Background: an optimization exercise with open tools, aiming at small area. Do not read the settings as production practice. RTL that was checked went through simulation tests only; none was proved equivalent to the original. Not every run is shown, and edits may drop behaviour that the tests do not exercise. The RTL of runs 6 and 7 was laid out without a check of its function. Power and IR drop assume default switching activity. The flow treats the clock pin as an ideal source, which a real chip does not have.

### flow/design.v
`timescale   1ns/1ps
module LDTU_BS(
	CLK,
	rst_b,
	DATA12_g01,
	DATA12_g10,
	shift_gain_10,
	BSL_VAL_g01,
	BSL_VAL_g10,
	DATA_gain_01,
	DATA_gain_10,
	SeuError
	);
	parameter    Nbits_12 = 12;
	parameter    Nbits_8 = 8;
	input CLK;
	input rst_b;
	input [Nbits_12-1:0] DATA12_g01;
	input [Nbits_12-1:0] DATA12_g10;
	input [Nbits_8-1:0] BSL_VAL_g01;
	input [Nbits_8-1:0] BSL_VAL_g10;
        input [1:0] shift_gain_10;
	output  [Nbits_12-1:0] DATA_gain_01;
	output  [Nbits_12-1:0] DATA_gain_10;
	output SeuError;
	wire [Nbits_12-1:0] b_val_g01;
	wire [Nbits_12-1:0] b_val_g10;
	reg	[Nbits_12-1:0] d_g01;
	reg	[Nbits_12-1:0] d_g10;
   	reg	[Nbits_12-1:0] dg01_synch;
	reg	[Nbits_12-1:0] dg10_synch;
	wire [Nbits_12-1:0] dg01;
	wire [Nbits_12-1:0] dg10;
	wire tmrError = 1'b0;
	assign SeuError = tmrError;
	assign b_val_g01 =  {4'b0,BSL_VAL_g01};
	assign b_val_g10 =  {4'b0,BSL_VAL_g10};
	always @ (posedge CLK) begin
		if (rst_b == 1'b0) d_g01 <= 12'b0;
		else d_g01 <= DATA12_g01;
	end
	always @ (posedge CLK) begin
		if (rst_b == 1'b0) d_g10 <= 12'b0;
		else d_g10 <= DATA12_g10  >> shift_gain_10;
	end
   assign dg01 = d_g01-b_val_g01;
   assign dg10 = d_g10-b_val_g10;
   always @ (posedge CLK) begin
      if(dg01 > d_g01) begin  
	 dg01_synch <= 12'b0;
      end
      else begin
	 dg01_synch <= dg01;
      end 
   end
   always @ (posedge CLK) begin
      if(dg10 > d_g10) begin  
	 dg10_synch <= 12'b0;
      end
      else begin
	 dg10_synch <= dg10;
      end
   end
   assign DATA_gain_01 = dg01_synch;
   assign DATA_gain_10 = dg10_synch;
endmodule
`timescale   1ns/1ps
module LDTU_iFIFO(
		  CLK,
		  rst_b,
		  GAIN_SEL_MODE,
		  DATA_gain_01,
		  DATA_gain_10,
		  SATURATION_value,
		  shift_gain_10,	     
		  DATA_to_enc,
		  baseline_flag,
		  SeuError
		  );
   parameter    Nbits_7 = 7;
   parameter    Nbits_12 = 12;
   parameter    FifoDepth2 = 16;
   parameter    FifoDepth = 8;
   parameter    NBitsCnt = 4; 
   parameter    RefSample = 4'b0011;
   parameter    RefSample2 = 4'b1001;
   parameter    LookAheadDepth = 16; 
   input CLK;
   input rst_b;
   input [1:0] GAIN_SEL_MODE;
   input [Nbits_12-1:0] DATA_gain_01;
   input [Nbits_12-1:0] DATA_gain_10;
   input [Nbits_12-1:0] SATURATION_value;
   input [1:0] 		shift_gain_10;
   output [Nbits_12:0] 	DATA_to_enc;
   output 		baseline_flag;
   output 		SeuError;
   wire 		tmrError = 1'b0;
   assign SeuError = tmrError;
   reg [NBitsCnt-1:0] 	wrH_ptr;	 
   reg [NBitsCnt-1:0] 	wrL_ptr;	 
   wire [NBitsCnt-1:0] 	wrH_ptrVoted = wrH_ptr;	 
   wire [NBitsCnt-1:0] 	wrL_ptrVoted = wrL_ptr;	 
   reg [Nbits_12-1:0] 	SATval;
   reg [Nbits_12-1:0] 	FIFO_g1 [LookAheadDepth-1:0];
   reg [Nbits_12-1:0] 	FIFO_g10 [LookAheadDepth-1:0];
   reg [NBitsCnt-1:0] 	rd_ptr;
   wire [NBitsCnt-1:0] 	rd_ptrVoted = rd_ptr;
   wire [NBitsCnt-1:0] 	ref_ptr;
   wire [Nbits_12-1:0] 	FIFO_g10_ref;
   wire 		ref_sat;
   reg [FifoDepth-1:0] 	gain_sel;
   reg [FifoDepth2-1:0] gain_sel2;
   wire [Nbits_12-1:0] 	dout_g1;
   wire [Nbits_12-1:0] 	dout_g10;
   wire [Nbits_12:0] 	d2enc;
   wire 		bsflag;
   wire [1:0] 		GAIN_SEL_MODE;
   integer 		iH;
   integer 		iL;
   always @(posedge CLK) begin
      if (rst_b == 1'b0) SATval <= 12'hfff;
      else SATval <= SATURATION_value >> shift_gain_10;
   end
   always @(posedge CLK) begin
      if (rst_b == 1'b0) wrH_ptr <= 4'b0000;
      else wrH_ptr <= wrH_ptrVoted+4'b0001;
   end
   always @(posedge CLK) begin
      if (rst_b == 1'b0) wrL_ptr <= 4'b0000;
      else wrL_ptr <= wrL_ptrVoted+4'b0001;
   end
   always @(posedge CLK) begin
      if (rst_b == 1'b0) begin
	 for (iL = 0; iL < LookAheadDepth; iL = iL +1) begin
	    FIFO_g1[iL] <= 12'b0;
	 end
      end else begin
	 FIFO_g1[wrL_ptrVoted] <= DATA_gain_01;
      end
   end
   always @(posedge CLK) begin
      if (rst_b == 1'b0) begin
	 for (iH = 0; iH < LookAheadDepth; iH = iH +1) begin
	    FIFO_g10[iH] <= 12'b0;
	 end
      end else begin
	 FIFO_g10[wrH_ptrVoted] <= DATA_gain_10;
      end
   end
   always @(posedge CLK) begin
      if (rst_b == 1'b0) rd_ptr <= 4'b0110;
      else rd_ptr <= rd_ptrVoted+4'b0001;
   end
   assign ref_ptr = (GAIN_SEL_MODE == 2'b01) ? (rd_ptrVoted + RefSample2) : (rd_ptrVoted + RefSample);
   assign FIFO_g10_ref = FIFO_g10[ref_ptr];
   assign ref_sat = (GAIN_SEL_MODE == 2'b11) ? 1'b1 : (GAIN_SEL_MODE == 2'b10) ? 1'b0 : (FIFO_g10_ref >= SATval) ? 1'b1 : 1'b0;
   always @(posedge CLK) begin
      if (rst_b == 1'b0) gain_sel <= 8'b0;
      else begin
	 if (GAIN_SEL_MODE == 2'b00) gain_sel <= {gain_sel[FifoDepth-2:0] ,ref_sat};
	 else begin
	    if (GAIN_SEL_MODE == 2'b11) gain_sel <= {gain_sel[FifoDepth-2:0] ,ref_sat};
	    else gain_sel <= 8'b0;
	 end
      end
   end
   always @(posedge CLK) begin
      if (rst_b == 1'b0) gain_sel2 <= 16'b0;
      else begin
	 if (GAIN_SEL_MODE == 2'b01) gain_sel2 <= {gain_sel2[FifoDepth2-2:0] ,ref_sat};
	 else gain_sel2 <= 16'b0;
      end
   end
   assign dout_g1 = FIFO_g1[rd_ptrVoted];
   assign dout_g10 = FIFO_g10[rd_ptrVoted];
   wire decision1, decision2;
   assign decision1 = (gain_sel == 8'b0) ? 1'b1 : 1'b0;
   assign decision2 = (gain_sel2 == 16'b0) ? 1'b1 : 1'b0;
   assign d2enc = (decision1 && decision2) ? {1'b0,dout_g10} : {1'b1,dout_g1};
   wire bas_flag;
   wire b_flag;
   assign bas_flag = (d2enc[12:6] == 7'b0) ? 1'b1 : 1'b0;
   assign b_flag 	= (d2enc[11:6] == 6'b0) ? 1'b1 : 1'b0;
   assign bsflag 	= (GAIN_SEL_MODE[1] == 1'b0) ? bas_flag : b_flag;
   assign DATA_to_enc = d2enc;
 assign baseline_flag = bsflag;
endmodule
`timescale	 1ns/1ps
module LDTU_FSM(
		   CLK,
		   rst_b,
		   fallback,
		   Orbit,
		   Orbit_FB,
		   baseline_flag,
		   Current_state,
		   Current_state_FB
		   );
   parameter SIZE=4;
   parameter IDLE=4'b0000;
   parameter bas_0=4'b0001;
   parameter bas_1=4'b0010;
   parameter bas_2=4'b0011;
   parameter bas_3=4'b0100;
   parameter bas_4=4'b0101;
   parameter sign_0=4'b0110;
   parameter sign_1=4'b0111;
   parameter bas_0_bis=4'b1000;
   parameter bas_1_bis=4'b1001;
   parameter bas_2_bis=4'b1010;
   parameter bas_3_bis=4'b1011;
   parameter bas_4_bis=4'b1100;
   parameter sign_0_bis=4'b1101;
   parameter sign_1_bis=4'b1110;
   parameter bc0_0      = 5'b01111;
   parameter bc0_1      = 5'b10000;
   parameter bc0_2      = 5'b10001;
   parameter bc0_3      = 5'b10010;
   parameter bc0_4      = 5'b10011;
   parameter header     = 5'b10100;
   parameter header_b0  = 5'b10101;
   parameter bc0_s0     = 5'b10110;
   parameter header_s0  = 5'b10111;
   parameter bc0_s0_bis = 5'b11000;
   input CLK;
   input rst_b;
   input fallback;
   input Orbit;
   input Orbit_FB;
   input baseline_flag;
   output reg[SIZE:0] Current_state;
   reg [SIZE:0]        nState;
   parameter SIZE_FB=3;
   output reg [SIZE_FB:0] Current_state_FB;
   reg [SIZE_FB:0]     nState_FB;
   parameter IDLE_FB=3'b000;
   parameter data_odd=3'b001;
   parameter latency1=3'b010;
   parameter data_even=3'b011;
   parameter latency2=3'b100;
   parameter data_odd_bc0=3'b101;
   parameter data_even_bc0=3'b110;
   always @( posedge CLK ) begin : FSM_SEQ
      if (rst_b==1'b0 || fallback==1'b1) begin
	 Current_state <= IDLE;
      end else begin
	 Current_state <= nState;
      end
   end
   always @( Current_state or baseline_flag or Orbit ) begin : FSM_COMB
      nState = IDLE;
       case (Current_state)		  
	IDLE : 
	  begin
	     if (baseline_flag==1'b1 && Orbit == 1'b0)
	       nState = bas_0;	     
	     else if (Orbit == 1'b1)
	       nState = header;	     
	     else
	       nState = sign_0;
	  end
	bas_0_bis :  
	  begin
	     if (baseline_flag==1'b1 && Orbit == 1'b0)
	       nState = sign_0_bis;
             else if(Orbit == 1'b1)
               nState = bc0_s0_bis;		        
	     else
	       nState = sign_0;
	  end
	bas_0 :  
	  begin
	     if (baseline_flag==1'b1 && Orbit == 1'b0)
	       nState = bas_1;
	     else if(Orbit == 1'b1)
	       nState = bc0_1;
	     else
	       nState = bas_1_bis;
	  end
	bas_1_bis :  
	  begin
	     if (baseline_flag==1'b1 && Orbit == 1'b0)
	       nState = sign_0_bis;
	     else if(Orbit == 1'b1)
               nState = bc0_s0_bis;
	     else
	       nState = sign_0;
	  end
	bas_1 :  
	  begin
	     if (baseline_flag==1'b1 && Orbit == 1'b0)
	       nState = bas_2;
	     else if(Orbit == 1'b1)
	       nState = bc0_2;
	     else
	       nState = bas_2_bis;
	  end
	bas_2_bis :  
	  begin
	     if (baseline_flag==1'b1  && Orbit == 1'b0)
	       nState = sign_0_bis;
	     else if(Orbit == 1'b1)
               nState = bc0_s0_bis;	     
	     else
	       nState = sign_0;
	  end
	bas_2 :  
	  begin
	     if (baseline_flag==1'b1  && Orbit == 1'b0)
	       nState = bas_3;
	     else if(Orbit == 1'b1)
	       nState = bc0_3;
	     else
	       nState = bas_3_bis;
	  end
	bas_3_bis :  
	  begin
	     if (baseline_flag==1'b1 && Orbit == 1'b0)
	       nState = sign_0_bis;
	     else if(Orbit == 1'b1)
               nState = bc0_s0_bis;
	     else
	       nState = sign_0;
	  end
	bas_3 :  
	  begin
	     if (baseline_flag==1'b1  && Orbit == 1'b0)
	       nState = bas_4;
	     else if(Orbit == 1'b1)
	       nState = bc0_4;
	     else
	       nState = bas_4_bis;
	  end
	bas_4_bis :  
	  begin
	     if (baseline_flag==1'b1  && Orbit == 1'b0)
	       nState = sign_0_bis;
	     else if(Orbit == 1'b1)
               nState = bc0_s0_bis;
	     else
	       nState = sign_0;
	  end
	bas_4 :  
	  begin
	     if (baseline_flag==1'b1  && Orbit == 1'b0)
	       nState = bas_0;
	     else if(Orbit == 1'b1)
	       nState = bc0_0;
	     else
	       nState = bas_0_bis;
	  end
	sign_0_bis :  
	  begin
	     if (baseline_flag==1'b0 && Orbit == 1'b0)
	       nState = bas_0_bis;	
             else if( Orbit == 1'b1)
               nState = bc0_0;	   
	     else
	       nState = bas_0;
	  end
	sign_0 :  
	  begin
	     if (baseline_flag==1'b0  && Orbit == 1'b0)
	       nState = sign_1;
             else if(Orbit == 1'b1)
               nState = bc0_s0;				
	     else
	       nState = sign_1_bis;
	  end
	sign_1_bis :  
	  begin
	     if (baseline_flag==1'b0 && Orbit == 1'b0)
	       nState = bas_0_bis;
             else if( Orbit == 1'b1)
               nState = bc0_0;			       
	     else
	       nState = bas_0;
	  end
	sign_1 :  
	  begin
	     if (baseline_flag==1'b0 && Orbit == 1'b0)
	       nState = sign_0;
	     else if( Orbit == 1'b1)
               nState = bc0_s0_bis;				     
	     else
	       nState = sign_0_bis;
	  end
	bc0_0 :
	  begin
	     if (baseline_flag==1'b0)
	       nState = header_s0;
	     else
	       nState = header_b0;
	  end
	bc0_1 :
	  begin
	     if (baseline_flag==1'b0)
	       nState = header_s0;
	     else
	       nState = header_b0;
	  end
	bc0_2 :
	  begin
	     if (baseline_flag==1'b0)
	       nState = header_s0;
	     else
	       nState = header_b0;
	  end
	bc0_3 :
	  begin
	     if (baseline_flag==1'b0)
	       nState = header_s0;
	     else
	       nState = header_b0;
	  end
	bc0_4 :
	  begin
	     if (baseline_flag==1'b0)
	       nState = header_s0;
	     else
	       nState = header_b0;
	  end		       
	bc0_s0:
	  begin
	       nState = header;
	  end
	bc0_s0_bis :
	  begin
	     if (baseline_flag==1'b0)
	       nState = header_s0;
	      else
	       nState = header_b0;	     
	  end
	header :
	  begin
	     if (baseline_flag==1'b0)
	       nState = sign_0;
	     else
	       nState = bas_0;
	  end
	header_s0 :
	  begin
	     if (baseline_flag==1'b0)
	       nState = sign_0;
	     else
	       nState = sign_0_bis;
	  end
	header_b0 :
	  begin
	     if (baseline_flag==1'b0)
	       nState = bas_0_bis;
	     else
	       nState = bas_0;
	  end
	default : nState = IDLE;
      endcase
   end
      always @( posedge CLK ) begin : FSM_SEQ_FB
      if (rst_b==1'b0 || fallback==1'b0) begin
	 Current_state_FB <= IDLE_FB;
      end else begin
	 Current_state_FB <= nState_FB;
      end
   end
   always @( Current_state_FB or Orbit_FB ) begin : FSM_COMB_FB
      nState_FB = IDLE_FB;
      case (Current_state_FB)
	IDLE_FB :
	  begin
		nState_FB = data_odd;
	  end 
	data_odd:
	  begin
	     nState_FB = latency1;
	  end
        latency1:
	  begin
	     if(Orbit_FB == 1'b0) begin
		nState_FB = data_even;
		end
	      else begin
		nState_FB = data_even_bc0;
	      end
	  end
	data_even:
	  begin
	     nState_FB = latency2;
	  end
	latency2:
	  begin
	     if(Orbit_FB == 1'b0) begin
		nState_FB = data_odd;
		end
	      else begin
		nState_FB = data_odd_bc0;
	      end
	  end
	default : nState_FB = IDLE_FB;
      endcase  
   end  
endmodule
`timescale	 1ns/1ps
module Delay_enc (clk, reset, D, Dd);
   input clk, reset;
   input [12:0] D;
   output reg [12:0] Dd;
   always @ (posedge clk) begin
      if (reset == 1'b0)
	Dd <= 13'b0;
      else
	Dd <= D;
   end	
endmodule  
module LDTU_Encoder(
		    CLK,
		    rst_b,
		    Orbit,
		    fallback,
		    baseline_flag,
		    DATA_to_enc,
		    DATA_32,
		    Load,
		    DATA_32_FB,
		    Load_FB,
		    SeuError
		    );
   parameter SIZE=4;
   parameter Nbits_6=6;
   parameter Nbits_12=12;
   parameter Nbits_32=32;
   parameter code_sel_sign1=6'b001010;
   parameter code_sel_sign2=6'b001011;
   parameter code_sel_bas1=2'b01;
   parameter code_sel_bas2=2'b10;
   parameter sync=13'b0101010101010;
   parameter one=24'b000001000000000000000000;
   parameter two=18'b000010000000000000;
   parameter three=12'b000011000000;
   parameter four=6'b000100;
   parameter Initial=32'b11110000000000000000000000000000;
   parameter Initial_FB=32'b00000000000000000000000000000000;
   parameter header_synch  = 13'b1111000001111;
   parameter IDLE=5'b00000;
   parameter bas_0=5'b00001;
   parameter bas_1=5'b00010;
   parameter bas_2=5'b00011;
   parameter bas_3=5'b00100;
   parameter bas_4=5'b00101;
   parameter sign_0=5'b00110;
   parameter sign_1=5'b00111;
   parameter bas_0_bis=5'b01000;
   parameter bas_1_bis=5'b01001;
   parameter bas_2_bis=5'b01010;
   parameter bas_3_bis=5'b01011;
   parameter bas_4_bis=5'b01100;
   parameter sign_0_bis=5'b01101;
   parameter sign_1_bis=5'b01110;
   parameter bc0_0     = 5'b01111;
   parameter bc0_1     = 5'b10000;
   parameter bc0_2     = 5'b10001;
   parameter bc0_3     = 5'b10010;
   parameter bc0_4     = 5'b10011;
   parameter header    = 5'b10100;
   parameter header_b0 = 5'b10101;
   parameter bc0_s0    = 5'b10110;
   parameter header_s0 = 5'b10111;
   parameter bc0_s0_bis= 5'b11000;
   parameter SIZE_FB=3;   
   parameter IDLE_FB=3'b000;
   parameter data_odd=3'b001;
   parameter latency1=3'b010;
   parameter data_even=3'b011;
   parameter latency2=3'b100;
   parameter data_odd_bc0=3'b101;
   parameter data_even_bc0=3'b110;
   input CLK;
   input rst_b;
   input Orbit;
   input fallback;
   input baseline_flag;
   input [Nbits_12:0] DATA_to_enc;
   output  [Nbits_32-1:0] DATA_32;    
   output 		 Load;
   output  [Nbits_32-1:0] DATA_32_FB;
   output 		 Load_FB;
   output 		 SeuError;
   wire [1:0] 		 code_sel_bas;
   wire [5:0] 		 code_sel_sign;
   wire Load_FB_synch;
   wire [Nbits_32-1:0] DATA_32_FB_synch;
   wire Load_synch;
   wire [Nbits_32-1:0] DATA_32_synch;
   reg [Nbits_6-1:0] 	 Ld_bas_1;
   reg [Nbits_6-1:0] 	 Ld_bas_2;
   reg [Nbits_6-1:0] 	 Ld_bas_3;
   reg [Nbits_6-1:0] 	 Ld_bas_4;
   reg [Nbits_6-1:0] 	 Ld_bas_5;
   reg [Nbits_12:0] 	 Ld_sign_1;
   reg [Nbits_12:0] 	 Ld_sign_2;
   reg [Nbits_32-1:0] 	 rDATA_32;
   reg 			 rLoad;
   wire [SIZE:0] 	 Current_state;
   wire [Nbits_12:0] 	 dDATA_to_enc;
   reg [Nbits_12:0] 	 Ld_sign_FB;
   reg [Nbits_32-1:0] 	 rDATA_32_FB;
   reg 			 rLoad_FB;
   wire                   OrbitFB;
   reg 			  Orbit_delay;
   wire [SIZE_FB:0] 	 Current_state_FB;
   wire 		 tmrError = 1'b0;
   assign                SeuError = tmrError;
   Delay_enc delay(
		   .clk(CLK), 
		   .reset(rst_b), 
		   .D(DATA_to_enc), 
		   .Dd(dDATA_to_enc));
   assign OrbitFB = Orbit | Orbit_delay;
   always @( posedge CLK) begin
      if (rst_b == 1'b0) begin 
	Orbit_delay <= 1'b0;
      end
      else begin
	Orbit_delay <= Orbit;
      end
   end
LDTU_FSM fsm(.CLK(CLK), .rst_b(rst_b), .baseline_flag(baseline_flag),.Orbit(Orbit), .Orbit_FB(OrbitFB), .fallback(fallback),
		.Current_state(Current_state), 
		.Current_state_FB(Current_state_FB));
   assign code_sel_bas = (baseline_flag==1'b1) ? code_sel_bas1 : code_sel_bas2;
   assign code_sel_sign = (baseline_flag==1'b0) ? code_sel_sign1 : code_sel_sign2;
   always @( posedge CLK)
     begin : FSM_seq_output
	if (rst_b==1'b0 || fallback==1'b1)
	  begin
	     Ld_bas_1 <= 6'b0;
	     Ld_bas_2 <= 6'b0;
	     Ld_bas_3 <= 6'b0;
	     Ld_bas_4 <= 6'b0;
	     Ld_bas_5 <= 6'b0;
	     Ld_sign_1 <= 13'b0;
	     Ld_sign_2 <= 13'b0;
	     rLoad <= 1'b0;
	     rDATA_32 <= Initial;
end
	else
	  begin
       	     case (Current_state)
       	       bc0_0 :  
       		 begin
       		    rLoad <= 1'b1;
       		    rDATA_32 <= {code_sel_bas2,one,Ld_bas_1};
       		    Ld_sign_1 <= dDATA_to_enc ;
       		 end 
       	       bc0_1 :  
       		 begin
       		    rLoad <= 1'b1;
       		    rDATA_32 <= {code_sel_bas2,two,Ld_bas_2,Ld_bas_1};
                    Ld_sign_1 <= dDATA_to_enc;
       	    	 end
       	       bc0_2 :  
       		 begin
       		    rLoad <= 1'b1;
       		    rDATA_32 <= {code_sel_bas2,three,Ld_bas_3,Ld_bas_2,Ld_bas_1};
                    Ld_sign_1 <= dDATA_to_enc;
       	    	 end
       	       bc0_3 :  
       		 begin
       		    rLoad <= 1'b1;
                    rDATA_32 <= {code_sel_bas2,four,Ld_bas_4,Ld_bas_3,Ld_bas_2,Ld_bas_1};
                    Ld_sign_1 <= dDATA_to_enc;
       	    	 end
       	       bc0_4 :  
       		 begin
       		    rLoad <= 1'b1;
                    rDATA_32 <= {code_sel_bas1,Ld_bas_5,Ld_bas_4,Ld_bas_3,Ld_bas_2,Ld_bas_1};
                    Ld_sign_1 <= dDATA_to_enc;
       	    	 end
       	       bc0_s0 :  
       		 begin
       		    rLoad <= 1'b1;
       		    rDATA_32 <= {code_sel_sign1,Ld_sign_2,Ld_sign_1};
       		    Ld_sign_1 <= dDATA_to_enc;
       		 end
       	       bc0_s0_bis :  
       		 begin
       		    rLoad <= 1'b1;
       		    rDATA_32 <= {code_sel_sign2,sync,Ld_sign_1};
       		    Ld_sign_1 <= dDATA_to_enc;
       		 end  
       	       header_s0 :  
       		 begin
       		    rLoad <= 1'b1;
       		    rDATA_32 <= {code_sel_sign2,header_synch,Ld_sign_1};
       		    Ld_bas_1 <= dDATA_to_enc;
       		    Ld_sign_1 <= dDATA_to_enc;
       		 end
       	       header :  
       		 begin
       		    rLoad <= 1'b1;
       		    rDATA_32 <= {code_sel_sign2,header_synch,Ld_sign_1};
       		    Ld_bas_1 <= dDATA_to_enc;
       		    Ld_sign_1 <= dDATA_to_enc;
       	 	 end
               header_b0 :  
       		 begin
       		    rLoad <= 1'b1;
       		    rDATA_32 <= {code_sel_sign2,header_synch,Ld_sign_1};
       		    Ld_bas_1 <= dDATA_to_enc;
       		    Ld_sign_1 <= dDATA_to_enc;
		 end
	       IDLE : 
		 begin
		    rLoad <= 1'b0;
		    rDATA_32 <= Initial;
end
	       bas_0 : 
		 begin
		    rLoad <= 1'b0;
		    Ld_bas_2 <= dDATA_to_enc;
		 end
	       bas_0_bis : 
		 begin
		    rLoad <= 1'b1;
		    rDATA_32 <= {code_sel_bas2,one,Ld_bas_1};
		    Ld_sign_1 <= dDATA_to_enc;
		 end
	       bas_1 : 
		 begin
		    rLoad <= 1'b0;
		    Ld_bas_3 <= dDATA_to_enc;
		 end
	       bas_1_bis : 
		 begin
		    rLoad <= 1'b1;
		    rDATA_32 <= {code_sel_bas2,two,Ld_bas_2,Ld_bas_1};
		    Ld_sign_1 <= dDATA_to_enc;
		 end
	       bas_2 : 
		 begin
		    rLoad <= 1'b0;
		    Ld_bas_4 <= dDATA_to_enc ;
		 end
	       bas_2_bis : 
		 begin
		    rLoad <= 1'b1;
		    rDATA_32 <= {code_sel_bas2,three,Ld_bas_3,Ld_bas_2,Ld_bas_1};
		    Ld_sign_1 <= dDATA_to_enc;
		 end
	       bas_3 : 
		 begin
		    rLoad <= 1'b0;
		    Ld_bas_5 <= dDATA_to_enc;
		 end
	       bas_3_bis : 
		 begin
		    rLoad <= 1'b1;
		    rDATA_32 <= {code_sel_bas2,four,Ld_bas_4,Ld_bas_3,Ld_bas_2,Ld_bas_1};
		    Ld_sign_1 <= dDATA_to_enc;
		 end
	       bas_4 : 
		 begin
		    rLoad <= 1'b1;
		    rDATA_32 <= {code_sel_bas1,Ld_bas_5,Ld_bas_4,Ld_bas_3,Ld_bas_2,Ld_bas_1};
		    Ld_bas_1 <= dDATA_to_enc;
		 end
	       bas_4_bis : 
		 begin
		    rLoad <= 1'b1;
		    rDATA_32 <= {code_sel_bas1,Ld_bas_5,Ld_bas_4,Ld_bas_3,Ld_bas_2,Ld_bas_1};
		    Ld_sign_1 <= dDATA_to_enc;
		 end
	       sign_0 : 
		 begin
		    rLoad <= 1'b0;
		    Ld_sign_2 <= dDATA_to_enc;
		 end
	       sign_0_bis : 
		 begin
		    rLoad <= 1'b1;
		    rDATA_32 <= {code_sel_sign2,sync,Ld_sign_1};
		    Ld_bas_1 <= dDATA_to_enc;
		 end
	       sign_1 : 
		 begin
		    rLoad <= 1'b1;
		    rDATA_32 <= {code_sel_sign1,Ld_sign_2,Ld_sign_1};
		    Ld_sign_1 <= dDATA_to_enc;
		 end
	       sign_1_bis : 
		 begin
		    rLoad <= 1'b1;
		    rDATA_32 <= {code_sel_sign1,Ld_sign_2,Ld_sign_1};
		    Ld_bas_1 <= dDATA_to_enc;
		 end
	       default : 
		 begin
		    rLoad <= 1'b0;
		    rDATA_32 <= Initial;
end
	     endcase
	  end
     end
   always @( posedge CLK )
     begin : FSM_seq_output_FB
	if (rst_b==1'b0 || fallback==1'b0)
	  begin
	     rLoad_FB <= 1'b0;
	     rDATA_32_FB <= Initial_FB;
             Ld_sign_FB<=13'b0;
          end
	else
	  begin
       	     case (Current_state_FB)
       	       data_odd :  
       		 begin
       		    rLoad_FB <= 1'b0;
       		    Ld_sign_FB <= dDATA_to_enc;
       		 end 
	       latency1 :
		 begin
		    rLoad_FB <=1'b0;
		 end
	       data_even :
		 begin
		    rLoad_FB<=1'b1;
	            rDATA_32_FB <= {2'b00,2'b01, ^dDATA_to_enc, ^Ld_sign_FB, dDATA_to_enc, Ld_sign_FB};
		 end
	       data_odd_bc0 :
		 begin
		    rLoad_FB<=1'b1;
	            rDATA_32_FB <= {2'b00,2'b11, ^dDATA_to_enc, ^Ld_sign_FB, dDATA_to_enc, Ld_sign_FB};
		 end
	       data_even_bc0 :
		 begin
		    rLoad_FB<=1'b1;
	            rDATA_32_FB <= {2'b00,2'b00, ^dDATA_to_enc, ^Ld_sign_FB, dDATA_to_enc, Ld_sign_FB};
		 end
	       latency2 :
		 begin
		    rLoad_FB <=1'b0;
		 end
	       default :
		 begin
		    rLoad_FB <= 1'b0;		    
		    rDATA_32_FB <= Initial_FB;
		 end
	     endcase  
	  end  
	end  
   assign  Load_FB_synch = rLoad_FB;
   assign  DATA_32_FB_synch = rDATA_32_FB;
   assign Load_synch = rLoad;
   assign DATA_32_synch = rDATA_32;
   assign DATA_32 = DATA_32_synch;
   assign DATA_32_FB = DATA_32_FB_synch;
   assign Load = Load_synch;
   assign Load_FB = Load_FB_synch;
endmodule
`timescale 1ns/1ps
module LDTU_CU(
	       CLK,
	       rst_b,
	       fallback,
	       Load_data,
	       DATA_32,
	       Load_data_FB,
	       DATA_32_FB,
	       full,
	       DATA_from_CU,
	       losing_data,
	       write_signal,
	       read_signal,
	       SeuError,
	       handshake
	       );
   parameter Nbits_32=32;
   parameter FifoDepth_buff=64;
   parameter bits_ptr=6;
   parameter limit=6'b110001;
   parameter crcBits=12;
   parameter Initial=32'b11110000000000000000000000000000;
   parameter bits_counter=2;
   input CLK;
   input rst_b;
   input fallback;
   input Load_data;
   input [Nbits_32-1:0] DATA_32;
   input 		Load_data_FB;
   input [Nbits_32-1:0] DATA_32_FB;
   input 		full;
   input 		handshake;
   output  		losing_data;
   output 		write_signal;
   output  [Nbits_32-1:0] DATA_from_CU;
   output 		     read_signal;
   output 		     SeuError;
   reg [7:0] 		     NSample;
   reg [5:0] 		     Nlimit;
   reg [7:0] 		     NFrame;
   reg [crcBits-1:0] 	     crc;
   reg 			     r_read_signal;
   reg 			     r_losing_data;
   reg 			     r_write_signal;
   reg [Nbits_32-1:0] 	     r_DATA_from_CU;
   wire 		     read_signal_synch;
   wire 		     losing_data_synch;
   wire 		     write_signal_synch;
   wire [Nbits_32-1:0] 	     DATA_from_CU_synch;
   wire [crcBits-1:0] 	     out_crc;
   wire 		     check_limit;
   wire [7:0] 		     NSamples;
   wire [Nbits_32-1:0] 	     wireTrailer;
   assign check_limit = (Nlimit>limit) ? 1'b1 : 1'b0;
   assign NSamples = (Nlimit==6'b0) ? 8'b0 : NSample;
   assign wireTrailer = {4'b1101,NSamples,crc,NFrame};
   wire [crcBits-1:0] 	     wcrc;
   assign wcrc = crc;
   wire 		     tmrError = 1'b0;   
   assign SeuError = tmrError;
   CRC_calc calc_crc (.reset(rst_b), .data(DATA_32), .crc(wcrc), .newcrc(out_crc));
   wire [7:0] 		     sum_val;
   SumValue SumValue ( .data(DATA_32[31:24]), .sum_val(sum_val));
   always @( posedge CLK ) begin
      if (rst_b==1'b0 || fallback==1'b1) begin
	 NSample <= 8'b0;
	 Nlimit <= 6'b0;
	 NFrame <= 8'b0;
	 crc <= 12'b0;
      end 
      else begin
	 if (Load_data == 1'b0) begin
	    if (check_limit==1'b1) begin
	       if (full==1'b0) begin
		  NSample <= 8'b0;
		  Nlimit <= 6'b0;
		  crc <= 12'b0;
		  NFrame <= NFrame+8'b1;
	       end
	    end
	 end 
	 else begin
	    if (full==1'b0) begin
	       Nlimit <= Nlimit+6'b1;
	       NSample <= NSample + sum_val;
	       crc <= out_crc;
	    end
	 end
      end
   end
   always @( posedge CLK ) begin
      if (rst_b==1'b0) begin
	 r_DATA_from_CU <= Initial;
   r_losing_data <= 1'b0;
   r_write_signal <= 1'b0;
end 
      else begin
	 if (Load_data == 1'b0 && Load_data_FB == 1'b0) begin
	    r_losing_data <= 1'b0;
	    if (check_limit==1'b1 && fallback==1'b0) begin
	       if (full==1'b0) begin
		  r_DATA_from_CU <= wireTrailer;
		  r_write_signal <= 1'b1;
	       end 
	       else begin
		  r_write_signal <= 1'b0;
	       end
	    end 
	    else begin
	       r_write_signal <= 1'b0;
	    end
	 end 
	 else begin
	    if (full==1'b0 && fallback==1'b0) begin
	       r_write_signal <= 1'b1;
	       r_losing_data <= 1'b0;
	       r_DATA_from_CU <= DATA_32;
	    end else if (full==1'b0 && fallback==1'b1) begin
	       r_write_signal <= 1'b1;
	       r_losing_data <= 1'b0;
	       r_DATA_from_CU <= DATA_32_FB;
	    end else begin
	       r_losing_data <= 1'b1;
	       r_write_signal <= 1'b0;
	    end
	 end
      end
   end
   always @( posedge CLK ) begin
      if (rst_b == 1'b0) r_read_signal <= 1'b0;
      else begin
	 if (handshake == 1'b1) begin
	    r_read_signal <= 1'b1;
	 end 
	 else r_read_signal <= 1'b0;
      end
   end
   assign	   read_signal_synch  = r_read_signal;
   assign	   write_signal_synch = r_write_signal;
   assign	   losing_data_synch  = r_losing_data;
   assign	   DATA_from_CU_synch = r_DATA_from_CU;	 
   assign read_signal  = read_signal_synch;
   assign write_signal = write_signal_synch;
   assign losing_data  = losing_data_synch;
   assign DATA_from_CU = DATA_from_CU_synch;
endmodule
module CRC_calc (reset,data,crc,newcrc);
   parameter Nbits_32=32;
   parameter crcBits=12;
   input reset;
   input [Nbits_32-1:0] data;
   input [crcBits-1:0] 	crc;
   output [crcBits-1:0] newcrc;
   wire 		bit_0, bit_1, bit_2, bit_3, bit_4, bit_5, bit_6, bit_7, bit_8, bit_9, bit_10, bit_11;
   assign bit_0 = (reset == 1'b0) ? 1'b0 : data[30] ^data[29] ^data[26] ^data[25] ^data[24] ^data[23] ^data[22] ^data[17] ^data[16] ^data[15] ^data[14] ^data[13] ^data[12] ^data[11] ^data[8] ^data[7] ^data[6] ^data[5] ^data[4] ^data[3] ^data[2] ^data[1] ^data[0] ^crc[2] ^crc[3] ^crc[4] ^crc[5] ^crc[6] ^crc[9] ^crc[10] ;
   assign bit_1 = (reset == 1'b0) ? 1'b0 : data[31] ^data[29] ^data[27] ^data[22] ^data[18] ^data[11] ^data[9] ^data[0] ^crc[2] ^crc[7] ^crc[9] ^crc[11] ;
   assign bit_2 = (reset == 1'b0) ? 1'b0 : data[29] ^data[28] ^data[26] ^data[25] ^data[24] ^data[22] ^data[19] ^data[17] ^data[16] ^data[15] ^data[14] ^data[13] ^data[11] ^data[10] ^data[8] ^data[7] ^data[6] ^data[5] ^data[4] ^data[3] ^data[2] ^data[0] ^crc[2] ^crc[4] ^crc[5] ^crc[6] ^crc[8] ^crc[9] ;
   assign bit_3 = (reset == 1'b0) ? 1'b0 : data[27] ^data[24] ^data[22] ^data[20] ^data[18] ^data[13] ^data[9] ^data[2] ^data[0] ^crc[0] ^crc[2] ^crc[4] ^crc[7] ;
   assign bit_4 = (reset == 1'b0) ? 1'b0 : data[28] ^data[25] ^data[23] ^data[21] ^data[19] ^data[14] ^data[10] ^data[3] ^data[1] ^crc[1] ^crc[3] ^crc[5] ^crc[8] ;
   assign bit_5 = (reset == 1'b0) ? 1'b0 : data[29] ^data[26] ^data[24] ^data[22] ^data[20] ^data[15] ^data[11] ^data[4] ^data[2] ^crc[0] ^crc[2] ^crc[4] ^crc[6] ^crc[9] ;
   assign bit_6 = (reset == 1'b0) ? 1'b0 : data[30] ^data[27] ^data[25] ^data[23] ^data[21] ^data[16] ^data[12] ^data[5] ^data[3] ^crc[1] ^crc[3] ^crc[5] ^crc[7] ^crc[10] ;
   assign bit_7 = (reset == 1'b0) ? 1'b0 : data[31] ^data[28] ^data[26] ^data[24] ^data[22] ^data[17] ^data[13] ^data[6] ^data[4] ^crc[2] ^crc[4] ^crc[6] ^crc[8] ^crc[11] ;
   assign bit_8 = (reset == 1'b0) ? 1'b0 : data[29] ^data[27] ^data[25] ^data[23] ^data[18] ^data[14] ^data[7] ^data[5] ^crc[3] ^crc[5] ^crc[7] ^crc[9] ;
   assign bit_9 = (reset == 1'b0) ? 1'b0 : data[30] ^data[28] ^data[26] ^data[24] ^data[19] ^data[15] ^data[8] ^data[6] ^crc[4] ^crc[6] ^crc[8] ^crc[10] ;
   assign bit_10 = (reset == 1'b0) ? 1'b0 : data[31] ^data[29] ^data[27] ^data[25] ^data[20] ^data[16] ^data[9] ^data[7] ^crc[0] ^crc[5] ^crc[7] ^crc[9] ^crc[11] ;
   assign bit_11 = (reset == 1'b0) ? 1'b0 : data[29] ^data[28] ^data[25] ^data[24] ^data[23] ^data[22] ^data[21] ^data[16] ^data[15] ^data[14] ^data[13] ^data[12] ^data[11] ^data[10] ^data[7] ^data[6] ^data[5] ^data[4] ^data[3] ^data[2] ^data[1] ^data[0] ^crc[1] ^crc[2] ^crc[3] ^crc[4] ^crc[5] ^crc[8] ^crc[9] ;
   assign newcrc = {bit_11,bit_10,bit_9,bit_8,bit_7,bit_6,bit_5,bit_4,bit_3,bit_2,bit_1,bit_0};
endmodule
module SumValue (data, sum_val);
   input [7:0] data;
   output reg [7:0] sum_val;
   always @(data) begin
      case (data[7:6])
	2'b01 : sum_val = 8'b101;
	2'b10 : sum_val = {2'b0,data[5:0]};
	2'b00 : begin
	   if (data[7:2] ==6'b001010) sum_val = 8'b10;
	   else sum_val = 8'b1;
	end
	default : sum_val = 8'b0;
      endcase
   end
endmodule
`timescale  1ns/1ps
module Hamm_TRX (
	CLK,
	reset,
	data_input,
	data_ham_in,
	write_signal,
	start_write
);
	parameter Nbits_32 = 32;
	parameter Nbits_ham = 38;
	input CLK;
	input reset;
	input [Nbits_32-1:0] data_input;
	input write_signal;
	output reg [Nbits_ham-1:0] data_ham_in;
	output reg start_write;
	wire p1, p2, p3, p4, p5, p6;  
	assign p1 = (reset == 1'b0) ? 1'b0 : data_input[0] ^ data_input[1] ^ data_input[3] ^ data_input[4] ^ data_input[6] ^ data_input[8] ^ data_input[10] ^ data_input[11] ^ data_input[13] ^ data_input[15] ^ data_input[17] ^ data_input[19] ^ data_input[21] ^ data_input[23] ^ data_input[25] ^ data_input[26] ^ data_input[28] ^ data_input[30];
	assign p2 = (reset == 1'b0) ? 1'b0 :  data_input[0] ^ data_input[2] ^ data_input[3] ^ data_input[5] ^ data_input[6] ^ data_input[9] ^ data_input[10] ^ data_input[12] ^ data_input[13] ^ data_input[16] ^ data_input[17] ^ data_input[20] ^ data_input[21] ^ data_input[24] ^ data_input[25] ^ data_input[27] ^ data_input[28] ^ data_input[31];
	assign p3 = (reset == 1'b0) ? 1'b0 : data_input[1] ^ data_input[2] ^ data_input[3] ^ data_input[7] ^ data_input[8] ^ data_input[9] ^ data_input[10] ^ data_input[14] ^ data_input[15] ^ data_input[16] ^ data_input[17] ^ data_input[22] ^ data_input[23] ^ data_input[24] ^ data_input[25] ^ data_input[29] ^ data_input[30] ^ data_input[31];
	assign p4 = (reset == 1'b0) ? 1'b0 : data_input[4] ^ data_input[5] ^ data_input[6] ^ data_input[7] ^ data_input[8] ^ data_input[9] ^ data_input[10] ^ data_input[18] ^ data_input[19] ^ data_input[20] ^ data_input[21] ^ data_input[22] ^ data_input[23] ^ data_input[24] ^ data_input[25];
	assign p5 = (reset == 1'b0) ? 1'b0 : data_input[11] ^ data_input[12] ^ data_input[13] ^ data_input[14] ^ data_input[15] ^ data_input[16] ^ data_input[17] ^ data_input[18] ^ data_input[19] ^ data_input[20] ^ data_input[21] ^ data_input[22] ^ data_input[23]^ data_input[24] ^ data_input[25];
	assign p6 = (reset == 1'b0) ? 1'b0 : data_input[26] ^ data_input[27] ^ data_input[28] ^ data_input[29] ^ data_input[30] ^ data_input[31];
	always @(posedge CLK) begin
		if (reset == 1'b0) begin
			data_ham_in <= 38'b01000000000000000000000000000000;
			start_write <= 1'b0;
		end else begin
			if (write_signal == 1'b1) begin
				data_ham_in <= {data_input[31], data_input[30], data_input[29], data_input[28], data_input[27], data_input[26], p6, data_input[25], data_input[24], data_input[23], data_input[22], data_input[21], data_input[20], data_input[19], data_input[18], data_input[17], data_input[16], data_input[15], data_input[14], data_input[13], data_input[12], data_input[11], p5, data_input[10], data_input[9], data_input[8], data_input[7], data_input[6], data_input[5], data_input[4], p4, data_input[3], data_input[2], data_input[1], p3, data_input[0], p2, p1};
				start_write <= 1'b1;
			end else begin
				start_write <= 1'b0;
			end
		end
	end
endmodule
`timescale	 1ns/1ps
module LDTU_oFIFO(
		  CLK,
		  rst_b,
		  start_write,
		  read_signal,
		  data_input,
		  data_output,
		  empty_signal,
		  full_signal,
		  decode_signal,
		  SeuError
		  );
   parameter	Nbits_ham=38;
   parameter	FifoDepth_buff=16;
   parameter	bits_ptr=4;
   output SeuError;
   output empty_signal;
   output full_signal;
   output reg [Nbits_ham-1:0] data_output;
   output 		      decode_signal;
   wire r_empty_signal;
   wire r_full_signal;
   reg 	r_decode_signal;
input 		      CLK;
   input 		      rst_b;
   input 		      start_write;
   input 		      read_signal;
   input [Nbits_ham-1:0]      data_input;
   reg [bits_ptr-1:0] 	      ptr_write;
   reg [bits_ptr-1:0] 	      ptr_read;
   wire [bits_ptr-1:0] 	      ptr_writeVoted = ptr_write;
   wire [bits_ptr-1:0] 	      ptr_readVoted = ptr_read;
   reg [Nbits_ham-1:0] 	      memory [ FifoDepth_buff-1 : 0 ] ;
   wire 		      tmrError = 1'b0;
   assign SeuError = tmrError;
   assign r_empty_signal = (ptr_readVoted == ptr_writeVoted);
   assign r_full_signal = ((ptr_readVoted == ptr_writeVoted + 4'b1)||((ptr_readVoted == 4'b0)&&(ptr_writeVoted == (4'b1111))));
   always @( posedge CLK ) begin
      if (rst_b==1'b0) ptr_write <= 4'b0;
      else begin
	 if (start_write ==1'b1) begin
	    if (r_full_signal ==1'b0) ptr_write <= ptr_writeVoted +4'b1;
	    else ptr_write <= ptr_writeVoted;
	 end else ptr_write <= ptr_writeVoted;
      end
   end
   always @( posedge CLK ) begin
      if (rst_b==1'b0) begin
	 ptr_read <= 4'b0;
	 r_decode_signal <= 1'b0;
      end else begin
	 if (read_signal ==1'b1) begin
	    if (r_empty_signal ==1'b0) begin
	       ptr_read <= ptr_readVoted + 4'b1;
	       r_decode_signal <= 1'b1;
	    end else begin
	       ptr_read <= ptr_readVoted;
	       r_decode_signal <= 1'b0;
	    end
	 end else begin
	    ptr_read <= ptr_readVoted;
	    r_decode_signal <= 1'b0;
	 end
      end
   end
   always @( posedge CLK ) begin
      if (rst_b==1'b0)
	memory[ptr_writeVoted]	<= 38'b0;
      else begin
	 if (start_write==1'b1) begin
	    if (r_full_signal==1'b0) memory[ptr_writeVoted] <= data_input;
	 end
      end
   end
   always @( posedge CLK ) begin
      if (rst_b==1'b0) data_output <= 38'b01000000000000000000000000000000;
      else data_output <= memory[ptr_readVoted] ;
   end
   assign empty_signal = r_empty_signal;
   assign full_signal = r_full_signal;
   assign decode_signal = r_decode_signal;
endmodule
`timescale  1ns/1ps
module Hamm_RX (
	CLK,
	reset,
	decode_signal,
	data_ham_out,
	data_output,
	HammError
	);
	parameter Nbits_32 = 32;
	parameter Nbits_ham = 38;
	input CLK;
	input reset;
	input [Nbits_ham-1:0] data_ham_out;
	input decode_signal;
	output reg [Nbits_32-1:0] data_output;
	output reg HammError;
	reg [Nbits_ham-1:0] data_ham_corrected;
	wire [5:0] error_position;  
	wire e0, e1, e2, e3, e4, e5;
assign e0 = (reset == 1'b0) ? 1'b0 : data_ham_out[0] ^ data_ham_out[2] ^ data_ham_out[4] ^ data_ham_out[6] ^ data_ham_out[8] ^ data_ham_out[10] ^ data_ham_out[12] ^ data_ham_out[14] ^ data_ham_out[16] ^ data_ham_out[18] ^ data_ham_out[20] ^ data_ham_out[22] ^ data_ham_out[24] ^ data_ham_out[26] ^ data_ham_out[28] ^ data_ham_out[30] ^ data_ham_out[32] ^ data_ham_out[34] ^ data_ham_out[36];
assign e1 = (reset == 1'b0) ? 1'b0 : data_ham_out[1] ^ data_ham_out[2] ^ data_ham_out[5] ^ data_ham_out[6] ^ data_ham_out[9] ^ data_ham_out[10] ^ data_ham_out[13] ^ data_ham_out[14] ^ data_ham_out[17] ^ data_ham_out[18] ^ data_ham_out[21] ^ data_ham_out[22] ^ data_ham_out[25] ^ data_ham_out[26] ^ data_ham_out[29] ^ data_ham_out[30] ^ data_ham_out[33] ^ data_ham_out[34] ^ data_ham_out[37];
assign e2 = (reset == 1'b0) ? 1'b0 : data_ham_out[3] ^ data_ham_out[4] ^ data_ham_out[5] ^ data_ham_out[6] ^ data_ham_out[11] ^ data_ham_out[12] ^ data_ham_out[13] ^ data_ham_out[14] ^ data_ham_out[19] ^ data_ham_out[20] ^ data_ham_out[21] ^ data_ham_out[22] ^ data_ham_out[27] ^ data_ham_out[28] ^ data_ham_out[29] ^ data_ham_out[30] ^ data_ham_out[35] ^ data_ham_out[36] ^ data_ham_out[37];
assign e3 = (reset == 1'b0) ? 1'b0 : data_ham_out[7] ^ data_ham_out[8] ^ data_ham_out[9] ^ data_ham_out[10] ^ data_ham_out[11] ^ data_ham_out[12] ^ data_ham_out[13] ^ data_ham_out[14] ^ data_ham_out[23] ^ data_ham_out[24] ^ data_ham_out[25] ^ data_ham_out[26] ^ data_ham_out[27] ^ data_ham_out[28] ^ data_ham_out[29] ^ data_ham_out[30];
assign e4 = (reset == 1'b0) ? 1'b0 : data_ham_out[15] ^ data_ham_out[16] ^ data_ham_out[17] ^ data_ham_out[18] ^ data_ham_out[19] ^ data_ham_out[20] ^ data_ham_out[21] ^ data_ham_out[22] ^ data_ham_out[23]^ data_ham_out[24] ^ data_ham_out[25] ^ data_ham_out[26] ^ data_ham_out[27] ^ data_ham_out[28] ^ data_ham_out[29] ^ data_ham_out[30];
assign e5 = (reset == 1'b0) ? 1'b0 : data_ham_out[31] ^ data_ham_out[32] ^ data_ham_out[33] ^ data_ham_out[34] ^ data_ham_out[35] ^ data_ham_out[36] ^ data_ham_out[37];
assign error_position = {e5, e4, e3, e2, e1, e0};
	always @(posedge CLK) begin
		if (reset == 1'b0) begin
			HammError <= 1'b0;
			data_output <= 32'b11101010101010101010101010101010;
		end else begin
			if (decode_signal == 1'b1) begin
				data_ham_corrected = data_ham_out;
				if (error_position == 6'b0) begin
					HammError <= 1'b0;
				end else begin
					HammError <= 1'b1;
					data_ham_corrected[error_position-6'b1] = ~ data_ham_out[error_position-6'b1];
				end
				data_output <= {data_ham_corrected[37], data_ham_corrected[36], data_ham_corrected[35], data_ham_corrected[34], data_ham_corrected[33], data_ham_corrected[32], data_ham_corrected[30], data_ham_corrected[29], data_ham_corrected[28], data_ham_corrected[27], data_ham_corrected[26], data_ham_corrected[25], data_ham_corrected[24], data_ham_corrected[23], data_ham_corrected[22], data_ham_corrected[21], data_ham_corrected[20], data_ham_corrected[19], data_ham_corrected[18], data_ham_corrected[17], data_ham_corrected[16], data_ham_corrected[14], data_ham_corrected[13], data_ham_corrected[12], data_ham_corrected[11], data_ham_corrected[10], data_ham_corrected[9], data_ham_corrected[8], data_ham_corrected[6], data_ham_corrected[5], data_ham_corrected[4], data_ham_corrected[2]};
			end
		end
	end
endmodule
`timescale  1ns/1ps
module LDTU_oFIFO_top (
		       CLK,
		       rst_b,
		       write_signal,
		       read_signal,
		       data_in_32,
		       flush_b,
		       synch,
		       synch_pattern,
		       DATA32_DTU,
		       full_signal,
		       SeuError
		       );
   parameter Nbits_32 = 32;
   parameter Nbits_ham = 38;
   parameter FifoDepth_buff = 16;
   parameter bits_ptr = 4; 
   parameter idle_patternEA = 32'b11101010101010101010101010101010;   
   parameter idle_pattern5A = 32'b01011010010110100101101001011010;
   input CLK;
   input rst_b;
   input write_signal;
   input read_signal;
   input [Nbits_32-1:0] data_in_32;
   input 		flush_b;
   input 		synch;
   input [Nbits_32-1:0] synch_pattern;
   output  [Nbits_32-1:0] DATA32_DTU;
   output 		 full_signal;
   output 		 SeuError;
   reg [Nbits_32-1:0] DATA32_DTU_synch;
   wire 		 CLK;
   wire 		 reset;
   wire [Nbits_ham-1:0]  data_in_38;
   wire [Nbits_ham-1:0]  data_out_38;  
   wire [Nbits_32-1:0] 	 data_out_32;
   wire 		 start_write;
   wire 		 HammError;
   wire 		 tmrError_oFIFO;
   wire 		 read_signal;
   wire 		 empty_signal; 
   wire 		 full_signal_synch;
   wire 		 decode_signal;
   wire 		 tmrError = 1'b0;
   assign SeuError = tmrError | tmrError_oFIFO;
   wire 		 fiforeset;
   assign fiforeset = (rst_b & flush_b & ~synch); 
   Hamm_TRX #(.Nbits_32(Nbits_32), .Nbits_ham(Nbits_ham))
   Hamming_32_38 (.CLK(CLK), .reset(fiforeset), 
		  .data_input(data_in_32), .data_ham_in(data_in_38), 
		  .write_signal(write_signal), .start_write(start_write));
   LDTU_oFIFO #(.Nbits_ham(Nbits_ham)) 
   FIFO (.CLK(CLK), .rst_b(fiforeset), 
	 .start_write(start_write), .read_signal(read_signal),
	 .data_input(data_in_38), .data_output(data_out_38), .full_signal(full_signal_synch), 
	 .decode_signal(decode_signal), .SeuError(tmrError_oFIFO), .empty_signal(empty_signal)); 
   Hamm_RX #(.Nbits_32(Nbits_32), .Nbits_ham(Nbits_ham))
   Hamming_38_32 (.CLK(CLK), .reset(fiforeset), .decode_signal(decode_signal), .data_ham_out(data_out_38), 
		  .data_output(data_out_32), .HammError(HammError));
   always @( posedge CLK ) begin
      if ( rst_b == 1'b0) begin 
	 DATA32_DTU_synch <= idle_patternEA;
      end else begin
	 if(flush_b==1'b0) begin
	    DATA32_DTU_synch <=  32'h2CF0F0F0;
	 end
	 else begin
	    if(synch==1'b1) begin
	       DATA32_DTU_synch <=  synch_pattern;
	    end
	 else begin
	   if (read_signal == 1'b1) begin
	      if (empty_signal == 1'b1) begin
		 DATA32_DTU_synch <= idle_patternEA;
	      end else begin
		 DATA32_DTU_synch <= data_out_32;
	      end
	   end
	 end  
	 end  
      end  
   end  
   assign DATA32_DTU = DATA32_DTU_synch;
   assign full_signal = full_signal_synch;
endmodule
`timescale    1ns/1ps
module LDTU_DATA32_ATU_DTU(
			   CLK,
			   RST,
			   CALIBRATION_BUSY,
			   TEST_ENABLE,
			   DATA32_ATU_0,
			   DATA32_ATU_1,
			   DATA32_ATU_2,
			   DATA32_ATU_3,
			   DATA32_DTU,
			   DATA32_0,
			   DATA32_1,
			   DATA32_2,
			   DATA32_3,
			   SeuError
  			   );
   parameter Nbits_32=32;
   parameter idle_patternEA = 32'b11101010101010101010101010101010;   
   parameter idle_pattern5A = 32'b01011010010110100101101001011010;
   parameter idle_patternRST =32'b00110101010101010101010101010101;
   input CLK;
   input RST;
   input CALIBRATION_BUSY;
   input TEST_ENABLE;
   input [Nbits_32-1:0] DATA32_ATU_0;
   input [Nbits_32-1:0] DATA32_ATU_1;
   input [Nbits_32-1:0] DATA32_ATU_2;
   input [Nbits_32-1:0] DATA32_ATU_3;
   input [Nbits_32-1:0] DATA32_DTU;
   output  [Nbits_32-1:0] DATA32_0;
   output  [Nbits_32-1:0] DATA32_1;
   output  [Nbits_32-1:0] DATA32_2;
   output  [Nbits_32-1:0] DATA32_3;
   output 		     SeuError;
   reg  [Nbits_32-1:0] r_DATA32_0;
   reg  [Nbits_32-1:0] r_DATA32_1;
   reg  [Nbits_32-1:0] r_DATA32_2;
   reg  [Nbits_32-1:0] r_DATA32_3;
   wire tmrError = 1'b0;
   assign SeuError = tmrError;
   always @(posedge CLK) begin
      if (RST == 1'b0) begin
	 if (TEST_ENABLE == 1'b0) r_DATA32_0 <= idle_patternRST;
	 else r_DATA32_0 <= idle_pattern5A;
	 r_DATA32_1 <= idle_pattern5A;
	 r_DATA32_2 <= idle_pattern5A;
	 r_DATA32_3 <= idle_pattern5A;
      end else begin
	 if (TEST_ENABLE == 1'b0) begin
	    if (CALIBRATION_BUSY == 1'b0) r_DATA32_0 <= DATA32_DTU;
	    else r_DATA32_0 <= idle_patternRST;
	    r_DATA32_1 <= idle_pattern5A;
	    r_DATA32_2 <= idle_pattern5A;
	    r_DATA32_3 <= idle_pattern5A;
	 end else begin
	    r_DATA32_0 <= DATA32_ATU_0;
	    r_DATA32_1 <= DATA32_ATU_1;
	    r_DATA32_2 <= DATA32_ATU_2;
	    r_DATA32_3 <= DATA32_ATU_3;
	 end  
      end  
   end  
   wire [Nbits_32-1:0] DATA32_0_synch; 
   wire [Nbits_32-1:0] DATA32_1_synch; 
   wire [Nbits_32-1:0] DATA32_2_synch; 
   wire [Nbits_32-1:0] DATA32_3_synch;
    assign DATA32_0_synch = r_DATA32_0; 
    assign DATA32_1_synch = r_DATA32_1; 
    assign DATA32_2_synch = r_DATA32_2; 
    assign DATA32_3_synch = r_DATA32_3;
   assign DATA32_0 =  DATA32_0_synch;
   assign DATA32_1 =  DATA32_1_synch;
   assign DATA32_2 =  DATA32_2_synch;
   assign DATA32_3 =  DATA32_3_synch;
endmodule
`timescale  1ps/1ps
module LiTE_DTU_160MHz_v2_0 (
			     CLK, 
			     RST_b, 
			     CALIBRATION_BUSY_1, 
			     CALIBRATION_BUSY_10, 
			     TEST_ENABLE, 
			     GAIN_SEL_MODE, 
			     fallback,
			     DATA12_g01, 
			     DATA12_g10, 
			     SATURATION_value, 
			     BSL_VAL_g01, 
			     BSL_VAL_g10, 
			     losing_data, 
			     DATA32_ATU_0, 
			     DATA32_ATU_1, 
			     DATA32_ATU_2, 
			     DATA32_ATU_3, 
			     Orbit, 
			     shift_gain_10,
			     flush_b,
			     synch,
			     synch_pattern,
			     DATA32_0, 
			     DATA32_1, 
			     DATA32_2, 
			     DATA32_3, 
			     handshake);
   parameter Nbits_8 	= 8;
   parameter Nbits_12 	= 12;
   parameter Nbits_32 	= 32;
   parameter FifoDepth = 8;
   parameter crcBits = 12;
   parameter FifoDepth_buff = 16;
   parameter bits_ptr = 4;
   input CLK;
   input RST_b;
   input fallback;
   input CALIBRATION_BUSY_1;
   input CALIBRATION_BUSY_10;
   input TEST_ENABLE;
   input [1:0] GAIN_SEL_MODE;
   input [Nbits_12-1:0] DATA12_g01;
   input [Nbits_12-1:0] DATA12_g10;
   input [Nbits_12-1:0] SATURATION_value;
   input [Nbits_8-1:0] 	BSL_VAL_g01;
   input [Nbits_8-1:0] 	BSL_VAL_g10;
   input 		handshake;
   input [Nbits_32-1:0] DATA32_ATU_0;
   input [Nbits_32-1:0] DATA32_ATU_1;
   input [Nbits_32-1:0] DATA32_ATU_2;
   input [Nbits_32-1:0] DATA32_ATU_3;
   input 		Orbit;
   input [1:0] 		shift_gain_10;
   input                flush_b;
   input 		synch;
   input [Nbits_32-1:0] synch_pattern;
   output 		losing_data;
   output [Nbits_32-1:0] DATA32_0;
   output [Nbits_32-1:0] DATA32_1;
   output [Nbits_32-1:0] DATA32_2;
   output [Nbits_32-1:0] DATA32_3;
   wire 		 totalError;
   wire [Nbits_32-1:0] 	 DATA32_DTU;
   wire [Nbits_12-1:0] 	 DATA_gain_01;			 
   wire [Nbits_12-1:0] 	 DATA_gain_10;			 
   wire [Nbits_12:0] 	 DATA_to_enc;				 
   wire 		 baseline_flag;					 
   wire [Nbits_32-1:0] 	 DATA_32;				 
   wire [Nbits_32-1:0] 	 DATA_32_FB;				 
   wire 		 Load;						 
   wire 		 Load_FB;						 
   wire 		 write_signal;					 
   wire [Nbits_32-1:0] 	 DATA_from_CU;			 
   wire 		 full;						 
   wire 		 reset_b;
   wire 		 CALIBRATION_BUSY;
   wire 		 RD_to_SERIALIZER;						 
   assign CALIBRATION_BUSY = CALIBRATION_BUSY_1 | CALIBRATION_BUSY_10;
   wire [2:0] 		 AA;
   assign AA = {RST_b, CALIBRATION_BUSY, TEST_ENABLE};
   assign reset_b = (AA == 3'b100) ? 1'b1 : 1'b0;
   wire 		 tmrError_BS;
   wire 		 tmrError_iFIFO;
   wire 		 tmrError_enc;
   wire 		 tmrError_oFIFO;
   wire 		 tmrError_CU;
   wire 		 tmrError_mux;
   assign totalError = tmrError_BS | tmrError_iFIFO | tmrError_enc | tmrError_CU | tmrError_oFIFO | tmrError_mux;
   wire 		 flushreset_b;
   assign flushreset_b = reset_b & flush_b;
   LDTU_BS #(.Nbits_12(Nbits_12), .Nbits_8(Nbits_8))
   B_subtraction (.CLK(CLK), .rst_b(reset_b), .DATA12_g01(DATA12_g01), .DATA12_g10(DATA12_g10), .BSL_VAL_g01(BSL_VAL_g01), .BSL_VAL_g10(BSL_VAL_g10), .DATA_gain_01(DATA_gain_01), .DATA_gain_10(DATA_gain_10), .shift_gain_10(shift_gain_10), .SeuError(tmrError_BS));
   LDTU_iFIFO #(.Nbits_12(Nbits_12), .FifoDepth(FifoDepth))
   Selection (.CLK(CLK), .rst_b(reset_b), .GAIN_SEL_MODE(GAIN_SEL_MODE), .DATA_gain_01(DATA_gain_01), .DATA_gain_10(DATA_gain_10), .SATURATION_value(SATURATION_value), .shift_gain_10(shift_gain_10), .DATA_to_enc(DATA_to_enc), .baseline_flag(baseline_flag), .SeuError(tmrError_iFIFO));
   LDTU_Encoder #(.Nbits_12(Nbits_12), .Nbits_32(Nbits_32))
   Encoder (.CLK(CLK), .rst_b(flushreset_b), .baseline_flag(baseline_flag), .Orbit(Orbit), .fallback(fallback),.DATA_to_enc(DATA_to_enc), .DATA_32(DATA_32), .DATA_32_FB(DATA_32_FB), .Load(Load),.Load_FB(Load_FB), .SeuError(tmrError_enc));
   LDTU_CU #(.Nbits_32(Nbits_32))
   Control_Unit (.CLK(CLK), 
		 .rst_b(flushreset_b), 
		 .fallback(fallback),
		 .Load_data(Load), .DATA_32(DATA_32), 
		 .Load_data_FB(Load_FB), .DATA_32_FB(DATA_32_FB), 
		 .full(full), .DATA_from_CU(DATA_from_CU), .losing_data(losing_data), .write_signal(write_signal), .read_signal(RD_to_SERIALIZER), .SeuError(tmrError_CU), .handshake(handshake)); 
   LDTU_oFIFO_top  #(.Nbits_32(Nbits_32), .FifoDepth_buff(FifoDepth_buff), .bits_ptr(bits_ptr))
   StorageFIFO (.CLK(CLK),
		.rst_b(reset_b),
		.flush_b(flush_b),
		.synch(synch),
		.synch_pattern(synch_pattern),
		.write_signal(write_signal), .read_signal(RD_to_SERIALIZER), 
		.data_in_32(DATA_from_CU), .full_signal(full), .DATA32_DTU(DATA32_DTU), 
		.SeuError(tmrError_oFIFO)
		);  
   LDTU_DATA32_ATU_DTU #(.Nbits_32(Nbits_32))
   DATA32_mux ( .CLK(CLK),
		.RST(RST_b),
		.CALIBRATION_BUSY(CALIBRATION_BUSY),
		.TEST_ENABLE(TEST_ENABLE),		
		.DATA32_ATU_0(DATA32_ATU_0), .DATA32_ATU_1(DATA32_ATU_1),
		.DATA32_ATU_2(DATA32_ATU_2), .DATA32_ATU_3(DATA32_ATU_3),
		.DATA32_DTU(DATA32_DTU),  
		.DATA32_0(DATA32_0), .DATA32_1(DATA32_1),
		.DATA32_2(DATA32_2), .DATA32_3(DATA32_3), .SeuError(tmrError_mux));
endmodule
### flow/run.sh
#!/bin/bash
# synth_recipe.tcl (not shown) runs the flow's synth.tcl, then flattens the netlist and writes it again
# the make line also repeats each setting of config.mk as NAME=value (left out here)
make -C /OpenROAD-flow-scripts/flow DESIGN_CONFIG=/design/flow/config.mk WORK_HOME=/design/flow/orfs CLKGATE_MAP_FILE= SYNTH_SCRIPT=/design/flow/synth_recipe.tcl finish
### flow/config.mk
export PLATFORM = sky130hd
export DESIGN_NAME = LiTE_DTU_160MHz_v2_0
export DESIGN_NICKNAME = LiTE_DTU_160MHz_v2_0
export VERILOG_FILES = /design/flow/design.v
export SDC_FILE = /design/flow/constraint.sdc
export NUM_CORES = 4
export LEC_CHECK = 0
export CAP_MARGIN = 20
export CORE_MARGIN = 2
export CORE_UTILIZATION = 40
export PLACE_DENSITY = 0.6
export SLEW_MARGIN = 20
### flow/constraint.sdc
create_clock -name core_clock -period 6.25 [get_ports {CLK}]
set_input_delay 1.2500 -clock core_clock [delete_from_list [all_inputs] [get_ports {CLK}]]
set_output_delay 1.2500 -clock core_clock [all_outputs]
set_load 0.01 [all_outputs]
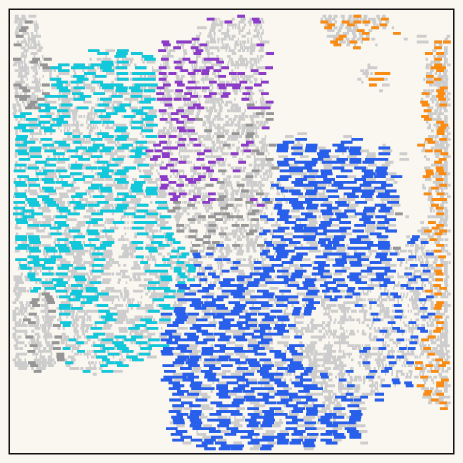
run_1/hierarchy.png
Other sequential cells in the stronger gray, the rest of the logic in the fainter gray.
color	scope	sequential cells
orange	DATA32_mux	128
blue	StorageFIFO	758
purple	Encoder	155
cyan	Selection	432

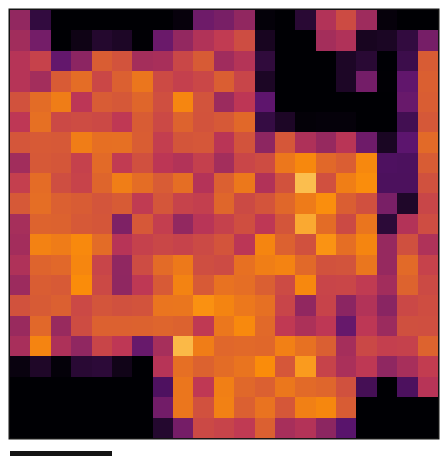
run_1/density.png
Bar = 100 um. The die is cut into 21 by 21 equal tiles; black is low, pale yellow is high, 0 to 100% covered.
nearly empty tiles	15%
tiles over 75% full	2.0%
fullest tile	86%
mean over tiles	44%
emptiest ninth of the die	north-east

==> notes.md, run 1 <==
* CTS tree: yes
* # DRC at 0
* Number of global-route vias before repair at 42.5k
* Initial DRC count at 4155
* Yosys reg bits at 1590
* WL/cell at 24.2 um
* Grt total ovfl at 0
* Leak pwr at 29.4 nW
* Top Ports at 355
* Worst setup margin at 0.752 ns
* WP data required at 6.92 ns
* Slew margin rel. at 0.223
* Ratio of total power to cell area at 274 mW/mm2
* CP Class: input pin to flop
* Die area at 0.177 mm2
* Detail Route Antenna Nets at 0
* Syn Area/Cell at 13.5 um2
* Unrepaired setup endpoints after global routing: false
* Commonest cells after routing, fill and taps aside: 992 x edfxtp_1, 590 x dfxtp_1, 514 x and2_1
* Total negative setup slack at 0 ns
* Clock Sinks at 1590
* Vias per cell at 5.46
* Crit end category: flop
* Most numerous cell in the Yosys netlist: edfxtp_1
* Unique masters post-synth at 90
* Commonest non-fill, non-tap cell in the layout: edfxtp_1
* Post-CTS resize count at 0
* Warnings, synthesis at 12
* Final Hold Fails at 0
* All-layer global routing usage at 0.213
* Number of antenna violations at the first check in global routing at 9
* Buffers on Ports at 354
* Synth Cell Area at 0.0695 mm2
* Period utilization at 0.880
* Synth Instances at 5145
* Final Slew Violations at 0
* Final WL at 191 mm
* Setup Viol. Count Final at 0
* Mapped Nets at 5457
* Crit path DAT at 6.17 ns
* Largest net degree at the start of global routing at 107
* Nets@finish at 5739
* Share of cells above drive strength 1 at 0.149
* Clock transition at the registers of the reported paths at 0.06 ns
* Die H at 421 um
* HP Class: flop to flop
* Ys flop type: edfxtp_1
* Slew @ Worst Pin at 1.16 ns
* Max cap viols at 0
* Sequential share of the synthesized area at 0.601
* Post-synth top cells: 992 x edfxtp_1, 598 x dfxtp_1, 515 x and2_1, 415 x nor2_1, 377 x mux4_2
* First-pass GRT wire length at 282 mm
* CTS buffer count at 170
* CP Max Fanout at 14
* Footprint of the multi-input gates at 0.0263 mm2
* Crit path buf inv count at 4
* Setup WS pre-CTS at 0.0577 ns
* Die Wd at 421 um
* CP max stage delay at 0.69 ns
* FP Rows at 152
* Final Critical Period at 5.50 ns
* Startpoint types: input pin
* Critical path's slowest cell: fa_2
* Synth area leaders: edfxtp_1 43%, dfxtp_1 17%, mux4_2 12%, and2_1 4.6%, xnor2_1 2.8%
* Syn-to-layout area delta at 17.1%
* FF+latch area at 0.0418 mm2
* GPL Wtd Cong at 0.915
* Post-synthesis async set-or-reset flop share at 0
* Core Region at 0.172 mm2
* Fillers at 15.0k
* Post-DP HPWL at 124 mm
* Inst Count DP at 7564
* Synth area leader: edfxtp_1
* Critical path's top delay family: compound AO/OA/AOI/OAI gates
* Highest clock rate at 182 MHz
* Vias at 43.0k
* Status: complete, no violations
* H-tree depth at 4
* Initial Utilization at 0.404
* Cell mode on critical path: a21o_1
* Final std cells w/o fill at 7885
* Fin util at 0.473
* Longest Clk Path Bufs at 3
* Total chip power at 22.3 mW
* Clk root buf: clkbuf_16
* CP Cell Sequence: clkdlybuf4s50_1 > buf_4 > nand2b_1 > inv_1 > fa_2 > buf_4 > mux4_2 > and2_1 > a211oi_1 > a31oi_1 > ha_1 > a21o_1 > a21o_1 > a21o_1 > a21o_1 > a21o_1 > a21o_1 > a21o_1 > a21o_1 > a2111oi_0 > nor2_1
* Area share of the largest cell type after synthesis at 0.429
* DRT Pass-1 Iters at 6
* Number of synthesized flops with an enable pin at 992
* Setup bufs post-CTS at 0
* Hold-fix buffers, CTS at 0
* Peak VDD IR at 268 uV
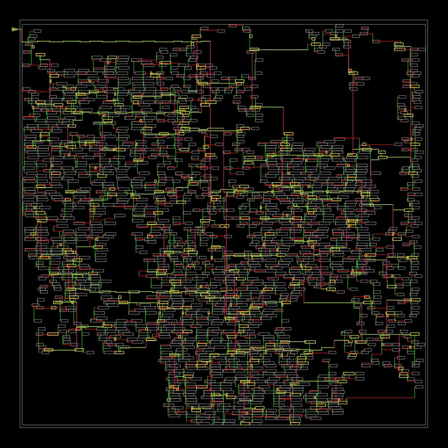
run_1/final_clocks.png
clock-net power: 10.3 mW
FFs & Latches: 1590
Worst-Skew Late Latency: 0.82 ns
skew final: 0.0457 ns

-- run 1: path summary, 6_finish.rpt --
check / from / to / slack, ns / cells after the start
setup / recovery: GAIN_SEL_MODE[1] / Selection.gain_sel[0] / 0.75 / 21
hold / removal: StorageFIFO.Hamming_38_32.data_output[18] / StorageFIFO.Hamming_38_32.data_output[18] / 0.45 / 2
setup reg to reg: StorageFIFO.FIFO.data_output[29] / StorageFIFO.Hamming_38_32.data_output[24] / 1.13 / 15
hold reg to reg: StorageFIFO.Hamming_38_32.data_output[18] / StorageFIFO.Hamming_38_32.data_output[18] / 0.45 / 2
-- run 1: area by class of cell --
class	count	share of cell area
clock inverter	69	0.0107
inverter	88	0.00406
tap	2310	0.0355
clock buffer	249	0.0597
sequential	1590	0.514
timing repair buffer	455	0.0535
antenna	2	0.0000615
multi-input combinational	3122	0.323
-- run 1: report_power, final --
part / switching (mW) / leakage [nW] / internal (mW)
Sequential: 0.0742 / 15.9 / 11.1
Clock: 4.32 / 2.77 / 5.94
Combinational: 0.376 / 10.8 / 0.403
-- run 1: layer usage --
metal	track usage	vias up	wire length (um)
met5	0	-	13
met4	0.0658	2	5480
met3	0.0365	295	13300
met2	0.365	1623	94800
met1	0.276	21600	77500
li1	-	19400	-
-- run 1: kinds of logic after synthesis --
family,synth area share
fa+ha+maj,0.0159
mux,0.143
buf+inv,0.0242
simple gates,0.118
xor+xnor,0.0410
flops,0.601
compound gates,0.0568
-- run 1: sequential cells by signal (all words and copies together), names as in the netlist, 13 cells and up --
name	count
Control_Unit.r_DATA_from_CU	32
DATA32_mux.r_DATA32_0	32
DATA32_mux.r_DATA32_1	32
DATA32_mux.r_DATA32_2	32
DATA32_mux.r_DATA32_3	32
Encoder.Ld_sign_1	13
Encoder.Ld_sign_2	13
Encoder.Ld_sign_FB	13
Encoder.delay.Dd	13
Encoder.rDATA_32	32
Encoder.rDATA_32_FB	30
Selection.FIFO_g1	192
Selection.FIFO_g10	192
Selection.gain_sel2	16
StorageFIFO.DATA32_DTU_synch	32
StorageFIFO.FIFO.data_output	38
StorageFIFO.FIFO.memory	608
StorageFIFO.Hamming_32_38.data_ham_in	38
StorageFIFO.Hamming_38_32.data_output	32
-- run 1: per-stage QoR --
stage / hold slack, ns / cell area [um2]
floorplan: 0.420 / 69500
global placement: 0.441 / 75600
detailed placement: 0.441 / 75600
CTS: 0.449 / 81300
global route: 0.464 / 81300
finish: 0.452 / 81300
run_1/metal_stack.png
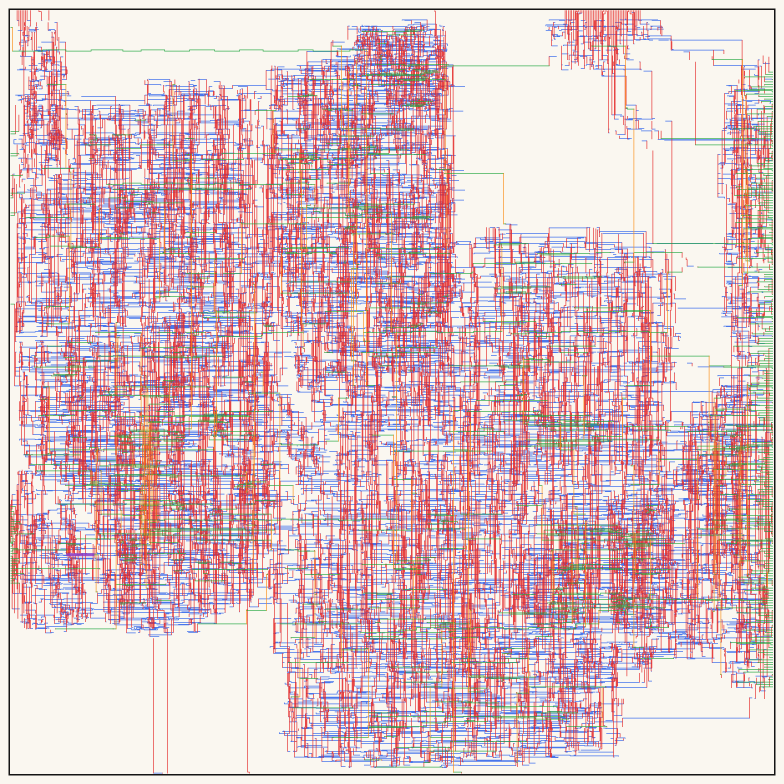

--- run 2 (changed files replaced; the others as in run 1) ---
==> flow/design.v <==
`timescale  1ps/1ps
module LiTE_DTU_160MHz_v2_0 (
			     CLK,
			     RST_b,
			     CALIBRATION_BUSY_1,
			     CALIBRATION_BUSY_10,
			     TEST_ENABLE,
			     GAIN_SEL_MODE,
			     fallback,
			     DATA12_g01,
			     DATA12_g10,
			     SATURATION_value,
			     BSL_VAL_g01,
			     BSL_VAL_g10,
			     losing_data,
			     DATA32_ATU_0,
			     DATA32_ATU_1,
			     DATA32_ATU_2,
			     DATA32_ATU_3,
			     Orbit,
			     shift_gain_10,
			     flush_b,
			     synch,
			     synch_pattern,
			     DATA32_0,
			     DATA32_1,
			     DATA32_2,
			     DATA32_3,
			     handshake);
   input CLK;
   input RST_b;
   input fallback;
   input CALIBRATION_BUSY_1;
   input CALIBRATION_BUSY_10;
   input TEST_ENABLE;
   input [1:0] GAIN_SEL_MODE;
   input [11:0] DATA12_g01;
   input [11:0] DATA12_g10;
   input [11:0] SATURATION_value;
   input [7:0]  BSL_VAL_g01;
   input [7:0]  BSL_VAL_g10;
   input 	handshake;
   input [31:0] DATA32_ATU_0;
   input [31:0] DATA32_ATU_1;
   input [31:0] DATA32_ATU_2;
   input [31:0] DATA32_ATU_3;
   input 	Orbit;
   input [1:0] 	shift_gain_10;
   input 	flush_b;
   input 	synch;
   input [31:0] synch_pattern;
   output 	losing_data;
   output [31:0] DATA32_0;
   output [31:0] DATA32_1;
   output [31:0] DATA32_2;
   output [31:0] DATA32_3;
   localparam [31:0] IDLE_EA = 32'hEAAAAAAA;
   localparam [31:0] IDLE_5A = 32'h5A5A5A5A;
   localparam [31:0] IDLE_RST = 32'h35555555;
   localparam [31:0] FLUSH_W = 32'h2CF0F0F0;
   wire 	 cal = CALIBRATION_BUSY_1 | CALIBRATION_BUSY_10;
   wire 	 rb  = RST_b & ~cal & ~TEST_ENABLE;
   wire 	 frb = rb & flush_b;
   wire 	 ffr = frb & ~synch;
   reg [3:0] 	 mcnt;
   reg 		 prst;
   always @(posedge CLK) begin
      if (!rb) begin
	 mcnt <= 4'd0;
	 prst <= (mcnt == 4'd0);
      end else if (mcnt != 4'd15) mcnt <= mcnt + 4'd1;
   end
   wire v1 = (mcnt >= 4'd3)  | ((mcnt == 4'd1) & ~prst);
   wire v7 = (mcnt >= 4'd9)  | ((mcnt == 4'd7) & ~prst);
   wire v9 = (mcnt >= 4'd11) | ((mcnt == 4'd9) & ~prst);
   reg [11:0] 	 d_g01, d_g10, s01, s10;
   wire [11:0] 	 b01 = {4'b0, BSL_VAL_g01};
   wire [11:0] 	 b10 = {4'b0, BSL_VAL_g10};
   always @(posedge CLK) begin
      d_g01 <= DATA12_g01;
      d_g10 <= DATA12_g10 >> shift_gain_10;
      s01 <= (d_g01 < b01) ? 12'd0 : d_g01 - b01;
      s10 <= (d_g10 < b10) ? 12'd0 : d_g10 - b10;
   end
   reg [11:0] 	 dl01 [1:9];
   reg [11:0] 	 dl10 [1:9];
   integer 	 i;
   always @(posedge CLK) begin
      dl01[1] <= s01;
      dl10[1] <= s10;
      for (i = 2; i <= 9; i = i + 1) begin
	 dl01[i] <= dl01[i-1];
	 dl10[i] <= dl10[i-1];
      end
   end
   reg [11:0] 	 SATval;
   always @(posedge CLK) SATval <= SATURATION_value >> shift_gain_10;
   wire 	 m01 = (GAIN_SEL_MODE == 2'b01);
   wire [11:0] 	 ref_d = m01 ? dl10[1] : dl10[7];
   wire 	 ref_v = m01 ? v1 : v7;
   wire 	 cmp = ref_v ? (ref_d >= SATval) : ((SATval == 12'd0) & (mcnt != 4'd0));
   wire 	 ref_sat = GAIN_SEL_MODE[1] ? GAIN_SEL_MODE[0] : cmp;
   reg [4:0] 	 gage;
   reg 		 gwin;    
   wire 	 clsA = ~GAIN_SEL_MODE[0] ^ GAIN_SEL_MODE[1];  
   wire 	 same = m01 ? gwin : ~gwin;
   wire [4:0] 	 ginc = gage[4] ? gage : gage + 5'd1;
   wire [4:0] 	 gage_n = (!rb || !(clsA | m01)) ? 5'd16 :
			  ref_sat ? 5'd0 : (same ? ginc : 5'd16);
   wire 	 dec_n = gage_n[4] | (~m01 & gage_n[3]);
   always @(posedge CLK) begin
      gage <= gage_n;
      gwin <= m01;
   end
   reg [12:0] 	 d2enc;
   always @(posedge CLK)
     d2enc <= {~dec_n, (rb & v9) ? (dec_n ? dl10[9] : dl01[9]) : 12'd0};
   wire 	 baseline_flag = GAIN_SEL_MODE[1] ? (d2enc[11:6] == 6'd0) : (d2enc[12:6] == 7'd0);
   reg [12:0] 	 dd;        
   always @(posedge CLK) dd <= d2enc;
   localparam [4:0] IDLE=5'd0, bas_0=5'd1, bas_1=5'd2, bas_2=5'd3, bas_3=5'd4, bas_4=5'd5,
		    sign_0=5'd6, sign_1=5'd7, bas_0_bis=5'd8, bas_1_bis=5'd9, bas_2_bis=5'd10,
		    bas_3_bis=5'd11, bas_4_bis=5'd12, sign_0_bis=5'd13, sign_1_bis=5'd14,
		    bc0_0=5'd15, bc0_1=5'd16, bc0_2=5'd17, bc0_3=5'd18, bc0_4=5'd19,
		    header=5'd20, header_b0=5'd21, bc0_s0=5'd22, header_s0=5'd23, bc0_s0_bis=5'd24;
   localparam [2:0] IDLE_FB=3'd0, data_odd=3'd1, latency1=3'd2, data_even=3'd3, latency2=3'd4,
		    data_odd_bc0=3'd5, data_even_bc0=3'd6;
   reg [4:0] 	 cs;        
   reg 		 mfb;       
   reg 		 Orbit_delay;
   wire [4:0] 	 ns = mfb ? IDLE : cs;          
   wire [2:0] 	 fs = mfb ? cs[2:0] : IDLE_FB;  
   wire 	 OrbitFB = Orbit | Orbit_delay;
   wire 	 b = baseline_flag;
   wire 	 o = Orbit;
   reg [4:0] 	 nn;
   always @(*) begin
      case (ns)
	IDLE: nn = (b & ~o) ? bas_0 : o ? header : sign_0;
	bas_0: nn = (b & ~o) ? bas_1 : o ? bc0_1 : bas_1_bis;
	bas_1: nn = (b & ~o) ? bas_2 : o ? bc0_2 : bas_2_bis;
	bas_2: nn = (b & ~o) ? bas_3 : o ? bc0_3 : bas_3_bis;
	bas_3: nn = (b & ~o) ? bas_4 : o ? bc0_4 : bas_4_bis;
	bas_4: nn = (b & ~o) ? bas_0 : o ? bc0_0 : bas_0_bis;
	bas_0_bis, bas_1_bis, bas_2_bis, bas_3_bis, bas_4_bis:
	  nn = (b & ~o) ? sign_0_bis : o ? bc0_s0_bis : sign_0;
	sign_0_bis, sign_1_bis: nn = (~b & ~o) ? bas_0_bis : o ? bc0_0 : bas_0;
	sign_0: nn = (~b & ~o) ? sign_1 : o ? bc0_s0 : sign_1_bis;
	sign_1: nn = (~b & ~o) ? sign_0 : o ? bc0_s0_bis : sign_0_bis;
	bc0_0, bc0_1, bc0_2, bc0_3, bc0_4, bc0_s0_bis: nn = ~b ? header_s0 : header_b0;
	bc0_s0: nn = header;
	header: nn = ~b ? sign_0 : bas_0;
	header_s0: nn = ~b ? sign_0 : sign_0_bis;
	header_b0: nn = ~b ? bas_0_bis : bas_0;
	default: nn = IDLE;
      endcase
   end
   reg [2:0] 	 fn;
   always @(*) begin
      case (fs)
	IDLE_FB: fn = data_odd;
	data_odd: fn = latency1;
	latency1: fn = OrbitFB ? data_even_bc0 : data_even;
	data_even: fn = latency2;
	latency2: fn = OrbitFB ? data_odd_bc0 : data_odd;
	default: fn = IDLE_FB;
      endcase
   end
   always @(posedge CLK) begin
      mfb <= fallback;
      Orbit_delay <= frb & Orbit;
      if (!frb) cs <= 5'd0;
      else if (fallback) cs <= {2'b0, fn};
      else cs <= nn;
   end
   reg [5:0] 	 B1, B2, B3, B4, B5;
   reg [12:0] 	 S1, S2;
   wire 	 nrst = !frb | fallback;
   wire 	 wB1 = (ns == header_s0) | (ns == header) | (ns == header_b0) | (ns == bas_4) |
		       (ns == sign_0_bis) | (ns == sign_1_bis);
   wire 	 wS1 = (ns == bc0_0) | (ns == bc0_1) | (ns == bc0_2) | (ns == bc0_3) | (ns == bc0_4) |
		       (ns == bc0_s0) | (ns == bc0_s0_bis) | (ns == header_s0) | (ns == header) |
		       (ns == header_b0) | (ns == bas_0_bis) | (ns == bas_1_bis) | (ns == bas_2_bis) |
		       (ns == bas_3_bis) | (ns == bas_4_bis) | (ns == sign_1);
   always @(posedge CLK) begin
      if (nrst) begin
	 B1 <= 6'd0;
	 S1 <= 13'd0;
      end else begin
	 if (wB1) B1 <= dd[5:0];
	 if (wS1) S1 <= dd;
      end
      if (ns == bas_0) B2 <= dd[5:0];
      if (ns == bas_1) B3 <= dd[5:0];
      if (ns == bas_2) B4 <= dd[5:0];
      if (ns == bas_3) B5 <= dd[5:0];
      if (fallback ? (fs == data_odd) : (ns == sign_0)) S2 <= dd;
   end
   localparam [12:0] sync_w = 13'b0101010101010;
   localparam [12:0] hdr_w  = 13'b1111000001111;
   reg [31:0] 	 wn;
   reg 		 ln;
   always @(*) begin
      ln = 1'b1;
      if (fallback) begin
	 case (fs)
	   data_odd_bc0: wn = {4'b0011, ^dd, ^S2, dd, S2};
	   data_even_bc0: wn = {4'b0000, ^dd, ^S2, dd, S2};
	   default: begin
	      wn = {4'b0001, ^dd, ^S2, dd, S2};
	      ln = (fs == data_even);
	   end
	 endcase
      end else begin
	 case (ns)
	   bc0_0, bas_0_bis: wn = {2'b10, 6'b000001, 18'b0, B1};
	   bc0_1, bas_1_bis: wn = {2'b10, 6'b000010, 12'b0, B2, B1};
	   bc0_2, bas_2_bis: wn = {2'b10, 6'b000011, 6'b0, B3, B2, B1};
	   bc0_3, bas_3_bis: wn = {2'b10, 6'b000100, B4, B3, B2, B1};
	   bc0_4, bas_4, bas_4_bis: wn = {2'b01, B5, B4, B3, B2, B1};
	   bc0_s0_bis, sign_0_bis: wn = {6'b001011, sync_w, S1};
	   header_s0, header, header_b0: wn = {6'b001011, hdr_w, S1};
	   default: begin
	      wn = {6'b001010, S2, S1};
	      ln = (ns == bc0_s0) | (ns == sign_1) | (ns == sign_1_bis);
	   end
	 endcase
      end
   end
   reg [31:0] 	 rW;
   reg 		 rL;
   always @(posedge CLK) begin
      rW <= wn;
      rL <= frb & ln;
   end
   reg [7:0] 	 NSample;
   reg [5:0] 	 Nlimit;
   reg [7:0] 	 NFrame;
   reg [11:0] 	 crc;
   reg 		 r_losing_data, r_write_signal, r_read_signal;
   reg [31:0] 	 cuW;
   wire 	 full;
   wire 	 load_n = rL & ~mfb;      
   wire 	 check_limit = (Nlimit > 6'd49);
   wire [31:0] 	 wsel = (fallback == mfb) ? rW : (fallback ? 32'h0 : 32'hF0000000);
   wire [31:0] 	 d = rW;
   reg [7:0] 	 sum_val;
   always @(*) begin
      case (d[31:30])
	2'b01: sum_val = 8'd5;
	2'b10: sum_val = {2'b0, d[29:24]};
	2'b00: sum_val = (d[29:26] == 4'b1010) ? 8'd2 : 8'd1;
	default: sum_val = 8'd0;
      endcase
   end
   wire [11:0] 	 c = crc;
   wire [11:0] 	 newcrc;
   assign newcrc[0] = d[30]^d[29]^d[26]^d[25]^d[24]^d[23]^d[22]^d[17]^d[16]^d[15]^d[14]^d[13]^d[12]^d[11]^d[8]^d[7]^d[6]^d[5]^d[4]^d[3]^d[2]^d[1]^d[0]^c[2]^c[3]^c[4]^c[5]^c[6]^c[9]^c[10];
   assign newcrc[1] = d[31]^d[29]^d[27]^d[22]^d[18]^d[11]^d[9]^d[0]^c[2]^c[7]^c[9]^c[11];
   assign newcrc[2] = d[29]^d[28]^d[26]^d[25]^d[24]^d[22]^d[19]^d[17]^d[16]^d[15]^d[14]^d[13]^d[11]^d[10]^d[8]^d[7]^d[6]^d[5]^d[4]^d[3]^d[2]^d[0]^c[2]^c[4]^c[5]^c[6]^c[8]^c[9];
   assign newcrc[3] = d[27]^d[24]^d[22]^d[20]^d[18]^d[13]^d[9]^d[2]^d[0]^c[0]^c[2]^c[4]^c[7];
   assign newcrc[4] = d[28]^d[25]^d[23]^d[21]^d[19]^d[14]^d[10]^d[3]^d[1]^c[1]^c[3]^c[5]^c[8];
   assign newcrc[5] = d[29]^d[26]^d[24]^d[22]^d[20]^d[15]^d[11]^d[4]^d[2]^c[0]^c[2]^c[4]^c[6]^c[9];
   assign newcrc[6] = d[30]^d[27]^d[25]^d[23]^d[21]^d[16]^d[12]^d[5]^d[3]^c[1]^c[3]^c[5]^c[7]^c[10];
   assign newcrc[7] = d[31]^d[28]^d[26]^d[24]^d[22]^d[17]^d[13]^d[6]^d[4]^c[2]^c[4]^c[6]^c[8]^c[11];
   assign newcrc[8] = d[29]^d[27]^d[25]^d[23]^d[18]^d[14]^d[7]^d[5]^c[3]^c[5]^c[7]^c[9];
   assign newcrc[9] = d[30]^d[28]^d[26]^d[24]^d[19]^d[15]^d[8]^d[6]^c[4]^c[6]^c[8]^c[10];
   assign newcrc[10] = d[31]^d[29]^d[27]^d[25]^d[20]^d[16]^d[9]^d[7]^c[0]^c[5]^c[7]^c[9]^c[11];
   assign newcrc[11] = d[29]^d[28]^d[25]^d[24]^d[23]^d[22]^d[21]^d[16]^d[15]^d[14]^d[13]^d[12]^d[11]^d[10]^d[7]^d[6]^d[5]^d[4]^d[3]^d[2]^d[1]^d[0]^c[1]^c[2]^c[3]^c[4]^c[5]^c[8]^c[9];
   always @(posedge CLK) begin
      if (!frb || fallback) begin
	 NSample <= 8'b0;
	 Nlimit <= 6'b0;
	 NFrame <= 8'b0;
	 crc <= 12'b0;
      end else if (!load_n) begin
	 if (check_limit && !full) begin
	    NSample <= 8'b0;
	    Nlimit <= 6'b0;
	    crc <= 12'b0;
	    NFrame <= NFrame + 8'b1;
	 end
      end else if (!full) begin
	 Nlimit <= Nlimit + 6'b1;
	 NSample <= NSample + sum_val;
	 crc <= newcrc;
      end
   end
   always @(posedge CLK) begin
      cuW <= rL ? wsel : {4'b1101, NSample, crc, NFrame};
      if (!frb) begin
	 r_losing_data <= 1'b0;
	 r_write_signal <= 1'b0;
      end else if (!rL) begin
	 r_losing_data <= 1'b0;
	 r_write_signal <= check_limit & ~fallback & ~full;
      end else begin
	 r_losing_data <= full;
	 r_write_signal <= ~full;
      end
      r_read_signal <= frb & handshake;
   end
   assign losing_data = r_losing_data;
   reg [31:0] 	 tW;
   reg 		 start_write;
   reg [3:0] 	 wp, rp;
   reg 		 dec;
   reg 		 rxv;
   reg [31:0] 	 mem [0:15];
   wire 	 empty = (rp == wp);
   assign full = (rp == wp + 4'd1);
   wire 	 we = start_write & ~full;
   wire 	 pop = r_read_signal & ~empty;
   always @(posedge CLK) begin
      tW <= cuW;
      start_write <= ffr & r_write_signal;
      if (!ffr) begin
	 wp <= 4'd0;
	 rp <= 4'd0;
	 dec <= 1'b0;
	 rxv <= 1'b0;
      end else begin
	 if (we) wp <= wp + 4'd1;
	 if (pop) rp <= rp + 4'd1;
	 dec <= pop;
	 rxv <= rxv | dec;
      end
      if (we) mem[wp] <= tW;
   end
   wire [3:0] 	 ra = rp - {3'b0, dec} - 4'd1;
   wire [31:0] 	 rx = mem[ra];
   reg [31:0] 	 DTU;
   always @(posedge CLK) begin
      if (!rb) DTU <= IDLE_EA;
      else if (!flush_b) DTU <= FLUSH_W;
      else if (synch) DTU <= synch_pattern;
      else if (r_read_signal) DTU <= (empty | ~rxv) ? IDLE_EA : rx;
   end
   reg [31:0] 	 r0, r1, r2, r3;
   always @(posedge CLK) begin
      if (!RST_b) r0 <= TEST_ENABLE ? IDLE_5A : IDLE_RST;
      else if (TEST_ENABLE) r0 <= DATA32_ATU_0;
      else if (cal) r0 <= IDLE_RST;
      else r0 <= DTU;
      r1 <= (RST_b & TEST_ENABLE) ? DATA32_ATU_1 : IDLE_5A;
      r2 <= (RST_b & TEST_ENABLE) ? DATA32_ATU_2 : IDLE_5A;
      r3 <= (RST_b & TEST_ENABLE) ? DATA32_ATU_3 : IDLE_5A;
   end
   assign DATA32_0 = r0;
   assign DATA32_1 = r1;
   assign DATA32_2 = r2;
   assign DATA32_3 = r3;
endmodule
==> flow/config.mk <==
export PLATFORM = sky130hd
export DESIGN_NAME = LiTE_DTU_160MHz_v2_0
export DESIGN_NICKNAME = LiTE_DTU_160MHz_v2_0
export VERILOG_FILES = /design/flow/design.v
export SDC_FILE = /design/flow/constraint.sdc
export NUM_CORES = 4
export LEC_CHECK = 0
export ABC_AREA = 1
export CAP_MARGIN = 20
export CORE_MARGIN = 2
export CORE_UTILIZATION = 40
export PLACE_DENSITY = 0.6
export SLEW_MARGIN = 20
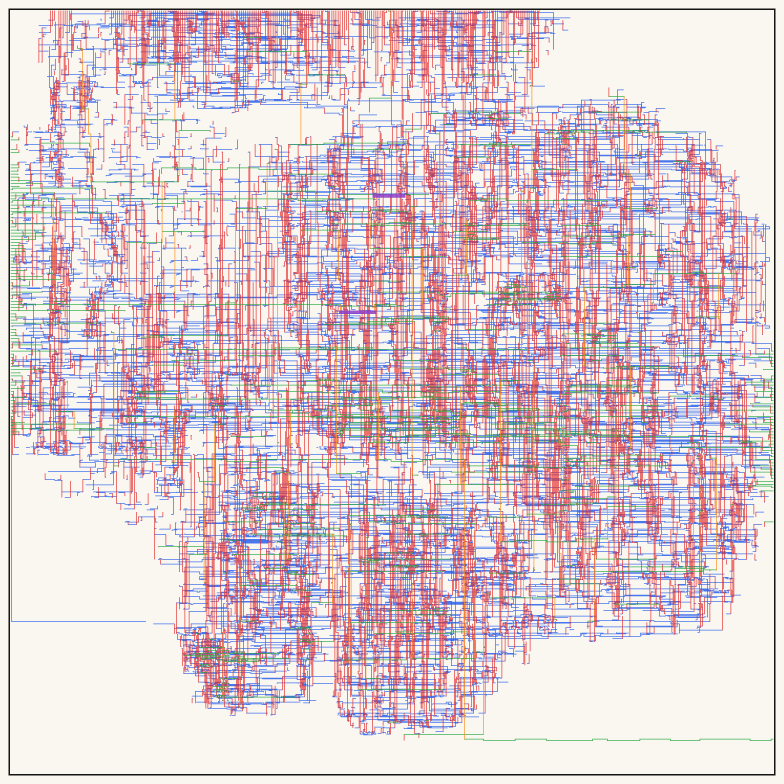
run_2/metal_stack.png
color	layer	wire length
red	met2	54.6 mm
green	met3	8030 um
blue	met1	52.7 mm
orange	met4	3200 um
purple	met5	27.6 um

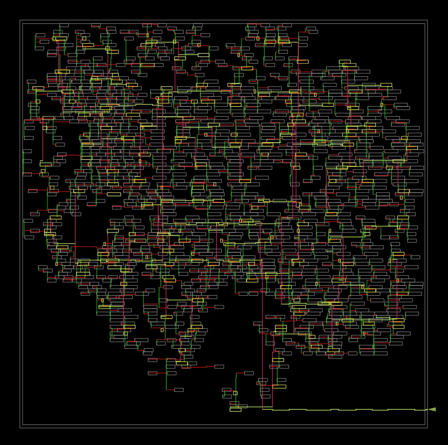
run_2/final_clocks.png
CTS buffer count: 117
Worst-Skew Late Latency: 0.73 ns
skew final: 0.0457 ns

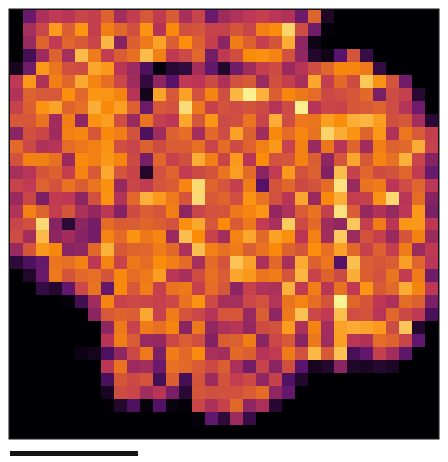
run_2/density.png
Bar = 100 um. The die is cut into 33 by 33 equal tiles; black is low, pale yellow is high, 0 to 100% covered.
fullest tile	97%
mean over tiles	46%
nearly empty tiles	19%
tiles over 75% full	11%

==> run 2 against run 1 <==
Net effect:
- still clean
- sequential share of layout area rose by 4.1 points
- cell area down 35%
- power down 24%
- area after synthesis down 37%
- synthesized cell count shrank 22%
- hold slack got worse by 0.15 ns
- clock power shrank 28%
- critical path depth shrank 5
- flip-flop and latch count is 397 lower
- maximum frequency grew 26%
- combinational power increased by 0.6%
- global-route usage down 0.61 points
- critical endpoint is now d2enc[5]
- largest cell class unchanged
- highest routed layer unchanged
==> notes.md, run 2 <==
* Post-DP HPWL at 78.2 mm
* Crit path DAT at 4.94 ns
* Synth area leaders: edfxtp_1 38%, dfxtp_1 29%, nand2_1 5.2%, a21oi_1 3.4%, nor2_1 3.1%
* Critical path's slowest cell: clkdlybuf4s50_1
* Die area at 0.112 mm2
* Final WL at 119 mm
* Yosys reg bits at 1193
* Sequential share of the synthesized area at 0.672
* Initial DRC count at 2740
* First-pass GRT wire length at 177 mm
* Syn Area/Cell at 11.0 um2
* Unrepaired setup endpoints after global routing: false
* Max FFs per register at 512
* Crit end category: flop
* Total negative setup slack at 0 ns
* WL/cell at 20.4 um
* Ratio of total power to cell area at 318 mW/mm2
* Post-synth top cells: 643 x dfxtp_1, 605 x nand2_1, 550 x edfxtp_1, 365 x nor2_1, 295 x a21oi_1
* Initial Utilization at 0.403
* Startpoint types: input pin
* Status: complete, no violations
* Core Region at 0.109 mm2
* Hold-fix buffers, CTS at 0
* Post-CTS resize count at 0
* Number of synthesized flops with an enable pin at 550
* Synth Cell Area at 0.0438 mm2
* CP max stage delay at 0.47 ns
* Commonest non-fill, non-tap cell in the layout: dfxtp_1
* Ys flop type: dfxtp_1
* Worst setup margin at 1.90 ns
* Slew margin rel. at 0.250
* CTS tree: yes
* Post-synthesis async set-or-reset flop share at 0
* Clk root buf: clkbuf_16
* Leak pwr at 19.7 nW
* Biggest register: mem
* # DRC at 0
* H-tree depth at 3
* Cell mode on critical path: nand2_1
* Syn-to-layout area delta at 21.1%
* GPL Wtd Cong at 0.884
* All-layer global routing usage at 0.207
* FP Rows at 121
* Mapped Nets at 4269
* Top Ports at 355
* Fillers at 9707
* Synth Instances at 3990
* Final std cells w/o fill at 5822
* Unique masters post-synth at 58
* Period utilization at 0.696
* Max cap viols at 0
* Nets@finish at 4582
* Slew @ Worst Pin at 1.13 ns
* CP Max Fanout at 16
* Vias per cell at 5.11
* Share of cells above drive strength 1 at 0.0840
* Vias at 29.8k
* DRT Pass-1 Iters at 6
==> run 2: cell count changes after synthesis, moves of 156 or more <==
| cell | change |
|---|---|
| and2_1 | -514 |
| edfxtp_1 | -442 |
| mux4_2 | -377 |
| nand2_1 | +294 |
| inv_1 | +173 |
| o21ai_0 | +156 |
==> run 2: cell type report <==
class                      instances  area [um2]  area share
clock inverter                    47         676      0.0128
sequential                      1193       29400       0.555
timing repair buffer             393        3870      0.0731
tap                             1414        1770      0.0334
multi-input combinational       2319       12700       0.239
clock buffer                     176        3520      0.0665
antenna                            1        2.50   0.0000472
inverter                         279        1060      0.0201
==> run 2: per-layer routing <==
layer  part of all wire  wire length (um)  vias to the layer above  GRT usage
met3              0.068              8030                      213     0.0352
met1               0.44             52700                    14300      0.292
met4              0.027              3200                        4     0.0638
met5            0.00023                27                        -          0
met2               0.46             54600                     1008      0.327
li1                   -                 -                    14300          -
==> run 2: power breakdown <==
part	total (mW)	leakage, nW	switching, mW	internal (mW)
sequential	8.62	10.2	0.148	8.47
combinational	0.784	7.40	0.395	0.389
clock	7.43	2.06	3.05	4.38
total	16.8	19.7	3.59	13.2
==> run 2: per-stage QoR <==
step | util | hold slack (ns) | cell area, um2 | power, mW
final | 0.487 | 0.302 | 53000 | 16.8
after global routing | 0.487 | 0.304 | 53000 | 17.4
after CTS | 0.487 | 0.291 | 53000 | 17.0
after detailed placement | 0.449 | 0.312 | 48800 | 9.58
after global placement | 0.449 | 0.310 | 48800 | 9.56
after floorplan | - | 0.310 | 43800 | 9.15
==> run 2: cells by family (layout without fill, tap and decap cells) <==
logic type | after synthesis | count (layout) | share of synthesized area
simple gates | 1275 | 1275 | 0.124
flops | 1193 | 1193 | 0.672
compound gates | 811 | 811 | 0.109
buf+inv | 478 | 895 | 0.0425
xor+xnor | 169 | 169 | 0.0338
fa+ha+maj | 53 | 53 | 0.0157
mux | 11 | 11 | 0.00252
other cells | 0 | 1 | 0
==> run 2: path summary, 6_finish.rpt <==
| path | from | to | slack (ns) | depth (start not counted) |
|---|---|---|---|---|
| setup reg to reg | wp[0] | mem[11][7] | 2.47 | 10 |
| hold / removal | dl10[4][7] | dl10[5][7] | 0.30 | 0 |
| hold reg to reg | dl10[4][7] | dl10[5][7] | 0.30 | 0 |
| setup / recovery | GAIN_SEL_MODE[1] | d2enc[5] | 1.90 | 16 |
run_2/wire_density.png
The die is cut into 33 by 33 equal tiles; black is low, pale yellow is high, scaled to the fullest tile. Values are wire area over tile area, all layers added.
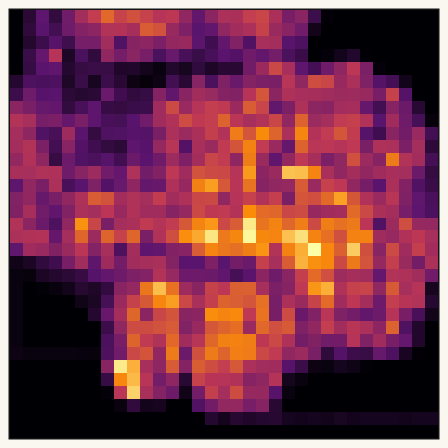

==> run 3: changes to the inputs <==
--- a/flow/config.mk
+++ b/flow/config.mk
@@ -7,3 +7,2 @@
 export LEC_CHECK = 0
-export ABC_AREA = 1
 export CAP_MARGIN = 20
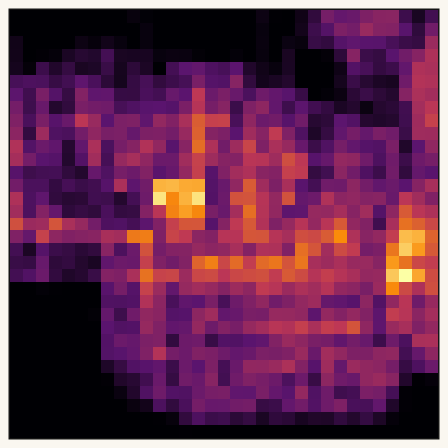
run_3/wire_density.png
The die is cut into 33 by 33 equal tiles; black is low, pale yellow is high, scaled to the fullest tile. Values are wire area over tile area, all layers added.
emptiest ninth of the die	south-west
nearly empty tiles	19%
fullest tile	0.60

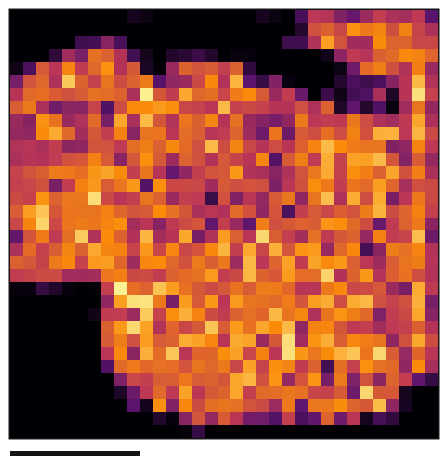
run_3/density.png
Bar = 100 um. The die is cut into 33 by 33 equal tiles; black is low, pale yellow is high, 0 to 100% covered.
emptiest ninth of the die	south-west
tiles over 75% full	12%
mean over tiles	46%
nearly empty tiles	18%
fullest tile	97%

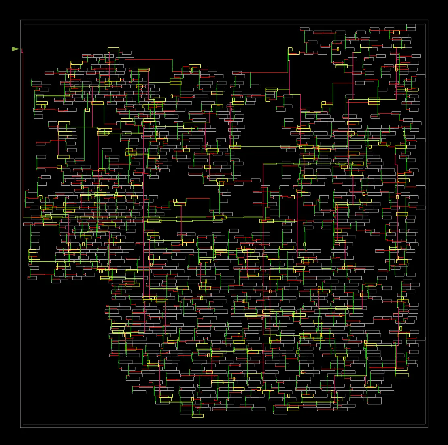
run_3/final_clocks.png
FFs & Latches: 1193
clock-net power: 7.32 mW
Clock Sinks: 1193
Clock buffer cells: 162
CTS buffer count: 118

==> run 3 against run 2 <==
Net effect:
- largest cell class unchanged
- wire length fell by 13%
- clock-buffer cell count fell by 14
- largest power group unchanged
- sequential power barely moved
- sequential share of layout area rose by 1.2 points
- still clean on timing, DRC and antenna
- synthesized cell count fell by 26%
- final cell count fell by 17%
==> notes.md, run 3 <==
* Status: complete, no violations
* Die Wd at 330 um
* Core Region at 0.105 mm2
* Unrepaired setup endpoints after global routing: false
* Commonest non-fill, non-tap cell in the layout: dfxtp_1
* HP Class: flop to flop
* Met3 GRT Util at 0.0428
* Final Slew Violations at 0
* CP Cell Sequence: clkdlybuf4s50_1 > inv_2 > nand2_1 > inv_2 > mux2i_1 > ha_1 > nand2b_1 > a21o_1 > a211oi_1 > o31a_1 > o21ba_1 > a211oi_2 > inv_2 > o21ai_0 > a21oi_1
* Slew margin rel. at 0.212
* DRT Pass-1 Iters at 6
* Syn-to-layout area delta at 22.2%
* Warnings, synthesis at 3
* Slew @ Worst Pin at 1.18 ns
* Synth area leaders: edfxtp_1 39%, dfxtp_1 30%, mux4_2 8.5%, xnor2_1 2.7%, nor2_1 1.8%
* Yosys reg bits at 1193
* Cell mode on critical path: inv_2
* Initial Utilization at 0.403
* Post-synth top cells: 643 x dfxtp_1, 550 x edfxtp_1, 199 x nor2_1, 169 x nand2_1, 161 x mux4_2
* First-pass GRT wire length at 152 mm
* Critical path's slowest cell: a211oi_2
* Synth Cell Area at 0.0424 mm2
* Vias per cell at 5.07
* Skew final at 0.0630 ns
* Synth area leader: edfxtp_1
* Highest clock rate at 228 MHz
* M1 GR Usage at 0.243
* Grt total ovfl at 0
* Max cap viols at 0
* Number of synthesized flops with an enable pin at 550
* Worst reg2reg setup slack at 2.25 ns
* Most numerous cell in the Yosys netlist: dfxtp_1
* Area share of the largest cell type after synthesis at 0.389
* H-tree depth at 3
* Die H at 330 um
* R2R cell count at 9
* Biggest register: mem
* WHS Path Cells at 0
* Ratio of total power to cell area at 323 mW/mm2
* Mapped Nets at 3221
* Post-synthesis async set-or-reset flop share at 0
* Crit path buf inv count at 4
* Crit path DAT at 4.95 ns
* Hold-fix buffers, CTS at 0
* Number of global-route vias before repair at 24.1k
* CP Class: input pin to flop
* Ys flop type: dfxtp_1
* All-layer global routing usage at 0.187
* Number of antenna violations at the first check in global routing at 7
* Commonest cells after routing, fill and taps aside: 643 x dfxtp_1, 550 x edfxtp_1, 351 x clkdlybuf4s50_1
* WL/cell at 21.4 um
* Longest Clk Path Bufs at 3
* GPL Wtd Cong at 0.861
* CP max stage delay at 0.71 ns
* Startpoint types: input pin
* Final std cells w/o fill at 4809
* Total negative setup slack at 0 ns
* Post-CTS resize count at 0
* WP data required at 6.82 ns
* Final WL at 103 mm
* Detail Route Antenna Nets at 0
* Fillers at 9029
* Vias at 24.4k
* Final Hold Fails at 0
* Setup Viol. Count Final at 0
* Top Usage Layer GRT: met2
* FP Rows at 119
* CTS tree: yes
* Final Critical Period at 4.38 ns
* Critical path's top delay family: compound AO/OA/AOI/OAI gates
* Post-DP HPWL at 68.4 mm
* Sequential share of the synthesized area at 0.693
* Crit path launch: GAIN_SEL_MODE[1]
* Reg-to-Reg Start: wp[0]
* Leak pwr at 17.1 nW
* Period utilization at 0.701
* Die area at 0.109 mm2
* Inst Count DP at 4581
* Unique masters post-synth at 73
* Max FFs per register at 512
* Grt met2 use at 0.309
* Syn Area/Cell at 14.4 um2
* Peak VDD IR at 249 uV
* Clock transition at the registers of the reported paths at 0.06 ns
* Crit end category: flop
* Critical Path End: d2enc[3]
* Instance count on the critical path at 15
[run 3: changes by cell type after synthesis, moves of 65 or more]
| cell | change |
|---|---|
| nand2b_1 | +65 |
| a21oi_1 | -196 |
| nand3_1 | -118 |
| o21ai_0 | -169 |
| inv_1 | -167 |
| mux4_2 | +161 |
| nand2_1 | -436 |
| nor2_1 | -166 |
[run 3: through the flow]
step                       util  total power, mW  hold WS (ns)  setup slack, ns  instance area [um2]
after floorplan               -             9.20         0.310             1.90                42400
after global placement    0.453             9.61         0.310             1.14                47700
after detailed placement  0.453             9.61         0.312             1.13                47700
after CTS                 0.492             16.9         0.278             1.87                51800
after global routing      0.493             17.3         0.282             1.54                51900
final                     0.493             16.8         0.282             1.87                51900
[run 3: worst min path at each step]
| stage | startpoint | to |
|---|---|---|
| final | dl01[3][11] | dl01[4][11] |
| after global routing | dl01[3][10] | dl01[4][10] |
| after CTS | dl01[6][7] | dl01[7][7] |
| after detailed placement | dl01[2][10] | dl01[3][10] |
| after global placement | s01[6] | dl01[1][6] |
| after floorplan | d2enc[0] | dd[0] |
[run 3: power by group]
group,switching (mW),internal (mW),total [mW]
sequential,0.144,8.50,8.64
clock,3.06,4.26,7.32
combinational,0.361,0.431,0.792
[run 3: per-layer routing]
| metal | wire length (um) | share of wire | up-vias |
|---|---|---|---|
| li1 | - | - | 11400 |
| met2 | 48800 | 0.47 | 874 |
| met3 | 7880 | 0.076 | 179 |
| met5 | 35 | 0.00034 | - |
| met4 | 2910 | 0.028 | 6 |
| met1 | 43400 | 0.42 | 11900 |
[run 3: area by class of cell]
class | count | area (um2) | area share
sequential | 1193 | 29400 | 0.567
clock buffer | 162 | 3360 | 0.0649
timing repair buffer | 400 | 3960 | 0.0764
tap | 1391 | 1740 | 0.0336
clock inverter | 64 | 778 | 0.0150
inverter | 96 | 360 | 0.00695
multi-input combinational | 1502 | 12300 | 0.236
antenna | 1 | 2.50 | 0.0000483
[run 3: kinds of logic (layout without fill, tap and decap cells)]
family	after synthesis	after routing	share of synthesized area
simple gates	668	668	0.0753
xor+xnor	170	170	0.0358
compound gates	394	394	0.0589
mux	216	216	0.0985
buf+inv	247	722	0.0226
other cells	0	1	0
flops	1193	1193	0.693
fa+ha+maj	54	54	0.0164
run_3/metal_stack.png
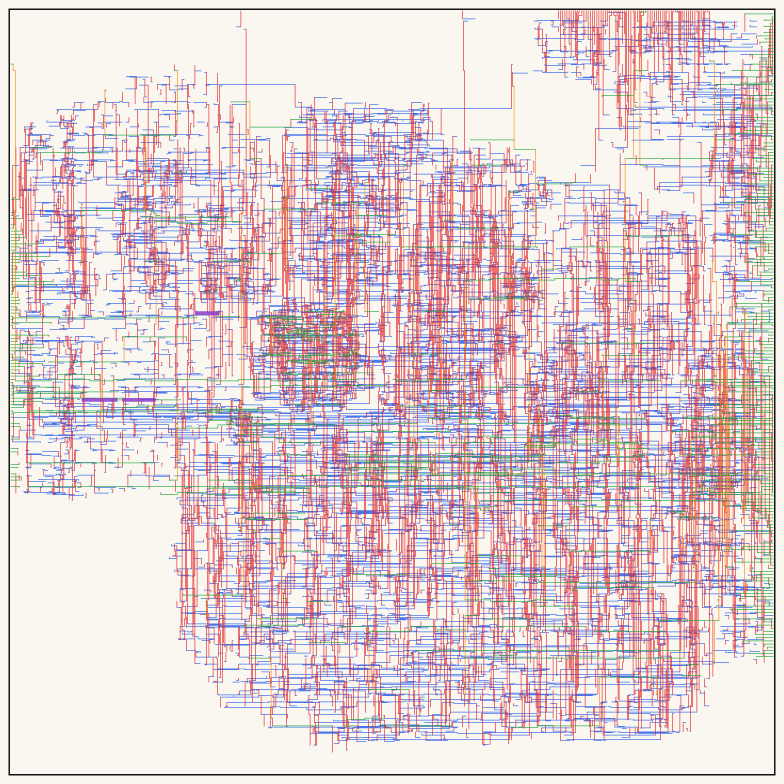

==> run 4: changes to the inputs <==
--- a/flow/config.mk
+++ b/flow/config.mk
@@ -10,2 +10,5 @@
 export CORE_UTILIZATION = 40
+export CTS_BUF_LIST = sky130_fd_sc_hd__clkbuf_16
+export CTS_CLUSTER_DIAMETER = 100
+export CTS_CLUSTER_SIZE = 30
 export PLACE_DENSITY = 0.6
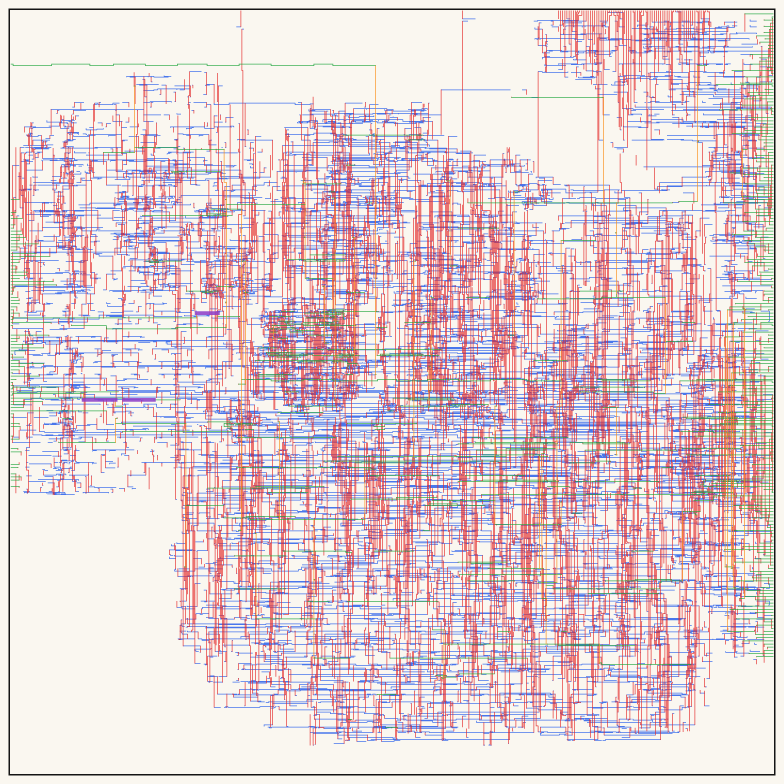
run_4/metal_stack.png
color	layer	wire length
blue	met1	43.6 mm
red	met2	48.6 mm
purple	met5	35.9 um
orange	met4	2360 um
green	met3	6670 um

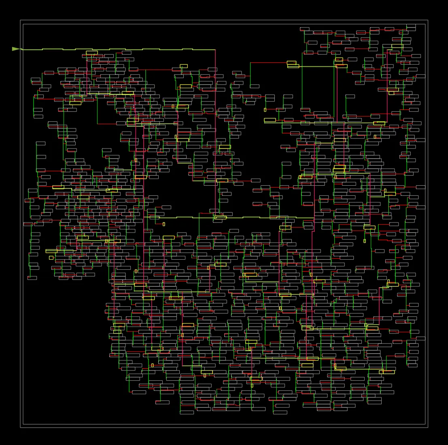
run_4/final_clocks.png
Clock buffer cells: 51
clock-net power: 3.89 mW
Worst-Skew Late Latency: 0.67 ns
CTS buffer count: 48
skew final: 0.0336 ns

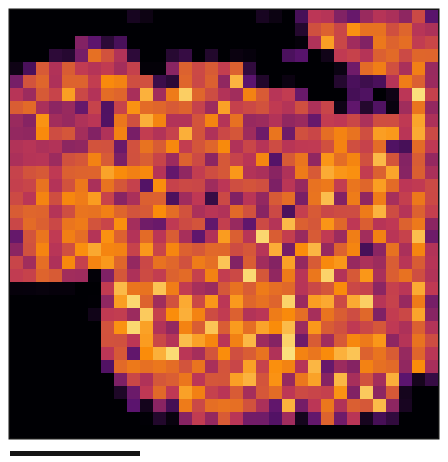
run_4/density.png
Bar = 100 um. The die is cut into 33 by 33 equal tiles; black is low, pale yellow is high, 0 to 100% covered.
mean over tiles	44%
nearly empty tiles	19%
fullest tile	93%

==> run 4 against run 3 <==
Net effect:
- combinational power barely moved
- synthesized cell count is the same
- maximum frequency up 0.20%
- core utilization shrank 2.5 points
- sequential share of layout area grew 3.1 points
- clock power is 47% lower
- sequential power about the same
- setup slack gained 0.0087 ns
- register-to-register slack hardly changed
- critical path type unchanged
==> notes.md, run 4 <==
* Worst hold slack at 0.309 ns
* Warnings, synthesis at 3
* WP data required at 6.79 ns
* Vias per cell at 5.11
* Worst Min Path Start: dl01[7][5]
* Area share of the largest cell type after synthesis at 0.389
* Synth Instances at 2942
* Core Region at 0.105 mm2
* M1 GR Usage at 0.246
* All-layer global routing usage at 0.183
* Synth area leaders: edfxtp_1 39%, dfxtp_1 30%, mux4_2 8.5%, xnor2_1 2.7%, nor2_1 1.8%
* Commonest non-fill, non-tap cell in the layout: dfxtp_1
* Crit end category: flop
* Post-synth top cells: 643 x dfxtp_1, 550 x edfxtp_1, 199 x nor2_1, 169 x nand2_1, 161 x mux4_2
* HP Class: flop to flop
* Final Critical Period at 4.37 ns
* Setup Viol. Count Final at 0
* Die area at 0.109 mm2
* Post-DP HPWL at 68.4 mm
* Highest clock rate at 229 MHz
* Most numerous cell in the Yosys netlist: dfxtp_1
* Ys flop type: dfxtp_1
* Biggest register: mem
* Die Wd at 330 um
* Detail Route Antenna Nets at 0
* Number of antenna violations at the first check in global routing at 4
* Share of cells above drive strength 1 at 0.0950
* H-tree depth at 2
* R2r endpoint: mem[15][2]
* Clock Sinks at 1193
* Unique masters post-synth at 73
* Worst hold endpoint: dl01[8][5]
* Initial Utilization at 0.403
* CTS tree: yes
* Synth Cell Area at 0.0424 mm2
* Number of global-route vias before repair at 23.4k
* Final WL at 101 mm
* Yosys reg bits at 1193
* Syn-to-layout area delta at 15.9%
* Clock transition at the registers of the reported paths at 0.12 ns
* Buffers on Ports at 354
* Largest net degree at the start of global routing at 58
* WHS Path Cells at 0
* Sequential share of the synthesized area at 0.693
* # DRC at 0
* R2R cell count at 9
* CP Class: input pin to flop
* FP Rows at 119
* WL/cell at 21.7 um
* Startpoint types: input pin
* Worst reg2reg setup slack at 2.24 ns
* DRT Pass-1 Iters at 5
* GPL Wtd Cong at 0.861
* Status: complete, no violations
* Slew margin rel. at 0.230
* Inst Count DP at 4581
* Top flop regs: mem x512, dl01 x108, dl10 x108
* Max cap viols at 0
* First-pass GRT wire length at 149 mm
* Total negative setup slack at 0 ns
* Final Hold Fails at 0
* Final Slew Violations at 0
* Grt met2 use at 0.308
* Post-CTS resize count at 0
* Setup bufs post-CTS at 0
* Syn Area/Cell at 14.4 um2
* Period utilization at 0.699
* Final std cells w/o fill at 4666
* Die H at 330 um
* Top Ports at 355
* Mapped Nets at 3221
* Leak pwr at 15.9 nW
* Crit path DAT at 4.91 ns
* Slew @ Worst Pin at 1.15 ns
* Peak VDD IR at 186 uV
* Hold-fix buffers, CTS at 0
* Top Usage Layer GRT: met2
* Reg-to-Reg Start: wp[0]
* Initial DRC count at 2064
* Post-synthesis async set-or-reset flop share at 0
* CP Max Fanout at 18
* Ratio of total power to cell area at 271 mW/mm2
* Unrepaired setup endpoints after global routing: false
* Met3 GRT Util at 0.0294
* Longest Clk Path Bufs at 3
* Commonest cells after routing, fill and taps aside: 643 x dfxtp_1, 550 x edfxtp_1, 351 x clkdlybuf4s50_1
* Grt total ovfl at 0
* Number of synthesized flops with an enable pin at 550
* Max FFs per register at 512
* Nets@finish at 3520
* Synth area leader: edfxtp_1
* Vias at 23.8k
* Clk root buf: clkbuf_16
[run 4: kinds of logic (layout without fill, tap and decap cells)]
kind of cell	count (synthesis)	in the layout	share of synthesized area
AO/OA/AOI/OAI	394	394	0.0589
XOR/XNOR	170	170	0.0358
adder cells (fa/ha/maj)	54	54	0.0164
buffers and inverters	247	579	0.0226
flip-flops	1193	1193	0.693
multiplexers	216	216	0.0985
other	0	1	0
AND/OR/NAND/NOR	668	668	0.0753
[run 4: cell type report]
cell class / instances / area (um2)
inverters: 96 / 360
clock inverters: 32 / 191
multi-input cells: 1502 / 12300
fillers: 9270 / 56100
clock buffers: 51 / 1280
flip-flops and latches: 1193 / 29400
repair buffers: 400 / 3960
well taps: 1391 / 1740
diodes: 1 / 2.50
[run 4: critical path: stages]
cell,delay [ns]
clkdlybuf4s50_1,0.53
inv_2,0.09
nand2_1,0.31
inv_2,0.24
mux2i_1,0.17
ha_1,0.27
nand2b_1,0.09
a21o_1,0.12
a211oi_1,0.07
o31a_1,0.30
o21ba_1,0.20
a211oi_2,0.68
inv_2,0.27
o21ai_0,0.22
a21oi_1,0.09
[run 4: layer usage]
| layer | wire length, um | vias to the layer above |
|---|---|---|
| met1 | 43600 | 11700 |
| met2 | 48600 | 761 |
| met5 | 35 | - |
| li1 | - | 11200 |
| met3 | 6670 | 107 |
| met4 | 2360 | 6 |
[run 4: worst max path at each step]
stage / from / endpoint / cells after the start
floorplan: wp[0] / mem[3][0] / 9
global placement: GAIN_SEL_MODE[1] / d2enc[2] / 15
detailed placement: GAIN_SEL_MODE[1] / d2enc[3] / 15
CTS: GAIN_SEL_MODE[1] / d2enc[3] / 15
global route: GAIN_SEL_MODE[1] / d2enc[2] / 15
finish: GAIN_SEL_MODE[1] / d2enc[3] / 15
[run 4: stage by stage]
stage | total power, mW | worst slack, ns | util | cell area (um2)
floorplan | 9.20 | 1.90 | - | 42400
global placement | 9.61 | 1.14 | 0.453 | 47700
detailed placement | 9.61 | 1.13 | 0.453 | 47700
CTS | 13.5 | 1.85 | 0.467 | 49200
global route | 13.8 | 1.54 | 0.467 | 49200
finish | 13.3 | 1.88 | 0.467 | 49200
[run 4: power by group]
part / leakage (nW) / internal (mW) / switching [mW]
Combinational: 5.84 / 0.430 / 0.360
Sequential: 9.28 / 8.49 / 0.144
Clock: 0.801 / 1.53 / 2.36
run_4/wire_density.png
The die is cut into 33 by 33 equal tiles; black is low, pale yellow is high, scaled to the fullest tile. Values are wire area over tile area, all layers added.
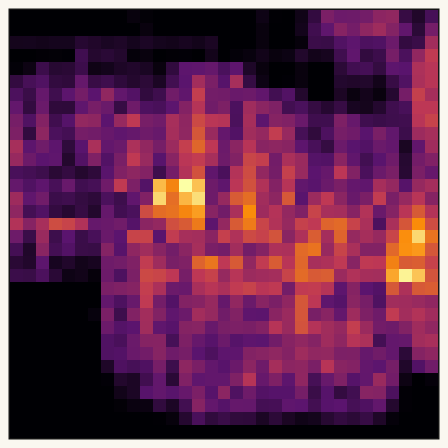

==> run 5: changes to the inputs <==
--- a/flow/config.mk
+++ b/flow/config.mk
@@ -10,5 +10,5 @@
 export CORE_UTILIZATION = 40
-export CTS_BUF_LIST = sky130_fd_sc_hd__clkbuf_16
-export CTS_CLUSTER_DIAMETER = 100
-export CTS_CLUSTER_SIZE = 30
+export CTS_BUF_LIST = sky130_fd_sc_hd__clkbuf_8
+export CTS_CLUSTER_DIAMETER = 60
+export CTS_CLUSTER_SIZE = 20
 export PLACE_DENSITY = 0.6
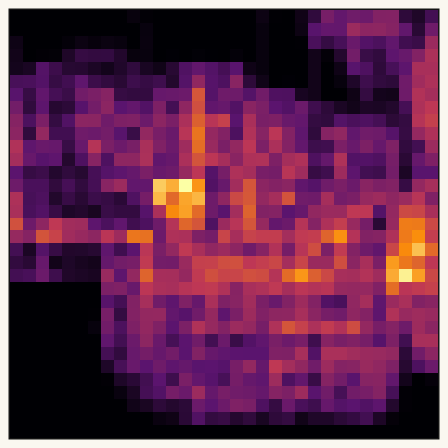
run_5/wire_density.png
The die is cut into 33 by 33 equal tiles; black is low, pale yellow is high, scaled to the fullest tile. Values are wire area over tile area, all layers added.
mean over tiles	0.15
fullest tile	0.60
emptiest ninth of the die	south-west
tiles over half the peak	9.0%

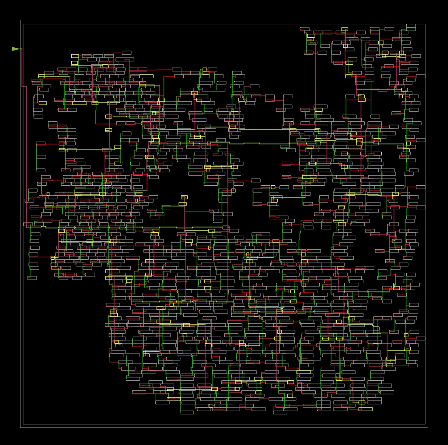
run_5/final_clocks.png
CTS buffer count: 95
skew final: 0.0556 ns
Worst-Skew Late Latency: 0.79 ns

==> run 5 against run 4 <==
Net effect:
- sequential share of layout area is 1.0 points lower
- clock-buffer cell count is 50 higher
- global-route usage is 0.19 points higher
- final cell count is 2.0% higher
- critical path type unchanged
- synthesized cell count stayed put
- setup slack better by 0.086 ns
- via count is 1.5% higher
- hold slack better by 0.0099 ns
- largest power group unchanged
==> notes.md, run 5 <==
* Final Critical Period at 4.28 ns
* Syn Area/Cell at 14.4 um2
* Top Ports at 355
* Buffers on Ports at 354
* Final Slew Violations at 0
* Setup bufs post-CTS at 0
* Ys flop type: dfxtp_1
* Area share of the largest cell type after synthesis at 0.389
* Post-synth top cells: 643 x dfxtp_1, 550 x edfxtp_1, 199 x nor2_1, 169 x nand2_1, 161 x mux4_2
* Reg-to-Reg Start: wp[0]
* Post-CTS resize count at 0
* Die area at 0.109 mm2
* # DRC at 0
* CP Max Fanout at 18
* Hold-fix buffers, CTS at 0
* FF+latch area at 0.0294 mm2
* FP Rows at 119
* Setup Viol. Count Final at 0
* Design area at 0.0500 mm2
* Largest net degree at the start of global routing at 58
* Crit end category: flop
* Status: complete, no violations
* WP data required at 6.89 ns
* Crit path buf inv count at 4
* CP max stage delay at 0.70 ns
* GPL Wtd Cong at 0.861
* Clock transition at the registers of the reported paths at 0.11 ns
* Biggest register: mem
* Synth Cell Area at 0.0424 mm2
* Clk root buf: clkbuf_8
* H-tree depth at 3
* Yosys reg bits at 1193
* Commonest cells after routing, fill and taps aside: 643 x dfxtp_1, 550 x edfxtp_1, 351 x clkdlybuf4s50_1
* Slew @ Worst Pin at 1.18 ns
* Worst Min Path Start: dl01[4][7]
* Crit path DAT at 4.92 ns
* CP Cell Sequence: clkdlybuf4s50_1 > inv_2 > nand2_1 > inv_2 > mux2i_1 > ha_1 > nand2b_1 > a21o_1 > a211oi_1 > o31a_1 > o21ba_1 > a211oi_2 > inv_2 > o21ai_0 > a21oi_1
* Vias per cell at 5.09
* Synth area leaders: edfxtp_1 39%, dfxtp_1 30%, mux4_2 8.5%, xnor2_1 2.7%, nor2_1 1.8%
* Total negative setup slack at 0 ns
* Footprint of the multi-input gates at 0.0123 mm2
* Sequential share of the synthesized area at 0.693
* Unique masters post-synth at 73
* Final Hold Fails at 0
* Slew margin rel. at 0.210
* Total chip power at 14.3 mW
* Post-DP HPWL at 68.4 mm
* Commonest non-fill, non-tap cell in the layout: dfxtp_1
* Clock Sinks at 1193
* Grt total ovfl at 0
* Critical path's slowest cell: a211oi_2
* CP Class: input pin to flop
* Die Wd at 330 um
* HP Class: flop to flop
* Synth Instances at 2942
* Post-synthesis async set-or-reset flop share at 0
* Core Region at 0.105 mm2
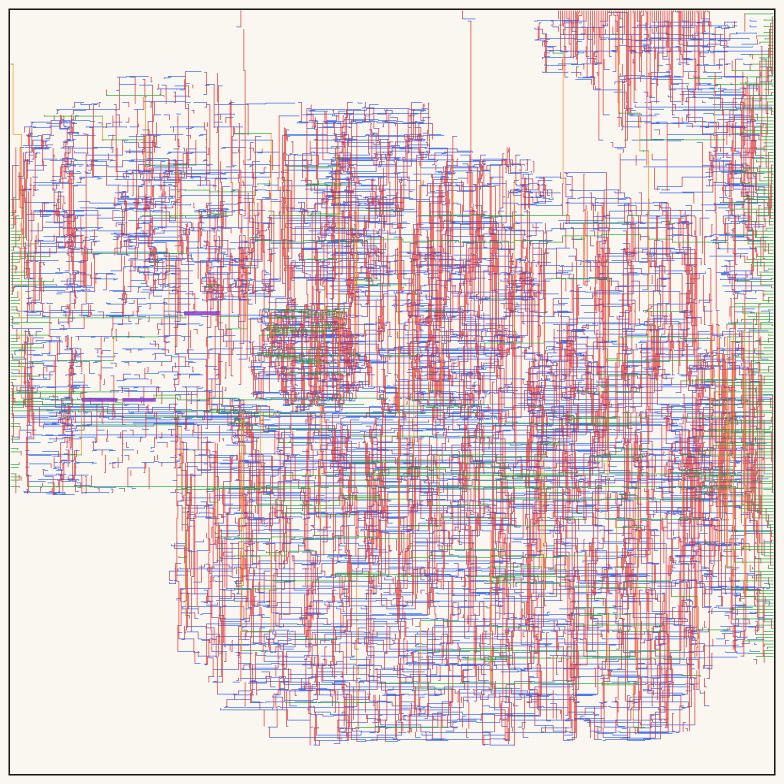
run_5/metal_stack.png
color	layer	wire length
green	met3	7910 um
orange	met4	2860 um
red	met2	48.6 mm
blue	met1	42.9 mm
purple	met5	40.5 um

run 5: cell counts after synthesis:
No cell type changed its count.
run 5: area by class of cell:
type                    count  share of cell area
multi-input cells        1502               0.245
well taps                1391              0.0348
clock buffers             101              0.0278
diodes                      1           0.0000500
inverters                  96             0.00720
clock inverters            74              0.0186
repair buffers            401              0.0793
flip-flops and latches   1193               0.587
run 5: metrics by stage:
step,hold slack [ns],worst slack [ns],util,std cells
after global routing,0.323,1.65,0.475,4759
after floorplan,0.310,1.90,-,2942
final,0.319,1.97,0.475,4759
after global placement,0.310,1.14,0.453,4580
after CTS,0.324,1.98,0.475,4756
after detailed placement,0.312,1.13,0.453,4581
run 5: path summary, 6_finish.rpt:
kind / to / slack [ns]
worst min register to register: dl01[5][7] / 0.32
worst max-delay path: d2enc[3] / 1.97
worst max register to register: mem[15][2] / 2.26
worst min-delay path: dl01[5][7] / 0.32
run 5: power breakdown:
part           switching [mW]  internal, mW
clock network            2.81          2.10
registers               0.145          8.49
logic                   0.360         0.430
total                    3.31          11.0
run 5: worst reg2reg max path: stages, from the launching register on:
cell	delay, ns
dfxtp_1	0.49
inv_1	0.11
ha_1	0.34
xor2_1	0.15
nor2_1	0.06
and3_1	0.32
nor2b_1	0.48
nand2_1	0.39
nor2_4	0.89
buf_4	0.42
run 5: cells by family after synthesis:
family          count (synthesis)  share of synthesized area
flops                        1193                      0.693
simple gates                  668                     0.0753
compound gates                394                     0.0589
buf+inv                       247                     0.0226
mux                           216                     0.0985
xor+xnor                      170                     0.0358
fa+ha+maj                      54                     0.0164
run 5: layer usage:
layer | track usage | vias to the layer above | part of all wire
li1 | - | 11400 | -
met1 | 0.242 | 11800 | 0.42
met2 | 0.306 | 856 | 0.48
met3 | 0.0430 | 159 | 0.077
met4 | 0.0560 | 6 | 0.028
met5 | 0 | - | 0.00039
run_5/density.png
Bar = 100 um. The die is cut into 33 by 33 equal tiles; black is low, pale yellow is high, 0 to 100% covered.
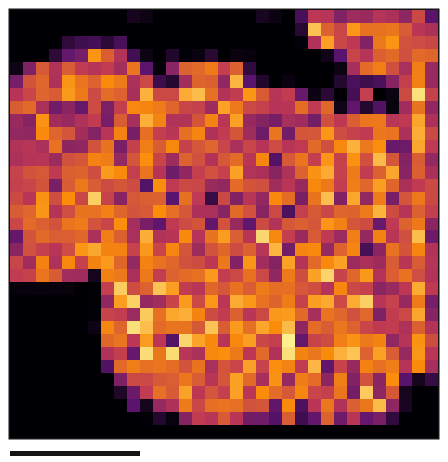

==> run 6: changes to the inputs <==
--- a/flow/design.v
+++ b/flow/design.v
@@ -175,4 +175,6 @@
    end
-   reg [5:0] 	 B1, B2, B3, B4, B5;
-   reg [12:0] 	 S1, S2;
+   reg [5:0] 	 B1;
+   reg [12:0] 	 S1;
+   reg [31:0] 	 rW;
+   reg 		 rL;
    wire 	 nrst = !frb | fallback;
@@ -192,7 +194,2 @@
       end
-      if (ns == bas_0) B2 <= dd[5:0];
-      if (ns == bas_1) B3 <= dd[5:0];
-      if (ns == bas_2) B4 <= dd[5:0];
-      if (ns == bas_3) B5 <= dd[5:0];
-      if (fallback ? (fs == data_odd) : (ns == sign_0)) S2 <= dd;
    end
@@ -204,10 +201,10 @@
       ln = 1'b1;
+      wn = rW;
       if (fallback) begin
 	 case (fs)
-	   data_odd_bc0: wn = {4'b0011, ^dd, ^S2, dd, S2};
-	   data_even_bc0: wn = {4'b0000, ^dd, ^S2, dd, S2};
-	   default: begin
-	      wn = {4'b0001, ^dd, ^S2, dd, S2};
-	      ln = (fs == data_even);
-	   end
+	   data_odd: begin wn[12:0] = dd; ln = 1'b0; end
+	   data_even: wn = {4'b0001, ^dd, ^rW[12:0], dd, rW[12:0]};
+	   data_odd_bc0: wn = {4'b0011, ^dd, ^rW[12:0], dd, rW[12:0]};
+	   data_even_bc0: wn = {4'b0000, ^dd, ^rW[12:0], dd, rW[12:0]};
+	   default: ln = 1'b0;
 	 endcase
@@ -215,13 +212,16 @@
 	 case (ns)
+	   bas_0: begin wn[11:6] = dd[5:0]; ln = 1'b0; end
+	   bas_1: begin wn[17:12] = dd[5:0]; ln = 1'b0; end
+	   bas_2: begin wn[23:18] = dd[5:0]; ln = 1'b0; end
+	   bas_3: begin wn[29:24] = dd[5:0]; ln = 1'b0; end
+	   sign_0: begin wn[25:13] = dd; ln = 1'b0; end
 	   bc0_0, bas_0_bis: wn = {2'b10, 6'b000001, 18'b0, B1};
-	   bc0_1, bas_1_bis: wn = {2'b10, 6'b000010, 12'b0, B2, B1};
-	   bc0_2, bas_2_bis: wn = {2'b10, 6'b000011, 6'b0, B3, B2, B1};
-	   bc0_3, bas_3_bis: wn = {2'b10, 6'b000100, B4, B3, B2, B1};
-	   bc0_4, bas_4, bas_4_bis: wn = {2'b01, B5, B4, B3, B2, B1};
+	   bc0_1, bas_1_bis: wn = {2'b10, 6'b000010, 12'b0, rW[11:6], B1};
+	   bc0_2, bas_2_bis: wn = {2'b10, 6'b000011, 6'b0, rW[17:6], B1};
+	   bc0_3, bas_3_bis: wn = {2'b10, 6'b000100, rW[23:6], B1};
+	   bc0_4, bas_4, bas_4_bis: wn = {2'b01, rW[29:6], B1};
+	   bc0_s0, sign_1, sign_1_bis: wn = {6'b001010, rW[25:13], S1};
 	   bc0_s0_bis, sign_0_bis: wn = {6'b001011, sync_w, S1};
 	   header_s0, header, header_b0: wn = {6'b001011, hdr_w, S1};
-	   default: begin
-	      wn = {6'b001010, S2, S1};
-	      ln = (ns == bc0_s0) | (ns == sign_1) | (ns == sign_1_bis);
-	   end
+	   default: ln = 1'b0;
 	 endcase
@@ -229,4 +229,2 @@
    end
-   reg [31:0] 	 rW;
-   reg 		 rL;
    always @(posedge CLK) begin
--- a/flow/config.mk
+++ b/flow/config.mk
@@ -11,4 +11,4 @@
 export CTS_BUF_LIST = sky130_fd_sc_hd__clkbuf_8
-export CTS_CLUSTER_DIAMETER = 60
-export CTS_CLUSTER_SIZE = 20
+export CTS_CLUSTER_DIAMETER = 50
+export CTS_CLUSTER_SIZE = 16
 export PLACE_DENSITY = 0.6
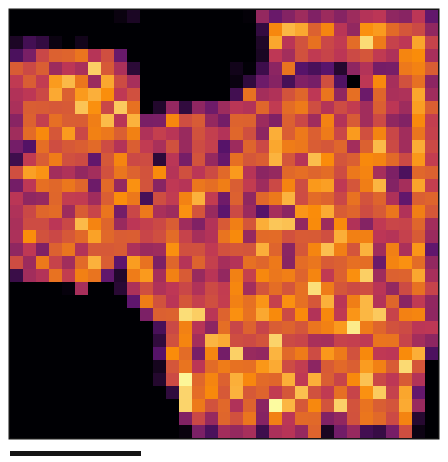
run_6/density.png
Bar = 100 um. The die is cut into 33 by 33 equal tiles; black is low, pale yellow is high, 0 to 100% covered.
fullest tile	99%
tiles over 75% full	9.8%
nearly empty tiles	20%
densest ninth of the die	east
mean over tiles	45%

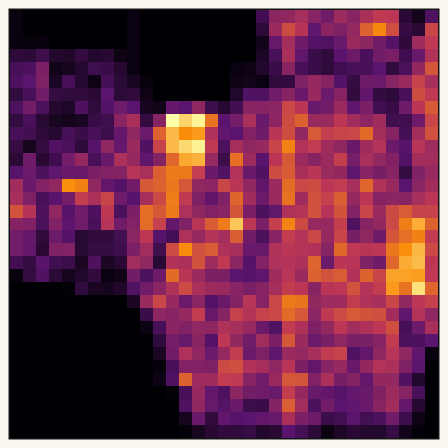
run_6/wire_density.png
The die is cut into 33 by 33 equal tiles; black is low, pale yellow is high, scaled to the fullest tile. Values are wire area over tile area, all layers added.
densest ninth of the die	east
emptiest ninth of the die	south-west
nearly empty tiles	20%

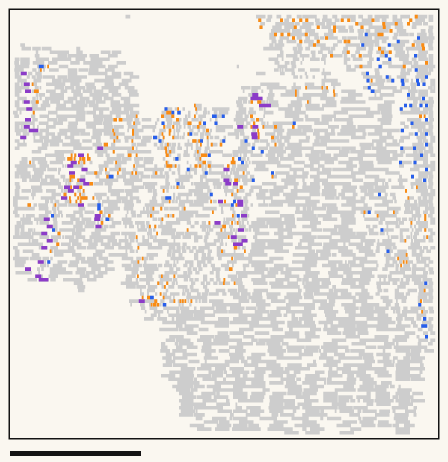
run_6/gate_families.png
Bar = 100 um.
color	family	cells	most used
blue	AND and OR gates	96	and3_1
purple	adder and majority cells	55	ha_1
orange	NAND gates	292	nand2_1

==> run 6 against run 5 <==
Net effect:
- still clean on timing, DRC and antenna
- die area is 1.4% lower
- area after synthesis is 1.4% lower
- non-clock buffer count is 1 higher
- clock power is 1% higher
- sequential power is 3.0% lower
- combinational power is 8.6% lower
- highest routed layer unchanged
==> notes.md, run 6 <==
* FP Rows at 118
* WP data required at 6.70 ns
* Nets@finish at 3555
* Post-DP HPWL at 65.9 mm
* Highest clock rate at 254 MHz
* Post-synth top cells: 611 x dfxtp_1, 545 x edfxtp_1, 196 x nor2_1, 194 x nand2_1, 161 x mux4_2
* Syn-to-layout area delta at 18.2%
* Clock transition at the registers of the reported paths at 0.09 ns
* Status: complete, no violations
* CTS tree: yes
* Fin util at 0.477
* Uppermost layer routed: met5
* Largest net degree at the start of global routing at 69
* M1 WL at 41.5 mm
* Max FFs per register at 512
* Inst Count DP at 4545
* Biggest register: mem
* Unique masters post-synth at 85
* Max cap viols at 0
* Final WL at 99.1 mm
* WL met2 at 49.6 mm
* Synth area leader: edfxtp_1
* Initial DRC count at 1938
* Number of synthesized flops with an enable pin at 545
* Number of antenna violations at the first check in global routing at 6
* R2R cell count at 9
* Commonest cells after routing, fill and taps aside: 611 x dfxtp_1, 545 x edfxtp_1, 352 x clkdlybuf4s50_1
* Met3 GRT Util at 0.0299
* CP Max Fanout at 19
* Worst reg2reg setup slack at 2.32 ns
* Slew @ Worst Pin at 1.01 ns
* Unrepaired setup endpoints after global routing: false
* H-tree depth at 3
* First-pass GRT wire length at 148 mm
* Number of global-route vias before repair at 23.7k
* Detail Route Antenna Nets at 0
* Worst Min Path Start: cuW[30]
* Fillers at 9237
* Yosys reg bits at 1156
* Longest Clk Path Bufs at 3
* Final Hold Fails at 0
* Post-synthesis async set-or-reset flop share at 0
* Grt met2 use at 0.317
* Top Ports at 355
* Commonest non-fill, non-tap cell in the layout: dfxtp_1
* HP Class: flop to flop
* # DRC at 0
* Die Wd at 327 um
* Sequential share of the synthesized area at 0.684
* Synth Instances at 2919
* Die area at 0.107 mm2
* Most numerous cell in the Yosys netlist: dfxtp_1
* WHS Path Cells at 0
* M1 GR Usage at 0.234
* Crit path DAT at 4.38 ns
* Crit end category: flop
* Die H at 327 um
* Synth area leaders: edfxtp_1 39%, dfxtp_1 29%, mux4_2 8.7%, xnor2_1 2.6%, nor2_1 1.8%
* Ratio of total power to cell area at 284 mW/mm2
* Synth Cell Area at 0.0418 mm2
* Post-CTS resize count at 0
* Sequential share of power at 0.596
* Startpoint types: flop
* Period utilization at 0.629
* Worst-Skew Late Latency at 0.80 ns
* Worst setup margin at 2.32 ns
* Net Sw Frac at 0.227
* Reg-to-Reg Start: wp[0]
* Slew margin rel. at 0.325
* Top Usage Layer GRT: met2
* Ys flop type: dfxtp_1
* R2r endpoint: mem[11][7]
* All-layer global routing usage at 0.182
* Grt total ovfl at 0
* WL/cell at 20.9 um
* Skew final at 0.0560 ns
* Setup WS pre-CTS at 1.52 ns
* Leak pwr at 17.1 nW
* Total negative setup slack at 0 ns
* Clock Power Share at 0.353
* Hold-fix buffers, CTS at 0
* CTS buffer count at 109
* Vias per cell at 5.06
* Total chip power at 14.1 mW
* Share of cells above drive strength 1 at 0.132
* Peak VDD IR at 185 uV
==> run 6: changes by cell type after synthesis, sizes merged, moves of 6 or more <==
cell    delta
dfxtp     -32
nand2     +26
buf       +12
mux2i     +11
nor3      -10
inv        -8
clkbuf     -7
nand3      -6
o221ai     -6
==> run 6: metrics by stage <==
step | area, um2 | hold slack, ns
floorplan | 41800 | 0.310
global placement | 47000 | 0.310
detailed placement | 47000 | 0.312
CTS | 49400 | 0.312
global route | 49400 | 0.310
finish | 49400 | 0.299
==> run 6: cell type report <==
type | count | area, um2 | share of cell area
timing repair buffer | 402 | 3930 | 0.0795
multi-input combinational | 1519 | 12400 | 0.251
clock inverter | 83 | 875 | 0.0177
inverter | 88 | 333 | 0.00673
clock buffer | 114 | 1570 | 0.0317
tap | 1380 | 1730 | 0.0349
sequential | 1156 | 28600 | 0.578
antenna | 1 | 2.50 | 0.0000506
==> run 6: kinds of logic (layout without fill, tap and decap cells) <==
| group | Yosys count | after routing | share of synthesized area |
|---|---|---|---|
| mux | 227 | 227 | 0.103 |
| compound gates | 390 | 390 | 0.0599 |
| flops | 1156 | 1156 | 0.684 |
| xor+xnor | 160 | 160 | 0.0339 |
| simple gates | 687 | 687 | 0.0795 |
| fa+ha+maj | 55 | 55 | 0.0169 |
| other cells | 0 | 1 | 0 |
| buf+inv | 244 | 687 | 0.0238 |
==> run 6: worst max-delay path by stage <==
stage	slack [ns]	startpoint	to	depth (start not counted)
4_1_cts	2.28	wp[0]	mem[11][7]	9
2_1_floorplan	1.86	wp[0]	mem[3][0]	10
3_5_place_dp	1.52	GAIN_SEL_MODE[1]	d2enc[1]	14
5_1_grt	2.02	wp[0]	mem[11][7]	9
3_3_place_gp	1.58	GAIN_SEL_MODE[1]	d2enc[9]	14
6_report	2.32	wp[0]	mem[11][7]	9
==> run 6: power by group through the flow <==
stage          Sequential (mW)  Combinational, mW  Clock [mW]
6_report                  8.37              0.722        4.96
5_1_grt                   8.42              0.798        5.40
4_1_cts                   8.38              0.730        5.12
3_5_place_dp              8.56              0.725           0
3_3_place_gp              8.55              0.724           0
2_1_floorplan             8.51              0.384           0
==> run 6: critical path: stages (launching register included) <==
cell	delay, ns
dfxtp_1	0.45
inv_1	0.10
ha_1	0.32
xor2_1	0.14
nor2_1	0.09
and3_1	0.29
nor2b_1	0.49
nand2_1	0.39
nor2_4	0.88
buf_4	0.44
run_6/metal_stack.png
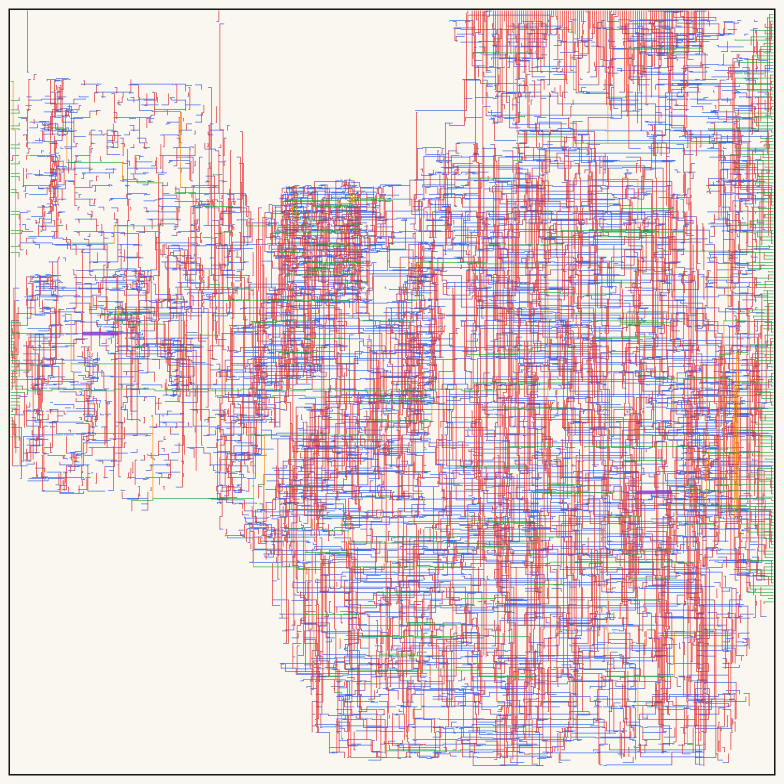

==> run 7: changes to the inputs <==
==> flow/flow/run.sh (new file) <==
#!/bin/bash
set -euo pipefail
CTS="-sink_clustering_enable -repair_clock_nets -sink_clustering_size 20 -sink_clustering_max_diameter 50 -buf_list sky130_fd_sc_hd__clkbuf_8 -dont_use_dummy_load"
bash standard.sh "BUFFER_PORTS_ARGS=-buffer_cell sky130_fd_sc_hd__buf_1" "CTS_ARGS=$CTS" finish > standard_flow.log 2>&1
==> flow/standard.sh (new file) <==
#!/bin/bash
# synth_recipe.tcl (not shown) runs the flow's synth.tcl, then flattens the netlist and writes it again
# the make line also repeats each setting of config.mk as NAME=value (left out here)
make -C /OpenROAD-flow-scripts/flow DESIGN_CONFIG=/design/flow/config.mk WORK_HOME=/design/flow/orfs CLKGATE_MAP_FILE= SYNTH_SCRIPT=/design/flow/synth_recipe.tcl "${@:-finish}"
--- a/flow/config.mk
+++ b/flow/config.mk
@@ -10,5 +10,2 @@
 export CORE_UTILIZATION = 40
-export CTS_BUF_LIST = sky130_fd_sc_hd__clkbuf_8
-export CTS_CLUSTER_DIAMETER = 50
-export CTS_CLUSTER_SIZE = 16
 export PLACE_DENSITY = 0.6
removed: flow/run.sh
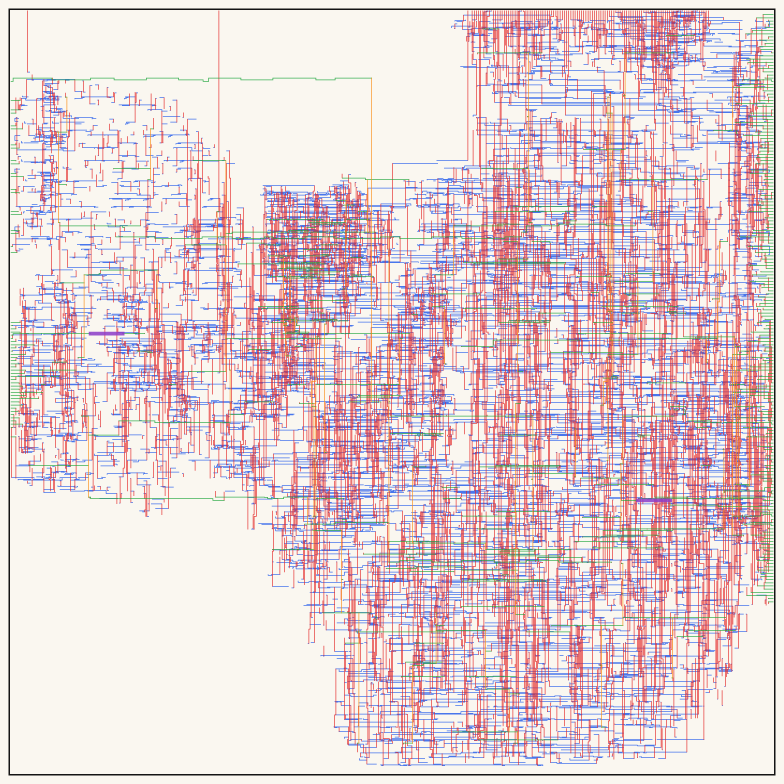
run_7/metal_stack.png
color	layer	wire length
purple	met5	27.6 um
green	met3	5490 um
red	met2	48.2 mm
blue	met1	40.9 mm
orange	met4	2530 um

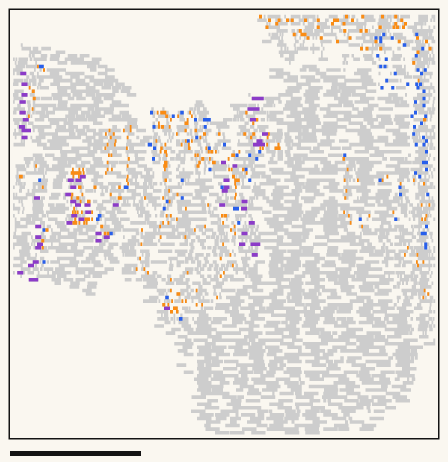
run_7/gate_families.png
Bar = 100 um.
color	family	cells	most used
blue	AND and OR gates	96	and3_1
orange	NAND gates	292	nand2_1
purple	adder and majority cells	55	ha_1

==> run 7 against run 6 <==
Net effect:
- register-to-register slack worse by 0.07 ns
- clock skew is 0.099 ns higher
- wire length is 1.9% lower
- synthesized cell count is the same
- area after synthesis did not move
- final cell count down 1.9%
- sequential share of layout area rose by 3.9 points
- highest routed layer unchanged
==> notes.md, run 7 <==
* Total chip power at 12.8 mW
* Final WL at 97.2 mm
* Clock transition at the registers of the reported paths at 0.10 ns
* Setup Viol. Count Final at 0
* Ys flop type: dfxtp_1
* Clk root buf: clkbuf_8
* Number of antenna violations at the first check in global routing at 10
* Die area at 0.107 mm2
* Startpoint types: input pin
* Mapped Nets at 3198
* Largest net degree at the start of global routing at 69
* CTS tree: yes
* Crit path DAT at 5.02 ns
* Setup WS pre-CTS at 1.53 ns
* Worst setup margin at 1.84 ns
* Status: complete, no violations
* Slew @ Worst Pin at 1.09 ns
* Yosys reg bits at 1156
* Number of synthesized flops with an enable pin at 545
* Unrepaired setup endpoints after global routing: false
* H-tree depth at 3
* Post-DP HPWL at 63.7 mm
* Post-synth top cells: 611 x dfxtp_1, 545 x edfxtp_1, 196 x nor2_1, 194 x nand2_1, 161 x mux4_2
* Max cap viols at 0
* Post-synthesis simple-gate area fraction at 0.0795
* Max FFs per register at 512
* Crit path launch: RST_b
* WL/cell at 20.9 um
* Unique masters post-synth at 85
* CTS buffer count at 107
* Initial Utilization at 0.404
* Core Region at 0.104 mm2
* Syn Area/Cell at 14.3 um2
* Sequential share of the synthesized area at 0.684
* CP Class: input pin to flop
* Period utilization at 0.705
* Slew margin rel. at 0.270
* Most numerous cell in the Yosys netlist: dfxtp_1
* First-pass GRT wire length at 146 mm
* HP Class: flop to flop
* Worst-Skew Late Latency at 0.83 ns
* Post-Synth XOR/XNOR Area at 0.0339
* Final Hold Fails at 0
* Fin util at 0.447
* CP Max Fanout at 52
* Multiplexer share of the synthesized area at 0.103
* Vias at 23.7k
* Longest Clk Path Bufs at 3
* Leak pwr at 15.6 nW
* GPL Wtd Cong at 0.847
* Biggest register: mem
* WP data required at 6.86 ns
* Reg-to-Reg Start: wp[0]
* Clock Sinks at 1156
* Synth Cell Area at 0.0418 mm2
* Nets@finish at 3551
* Grt total ovfl at 0
* Synthesized-area fraction occupied by adder cells at 0.0169
* Synth area leaders: edfxtp_1 39%, dfxtp_1 29%, mux4_2 8.7%, xnor2_1 2.6%, nor2_1 1.8%
* Ratio of total power to cell area at 275 mW/mm2
* # DRC at 0
* Peak VDD IR at 189 uV
* Hold-fix buffers, CTS at 0
* Top flop regs: mem x512, dl01 x108, dl10 x108
* Detail Route Antenna Nets at 0
* Complex-gate fraction of the synthesized area at 0.0599
* Critical Path End: d2enc[9]
* Synth area leader: edfxtp_1
* Initial DRC count at 1847
* Setup bufs post-CTS at 0
* Largest family of logic cells by synthesized area: multiplexers
* Commonest non-fill, non-tap cell in the layout: dfxtp_1
* Vias per cell at 5.10
* Total negative setup slack at 0 ns
* Worst hold slack at 0.214 ns
* Post-CTS resize count at 0
* Warnings, synthesis at 3
* Number of global-route vias before repair at 23.9k
* Syn-to-layout area delta at 10.7%
* Worst reg2reg setup slack at 2.25 ns
* Crit end category: flop
* Post-synthesis async set-or-reset flop share at 0
* Die H at 327 um
* Buffers on Ports at 354
* Synth Instances at 2919
* Highest clock rate at 227 MHz
* Die Wd at 327 um
* Top Ports at 355
* R2R cell count at 9
* Final Slew Violations at 0
* Share of cells above drive strength 1 at 0.113
* R2r endpoint: mem[8][14]
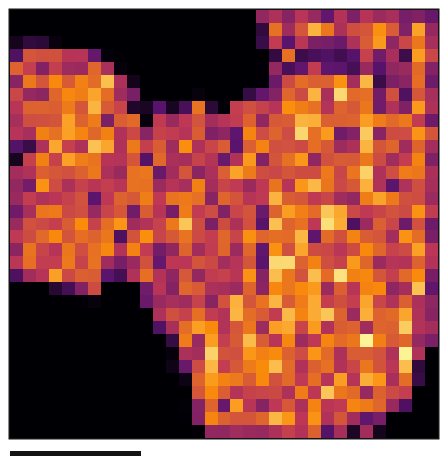
run_7/density.png
Bar = 100 um. The die is cut into 33 by 33 equal tiles; black is low, pale yellow is high, 0 to 100% covered.
mean over tiles	42%
densest ninth of the die	east
tiles over 75% full	9.1%

-- run 7: cell counts after synthesis --
Identical to the previous run, type by type.
-- run 7: area by class of cell --
class / instances / area (um2)
Tap cell: 1380 / 1730
Antenna cell: 5 / 12.5
Inverter: 88 / 333
Fill cell: 9392 / 57400
Multi-Input combinational cell: 1519 / 12400
Sequential cell: 1156 / 28600
Clock buffer: 107 / 1470
Timing Repair Buffer: 400 / 1740
-- run 7: where the power goes --
part           switching [mW]  internal (mW)
Clock                    2.28           1.51
Combinational           0.323          0.257
Sequential              0.133           8.25
Total                    2.74           10.0
-- run 7: critical path, stage by stage --
cell and delay, ns:
clkbuf_2 0.08, buf_4 0.36, nand2_1 0.32, nor2_2 0.54, clkinv_1 1.03, a211o_2 0.65, a31oi_4 0.51, mux2i_1 0.25
-- run 7: routing by layer --
metal,up-vias,global-route usage,part of all wire
met5,-,0,0.00028
met4,4,0.0538,0.026
met3,163,0.0308,0.056
met2,736,0.308,0.50
met1,11600,0.229,0.42
li1,11200,-,-
-- run 7: metrics by stage --
step	cell area [um2]	cells
finish	46300	4655
global route	46300	4654
CTS	46300	4649
detailed placement	44800	4542
global placement	44800	4542
floorplan	41800	2919
-- run 7: cells by family (layout without fill, tap and decap cells) --
family | count (synthesis) | in the layout
other cells | 0 | 5
simple gates | 687 | 687
xor+xnor | 160 | 160
flops | 1156 | 1156
compound gates | 390 | 390
fa+ha+maj | 55 | 55
mux | 227 | 227
buf+inv | 244 | 595
-- run 7: worst min path at each step --
stage	slack [ns]	start	cells past startpoint	endpoint
floorplan	0.31	d2enc[0]	0	dd[0]
global placement	0.31	s10[4]	0	dl10[1][4]
detailed placement	0.31	d2enc[2]	0	dd[2]
CTS	0.22	cuW[10]	0	tW[10]
global route	0.22	cuW[10]	0	tW[10]
finish	0.21	cuW[10]	0	tW[10]
run_7/wire_density.png
The die is cut into 33 by 33 equal tiles; black is low, pale yellow is high, scaled to the fullest tile. Values are wire area over tile area, all layers added.
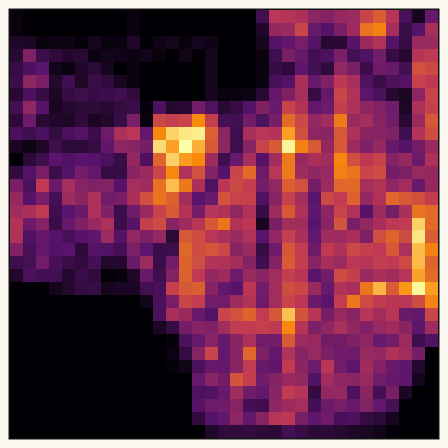

==> run 8: changes to the inputs <==
--- a/flow/design.v
+++ b/flow/design.v
@@ -238,3 +238,3 @@
    reg 		 r_losing_data, r_write_signal, r_read_signal;
-   reg [31:0] 	 cuW;
+   reg [30:0] 	 cuW;
    wire 	 full;
@@ -267,2 +267,7 @@
    assign newcrc[11] = d[29]^d[28]^d[25]^d[24]^d[23]^d[22]^d[21]^d[16]^d[15]^d[14]^d[13]^d[12]^d[11]^d[10]^d[7]^d[6]^d[5]^d[4]^d[3]^d[2]^d[1]^d[0]^c[1]^c[2]^c[3]^c[4]^c[5]^c[8]^c[9];
+   wire [31:0] 	 wcu = rL ? wsel : {4'b1101, NSample, crc, NFrame};
+   wire 	 wfull = (wcu[31:30] == 2'b01);
+   wire 	 wfb = (wcu[31:30] == 2'b00) & (wcu[29:28] != 2'b10);
+   wire [2:0] 	 wcode = (wcu[29:28] == 2'b01) ? 3'b001 : (wcu[29:28] == 2'b11) ? 3'b100 : 3'b111;
+   wire [30:0] 	 wenc = {wfull, wfb ? wcode : wcu[29:27], wcu[26:0]};
    always @(posedge CLK) begin
@@ -287,3 +292,3 @@
    always @(posedge CLK) begin
-      cuW <= rL ? wsel : {4'b1101, NSample, crc, NFrame};
+      cuW <= wenc;
       if (!frb) begin
@@ -301,3 +306,3 @@
    assign losing_data = r_losing_data;
-   reg [31:0] 	 tW;
+   reg [30:0] 	 tW;
    reg 		 start_write;
@@ -306,3 +311,3 @@
    reg 		 rxv;
-   reg [31:0] 	 mem [0:15];
+   reg [30:0] 	 mem [0:15];
    wire 	 empty = (rp == wp);
@@ -328,3 +333,8 @@
    wire [3:0] 	 ra = rp - {3'b0, dec} - 4'd1;
-   wire [31:0] 	 rx = mem[ra];
+   wire [30:0] 	 rxe = mem[ra];
+   wire 	 rfb = ~rxe[30] & ((rxe[29:27] == 3'b001) | (rxe[29:27] == 3'b100) | (rxe[29:27] == 3'b111));
+   wire [1:0] 	 rtop = rxe[30] ? 2'b01 : (rxe[29:27] == 3'b000) ? 2'b10 :
+			(rfb | (rxe[29:27] == 3'b101)) ? 2'b00 : 2'b11;
+   wire [1:0] 	 rc2 = (rxe[29:27] == 3'b001) ? 2'b01 : (rxe[29:27] == 3'b100) ? 2'b11 : 2'b00;
+   wire [31:0] 	 rx = rfb ? {2'b00, rc2, ^rxe[25:13], rxe[26:0]} : {rtop, rxe[29:0]};
    reg [31:0] 	 DTU;
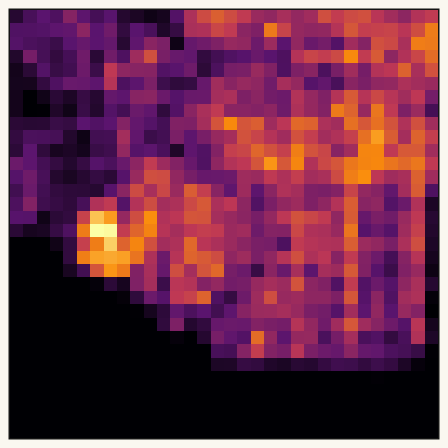
run_8/wire_density.png
The die is cut into 32 by 32 equal tiles; black is low, pale yellow is high, scaled to the fullest tile. Values are wire area over tile area, all layers added.
emptiest ninth of the die	south-west
mean over tiles	0.15
fullest tile	0.54
tiles over half the peak	17%
nearly empty tiles	25%
densest ninth of the die	north-east

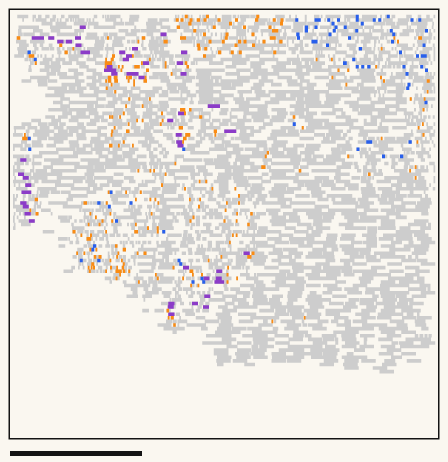
run_8/gate_families.png
Bar = 100 um.
color	family	cells	most used
blue	AND and OR gates	77	and3_1
orange	NAND gates	293	nand2_1
purple	adder and majority cells	53	ha_1

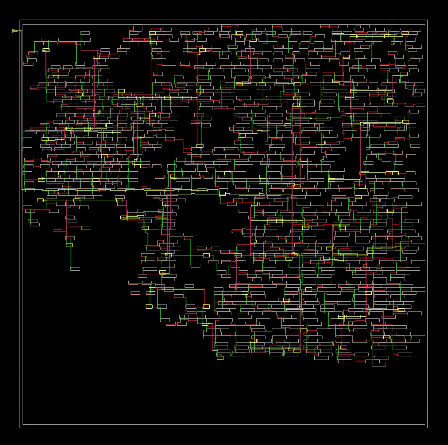
run_8/final_clocks.png
clock-net power: 3.58 mW
Worst-Skew Late Latency: 0.75 ns

==> run 8 against run 7 <==
Net effect:
- maximum frequency rose by 4.4%
- final cell count fell by 0.99%
- sequential power fell by 2%
- die area fell by 1.8%
- via count fell by 0.19%
==> notes.md, run 8 <==
* Status: complete, no violations
* Reg-to-Reg Start: rp[0]
* Number of synthesized flops with an enable pin at 529
* Commonest cells after routing, fill and taps aside: 609 x dfxtp_1, 529 x edfxtp_1, 349 x buf_1
* Number of antenna violations at the first check in global routing at 11
* Final WL at 97.1 mm
* Synth area leaders: edfxtp_1 39%, dfxtp_1 30%, mux4_2 8.8%, xnor2_1 2.9%, nor2_1 1.9%
* FP Rows at 117
* Total chip power at 12.4 mW
* Crit path DAT at 4.83 ns
* Detail Route Antenna Nets at 0
* Max FFs per register at 496
* Sequential share of the synthesized area at 0.683
* Warnings, synthesis at 3
* Period utilization at 0.675
* Synth Instances at 2884
* Worst reg2reg setup slack at 2.03 ns
* Vias at 23.7k
* Post-synthesis async set-or-reset flop share at 0
* Buffers on Ports at 354
* Synth Cell Area at 0.0411 mm2
* WL/cell at 21.1 um
* Top flop regs: mem x496, dl01 x108, dl10 x108
* Final Hold Fails at 0
* CP Max Fanout at 29
* Most numerous cell in the Yosys netlist: dfxtp_1
* Clock transition at the registers of the reported paths at 0.10 ns
* Die H at 325 um
* CTS buffer count at 98
* Clock Sinks at 1138
* GPL Wtd Cong at 0.860
* Worst setup margin at 2.03 ns
* Commonest non-fill, non-tap cell in the layout: dfxtp_1
* Vias per cell at 5.14
* Total negative setup slack at 0 ns
* Largest net degree at the start of global routing at 70
* Setup WS pre-CTS at 1.45 ns
* All-layer global routing usage at 0.181
* Sequential share of power at 0.665
* Post-CTS resize count at 0
* Highest clock rate at 237 MHz
* Yosys reg bits at 1138
* Number of global-route vias before repair at 23.3k
* Clock Power Share at 0.289
## run 8: kinds of logic after synthesis
group,after synthesis,synth area share
xor+xnor,173,0.0369
compound gates,396,0.0609
mux,221,0.103
fa+ha+maj,53,0.0167
buf+inv,238,0.0236
simple gates,665,0.0758
flops,1138,0.683
## run 8: power groups by stage
stage / Clock, mW / Combinational, mW / Sequential, mW
5_1_grt: 3.97 / 0.641 / 8.28
4_1_cts: 3.72 / 0.581 / 8.25
3_5_place_dp: 0 / 0.577 / 8.42
3_3_place_gp: 0 / 0.576 / 8.41
2_1_floorplan: 0 / 0.373 / 8.38
6_report: 3.58 / 0.577 / 8.24
## run 8: cell type report
cell class,count,area [um2]
diodes,4,10.0
clock buffers,98,1350
fillers,9238,56400
inverters,85,319
multi-input cells,1508,12200
flip-flops and latches,1138,28100
well taps,1368,1710
repair buffers,408,1770
## run 8: routing by layer
layer | routed length, um | share of wire | global-route usage | vias to the layer above
met5 | 13 | 0.00013 | 0 | -
met4 | 2600 | 0.027 | 0.0552 | 2
met3 | 6230 | 0.064 | 0.0283 | 156
met2 | 46200 | 0.48 | 0.294 | 757
met1 | 42100 | 0.43 | 0.251 | 11700
li1 | - | - | - | 11100
## run 8: how the worst max path moves through the flow
stage,start,endpoint
2_1_floorplan,wp[0],mem[3][0]
3_3_place_gp,GAIN_SEL_MODE[1],d2enc[1]
3_5_place_dp,GAIN_SEL_MODE[1],d2enc[5]
4_1_cts,rp[0],DTU[27]
5_1_grt,rp[0],DTU[27]
6_report,rp[0],DTU[27]
## run 8: per-stage QoR
step	utilization	hold WS [ns]	area, um2	instances
2_1_floorplan	-	0.310	41100	2884
3_3_place_gp	0.433	0.310	44100	4507
3_5_place_dp	0.433	0.312	44100	4507
4_1_cts	0.446	0.196	45400	4605
5_1_grt	0.446	0.206	45400	4609
6_report	0.446	0.208	45400	4609
## run 8: worst max-delay path, cell delays in order, from the launching register on
cell	delay (ns)
dfxtp_1	0.40
ha_4	0.71
buf_4	0.39
mux4_2	0.52
mux4_2	0.59
xor2_1	0.19
xnor2_1	0.29
xnor2_1	0.14
xnor2_1	0.23
o21a_1	0.15
nor3_2	0.04
a2111oi_2	0.30
o21ai_1	0.11
run_8/metal_stack.png
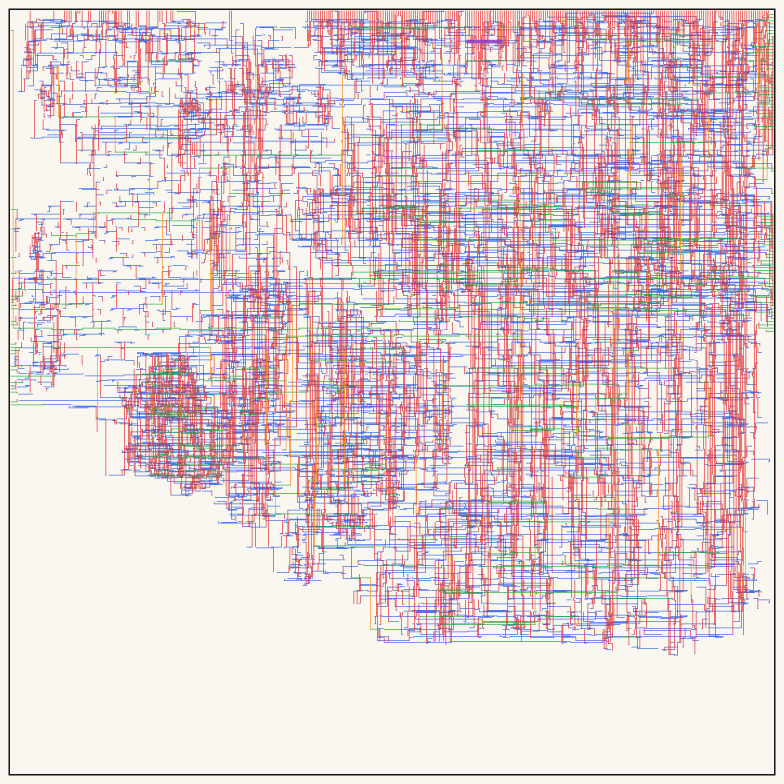

==> run 9: changes to the inputs <==
--- a/flow/design.v
+++ b/flow/design.v
@@ -76,2 +76,13 @@
    reg [11:0] 	 d_g01, d_g10, s01, s10;
+   wire [14:0] 	 dgx = {3'b0, DATA12_g10};
+   reg [11:0] 	 dgsh;
+   integer 	 q2;
+   always @(*) for (q2 = 0; q2 < 12; q2 = q2 + 1) begin
+      case (shift_gain_10)
+	2'd0: dgsh[q2] = dgx[q2];
+	2'd1: dgsh[q2] = dgx[q2+1];
+	2'd2: dgsh[q2] = dgx[q2+2];
+	default: dgsh[q2] = dgx[q2+3];
+      endcase
+   end
    wire [11:0] 	 b01 = {4'b0, BSL_VAL_g01};
@@ -80,3 +91,3 @@
       d_g01 <= DATA12_g01;
-      d_g10 <= DATA12_g10 >> shift_gain_10;
+      d_g10 <= dgsh;
       s01 <= (d_g01 < b01) ? 12'd0 : d_g01 - b01;
@@ -96,3 +107,14 @@
    reg [11:0] 	 SATval;
-   always @(posedge CLK) SATval <= SATURATION_value >> shift_gain_10;
+   wire [14:0] satx = {3'b0, SATURATION_value};
+   reg [11:0] satsh;
+   integer q;
+   always @(*) for (q = 0; q < 12; q = q + 1) begin
+      case (shift_gain_10)
+        2'd0: satsh[q] = satx[q];
+        2'd1: satsh[q] = satx[q+1];
+        2'd2: satsh[q] = satx[q+2];
+        default: satsh[q] = satx[q+3];
+      endcase
+   end
+   always @(posedge CLK) SATval <= satsh;
    wire 	 m01 = (GAIN_SEL_MODE == 2'b01);
@@ -120,7 +142,9 @@
    always @(posedge CLK) dd <= d2enc;
-   localparam [4:0] IDLE=5'd0, bas_0=5'd1, bas_1=5'd2, bas_2=5'd3, bas_3=5'd4, bas_4=5'd5,
-		    sign_0=5'd6, sign_1=5'd7, bas_0_bis=5'd8, bas_1_bis=5'd9, bas_2_bis=5'd10,
-		    bas_3_bis=5'd11, bas_4_bis=5'd12, sign_0_bis=5'd13, sign_1_bis=5'd14,
-		    bc0_0=5'd15, bc0_1=5'd16, bc0_2=5'd17, bc0_3=5'd18, bc0_4=5'd19,
-		    header=5'd20, header_b0=5'd21, bc0_s0=5'd22, header_s0=5'd23, bc0_s0_bis=5'd24;
+   localparam [4:0] IDLE=5'b00000, sign_0=5'b00001, sign_1=5'b00010, sign_0_bis=5'b00011,
+		    sign_1_bis=5'b00100, header=5'b00101, header_b0=5'b00110, header_s0=5'b00111,
+		    bas_0=5'b01000, bas_1=5'b01001, bas_2=5'b01010, bas_3=5'b01011, bas_4=5'b01100,
+		    bas_0_bis=5'b10000, bas_1_bis=5'b10001, bas_2_bis=5'b10010, bas_3_bis=5'b10011,
+		    bas_4_bis=5'b10100,
+		    bc0_0=5'b11000, bc0_1=5'b11001, bc0_2=5'b11010, bc0_3=5'b11011, bc0_4=5'b11100,
+		    bc0_s0=5'b11101, bc0_s0_bis=5'b11110;
    localparam [2:0] IDLE_FB=3'd0, data_odd=3'd1, latency1=3'd2, data_even=3'd3, latency2=3'd4,
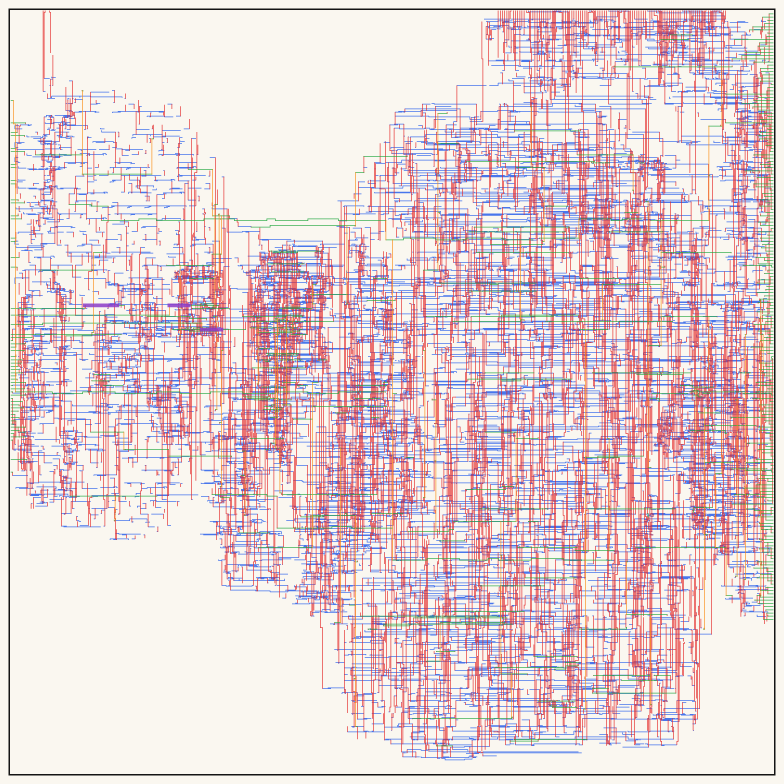
run_9/metal_stack.png
color	layer	wire length
blue	met1	39.0 mm
orange	met4	2600 um
purple	met5	30.4 um
green	met3	5070 um
red	met2	46.8 mm

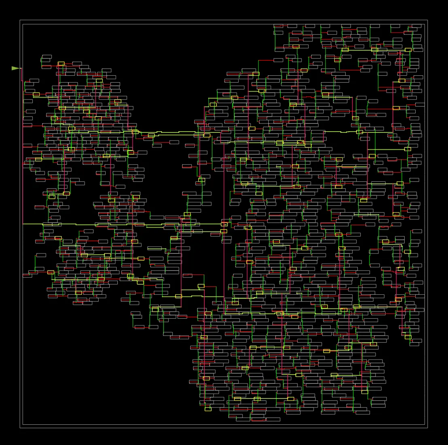
run_9/final_clocks.png
CTS buffer count: 105
clock-net power: 3.68 mW
Worst-Skew Late Latency: 0.78 ns
Clock buffer cells: 105
FFs & Latches: 1138

==> run 9 against run 8 <==
Net effect:
- still clean on timing, DRC and antenna
- global-route usage fell by 0.61 points
- power rose by 0.42%
- sequential power fell by 0.5%
- wire length fell by 3.7%
- combinational power fell by 2%
- area after synthesis fell by 0.10%
- final cell count fell by 0.52%
- flip-flop and latch count did not move
- hold slack improved by 0.023 ns
- non-clock buffer count fell by 11
- sequential share of layout area rose by 0.063 points
- die area fell by 0.10%
==> notes.md, run 9 <==
* Synth area leaders: edfxtp_1 39%, dfxtp_1 30%, mux4_2 7.9%, xnor2_1 2.6%, nor2_1 1.7%
* Warnings, synthesis at 3
* Sequential share of power at 0.659
* Status: complete, no violations
* Net Sw Frac at 0.212
* First-pass GRT wire length at 141 mm
* Total negative setup slack at 0 ns
* Top Ports at 355
* Footprint of the multi-input gates at 0.0121 mm2
* CP Class: input pin to flop
* Crit end category: flop
* Startpoint types: input pin
* Commonest non-fill, non-tap cell in the layout: dfxtp_1
* Number of synthesized flops with an enable pin at 529
* Slew margin rel. at 0.251
* Biggest register: mem
* Initial DRC count at 1572
* DRT Pass-1 Iters at 5
* Nets@finish at 3497
* Setup Viol. Count Final at 0
* Hold-fix buffers, CTS at 0
* Final Hold Fails at 0
* WL/cell at 20.4 um
* Most numerous cell in the Yosys netlist: dfxtp_1
* Final std cells w/o fill at 4585
* Leak pwr at 16.2 nW
* Clock Sinks at 1138
* Top flop regs: mem x496, dl01 x108, dl10 x108
* Number of global-route vias before repair at 23.0k
* # DRC at 0
* Synth Cell Area at 0.0410 mm2
* Fillers at 9189
* Initial Utilization at 0.403
* Inst Count DP at 4479
* Post-synthesis simple-gate area fraction at 0.0773
* Ys flop type: dfxtp_1
* Die Wd at 324 um
* Mapped Nets at 3146
* CTS tree: yes
* Sequential share of the synthesized area at 0.684
* Skew final at 0.142 ns
* Pint at 9.82 mW
* Area share of the largest cell type after synthesis at 0.387
* CP Cell Sequence: buf_1 > nand2_1 > inv_2 > mux2i_1 > ha_1 > nand2b_1 > a21o_1 > a21o_1 > a21oi_1 > o21ai_0 > a2111oi_0 > o211ai_1 > nand4_1 > a21oi_1
* H-tree depth at 3
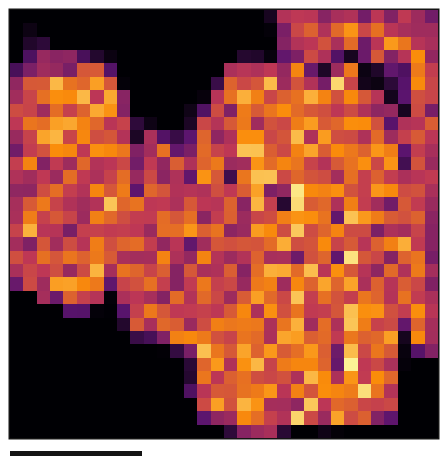
run_9/density.png
Bar = 100 um. The die is cut into 32 by 32 equal tiles; black is low, pale yellow is high, 0 to 100% covered.
emptiest ninth of the die	south-west
tiles over 75% full	9.6%
mean over tiles	42%
nearly empty tiles	23%
fullest tile	97%

==> run 9: cell count changes in the layout (fill, tap and decap cells not counted), sizes merged, moves of 15 or more <==
cell | before | now
nor2 | 208 | 185
nand2 | 199 | 183
a21oi | 92 | 110
o21ai | 131 | 116
a21o | 26 | 10
==> run 9: worst max-delay path, delay by kind of cell <==
family	cells	cell delay, ns
buf+inv	2	0.51
simple gates	3	0.69
compound gates	7	1.94
mux	1	0.23
fa+ha+maj	1	0.24
==> run 9: path summary, 6_finish.rpt <==
check             cells after the start           to             start  slack (ns)
setup / recovery                     14     d2enc[5]  GAIN_SEL_MODE[0]        1.93
hold / removal                        0       tW[30]           cuW[30]        0.23
hold reg to reg                       0       tW[30]           cuW[30]        0.23
setup reg to reg                      9  mem[11][14]             wp[0]        2.24
==> run 9: power groups by stage <==
stage | sequential, mW | clock, mW | combinational, mW
2_1_floorplan | 8.34 | 0 | 0.374
3_3_place_gp | 8.38 | 0 | 0.567
3_5_place_dp | 8.38 | 0 | 0.569
4_1_cts | 8.21 | 3.84 | 0.573
5_1_grt | 8.24 | 4.09 | 0.638
6_report | 8.20 | 3.68 | 0.567
==> run 9: metal layers <==
layer / part of all wire / vias to the layer above / track usage
li1: - / 11000 / -
met1: 0.42 / 11500 / 0.221
met2: 0.50 / 718 / 0.307
met3: 0.054 / 154 / 0.0305
met4: 0.028 / 6 / 0.0519
met5: 0.00032 / - / 0
==> run 9: cell type report <==
class,count,area share
Antenna cell,1,0.0000551
Inverter,98,0.00810
Tap cell,1368,0.0377
Multi-Input combinational cell,1478,0.266
Timing Repair Buffer,397,0.0376
Sequential cell,1138,0.618
Clock buffer,105,0.0318
==> run 9: cells by family after synthesis <==
family | Yosys count
DFF | 1138
and+or+nand+nor | 661
AOI/OAI and AO/OA | 391
buffers and inverters | 251
muxes | 209
xor gates and xnor gates | 164
adders and majority gates | 53
==> run 9: per-stage QoR <==
step | setup slack (ns) | hold slack [ns] | power [mW] | instance area [um2]
2_1_floorplan | 2.12 | 0.310 | 8.71 | 41000
3_3_place_gp | 1.22 | 0.310 | 8.94 | 43900
3_5_place_dp | 1.21 | 0.312 | 8.95 | 43900
4_1_cts | 1.98 | 0.227 | 12.6 | 45400
5_1_grt | 1.46 | 0.224 | 13.0 | 45400
6_report | 1.93 | 0.231 | 12.5 | 45400
run_9/gate_families.png
Bar = 100 um.
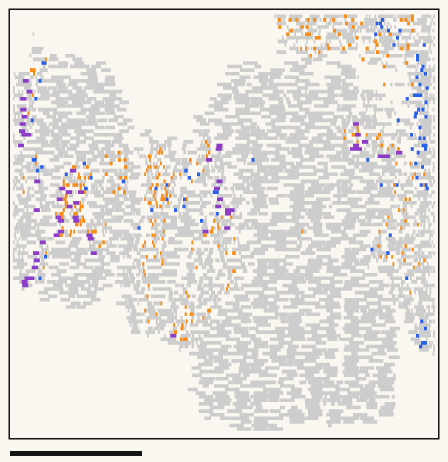

==> run 10: changes to the inputs <==
--- a/flow/config.mk
+++ b/flow/config.mk
@@ -7,3 +7,3 @@
 export LEC_CHECK = 0
-export CAP_MARGIN = 20
+export CAP_MARGIN = 0
 export CORE_MARGIN = 2
@@ -11,2 +11,2 @@
 export PLACE_DENSITY = 0.6
-export SLEW_MARGIN = 20
+export SLEW_MARGIN = 0
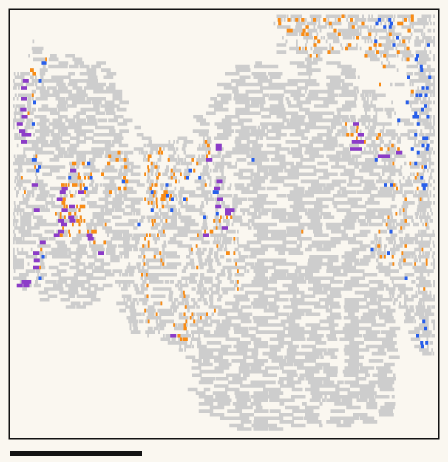
run_10/gate_families.png
Bar = 100 um.
color	family	cells	most used
blue	AND and OR gates	87	and3_1
orange	NAND gates	290	nand2_1
purple	adder and majority cells	53	ha_1

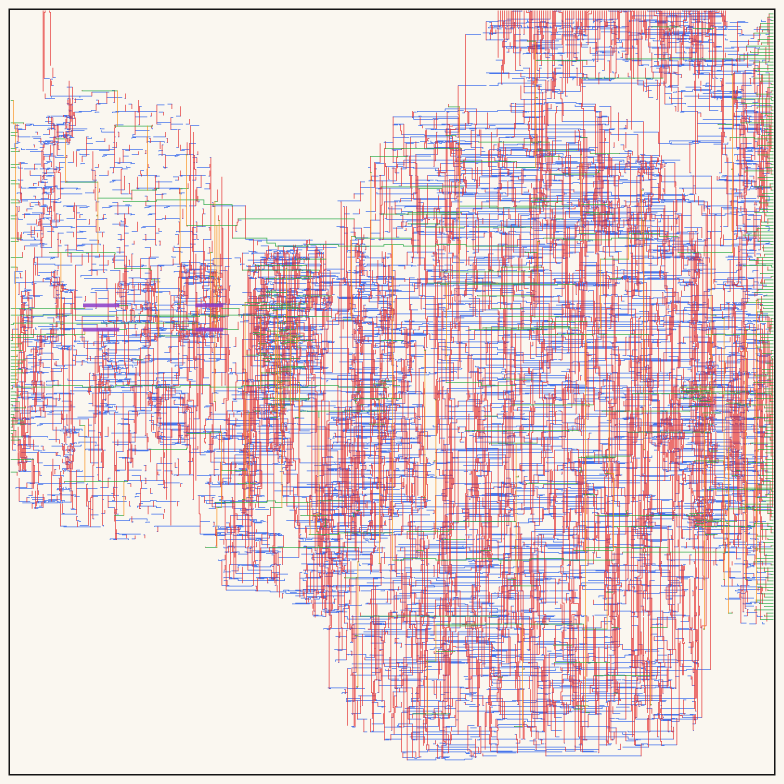
run_10/metal_stack.png
color	layer	wire length
blue	met1	38.4 mm
orange	met4	2950 um
red	met2	46.9 mm
green	met3	5050 um
purple	met5	47.8 um

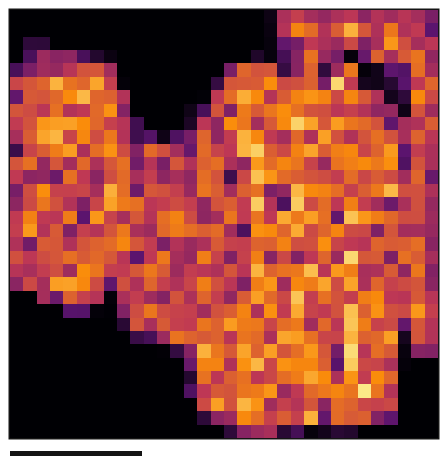
run_10/density.png
Bar = 100 um. The die is cut into 32 by 32 equal tiles; black is low, pale yellow is high, 0 to 100% covered.
mean over tiles	42%
fullest tile	95%
emptiest ninth of the die	south-west
tiles over 75% full	8.7%
nearly empty tiles	23%

==> run 10 against run 9 <==
Net effect:
- first-iteration DRC count is 5.8% higher
- maximum frequency is 0.19% lower
- combinational power hardly changed
- flip-flop and latch count stayed put
- setup slack worse by 0.0082 ns
- core utilization hardly changed
- power is 0.11% higher
- hold slack better by 0.00098 ns
- synthesized cell count stayed put
- global-route usage hardly changed
- sequential power hardly changed
- cell area hardly changed
==> notes.md, run 10 <==
* Post-DP HPWL at 62.3 mm
* Startpoint types: input pin
* Core Region at 0.102 mm2
* Hold-fix buffers, CTS at 0
* Critical path's top delay family: compound AO/OA/AOI/OAI gates
* Warnings, synthesis at 3
* Grt met2 use at 0.305
* Buffers on Ports at 354
* # DRC at 0
* Ratio of total power to cell area at 275 mW/mm2
* Status: complete, no violations
* Top flop regs: mem x496, dl01 x108, dl10 x108
* Post-CTS resize count at 0
* Longest Clk Path Bufs at 3
* Area share of the largest cell type after synthesis at 0.387
* Total negative setup slack at 0 ns
* Number of antenna violations at the first check in global routing at 7
* Setup WS pre-CTS at 1.20 ns
* Initial DRC count at 1663
* Max FFs per register at 496
* Sequential share of the synthesized area at 0.684
* Ys flop type: dfxtp_1
* Clock transition at the registers of the reported paths at 0.08 ns
* Post-synth top cells: 609 x dfxtp_1, 529 x edfxtp_1, 185 x nor2_1, 183 x nand2_1, 144 x mux4_2
* Vias per cell at 5.10
* Commonest cells after routing, fill and taps aside: 609 x dfxtp_1, 529 x edfxtp_1, 349 x buf_1
* All-layer global routing usage at 0.175
* Worst setup margin at 1.92 ns
* Peak VDD IR at 178 uV
* First-pass GRT wire length at 141 mm
* Commonest non-fill, non-tap cell in the layout: dfxtp_1
* CP max stage delay at 0.78 ns
* Final std cells w/o fill at 4588
* CTS tree: yes
* Synth area leader: edfxtp_1
* Final Critical Period at 4.33 ns
* Critical path's slowest cell: a2111oi_0
* CTS buffer count at 105
* Setup Viol. Count Final at 0
* Final Hold Fails at 0
* Crit path DAT at 4.92 ns
* Met3 GRT Util at 0.0323
* Die H at 324 um
* Share of cells above drive strength 1 at 0.104
* Skew final at 0.139 ns
* Setup bufs post-CTS at 0
* Inst Count DP at 4480
* Post-synthesis async set-or-reset flop share at 0
* CP Class: input pin to flop
* Crit end category: flop
* Most numerous cell in the Yosys netlist: dfxtp_1
* Die area at 0.105 mm2
* Number of global-route vias before repair at 23.1k
* Biggest register: mem
* Final Slew Violations at 0
* HP Class: flop to flop
* WP data required at 6.85 ns
* Die Wd at 324 um
* CP Max Fanout at 16
* Synth area leaders: edfxtp_1 39%, dfxtp_1 30%, mux4_2 7.9%, xnor2_1 2.6%, nor2_1 1.7%
* Worst-Skew Late Latency at 0.80 ns
* Vias at 23.4k
[run 10: stage by stage]
stage	hold WS, ns	instance area [um2]	util
finish	0.232	45400	0.446
global route	0.226	45400	0.446
CTS	0.223	45400	0.446
detailed placement	0.312	44000	0.432
global placement	0.310	43900	0.432
floorplan	0.310	41000	-
[run 10: cell families after synthesis]
logic type / count (synthesis) / synth area share
xor gates and xnor gates: 164 / 0.0362
muxes: 209 / 0.101
AOI/OAI and AO/OA: 391 / 0.0597
DFF: 1138 / 0.684
buffers and inverters: 251 / 0.0256
and+or+nand+nor: 661 / 0.0773
adders and majority gates: 53 / 0.0167
[run 10: path summary, 6_finish.rpt]
path / start / to / slack, ns / cells past startpoint
worst max-delay path: GAIN_SEL_MODE[0] / d2enc[0] / 1.92 / 14
worst max register to register: wp[0] / mem[2][30] / 2.17 / 9
worst min register to register: cuW[30] / tW[30] / 0.23 / 0
worst min-delay path: cuW[30] / tW[30] / 0.23 / 0
[run 10: final cells by class]
cell class / instances / share of cell area
flip-flops and latches: 1138 / 0.618
diodes: 3 / 0.000165
multi-input cells: 1478 / 0.266
well taps: 1368 / 0.0377
inverters: 98 / 0.00810
clock buffers: 105 / 0.0318
repair buffers: 398 / 0.0379
[run 10: metal layers]
metal  up-vias  wire, um
li1      11000         -
met1     11500     38400
met2       759     46900
met3       167      5050
met4         8      2950
met5         -        47
[run 10: worst reg2reg max path, cell delays in order (launching register included)]
cell     delay, ns
dfxtp_1       0.47
inv_1         0.11
ha_1          0.33
xor2_1        0.19
nor4_2        0.07
buf_4         0.20
nor2b_1       0.51
nand2_1       0.37
nor3_2        1.08
buf_4         0.45
[run 10: power by group]
group	switching [mW]	internal [mW]
logic	0.316	0.250
clock network	2.21	1.49
registers	0.125	8.08
total	2.65	9.82
run_10/final_clocks.png
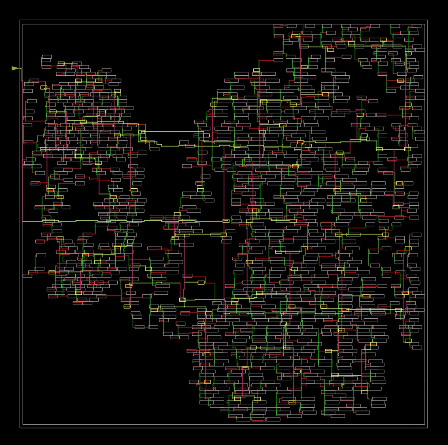

==> run 11: changes to the inputs <==
==> flow/flow/run.sh (replaced) <==
#!/bin/bash
set -euo pipefail
CTS="-sink_clustering_enable -repair_clock_nets -sink_clustering_size 16 -sink_clustering_max_diameter 45 -buf_list sky130_fd_sc_hd__clkbuf_8 -dont_use_dummy_load"
bash standard.sh "BUFFER_PORTS_ARGS=-buffer_cell sky130_fd_sc_hd__buf_1" "CTS_ARGS=$CTS" finish > standard_flow.log 2>&1
--- a/flow/config.mk
+++ b/flow/config.mk
@@ -7,6 +7,6 @@
 export LEC_CHECK = 0
-export CAP_MARGIN = 0
+export CAP_MARGIN = 20
 export CORE_MARGIN = 2
-export CORE_UTILIZATION = 40
-export PLACE_DENSITY = 0.6
-export SLEW_MARGIN = 0
+export CORE_UTILIZATION = 60
+export PLACE_DENSITY = 0.7
+export SLEW_MARGIN = 20
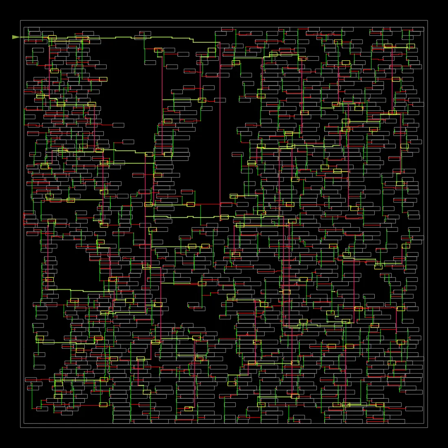
run_11/final_clocks.png
clock-net power: 3.78 mW
skew final: 0.103 ns
Clock Sinks: 1138
Clock buffer cells: 112
CTS buffer count: 112

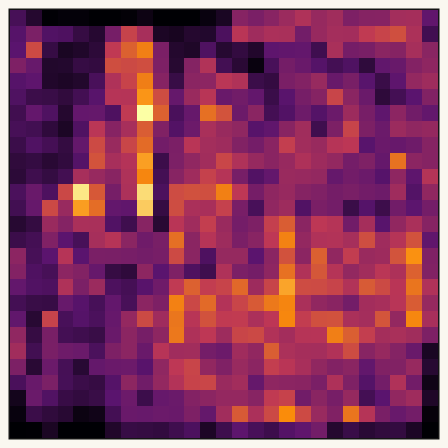
run_11/wire_density.png
The die is cut into 27 by 27 equal tiles; black is low, pale yellow is high, scaled to the fullest tile. Values are wire area over tile area, all layers added.
mean over tiles	0.21
tiles over half the peak	16%
emptiest ninth of the die	south-west
nearly empty tiles	2.2%
fullest tile	0.61

==> run 11 against run 10 <==
Net effect:
- still clean on timing, DRC and antenna
- via count is 2.2% higher
- flip-flop and latch count stayed put
- final cell count is 11% lower
- core utilization is 22 points higher
- critical path type unchanged
==> notes.md, run 11 <==
* Status: complete, no violations
* Worst-Skew Late Latency at 0.75 ns
* Leak pwr at 16.3 nW
* Post-synthesis async set-or-reset flop share at 0
* Area share of the largest cell type after synthesis at 0.387
* Top Ports at 355
* WL/cell at 22.5 um
* Crit path DAT at 5.10 ns
* Fillers at 4850
* Setup Viol. Count Final at 0
* Vias at 23.9k
* Startpoint types: input pin
* WHS Path Cells at 0
* Grt total ovfl at 0
* Ratio of total power to cell area at 280 mW/mm2
* # DRC at 0
* Highest clock rate at 222 MHz
* Final Critical Period at 4.50 ns
* Unique masters post-synth at 76
* Syn Area/Cell at 14.3 um2
* Max cap viols at 0
* Hold-fix buffers, CTS at 0
* Slew margin rel. at 0.232
* CP Max Fanout at 16
* Die area at 0.0705 mm2
* Max FFs per register at 496
* Detail Route Antenna Nets at 0
* Die H at 266 um
* Period utilization at 0.720
* Post-synth top cells: 609 x dfxtp_1, 529 x edfxtp_1, 185 x nor2_1, 183 x nand2_1, 144 x mux4_2
* Biggest register: mem
* Crit end category: flop
* Die Wd at 266 um
* Clock transition at the registers of the reported paths at 0.09 ns
* Final Slew Violations at 0
* Synth Cell Area at 0.0410 mm2
* Fin util at 0.666
* HP Class: flop to flop
* Final Hold Fails at 0
* Peak VDD IR at 229 uV
* Initial DRC count at 1981
* Setup bufs post-CTS at 0
* Synth area leader: edfxtp_1
* Post-CTS resize count at 0
* R2R cell count at 11
* Share of cells above drive strength 1 at 0.107
* Final WL at 92.1 mm
* Warnings, synthesis at 3
* Commonest non-fill, non-tap cell in the layout: dfxtp_1
* Post-DP HPWL at 61.9 mm
* Ys flop type: dfxtp_1
* Total negative setup slack at 0 ns
* Number of antenna violations at the first check in global routing at 2
* Initial Utilization at 0.609
* Unrepaired setup endpoints after global routing: false
* Mapped Nets at 3146
* Sequential share of the synthesized area at 0.684
* Nets@finish at 3511
* Number of global-route vias before repair at 24.1k
* Footprint of the multi-input gates at 0.0121 mm2
* WP data required at 6.85 ns
* Yosys reg bits at 1138
* H-tree depth at 3
* First-pass GRT wire length at 139 mm
* Top flop regs: mem x496, dl01 x108, dl10 x108
* Longest Clk Path Bufs at 3
* Number of synthesized flops with an enable pin at 529
* Slew @ Worst Pin at 1.14 ns
* Clk root buf: clkbuf_8
* GPL Wtd Cong at 0.909
* FF+latch area at 0.0281 mm2
* DRT Pass-1 Iters at 5
* Commonest cells after routing, fill and taps aside: 609 x dfxtp_1, 529 x edfxtp_1, 351 x buf_1
* Buffers on Ports at 354
* FP Rows at 95
* Syn-to-layout area delta at 9.36%
* Vias per cell at 5.83
* Most numerous cell in the Yosys netlist: dfxtp_1
* Largest net degree at the start of global routing at 68
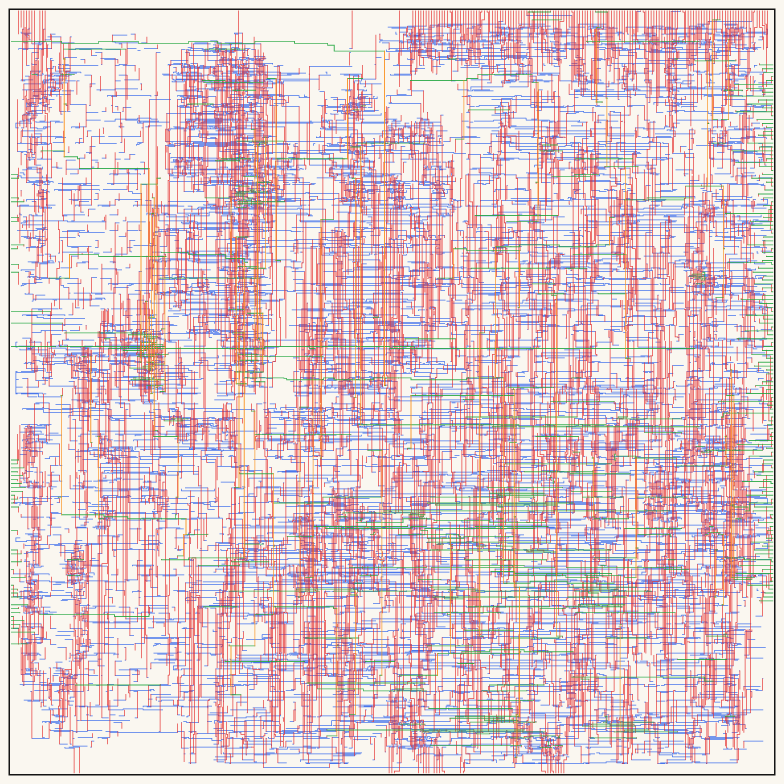
run_11/metal_stack.png
color	layer	wire length
blue	met1	37.1 mm
green	met3	5740 um
red	met2	46.2 mm
orange	met4	3060 um

## run 11: layout make-up
cell class	count	share of cell area
flip-flops and latches	1138	0.625
multi-input cells	1478	0.269
repair buffers	404	0.0385
clock buffers	112	0.0343
well taps	873	0.0243
inverters	98	0.00819
diodes	1	0.0000557
## run 11: logic make-up (layout without fill, tap and decap cells)
| group | count (synthesis) | in the layout | synth area share |
|---|---|---|---|
| buffers and inverters | 251 | 614 | 0.0256 |
| multiplexers | 209 | 209 | 0.101 |
| adder cells (fa/ha/maj) | 53 | 53 | 0.0167 |
| other | 0 | 1 | 0 |
| AO/OA/AOI/OAI | 391 | 391 | 0.0597 |
| AND/OR/NAND/NOR | 661 | 661 | 0.0773 |
| XOR/XNOR | 164 | 164 | 0.0362 |
| flip-flops | 1138 | 1138 | 0.684 |
## run 11: final timing paths
kind                                        from    endpoint  slack, ns
worst max-delay path            GAIN_SEL_MODE[0]    d2enc[4]       1.75
worst max register to register             rp[0]     DTU[27]       2.35
worst min register to register        dl10[2][9]  dl10[3][9]       0.29
worst min-delay path                  dl10[2][9]  dl10[3][9]       0.29
## run 11: worst max-delay path, stage by stage
cell and delay [ns]:
buf_1 0.23, nand2_1 0.37, inv_2 0.36, mux2i_1 0.23, ha_1 0.24, nand2b_1 0.14, a21o_1 0.18, a21o_1 0.17
a21oi_1 0.12, o21ai_0 0.09, a2111oi_0 0.79, o211ai_1 0.55, nand4_1 0.29, a21oi_1 0.08
## run 11: power breakdown
group | internal (mW) | switching (mW) | total (mW)
clock network | 1.58 | 2.20 | 3.78
logic | 0.250 | 0.320 | 0.570
registers | 8.08 | 0.137 | 8.22
## run 11: metal layers
layer  track usage  up-vias  share of wire
li1              -    11100              -
met1         0.338    11800           0.40
met2         0.447      865           0.50
met3        0.0380      172          0.062
met4        0.0924        0          0.033
met5             0        -              0
## run 11: metrics by stage
stage / setup WS (ns) / power (mW) / std cells / area [um2] / hold slack, ns
5_1_grt: 1.39 / 13.0 / 4104 / 44900 / 0.291
3_3_place_gp: 1.17 / 8.94 / 3989 / 43300 / 0.310
4_1_cts: 1.79 / 12.7 / 4102 / 44900 / 0.293
6_report: 1.75 / 12.6 / 4104 / 44900 / 0.292
2_1_floorplan: 2.12 / 8.71 / 2867 / 41000 / 0.310
3_5_place_dp: 1.03 / 8.96 / 3990 / 43300 / 0.312
run_11/gate_families.png
Bar = 100 um.
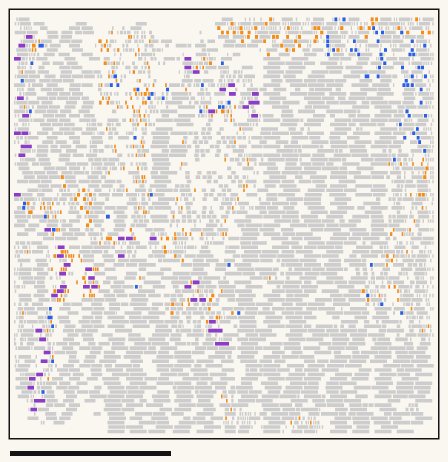

==> run 12: changes to the inputs <==
==> flow/flow/run.sh (replaced) <==
#!/bin/bash
set -euo pipefail
CTS="-sink_clustering_enable -repair_clock_nets -sink_clustering_size 36 -sink_clustering_max_diameter 70 -root_buf sky130_fd_sc_hd__clkbuf_16 -buf_list sky130_fd_sc_hd__clkbuf_16 -sink_clustering_buffer sky130_fd_sc_hd__clkbuf_16 -dont_use_dummy_load"
bash standard.sh "BUFFER_PORTS_ARGS=-buffer_cell sky130_fd_sc_hd__buf_1" "CTS_ARGS=$CTS" finish > standard_flow.log 2>&1
--- a/flow/config.mk
+++ b/flow/config.mk
@@ -9,3 +9,3 @@
 export CORE_MARGIN = 2
-export CORE_UTILIZATION = 60
+export CORE_UTILIZATION = 55
 export PLACE_DENSITY = 0.7
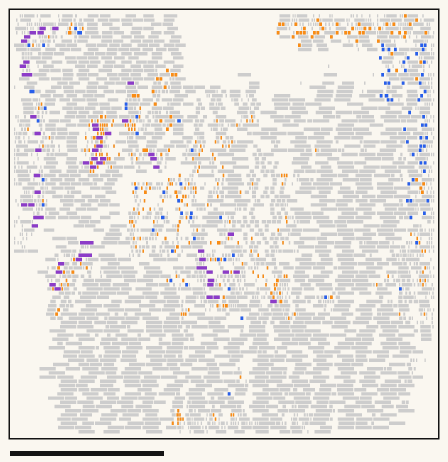
run_12/gate_families.png
Bar = 100 um.
color	family	cells	most used
blue	AND and OR gates	87	and3_1
purple	adder and majority cells	53	ha_1
orange	NAND gates	290	nand2_1

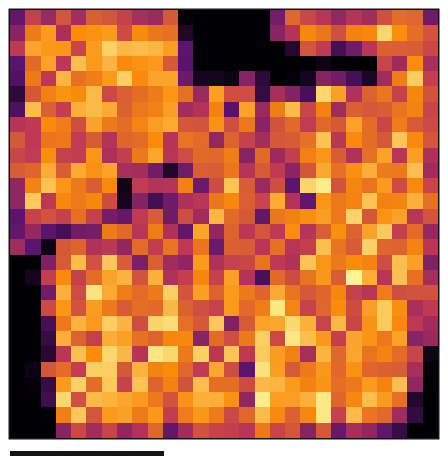
run_12/density.png
Bar = 100 um. The die is cut into 28 by 28 equal tiles; black is low, pale yellow is high, 0 to 100% covered.
fullest tile	98%
emptiest ninth of the die	north
mean over tiles	57%
nearly empty tiles	7.7%
tiles over 75% full	25%

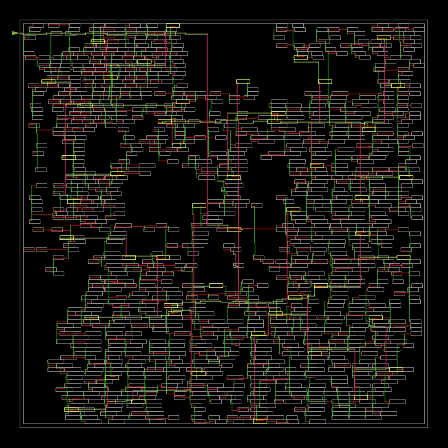
run_12/final_clocks.png
Worst-Skew Late Latency: 0.65 ns
clock-net power: 3.49 mW

==> run 12 against run 11 <==
Net effect:
- sequential share of layout area rose by 0.26 points
- final cell count increased by 0.78%
- flip-flop and latch count unchanged
- register-to-register slack got worse by 0.08 ns
- non-clock buffer count fell by 3
- combinational power up 3%
- clock power is 7.7% lower
- clock skew fell by 0.032 ns
- synthesized cell count is the same
- hold slack better by 0.0073 ns
- critical path type unchanged
==> notes.md, run 12 <==
* Synthesized-area fraction occupied by adder cells at 0.0167
* Setup bufs post-CTS at 0
* Die area at 0.0768 mm2
* Total negative setup slack at 0 ns
* Top flop regs: mem x496, dl01 x108, dl10 x108
* Final WL at 93.1 mm
* H-tree depth at 2
* Sequential share of the synthesized area at 0.684
* Synth Instances at 2867
* CP Class: input pin to flop
* R2r endpoint: DTU[27]
* Period utilization at 0.742
* WP data required at 6.74 ns
* Reg-to-Reg Start: rp[0]
* First-pass GRT wire length at 140 mm
* Clock transition at the registers of the reported paths at 0.11 ns
* Synth Cell Area at 0.0410 mm2
* Crit path DAT at 5.13 ns
* Crit path launch: GAIN_SEL_MODE[0]
* Area after DPL at 0.0435 mm2
* Unique masters post-synth at 76
* Share of cells above drive strength 1 at 0.0898
* Post-synthesis simple-gate area fraction at 0.0773
* Hold-fix buffers, CTS at 0
* Complex-gate fraction of the synthesized area at 0.0597
* WL/cell at 22.5 um
* CTS tree: yes
* Top Ports at 355
* Commonest non-fill, non-tap cell in the layout: dfxtp_1
* CP Max Fanout at 16
* Status: complete, no violations
* Post-synth top cells: 609 x dfxtp_1, 529 x edfxtp_1, 185 x nor2_1, 183 x nand2_1, 144 x mux4_2
* Ratio of total power to cell area at 275 mW/mm2
* WHS Path Cells at 0
* Initial DRC count at 2411
* Number of global-route vias before repair at 23.5k
* Design area at 0.0447 mm2
* Core Region at 0.0742 mm2
* Max FFs per register at 496
* Skew final at 0.0704 ns
* Final Critical Period at 4.64 ns
* Ys flop type: dfxtp_1
* Commonest cells after routing, fill and taps aside: 609 x dfxtp_1, 529 x edfxtp_1, 350 x buf_1
* Synth area leader: edfxtp_1
* Clk root buf: clkbuf_16
* CP max stage delay at 0.86 ns
* Vias at 23.9k
* GPL Wtd Cong at 0.895
* Syn-to-layout area delta at 8.90%
* Grt total ovfl at 0
* Critical Path End: d2enc[7]
* Startpoint types: input pin
* Area share of the largest cell type after synthesis at 0.387
* Final Hold Fails at 0
* Unrepaired setup endpoints after global routing: false
* Synth area leaders: edfxtp_1 39%, dfxtp_1 30%, mux4_2 7.9%, xnor2_1 2.6%, nor2_1 1.7%
* Setup Viol. Count Final at 0
* Nets@finish at 3445
* Worst reg2reg setup slack at 2.27 ns
* All-layer global routing usage at 0.239
* Number of antenna violations at the first check in global routing at 3
* Worst setup margin at 1.61 ns
* Yosys reg bits at 1138
* Slew margin rel. at 0.235
* Crit end category: flop
* Detail Route Antenna Nets at 0
* Post-CTS resize count at 0
* CTS buffer count at 49
* Initial Utilization at 0.553
* Final Slew Violations at 0
* Vias per cell at 5.79
* Peak VDD IR at 226 uV
* Largest net degree at the start of global routing at 69
* Mapped Nets at 3146
* Buffers on Ports at 354
* Most numerous cell in the Yosys netlist: dfxtp_1
* Post-Synth XOR/XNOR Area at 0.0362
* Syn Area/Cell at 14.3 um2
* CP Cell Sequence: buf_1 > nand2_1 > inv_2 > mux2i_1 > ha_1 > nand2b_1 > a21o_1 > a21o_1 > a21oi_1 > o21ai_0 > a2111oi_0 > o211ai_1 > nand4_1 > a21oi_1
* Critical path's slowest cell: a2111oi_0
* HP Class: flop to flop
* Max cap viols at 0
* DRT Pass-1 Iters at 5
* R2R cell count at 11
* FP Rows at 100
* Slew @ Worst Pin at 1.15 ns
* Post-DP HPWL at 61.8 mm
[run 12: area by class of cell]
class                      count  area (um2)
fill                        5670       29500
sequential                  1138       28100
multi-input combinational   1478       12100
timing repair buffer         401        1700
clock buffer                  49        1230
tap                          969        1210
inverter                      98         368
antenna                        3        7.51
[run 12: worst min path at each step]
stage	slack [ns]	to	start
2_1_floorplan	0.31	dd[0]	d2enc[0]
3_3_place_gp	0.31	dl10[7][7]	dl10[6][7]
3_5_place_dp	0.31	dd[0]	d2enc[0]
4_1_cts	0.31	dl10[3][7]	dl10[2][7]
5_1_grt	0.31	dl10[5][6]	dl10[4][6]
6_report	0.30	dl10[3][7]	dl10[2][7]
[run 12: kinds of logic after synthesis]
family	Yosys count
AOI/OAI and AO/OA	391
xor gates and xnor gates	164
adders and majority gates	53
buffers and inverters	251
DFF	1138
muxes	209
and+or+nand+nor	661
[run 12: layer usage]
layer  GRT usage  up-vias  share of wire
li1            -    10900              -
met1       0.336    11900           0.42
met2       0.392     1001           0.48
met3      0.0333      151          0.075
met4      0.0655        4          0.028
met5           0        -        0.00029
[run 12: power breakdown]
| group | total [mW] | switching (mW) | internal [mW] |
|---|---|---|---|
| sequential | 8.21 | 0.127 | 8.08 |
| clock | 3.49 | 2.09 | 1.41 |
| combinational | 0.586 | 0.333 | 0.252 |
[run 12: metrics by stage]
step	hold slack [ns]	cells	total power, mW	utilization
after global routing	0.306	4133	12.7	0.602
after CTS	0.307	4133	12.4	0.602
after global placement	0.310	4084	8.94	0.586
after detailed placement	0.312	4084	8.96	0.586
final	0.300	4136	12.3	0.602
after floorplan	0.310	2867	8.71	-
[run 12: critical path: cells and delay by family]
kind / cells / cell delay [ns]
and+or+nand+nor: 3 / 0.74
muxes: 1 / 0.23
adders and majority gates: 1 / 0.24
AOI/OAI and AO/OA: 7 / 2.12
buffers and inverters: 2 / 0.55
run_12/wire_density.png
The die is cut into 28 by 28 equal tiles; black is low, pale yellow is high, scaled to the fullest tile. Values are wire area over tile area, all layers added.
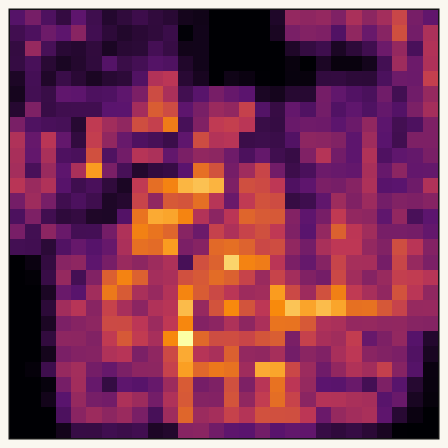

==> run 13: changes to the inputs <==
==> flow/flow/run.sh (replaced) <==
#!/bin/bash
set -euo pipefail
CTS="-sink_clustering_enable -repair_clock_nets -sink_clustering_size 32 -sink_clustering_max_diameter 80 -root_buf sky130_fd_sc_hd__clkbuf_16 -buf_list sky130_fd_sc_hd__clkbuf_16 -sink_clustering_buffer sky130_fd_sc_hd__clkbuf_16 -dont_use_dummy_load"
bash standard.sh "BUFFER_PORTS_ARGS=-buffer_cell sky130_fd_sc_hd__buf_1" "CTS_ARGS=$CTS" finish > standard_flow.log 2>&1
--- a/flow/config.mk
+++ b/flow/config.mk
@@ -9,4 +9,4 @@
 export CORE_MARGIN = 2
-export CORE_UTILIZATION = 55
-export PLACE_DENSITY = 0.7
+export CORE_UTILIZATION = 40
+export PLACE_DENSITY = 0.6
 export SLEW_MARGIN = 20
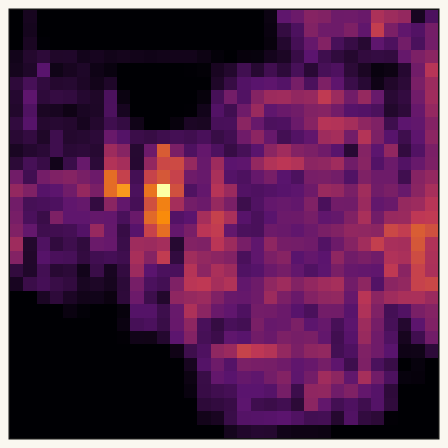
run_13/wire_density.png
The die is cut into 32 by 32 equal tiles; black is low, pale yellow is high, scaled to the fullest tile. Values are wire area over tile area, all layers added.
nearly empty tiles	22%
fullest tile	0.68
tiles over half the peak	3.9%
emptiest ninth of the die	south-west

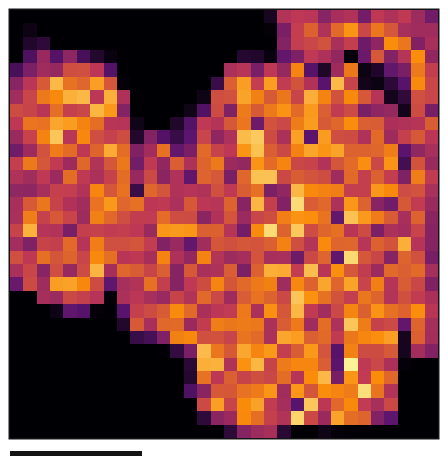
run_13/density.png
Bar = 100 um. The die is cut into 32 by 32 equal tiles; black is low, pale yellow is high, 0 to 100% covered.
tiles over 75% full	9.5%
mean over tiles	41%
nearly empty tiles	23%
emptiest ninth of the die	south-west

==> run 13 against run 12 <==
Net effect:
- sequential share of layout area fell by 0.66 points
- critical path depth did not move
- flip-flop and latch count did not move
- final cell count rose by 9.5%
- die area rose by 37%
- power rose by 0.11%
- clock skew rose by 0.018 ns
- non-clock buffer count fell by 4
- register-to-register slack improved by 0.02 ns
- largest cell class unchanged
==> notes.md, run 13 <==
* Die Wd at 324 um
* Fin util at 0.444
* Crit path DAT at 4.87 ns
* Vias per cell at 5.10
* Footprint of the multi-input gates at 0.0121 mm2
* Top Ports at 355
* Number of global-route vias before repair at 22.5k
* Worst Min Path Start: cuW[30]
* Nets@finish at 3441
* Total negative setup slack at 0 ns
* Leak pwr at 16.1 nW
* Syn Area/Cell at 14.3 um2
* Reg-to-Reg Start: wp[0]
* Detail Route Antenna Nets at 0
* Final Slew Violations at 0
* Startpoint types: input pin
* Top flop regs: mem x496, dl01 x108, dl10 x108
* Unique masters post-synth at 76
* Post-synthesis simple-gate area fraction at 0.0773
* Setup bufs post-CTS at 0
* Post-synthesis async set-or-reset flop share at 0
* Setup Viol. Count Final at 0
* Worst setup margin at 1.90 ns
* Largest net degree at the start of global routing at 69
* Worst hold endpoint: tW[30]
* WL/cell at 20.5 um
* Final WL at 92.9 mm
* FF+latch area at 0.0281 mm2
* CTS tree: yes
* # DRC at 0
* Clock Sinks at 1138
* CTS buffer count at 49
* Slew margin rel. at 0.259
* Synth area leader: edfxtp_1
* Complex-gate fraction of the synthesized area at 0.0597
* Yosys reg bits at 1138
* Status: complete, no violations
* Mapped Nets at 3146
* Largest family of logic cells by synthesized area: multiplexers
* Longest Clk Path Bufs at 3
* Biggest register: mem
* Sequential share of the synthesized area at 0.684
* Max cap viols at 0
* Worst reg2reg setup slack at 2.29 ns
* Synth Instances at 2867
* N_diodes at 0
* Ys flop type: dfxtp_1
* Worst-Skew Late Latency at 0.68 ns
* Commonest non-fill, non-tap cell in the layout: dfxtp_1
* DRT Pass-1 Iters at 6
* Synth Cell Area at 0.0410 mm2
* Share of cells above drive strength 1 at 0.0883
* Die H at 324 um
* Unrepaired setup endpoints after global routing: false
* Vias at 23.1k
* Clk root buf: clkbuf_16
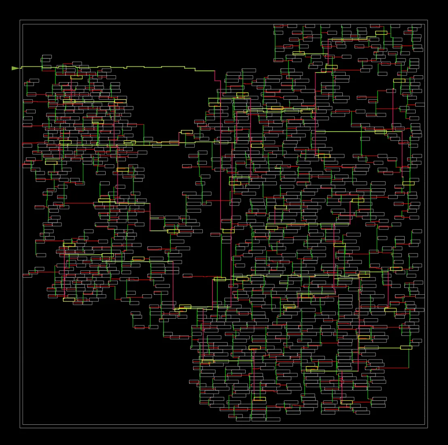
run_13/final_clocks.png
clock-net power: 3.53 mW
Clock buffer cells: 49
skew final: 0.0888 ns

run 13: changes by cell type in the layout (fill, tap and decap cells not counted), moves of 2 or more:
| cell | before | now |
|---|---|---|
| diode_2 | 3 | 0 |
| nor3_4 | 4 | 2 |
| buf_4 | 46 | 39 |
| nor3_2 | 0 | 2 |
| buf_12 | 1 | 4 |
run 13: worst max path at each step:
stage                     startpoint         to  slack, ns  depth (start not counted)
floorplan                      wp[0]  mem[3][0]       2.12                          8
global placement    GAIN_SEL_MODE[0]   d2enc[9]       1.22                         14
detailed placement  GAIN_SEL_MODE[0]   d2enc[7]       1.21                         14
CTS                 GAIN_SEL_MODE[0]   d2enc[7]       1.89                         14
global route        GAIN_SEL_MODE[0]   d2enc[0]       1.39                         14
finish              GAIN_SEL_MODE[0]   d2enc[3]       1.90                         14
run 13: cell families (layout without fill, tap and decap cells):
logic type      Yosys count  count (layout)
simple gates            661             661
flops                  1138            1138
fa+ha+maj                53              53
mux                     209             209
buf+inv                 251             544
compound gates          391             391
xor+xnor                164             164
run 13: metrics by stage:
stage                     power [mW]  cell area [um2]  cells
after floorplan                 8.71            41000   2867
after global placement          8.94            43900   4479
after detailed placement        8.95            43900   4479
after CTS                       12.5            45200   4528
after global routing            12.8            45200   4528
final                           12.3            45200   4528
run 13: metal layers:
layer / vias to the layer above / wire length [um] / GRT usage
met4: 6 / 2110 / 0.0415
met2: 682 / 46900 / 0.307
met3: 122 / 4760 / 0.0259
met5: - / 30 / 0
met1: 11400 / 39100 / 0.223
li1: 10900 / - / -
run 13: worst max-delay path, cell delays in order:
cell       delay (ns)
buf_1            0.20
nand2_1          0.29
inv_2            0.31
mux2i_1          0.23
ha_1             0.24
nand2b_1         0.14
a21o_1           0.18
a21o_1           0.17
a21oi_1          0.13
o21ai_0          0.09
a2111oi_0        0.73
o211ai_1         0.55
nand4_1          0.27
a21oi_1          0.08
run 13: cell type report:
cell class,instances,share of cell area
Clock buffer,49,0.0271
Inverter,98,0.00814
Multi-Input combinational cell,1478,0.268
Sequential cell,1138,0.622
Tap cell,1368,0.0379
Timing Repair Buffer,397,0.0378
run 13: power by group:
group / total (mW) / internal, mW / leakage (nW) / switching, mW
Combinational: 0.567 / 0.250 / 5.01 / 0.317
Sequential: 8.20 / 8.08 / 10.5 / 0.125
Clock: 3.53 / 1.41 / 0.604 / 2.12
==> run 14: changes to the inputs <==
==> flow/flow/run.sh (replaced) <==
#!/bin/bash
# The standard layout, with three changes to how the layout is made:
#  1. after the standard synthesis, its combinational logic is mapped again
#     for area (ABC deepsyn + area mapping); every register keeps its name,
#     its cell type and its connections, and the netlist is checked for that
#  2. port buffers use the smallest buffer cell (buf_1)
#  3. clock tree: clkbuf_16 buffers, sink clusters of up to 32, no dummy loads
# Each tool writes its full output to a log file in this folder.
set -euo pipefail
WORK=$(pwd)
FLOWDIR=$WORK/flow
R=$WORK/orfs/results/$FLOW_PLATFORM/LiTE_DTU_160MHz_v2_0/base
LIB=$FLOW_HOME/platforms/$FLOW_PLATFORM/lib/sky130_fd_sc_hd__tt_025C_1v80.lib
YOSYS=$(command -v yosys || true)
[[ -x "$YOSYS" ]] || YOSYS=$FLOW_HOME/../tools/install/yosys/bin/yosys

CTS="-sink_clustering_enable -repair_clock_nets -sink_clustering_size 32 -sink_clustering_max_diameter 80 -root_buf sky130_fd_sc_hd__clkbuf_16 -buf_list sky130_fd_sc_hd__clkbuf_16 -sink_clustering_buffer sky130_fd_sc_hd__clkbuf_16 -dont_use_dummy_load"
ARGS=("BUFFER_PORTS_ARGS=-buffer_cell sky130_fd_sc_hd__buf_1" "CTS_ARGS=$CTS")

# 1. standard synthesis
bash standard.sh "${ARGS[@]}" synth > standard_synth.log 2>&1
cp "$R/1_2_yosys.v" "$WORK/netlist_standard.v"

# 2. re-map the combinational logic
remap() {
  local seq
  seq=$(grep -oE "sky130_fd_sc_hd__[a-z0-9_]*df[a-z0-9_]*" netlist_standard.v | sort -u | tr '\n' ' ')
  [[ "$seq" == "sky130_fd_sc_hd__dfxtp_1 sky130_fd_sc_hd__edfxtp_1 " ]] || { echo "unexpected register cells: $seq"; return 1; }
  sed -E 's/\bsky130_fd_sc_hd__(e?dfxtp_1) /KEEP__\1 /' netlist_standard.v > netlist_keep.v
  local du
  du=$(grep -o -- "-dont_use [^ ]*" "$WORK/orfs/logs/$FLOW_PLATFORM/LiTE_DTU_160MHz_v2_0/base/1_2_yosys.log" | sort -u | tr '\n' ' ')
  [[ -n "$du" ]] || { echo "no dont_use list"; return 1; }
  cat > remap.ys <<EOY
read_liberty -wb -ignore_miss_func $LIB
read_verilog -lib $FLOWDIR/keep_cells.v
read_verilog netlist_keep.v
hierarchy -check -top $FLOW_TOP
flatten -wb
opt -purge
techmap
opt -fast
abc -liberty $LIB $du -script $FLOWDIR/area.abc
splitnets
opt_clean -purge
hilomap -singleton -hicell sky130_fd_sc_hd__conb_1 HI -locell sky130_fd_sc_hd__conb_1 LO
insbuf -buf sky130_fd_sc_hd__buf_4 A X
opt_clean -purge
check -assert
stat -liberty $LIB
write_verilog -noattr -nohex -nodec netlist_remap_keep.v
EOY
  "$YOSYS" -s remap.ys > remap_yosys.log 2>&1 || { echo "yosys failed"; return 1; }
  sed -E 's/\bKEEP__(e?dfxtp_1) /sky130_fd_sc_hd__\1 /' netlist_remap_keep.v > netlist_remap.v
  # the registers must be the same: names, cell types and count
  grep -E "^\s*sky130_fd_sc_hd__e?dfxtp_1 " netlist_standard.v | awk '{print $1, $2}' | sort > regs_standard.txt
  grep -E "^\s*sky130_fd_sc_hd__e?dfxtp_1 " netlist_remap.v | awk '{print $1, $2}' | sort > regs_remap.txt
  cmp -s regs_standard.txt regs_remap.txt || { echo "registers differ"; return 1; }
  [[ $(wc -l < regs_standard.txt) -gt 0 ]] || { echo "no registers found"; return 1; }
  ! grep -q "KEEP__" netlist_remap.v || { echo "stand-in left"; return 1; }
  return 0
}
if remap > remap.log 2>&1; then
  cp netlist_remap.v "$R/1_2_yosys.v"
  rm -f "$R/1_synth.odb" "$R/1_synth.sdc"
  echo "remapped netlist in use" >> remap.log
else
  echo "remap failed; standard netlist kept" >> remap.log
fi

# 3. the rest of the standard flow
bash standard.sh "${ARGS[@]}" finish > standard_finish.log 2>&1
==> flow/flow/area.abc (new file) <==
&get -n
&st
&deepsyn -T 120
&dch -f
&nf -a -R 1000
&put
==> flow/flow/keep_cells.v (new file) <==
// Stand-ins for the registers while the combinational logic is re-mapped:
// they are left untouched and renamed back to their library cells afterwards.
(* blackbox *)
module KEEP__dfxtp_1(input CLK, input D, output Q);
endmodule
(* blackbox *)
module KEEP__edfxtp_1(input CLK, input D, input DE, output Q);
endmodule
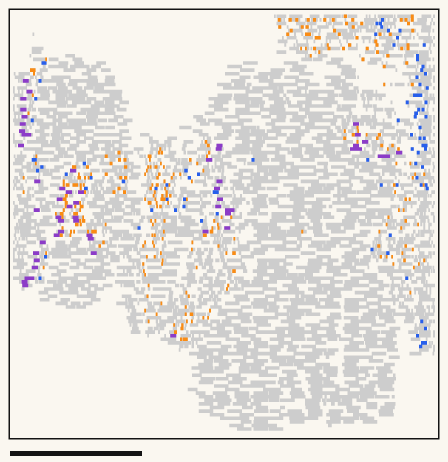
run_14/gate_families.png
Bar = 100 um.
color	family	cells	most used
blue	AND and OR gates	87	and3_1
orange	NAND gates	290	nand2_1
purple	adder and majority cells	53	ha_1

==> run 14 against run 13 <==
Net effect:
- critical endpoint unchanged
- largest cell class unchanged
- cell area did not move
- maximum frequency did not move
- synthesized cell count did not move
- largest power group unchanged
==> notes.md, run 14 <==
* Die Wd at 324 um
* Clk root buf: clkbuf_16
* Setup Viol. Count Final at 0
* Number of antenna violations at the first check in global routing at 5
* Commonest cells after routing, fill and taps aside: 609 x dfxtp_1, 529 x edfxtp_1, 349 x buf_1
* Post-synth top cells: 609 x dfxtp_1, 529 x edfxtp_1, 185 x nor2_1, 183 x nand2_1, 144 x mux4_2
* Critical path's slowest cell: a2111oi_0
* Longest Clk Path Bufs at 3
* Warnings, synthesis at 3
* Largest net degree at the start of global routing at 69
* Setup bufs post-CTS at 0
* Yosys reg bits at 1138
* Critical path's top delay family: compound AO/OA/AOI/OAI gates
* WL/cell at 20.5 um
* Status: complete, no violations
* CP Cell Sequence: buf_1 > nand2_1 > inv_2 > mux2i_1 > ha_1 > nand2b_1 > a21o_1 > a21o_1 > a21oi_1 > o21ai_0 > a2111oi_0 > o211ai_1 > nand4_1 > a21oi_1
* Post-CTS resize count at 0
* Reg-to-Reg Start: wp[0]
* Worst setup margin at 1.90 ns
* Vias at 23.1k
* Hold-fix buffers, CTS at 0
* Most numerous cell in the Yosys netlist: dfxtp_1
* Nets@finish at 3441
* Synth area leaders: edfxtp_1 39%, dfxtp_1 30%, mux4_2 7.9%, xnor2_1 2.6%, nor2_1 1.7%
* Clock Sinks at 1138
* Worst Min Path Start: cuW[30]
* R2R cell count at 9
* Grt total ovfl at 0
* Sequential share of the synthesized area at 0.684
* FP Rows at 117
* WP data required at 6.76 ns
* Max FFs per register at 496
* Syn-to-layout area delta at 10.1%
* Clock Power Share at 0.287
* Number of global-route vias before repair at 22.5k
* Peak VDD IR at 187 uV
* CP Max Fanout at 16
* Unrepaired setup endpoints after global routing: false
* Worst hold slack at 0.282 ns
* Total chip power at 12.3 mW
* HP Class: flop to flop
* All-layer global routing usage at 0.173
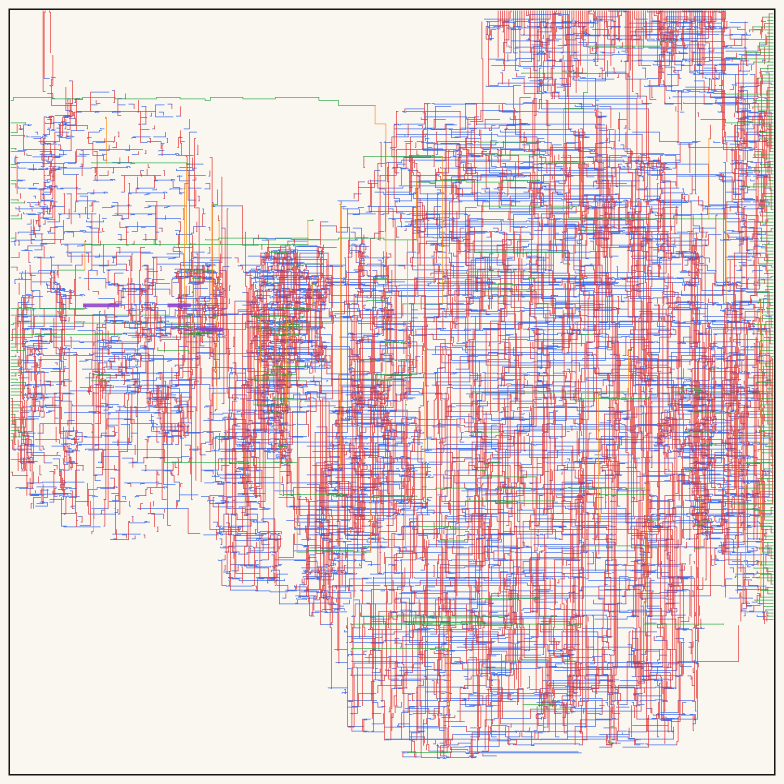
run_14/metal_stack.png
color	layer	wire length
purple	met5	30.4 um
red	met2	46.9 mm
green	met3	4760 um
orange	met4	2110 um
blue	met1	39.1 mm

run 14: cell counts in the layout (fill, tap and decap cells not counted):
No cell type changed its count.
run 14: power groups by stage:
stage / clock, mW / sequential (mW) / combinational, mW
5_1_grt: 3.90 / 8.24 / 0.638
4_1_cts: 3.67 / 8.21 / 0.573
6_report: 3.53 / 8.20 / 0.567
2_1_floorplan: 0 / 8.34 / 0.374
3_5_place_dp: 0 / 8.38 / 0.569
3_3_place_gp: 0 / 8.38 / 0.567
run 14: layout make-up:
type / instances / area share
repair buffers: 397 / 0.0378
well taps: 1368 / 0.0379
flip-flops and latches: 1138 / 0.622
inverters: 98 / 0.00814
multi-input cells: 1478 / 0.268
clock buffers: 49 / 0.0271
run 14: how the worst max path moves through the flow:
stage,to,start,slack (ns),depth (start not counted)
global placement,d2enc[9],GAIN_SEL_MODE[0],1.22,14
finish,d2enc[3],GAIN_SEL_MODE[0],1.90,14
floorplan,mem[3][0],wp[0],2.12,8
CTS,d2enc[7],GAIN_SEL_MODE[0],1.89,14
detailed placement,d2enc[7],GAIN_SEL_MODE[0],1.21,14
global route,d2enc[0],GAIN_SEL_MODE[0],1.39,14
run 14: worst register-to-register path: stages, from the launching register on:
cell,delay [ns]
dfxtp_1,0.49
inv_1,0.11
ha_1,0.34
xor2_1,0.19
nor4_2,0.07
buf_4,0.20
nor2b_1,0.48
nand2_1,0.41
nor2_4,0.96
buf_4,0.40
run 14: logic make-up after synthesis:
group,Yosys count,synth area share
XOR/XNOR,164,0.0362
adder cells (fa/ha/maj),53,0.0167
buffers and inverters,251,0.0256
AND/OR/NAND/NOR,661,0.0773
flip-flops,1138,0.684
AO/OA/AOI/OAI,391,0.0597
multiplexers,209,0.101
run 14: through the flow:
stage               std cells  cell area (um2)
floorplan                2867            41000
global placement         4479            43900
detailed placement       4479            43900
CTS                      4528            45200
global route             4528            45200
finish                   4528            45200
run 14: metal layers:
layer	up-vias	wire, um	global-route usage
met5	-	30	0
met4	6	2110	0.0415
met3	122	4760	0.0259
met2	682	46900	0.307
met1	11400	39100	0.223
li1	10900	-	-
==> run 15: changes to the inputs <==
--- a/flow/flow/run.sh
+++ b/flow/flow/run.sh
@@ -32,2 +32,3 @@
   [[ -n "$du" ]] || { echo "no dont_use list"; return 1; }
+  # the re-mapping, on the cells' library functions
   cat > remap.ys <<EOY
@@ -42,2 +43,12 @@
 abc -liberty $LIB $du -script $FLOWDIR/area.abc
+opt_clean -purge
+write_verilog -noattr -nohex -nodec netlist_abc_keep.v
+EOY
+  "$YOSYS" -s remap.ys > remap_yosys.log 2>&1 || { echo "yosys remap failed"; return 1; }
+  # the finishing steps of the standard synthesis, on the library cells
+  cat > finish.ys <<EOY
+read_liberty -lib $LIB
+read_verilog -lib $FLOWDIR/keep_cells.v
+read_verilog netlist_abc_keep.v
+hierarchy -check -top $FLOW_TOP
 splitnets
@@ -51,3 +62,3 @@
 EOY
-  "$YOSYS" -s remap.ys > remap_yosys.log 2>&1 || { echo "yosys failed"; return 1; }
+  "$YOSYS" -s finish.ys > finish_yosys.log 2>&1 || { echo "yosys finish failed"; return 1; }
   sed -E 's/\bKEEP__(e?dfxtp_1) /sky130_fd_sc_hd__\1 /' netlist_remap_keep.v > netlist_remap.v
--- a/flow/config.mk
+++ b/flow/config.mk
@@ -10,2 +10,3 @@
 export CORE_UTILIZATION = 40
+export GPL_TIMING_DRIVEN = 0
 export PLACE_DENSITY = 0.6
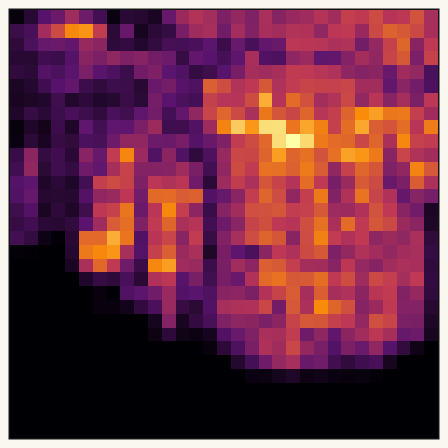
run_15/wire_density.png
The die is cut into 31 by 31 equal tiles; black is low, pale yellow is high, scaled to the fullest tile. Values are wire area over tile area, all layers added.
tiles over half the peak	22%
mean over tiles	0.17
emptiest ninth of the die	south-west
fullest tile	0.57

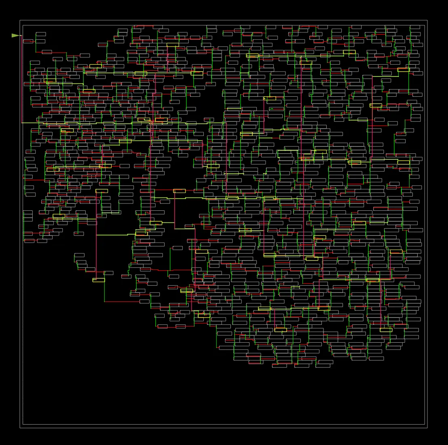
run_15/final_clocks.png
Worst-Skew Late Latency: 0.63 ns
skew final: 0.101 ns
Clock buffer cells: 46
CTS buffer count: 46
clock-net power: 3.43 mW

==> run 15 against run 14 <==
Net effect:
- non-clock buffer count up 22
- flip-flop and latch count unchanged
- maximum frequency down 19%
- clock power down 3%
- core utilization up 1.5 points
- sequential power about the same
- hold slack worse by 0.026 ns
- register-to-register slack worse by 1.4 ns
- cell area down 5.0%
- via count up 4.0%
- wire length up 8.2%
- first-iteration DRC count up 69%
- critical endpoint is now DTU[27]
- largest cell class unchanged
- largest power group unchanged
- highest routed layer is now met4
==> notes.md, run 15 <==
* Clk root buf: clkbuf_16
* Slew margin rel. at 0.270
* Total chip power at 12.1 mW
* Clock Sinks at 1138
* Die H at 311 um
* Ratio of total power to cell area at 281 mW/mm2
* DRT Pass-1 Iters at 6
* Worst reg2reg setup slack at 0.86 ns
* FP Rows at 112
* H-tree depth at 2
* All-layer global routing usage at 0.202
* CTS tree: yes
* Post-CTS resize count at 0
* Max cap viols at 0
* Warnings, synthesis at 3
* R2r endpoint: DTU[27]
* Buffers on Ports at 354
* Final Critical Period at 5.39 ns
* Core Region at 0.0935 mm2
* Share of cells above drive strength 1 at 0.0464
* Peak VDD IR at 231 uV
* Nets@finish at 3437
* HP Class: flop to flop
* Final Hold Fails at 0
* WHS Path Cells at 0
* Final WL at 100 mm
* CP max stage delay at 0.95 ns
* Vias at 24.0k
* Die area at 0.0968 mm2
* Area after DPL at 0.0417 mm2
* Vias per cell at 5.38
* Clock transition at the registers of the reported paths at 0.12 ns
* Die Wd at 311 um
* Cell mode on critical path: xnor2_1
* Longest Clk Path Bufs at 3
* CP Max Fanout at 19
* Worst hold endpoint: tW[17]
* CP Class: flop to flop
* Synth Cell Area at 0.0377 mm2
* Initial DRC count at 2706
* Status: complete, no violations
* Grt total ovfl at 0
* Top Ports at 355
* Setup Viol. Count Final at 0
* Slew @ Worst Pin at 1.09 ns
* WL/cell at 22.5 um
* Crit end category: flop
* First-pass GRT wire length at 149 mm
* Reg-to-Reg Start: rp[3]
* Worst Min Path Start: cuW[17]
* Highest clock rate at 185 MHz
* Syn Area/Cell at 13.8 um2
* Period utilization at 0.863
* Top flop regs: mem x496, dl01 x108, dl10 x108
* Largest net degree at the start of global routing at 49
* Final Slew Violations at 0
* N_diodes at 0
* Post-DP HPWL at 71.7 mm
* Setup bufs post-CTS at 0
* # DRC at 0
* Initial Utilization at 0.404
* Commonest non-fill, non-tap cell in the layout: dfxtp_1
* Number of global-route vias before repair at 23.1k
* R2R cell count at 12
* Syn-to-layout area delta at 13.6%
* CP Cell Sequence: nand2b_1 > nand2_1 > nor2_1 > nand2_1 > o22ai_1 > a2111oi_0 > o21ai_0 > xor2_1 > xnor2_1 > xnor2_1 > xnor2_1 > o21a_1
* Leak pwr at 14.2 nW
* Biggest register: mem
* Fin util at 0.459
* Startpoint types: flop
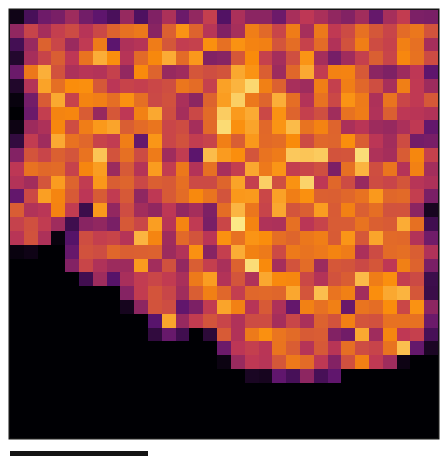
run_15/density.png
Bar = 100 um. The die is cut into 31 by 31 equal tiles; black is low, pale yellow is high, 0 to 100% covered.
tiles over 75% full	10%
fullest tile	95%
nearly empty tiles	24%
emptiest ninth of the die	south-west
mean over tiles	43%

[run 15: worst max path at each step]
stage | start | endpoint | slack [ns] | cells past startpoint
5_1_grt | rp[3] | DTU[27] | 0.61 | 12
2_1_floorplan | rp[2] | mem[1][0] | 0.85 | 9
3_5_place_dp | rp[3] | DTU[27] | 0.86 | 12
3_3_place_gp | rp[2] | mem[1][12] | -4.52 | 9
4_1_cts | rp[3] | DTU[27] | 0.83 | 12
6_report | rp[3] | DTU[27] | 0.86 | 12
[run 15: metal layers]
layer,vias up,GRT usage,share of wire
met5,-,0,0
met4,0,0.0437,0.020
met3,115,0.0236,0.065
met2,871,0.346,0.49
met1,11900,0.277,0.43
li1,11200,-,-
[run 15: final cells by class]
type / count / area (um2)
multi-input combinational: 1549 / 9670
timing repair buffer: 419 / 2220
tap: 1254 / 1570
sequential: 1138 / 28100
inverter: 57 / 214
clock buffer: 46 / 1150
fill: 8416 / 50600
[run 15: critical path, delay by kind of cell, from the launching register on]
| kind | cells | cell delay (ns) |
|---|---|---|
| xor+xnor | 4 | 0.86 |
| simple gates | 4 | 2.23 |
| compound gates | 4 | 1.23 |
| flops | 1 | 0.95 |
[run 15: through the flow]
stage / setup slack [ns] / instances / setup TNS, ns / hold WS, ns
after detailed placement: 0.863 / 4417 / 0 / 0.312
after global routing: 0.614 / 4463 / 0 / 0.257
final: 0.856 / 4463 / 0 / 0.255
after floorplan: 0.854 / 2744 / 0 / 0.310
after CTS: 0.830 / 4463 / 0 / 0.265
after global placement: -4.52 / 4352 / -991.74 / 0.310
[run 15: where the power goes]
group	switching (mW)	internal [mW]
Sequential	0.114	8.07
Clock	2.10	1.33
Combinational	0.253	0.196
Total	2.47	9.60
run_15/metal_stack.png
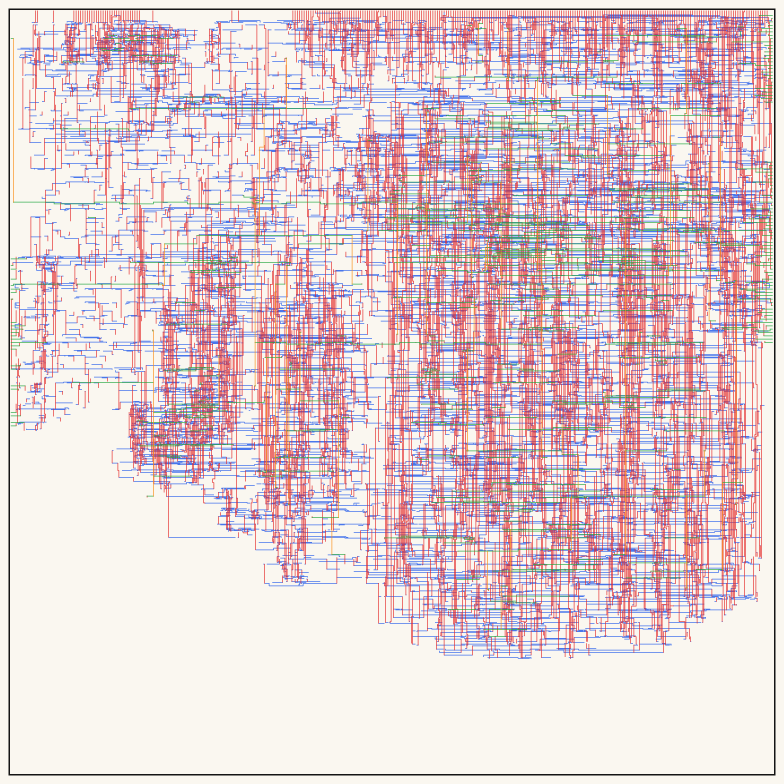

==> run 16: changes to the inputs <==
--- a/flow/config.mk
+++ b/flow/config.mk
@@ -10,3 +10,2 @@
 export CORE_UTILIZATION = 40
-export GPL_TIMING_DRIVEN = 0
 export PLACE_DENSITY = 0.6
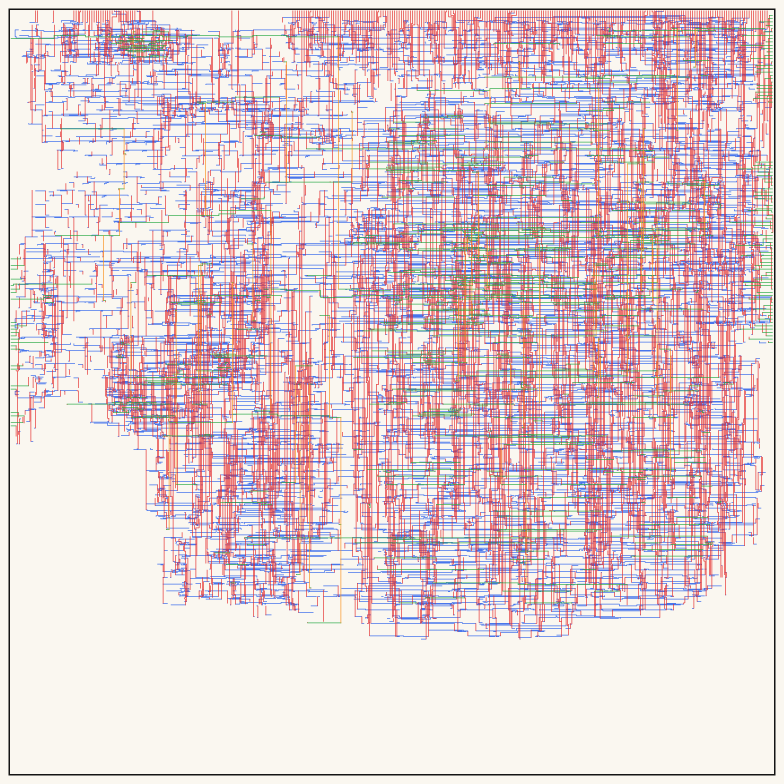
run_16/metal_stack.png
color	layer	wire length
orange	met4	2070 um
red	met2	48.3 mm
blue	met1	43.0 mm
green	met3	7760 um

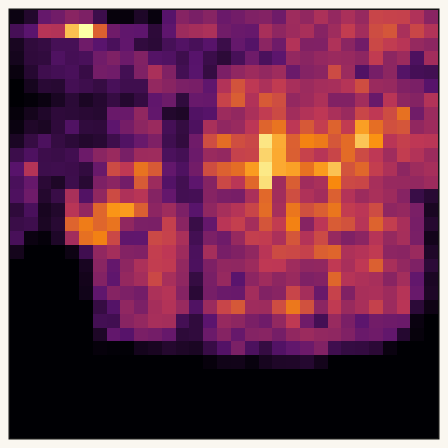
run_16/wire_density.png
The die is cut into 31 by 31 equal tiles; black is low, pale yellow is high, scaled to the fullest tile. Values are wire area over tile area, all layers added.
mean over tiles	0.17
tiles over half the peak	16%
emptiest ninth of the die	south-west
fullest tile	0.61
nearly empty tiles	25%

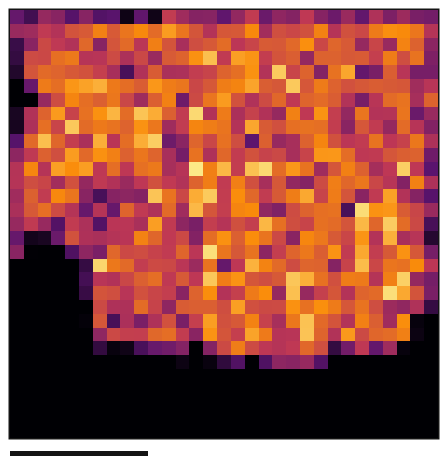
run_16/density.png
Bar = 100 um. The die is cut into 31 by 31 equal tiles; black is low, pale yellow is high, 0 to 100% covered.
tiles over 75% full	9.3%
mean over tiles	42%
emptiest ninth of the die	south-west
fullest tile	95%

==> run 16 against run 15 <==
Net effect:
- still clean on timing, DRC and antenna
- critical path depth up 3
- area after synthesis did not move
- via count decreased by 0.27%
- non-clock buffer count is 15 lower
- clock power decreased by 2%
- power down 0.49%
- maximum frequency up 20%
- sequential share of layout area is 0.97 points higher
- hold slack improved by 0.052 ns
- largest cell class unchanged
==> notes.md, run 16 <==
* Max cap viols at 0
* Period utilization at 0.722
* Max FFs per register at 496
* Die H at 311 um
* Syn-to-layout area delta at 12.0%
* Longest Clk Path Bufs at 3
* Status: complete, no violations
* Biggest register: mem
* Setup bufs post-CTS at 0
* Total chip power at 12.0 mW
* Syn Area/Cell at 13.8 um2
* Top Ports at 355
* GPL Wtd Cong at 0.916
* Mapped Nets at 2970
* WHS Path Cells at 0
* FP Rows at 112
* Worst-Skew Late Latency at 0.65 ns
* Grt met2 use at 0.340
* Clock Sinks at 1138
* WL/cell at 22.7 um
* Vias at 24.0k
* Hold-fix buffers, CTS at 0
* Final Hold Fails at 0
* WP data required at 6.82 ns
* Total negative setup slack at 0 ns
* M1 GR Usage at 0.279
* Critical path's slowest cell: dfxtp_1
* Fillers at 8532
* Unrepaired setup endpoints after global routing: false
* Crit end category: flop
* Synth Cell Area at 0.0377 mm2
* Ratio of total power to cell area at 284 mW/mm2
* Post-CTS resize count at 0
* N_diodes at 0
* Vias per cell at 5.39
* Buffers on Ports at 354
* Instance count on the critical path at 15
* Commonest cells after routing, fill and taps aside: 609 x dfxtp_1, 529 x edfxtp_1, 352 x buf_1
* Setup Viol. Count Final at 0
* CP Cell Sequence: nand2b_1 > buf_4 > nand2_1 > nor2_1 > nand2_1 > o22ai_1 > nor3_1 > a2111oi_0 > buf_4 > nor2b_1 > nand2_1 > a21oi_1 > nor2_1 > nor2_1 > o21a_1
* Post-DP HPWL at 69.7 mm
* HP Class: flop to flop
* Slew @ Worst Pin at 1.20 ns
* Largest net degree at the start of global routing at 69
* DRT Pass-1 Iters at 8
* Number of antenna violations at the first check in global routing at 2
* Nets@finish at 3420
* CP max stage delay at 0.91 ns
* Skew final at 0.0761 ns
* Met3 GRT Util at 0.0289
* Top flop regs: mem x496, dl01 x108, dl10 x108
* # DRC at 0
* CP Class: flop to flop
* Grt total ovfl at 0
* Number of global-route vias before repair at 23.0k
* Top Usage Layer GRT: met2
* CTS buffer count at 44
* Worst hold slack at 0.307 ns
* Setup WS pre-CTS at 1.57 ns
* Critical path's top delay family: simple AND/OR/NAND/NOR gates
* H-tree depth at 2
* Clock transition at the registers of the reported paths at 0.12 ns
* CP Max Fanout at 19
* Share of cells above drive strength 1 at 0.0370
* Leak pwr at 13.9 nW
* Final Slew Violations at 0
* Die area at 0.0968 mm2
* Crit path buf inv count at 2
* Detail Route Antenna Nets at 0
* First-pass GRT wire length at 149 mm
* R2R cell count at 15
* Initial DRC count at 2753
* Warnings, synthesis at 3
* Peak VDD IR at 206 uV
* Commonest non-fill, non-tap cell in the layout: dfxtp_1
* Worst setup margin at 1.74 ns
* Startpoint types: flop
* Final Critical Period at 4.51 ns
* Highest clock rate at 222 MHz
* Slew margin rel. at 0.202
* Crit path DAT at 5.09 ns
* CTS tree: yes
* Core Region at 0.0935 mm2
==> run 16: cell count changes in the layout (fill, tap and decap cells not counted), sizes merged <==
cell  previous run  this run
buf            419       402
==> run 16: worst reg2reg max path, delay by kind of cell, from the launching register on <==
family | cells | cell delay, ns
DFF | 1 | 0.91
AOI/OAI and AO/OA | 4 | 1.25
buffers and inverters | 2 | 0.56
and+or+nand+nor | 9 | 1.71
==> run 16: layer usage <==
layer	share of wire	up-vias
li1	-	11100
met5	0	-
met1	0.43	11800
met4	0.021	0
met2	0.48	970
met3	0.077	108
==> run 16: metrics by stage <==
stage,instance area [um2],instances,util
6_report,42300,4446,0.452
5_1_grt,42300,4446,0.452
4_1_cts,42200,4445,0.452
3_5_place_dp,41100,4401,0.440
3_3_place_gp,41100,4401,0.440
2_1_floorplan,37800,2744,-
==> run 16: area by class of cell <==
type                            instances  area [um2]  area share
Sequential cell                      1138       28100       0.664
Multi-Input combinational cell       1549        9590       0.227
Timing Repair Buffer                  404        1720      0.0407
Tap cell                             1254        1570      0.0371
Clock buffer                           44        1100      0.0260
Inverter                               57         214     0.00506
==> run 16: where the power goes <==
part           internal, mW  switching [mW]  total, mW
sequential             8.07           0.122       8.20
clock                  1.27            2.09       3.37
combinational         0.194           0.249      0.444
==> run 16: final timing paths <==
path | startpoint | end | slack [ns]
setup / recovery | rp[3] | DTU[27] | 1.74
hold / removal | dl01[3][0] | dl01[4][0] | 0.31
setup reg to reg | rp[3] | DTU[27] | 1.74
hold reg to reg | dl01[3][0] | dl01[4][0] | 0.31
run_16/gate_families.png
Bar = 100 um.
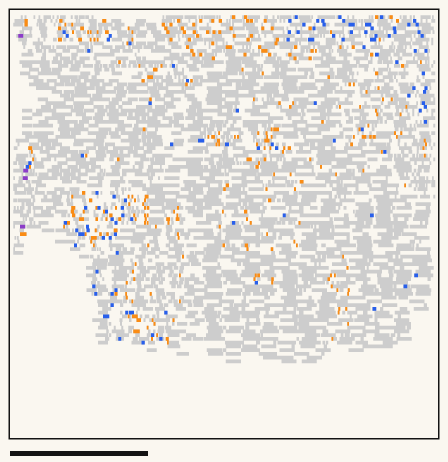

==> run 17: changes to the inputs <==
--- a/flow/flow/run.sh
+++ b/flow/flow/run.sh
@@ -6,3 +6,3 @@
 #  2. port buffers use the smallest buffer cell (buf_1)
-#  3. clock tree: clkbuf_16 buffers, sink clusters of up to 32, no dummy loads
+#  3. clock tree: clkbuf_16 buffers, sink clusters of up to 28, no dummy loads
 # Each tool writes its full output to a log file in this folder.
@@ -16,3 +16,3 @@
 
-CTS="-sink_clustering_enable -repair_clock_nets -sink_clustering_size 32 -sink_clustering_max_diameter 80 -root_buf sky130_fd_sc_hd__clkbuf_16 -buf_list sky130_fd_sc_hd__clkbuf_16 -sink_clustering_buffer sky130_fd_sc_hd__clkbuf_16 -dont_use_dummy_load"
+CTS="-sink_clustering_enable -repair_clock_nets -sink_clustering_size 28 -sink_clustering_max_diameter 75 -root_buf sky130_fd_sc_hd__clkbuf_16 -buf_list sky130_fd_sc_hd__clkbuf_16 -sink_clustering_buffer sky130_fd_sc_hd__clkbuf_16 -dont_use_dummy_load"
 ARGS=("BUFFER_PORTS_ARGS=-buffer_cell sky130_fd_sc_hd__buf_1" "CTS_ARGS=$CTS")
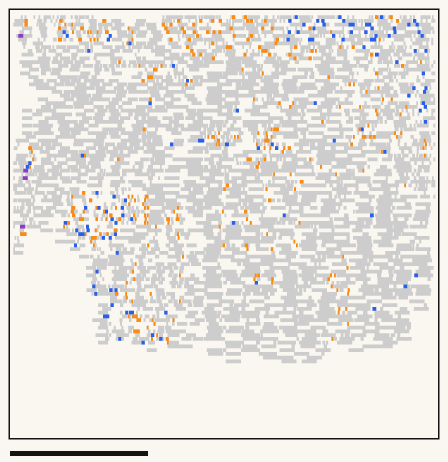
run_17/gate_families.png
Bar = 100 um.
color	family	cells	most used
blue	AND and OR gates	117	and3_1
purple	adder and majority cells	4	maj3_1
orange	NAND gates	307	nand2_1

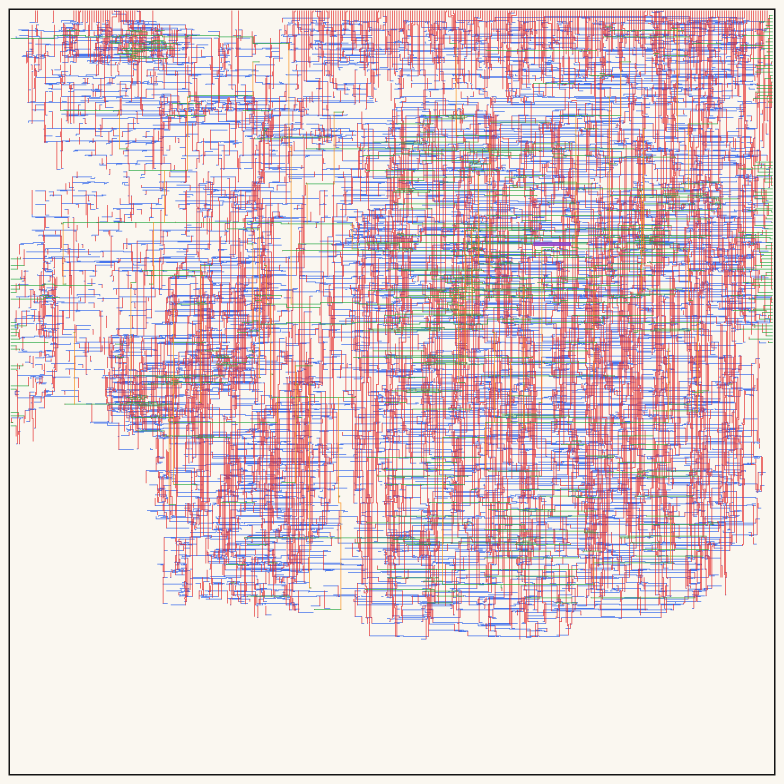
run_17/metal_stack.png
color	layer	wire length
purple	met5	13.8 um
red	met2	48.7 mm
green	met3	7500 um
orange	met4	1910 um
blue	met1	43.0 mm

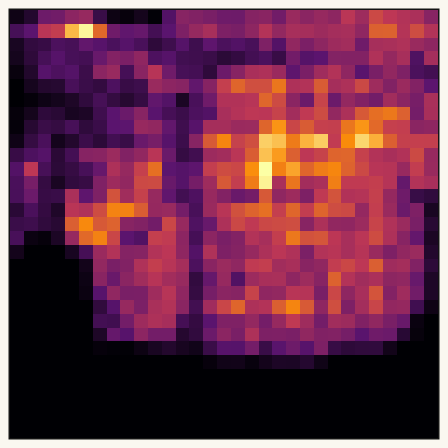
run_17/wire_density.png
The die is cut into 31 by 31 equal tiles; black is low, pale yellow is high, scaled to the fullest tile. Values are wire area over tile area, all layers added.
mean over tiles	0.17
nearly empty tiles	25%
tiles over half the peak	16%
emptiest ninth of the die	south-west
fullest tile	0.61

==> run 17 against run 16 <==
Net effect:
- flip-flop and latch count unchanged
- global-route usage about the same
- clock power increased by 4%
- sequential power about the same
- largest power group unchanged
- first-iteration DRC count increased by 1.8%
- core utilization increased by 0.11 points
- critical path type unchanged
- final cell count increased by 0.11%
==> notes.md, run 17 <==
* Period utilization at 0.722
* Total chip power at 12.1 mW
* All-layer global routing usage at 0.203
* Skew final at 0.0652 ns
* Core Region at 0.0935 mm2
* FP Rows at 112
* Critical path's slowest cell: nand2_1
* CP Class: flop to flop
* Highest clock rate at 222 MHz
* Buffers on Ports at 354
* Final std cells w/o fill at 4451
* Share of cells above drive strength 1 at 0.0382
* Setup WS pre-CTS at 1.57 ns
* Crit path launch: rp[0]
* Hold-fix buffers, CTS at 0
* Largest net degree at the start of global routing at 69
* Status: complete, no violations
* CP Cell Sequence: clkinv_1 > nor2_1 > nor2_1 > xnor2_1 > nor2_1 > nand2_1 > o22ai_1 > a2111oi_0 > o21ai_0 > xor2_1 > xnor2_1 > xnor2_1 > xnor2_1 > o21a_1
* CP max stage delay at 0.68 ns
* Clock transition at the registers of the reported paths at 0.11 ns
* Mapped Nets at 2970
* Crit end category: flop
* FF+latch area at 0.0281 mm2
* Clk root buf: clkbuf_16
* Nets@finish at 3424
* Final WL at 101 mm
* Slew @ Worst Pin at 1.17 ns
* WP data required at 6.78 ns
* Die H at 311 um
* Footprint of the multi-input gates at 0.00959 mm2
* Total negative setup slack at 0 ns
* WL/cell at 22.7 um
* Syn Area/Cell at 13.8 um2
* Vias per cell at 5.39
* Syn-to-layout area delta at 12.2%
* Grt total ovfl at 0
* Unrepaired setup endpoints after global routing: false
* Clock Sinks at 1138
* GPL Wtd Cong at 0.916
* Crit path buf inv count at 1
* Fillers at 8501
* Setup Viol. Count Final at 0
* Warnings, synthesis at 3
* HP Class: flop to flop
* Critical path's top delay family: XOR/XNOR gates
* Die Wd at 311 um
* Vias at 24.0k
* CTS tree: yes
* Top flop regs: mem x496, dl01 x108, dl10 x108
* Worst Min Path Start: dl01[3][0]
* Reg-to-Reg Start: rp[0]
* First-pass GRT wire length at 150 mm
* Detail Route Antenna Nets at 0
* Final Hold Fails at 0
* Post-CTS resize count at 0
* Number of antenna violations at the first check in global routing at 2
* Max FFs per register at 496
* Slew margin rel. at 0.219
* Post-DP HPWL at 69.7 mm
* # DRC at 0
* DRT Pass-1 Iters at 7
* Startpoint types: flop
* Peak VDD IR at 201 uV
* Number of global-route vias before repair at 23.0k
* CP Max Fanout at 16
* Initial Utilization at 0.404
* Die area at 0.0968 mm2
* Longest Clk Path Bufs at 3
* Synth Instances at 2744
* Biggest register: mem
* Initial DRC count at 2802
* Cell mode on critical path: xnor2_1
* Synth Cell Area at 0.0377 mm2
* Inst Count DP at 4401
* Leak pwr at 14.0 nW
-- run 17: cell types whose count changed in the layout (fill, tap and decap cells not counted), sizes merged --
cell / before / now
clkbuf: 46 / 50
diode: 0 / 1
-- run 17: layout make-up --
cell class | instances | share of cell area
multi-input cells | 1549 | 0.226
repair buffers | 404 | 0.0406
flip-flops and latches | 1138 | 0.663
inverters | 57 | 0.00505
clock buffers | 48 | 0.0283
well taps | 1254 | 0.0370
diodes | 1 | 0.0000591
-- run 17: worst register-to-register path, stage by stage, from the launching register on --
cell,delay [ns]
dfxtp_1,0.36
clkinv_1,0.15
nor2_1,0.33
nor2_1,0.18
xnor2_1,0.63
nor2_1,0.19
nand2_1,0.68
o22ai_1,0.20
a2111oi_0,0.40
o21ai_0,0.30
xor2_1,0.24
xnor2_1,0.32
xnor2_1,0.18
xnor2_1,0.09
o21a_1,0.16
-- run 17: path summary, 6_finish.rpt --
path,endpoint,slack [ns],cells after the start
max,DTU[27],1.74,14
min,dl01[4][0],0.26,0
max reg2reg,DTU[27],1.74,14
min reg2reg,dl01[4][0],0.26,0
-- run 17: stage by stage --
step / utilization / hold WS (ns) / area [um2]
after floorplan: - / 0.310 / 37800
after global placement: 0.440 / 0.310 / 41100
after detailed placement: 0.440 / 0.312 / 41100
after CTS: 0.453 / 0.252 / 42300
after global routing: 0.453 / 0.257 / 42400
final: 0.453 / 0.258 / 42400
-- run 17: metal layers --
metal / up-vias / track usage / share of wire
li1: 11100 / - / -
met4: 2 / 0.0402 / 0.019
met2: 922 / 0.341 / 0.48
met5: - / 0 / 0.00013
met3: 118 / 0.0278 / 0.074
met1: 11800 / 0.281 / 0.43
-- run 17: power by group --
group          switching [mW]  internal [mW]
registers               0.121           8.07
logic                   0.250          0.194
clock network            2.11           1.38
run_17/density.png
Bar = 100 um. The die is cut into 31 by 31 equal tiles; black is low, pale yellow is high, 0 to 100% covered.
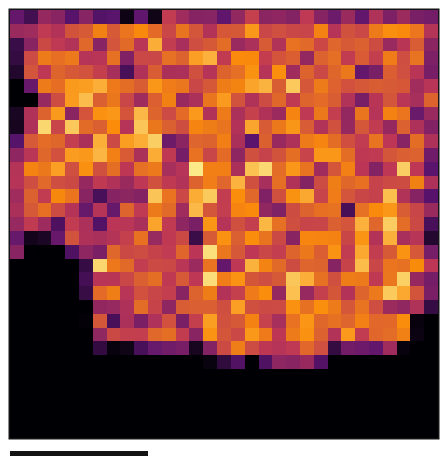

==> run 18: changes to the inputs <==
--- a/flow/flow/run.sh
+++ b/flow/flow/run.sh
@@ -3,6 +3,7 @@
 #  1. after the standard synthesis, its combinational logic is mapped again
-#     for area (ABC deepsyn + area mapping); every register keeps its name,
+#     for area (ABC deepsyn + area mapping, four scripts in parallel, the
+#     smallest result kept); every register keeps its name,
 #     its cell type and its connections, and the netlist is checked for that
 #  2. port buffers use the smallest buffer cell (buf_1)
-#  3. clock tree: clkbuf_16 buffers, sink clusters of up to 28, no dummy loads
+#  3. clock tree: clkbuf_16 buffers, sink clusters of up to 32, no dummy loads
 # Each tool writes its full output to a log file in this folder.
@@ -16,3 +17,3 @@
 
-CTS="-sink_clustering_enable -repair_clock_nets -sink_clustering_size 28 -sink_clustering_max_diameter 75 -root_buf sky130_fd_sc_hd__clkbuf_16 -buf_list sky130_fd_sc_hd__clkbuf_16 -sink_clustering_buffer sky130_fd_sc_hd__clkbuf_16 -dont_use_dummy_load"
+CTS="-sink_clustering_enable -repair_clock_nets -sink_clustering_size 32 -sink_clustering_max_diameter 80 -root_buf sky130_fd_sc_hd__clkbuf_16 -buf_list sky130_fd_sc_hd__clkbuf_16 -sink_clustering_buffer sky130_fd_sc_hd__clkbuf_16 -dont_use_dummy_load"
 ARGS=("BUFFER_PORTS_ARGS=-buffer_cell sky130_fd_sc_hd__buf_1" "CTS_ARGS=$CTS")
@@ -32,4 +33,6 @@
   [[ -n "$du" ]] || { echo "no dont_use list"; return 1; }
-  # the re-mapping, on the cells' library functions
-  cat > remap.ys <<EOY
+  # the re-mapping, on the cells' library functions, with each script
+  local best="" best_area=""
+  for k in 1 2 3 4; do
+    cat > remap$k.ys <<EOY
 read_liberty -wb -ignore_miss_func $LIB
@@ -42,7 +45,20 @@
 opt -fast
-abc -liberty $LIB $du -script $FLOWDIR/area.abc
+abc -liberty $LIB $du -script $FLOWDIR/area$k.abc
 opt_clean -purge
-write_verilog -noattr -nohex -nodec netlist_abc_keep.v
+stat -liberty $LIB
+write_verilog -noattr -nohex -nodec netlist_abc_keep$k.v
 EOY
-  "$YOSYS" -s remap.ys > remap_yosys.log 2>&1 || { echo "yosys remap failed"; return 1; }
+    "$YOSYS" -s remap$k.ys > remap_yosys$k.log 2>&1 &
+  done
+  wait || true
+  for k in 1 2 3 4; do
+    local a
+    a=$(grep "Chip area" remap_yosys$k.log 2>/dev/null | tail -1 | awk '{print $NF}')
+    [[ -n "$a" && -s netlist_abc_keep$k.v ]] || continue
+    echo "script $k: area $a"
+    if [[ -z "$best" ]] || awk -v a="$a" -v b="$best_area" 'BEGIN {exit !(a < b)}'; then best=$k; best_area=$a; fi
+  done
+  [[ -n "$best" ]] || { echo "yosys remap failed"; return 1; }
+  echo "kept script $best"
+  cp netlist_abc_keep$best.v netlist_abc_keep.v
   # the finishing steps of the standard synthesis, on the library cells
==> flow/flow/area1.abc (new file) <==
&get -n
&st
&deepsyn -T 120
&dch -f
&nf -a -R 1000
&put
==> flow/flow/area2.abc (new file) <==
&get -n
&st
&deepsyn -T 120 -S 1
&dch -f
&nf -a -R 1000
&put
==> flow/flow/area3.abc (new file) <==
&get -n
&st
&deepsyn -T 60
&deepsyn -T 60 -S 3
&dch -f
&nf -a -R 1000
&put
==> flow/flow/area4.abc (new file) <==
&get -n
&st
&deepsyn -T 120 -S 2
&dch -f
&nf -a -R 1000
&put
removed: flow/flow/area.abc
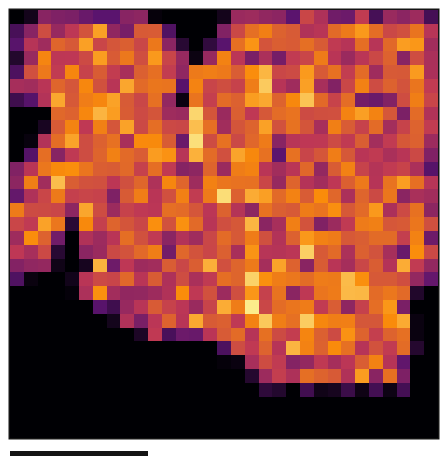
run_18/density.png
Bar = 100 um. The die is cut into 31 by 31 equal tiles; black is low, pale yellow is high, 0 to 100% covered.
tiles over 75% full	7.7%
nearly empty tiles	23%
mean over tiles	42%
fullest tile	96%

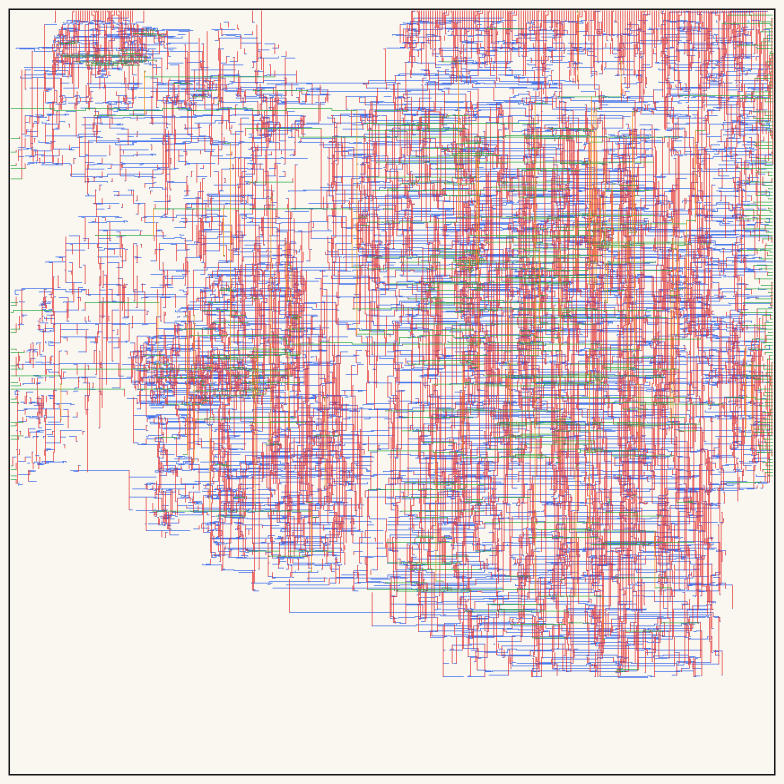
run_18/metal_stack.png
color	layer	wire length
red	met2	47.2 mm
blue	met1	40.3 mm
green	met3	7290 um
orange	met4	2650 um

==> run 18 against run 17 <==
Net effect:
- still clean on timing, DRC and antenna
- area after synthesis about the same
- die area about the same
- clock power decreased by 2%
- flip-flop and latch count unchanged
- final cell count decreased by 0.18%
- critical path type unchanged
- highest routed layer is now met4
==> notes.md, run 18 <==
* Die area at 0.0968 mm2
* Critical path's top delay family: simple AND/OR/NAND/NOR gates
* DRT Pass-1 Iters at 8
* Commonest non-fill, non-tap cell in the layout: dfxtp_1
* Highest clock rate at 204 MHz
* Longest Clk Path Bufs at 3
* Clock transition at the registers of the reported paths at 0.12 ns
* Buffers on Ports at 354
* CP max stage delay at 0.76 ns
* Number of global-route vias before repair at 22.8k
* Top Ports at 355
* CP Max Fanout at 11
* Setup bufs post-CTS at 0
* Setup Viol. Count Final at 0
* Final Critical Period at 4.90 ns
* Reg-to-Reg Start: rp[0]
* Worst Min Path Start: dl01[4][2]
* Share of cells above drive strength 1 at 0.0408
* All-layer global routing usage at 0.194
* Syn Area/Cell at 13.8 um2
* Clock Power Share at 0.283
* Clock Sinks at 1138
* Critical path's slowest cell: nor3_1
* CTS buffer count at 45
* # DRC at 0
* Commonest cells after routing, fill and taps aside: 609 x dfxtp_1, 529 x edfxtp_1, 352 x buf_1
* Vias at 23.9k
* Period utilization at 0.785
* Ratio of total power to cell area at 285 mW/mm2
* Mapped Nets at 2956
* CP Cell Sequence: clkinv_1 > nor2_1 > nor2_1 > xnor2_1 > buf_4 > nor3_1 > nand2_1 > o221ai_1 > nor3_1 > o21ai_0 > xnor2_1 > xnor2_1 > xnor2_1 > xnor3_1 > xnor2_1 > a21oi_1
* Crit path launch: rp[0]
* Slew margin rel. at 0.305
* Detail Route Antenna Nets at 0
* Net Sw Frac at 0.206
* N_diodes at 0
* FP Rows at 112
* Post-CTS resize count at 0
* Hold-fix buffers, CTS at 0
* Setup WS pre-CTS at 1.33 ns
* Sequential share of power at 0.681
* Vias per cell at 5.38
* Net Switching at 2.49 mW
* Initial Utilization at 0.404
* Core Region at 0.0935 mm2
* Biggest register: mem
* Max cap viols at 0
* Initial DRC count at 2566
* Final Hold Fails at 0
* First-pass GRT wire length at 144 mm
* Number of antenna violations at the first check in global routing at 1
* Crit path DAT at 5.44 ns
* Unrepaired setup endpoints after global routing: false
* HP Class: flop to flop
* Worst setup margin at 1.35 ns
* Crit path buf inv count at 2
* Max FFs per register at 496
* Final Slew Violations at 0
* Leak pwr at 14.0 nW
* Grt total ovfl at 0
* CTS tree: yes
* Startpoint types: flop
* Clk root buf: clkbuf_16
* Worst-Skew Late Latency at 0.67 ns
* Pint at 9.59 mW
* Top flop regs: mem x496, dl01 x108, dl10 x108
* WP data required at 6.79 ns
* Warnings, synthesis at 3
* H-tree depth at 2
* Combinational share of power at 0.036
* Nets@finish at 3417
* Die Wd at 311 um
* Die H at 311 um
* Cell mode on critical path: xnor2_1
* Post-DP HPWL at 65.8 mm
* Synth Instances at 2730
* Worst hold slack at 0.299 ns
* Total negative setup slack at 0 ns
* Crit end category: flop
* CP Class: flop to flop
* GPL Wtd Cong at 0.873
* Slew @ Worst Pin at 1.03 ns
* Peak VDD IR at 194 uV
* Synth Cell Area at 0.0377 mm2
* WL/cell at 21.9 um
* Skew final at 0.0953 ns
* Status: complete, no violations
* Syn-to-layout area delta at 12.2%
* Final WL at 97.4 mm
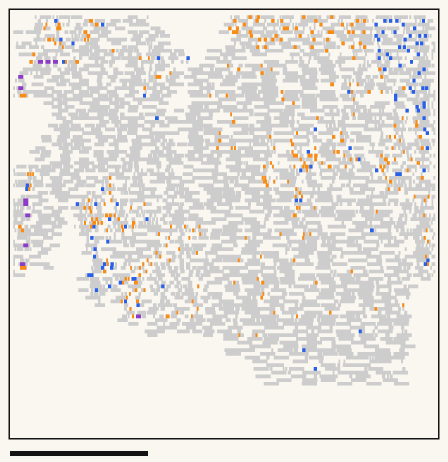
run_18/gate_families.png
Bar = 100 um.
color	family	cells	most used
orange	NAND gates	303	nand2_1
blue	AND and OR gates	101	and3_1
purple	adder and majority cells	11	maj3_1

run 18: path summary, 6_finish.rpt:
check	endpoint	slack [ns]	cells past startpoint
worst min register to register	dl01[5][2]	0.30	0
worst max register to register	DTU[27]	1.35	16
worst min-delay path	dl01[5][2]	0.30	0
worst max-delay path	DTU[27]	1.35	16
run 18: worst reg2reg max path, cell delays in order (launching register included):
cell	delay, ns
dfxtp_1	0.37
clkinv_1	0.15
nor2_1	0.29
nor2_1	0.17
xnor2_1	0.34
buf_4	0.28
nor3_1	0.76
nand2_1	0.64
o221ai_1	0.40
nor3_1	0.08
o21ai_0	0.19
xnor2_1	0.16
xnor2_1	0.16
xnor2_1	0.25
xnor3_1	0.27
xnor2_1	0.20
a21oi_1	0.09
run 18: area by class of cell:
class | instances | area [um2]
clock buffers | 45 | 1130
fillers | 8563 | 51100
inverters | 70 | 263
multi-input cells | 1522 | 9530
flip-flops and latches | 1138 | 28100
well taps | 1254 | 1570
repair buffers | 414 | 1780
run 18: layer usage:
metal | vias to the layer above | track usage | routed length [um]
li1 | 11100 | - | -
met1 | 11600 | 0.259 | 40300
met2 | 970 | 0.329 | 47200
met3 | 142 | 0.0297 | 7290
met4 | 0 | 0.0556 | 2650
met5 | - | 0 | 0
run 18: power by group through the flow:
stage | registers (mW) | logic, mW | clock network (mW)
6_report | 8.22 | 0.433 | 3.42
2_1_floorplan | 8.36 | 0.251 | 0
4_1_cts | 8.23 | 0.435 | 3.51
5_1_grt | 8.26 | 0.482 | 3.74
3_5_place_dp | 8.40 | 0.433 | 0
3_3_place_gp | 8.40 | 0.432 | 0
run 18: metrics by stage:
step / area (um2) / instances / power [mW] / util
6_report: 42300 / 4443 / 12.1 / 0.453
3_5_place_dp: 41200 / 4398 / 8.84 / 0.441
2_1_floorplan: 37700 / 2730 / 8.61 / -
3_3_place_gp: 41200 / 4398 / 8.83 / 0.441
4_1_cts: 42300 / 4443 / 12.2 / 0.453
5_1_grt: 42300 / 4443 / 12.5 / 0.453

-- static timing again, ports no longer ideal --
The flow's constraints put no driver on any port. The routed layouts listed below were extracted and timed again, unchanged, in two steps. Step 1, drivers: a clkbuf_16 drives CLK and a buf_2 each remaining input, both assumed. Step 2, shift: input delay + t, output delay - t, t = (earliest + latest rising clock arrival at the registers) / 2. This alone moves slack from input paths to output paths. Slacks: no drivers / after step 1 / after step 2; pairs: no drivers / after step 1.
| run | shift t [ns] | setup WS [ns] | hold WS [ns] |
|---|---|---|---|
| run 1 | 0.886 | 0.752 / 0.789 / -0.097 | 0.452 / 0.452 / 0.452 |
| run 2 | 0.782 | 1.899 / 1.934 / 1.152 | 0.302 / 0.302 / 0.302 |
| run 3 | 0.768 | 1.871 / 1.916 / 1.148 | 0.282 / 0.282 / 0.282 |
| run 4 | 0.720 | 1.880 / 1.921 / 1.201 | 0.309 / 0.309 / 0.309 |
| run 5 | 0.834 | 1.966 / 2.011 / 1.177 | 0.319 / 0.319 / 0.319 |
| run 6 | 0.835 | 2.316 / 2.316 / 1.539 | 0.299 / 0.299 / 0.299 |
| run 7 | 0.792 | 1.842 / 1.880 / 1.088 | 0.214 / 0.214 / 0.214 |
| run 8 | 0.728 | 2.028 / 2.028 / 1.461 | 0.208 / 0.208 / 0.208 |
| run 9 | 0.779 | 1.928 / 1.937 / 1.158 | 0.231 / 0.231 / 0.231 |
| run 10 | 0.791 | 1.920 / 1.930 / 1.139 | 0.232 / 0.232 / 0.232 |
| run 11 | 0.758 | 1.748 / 1.769 / 1.011 | 0.292 / 0.292 / 0.292 |
| run 12 | 0.674 | 1.611 / 1.592 / 0.918 | 0.300 / 0.300 / 0.300 |
| run 13 | 0.699 | 1.899 / 1.909 / 1.210 | 0.282 / 0.282 / 0.282 |
| run 14 | 0.699 | 1.899 / 1.909 / 1.210 | 0.282 / 0.282 / 0.282 |
| run 15 | 0.651 | 0.856 / 0.856 / 0.856 | 0.255 / 0.255 / 0.255 |
| run 16 | 0.676 | 1.737 / 1.737 / 1.612 | 0.307 / 0.307 / 0.307 |
| run 17 | 0.665 | 1.736 / 1.736 / 1.570 | 0.258 / 0.258 / 0.258 |
| run 18 | 0.686 | 1.345 / 1.345 / 1.332 | 0.299 / 0.299 / 0.299 |
With both steps, setup timing fails in run 1, where it was met with ideal ports. For run 1, which loses most, drivers alone change the setup slack by +0.037 ns; drivers and shift together by -0.849 ns.
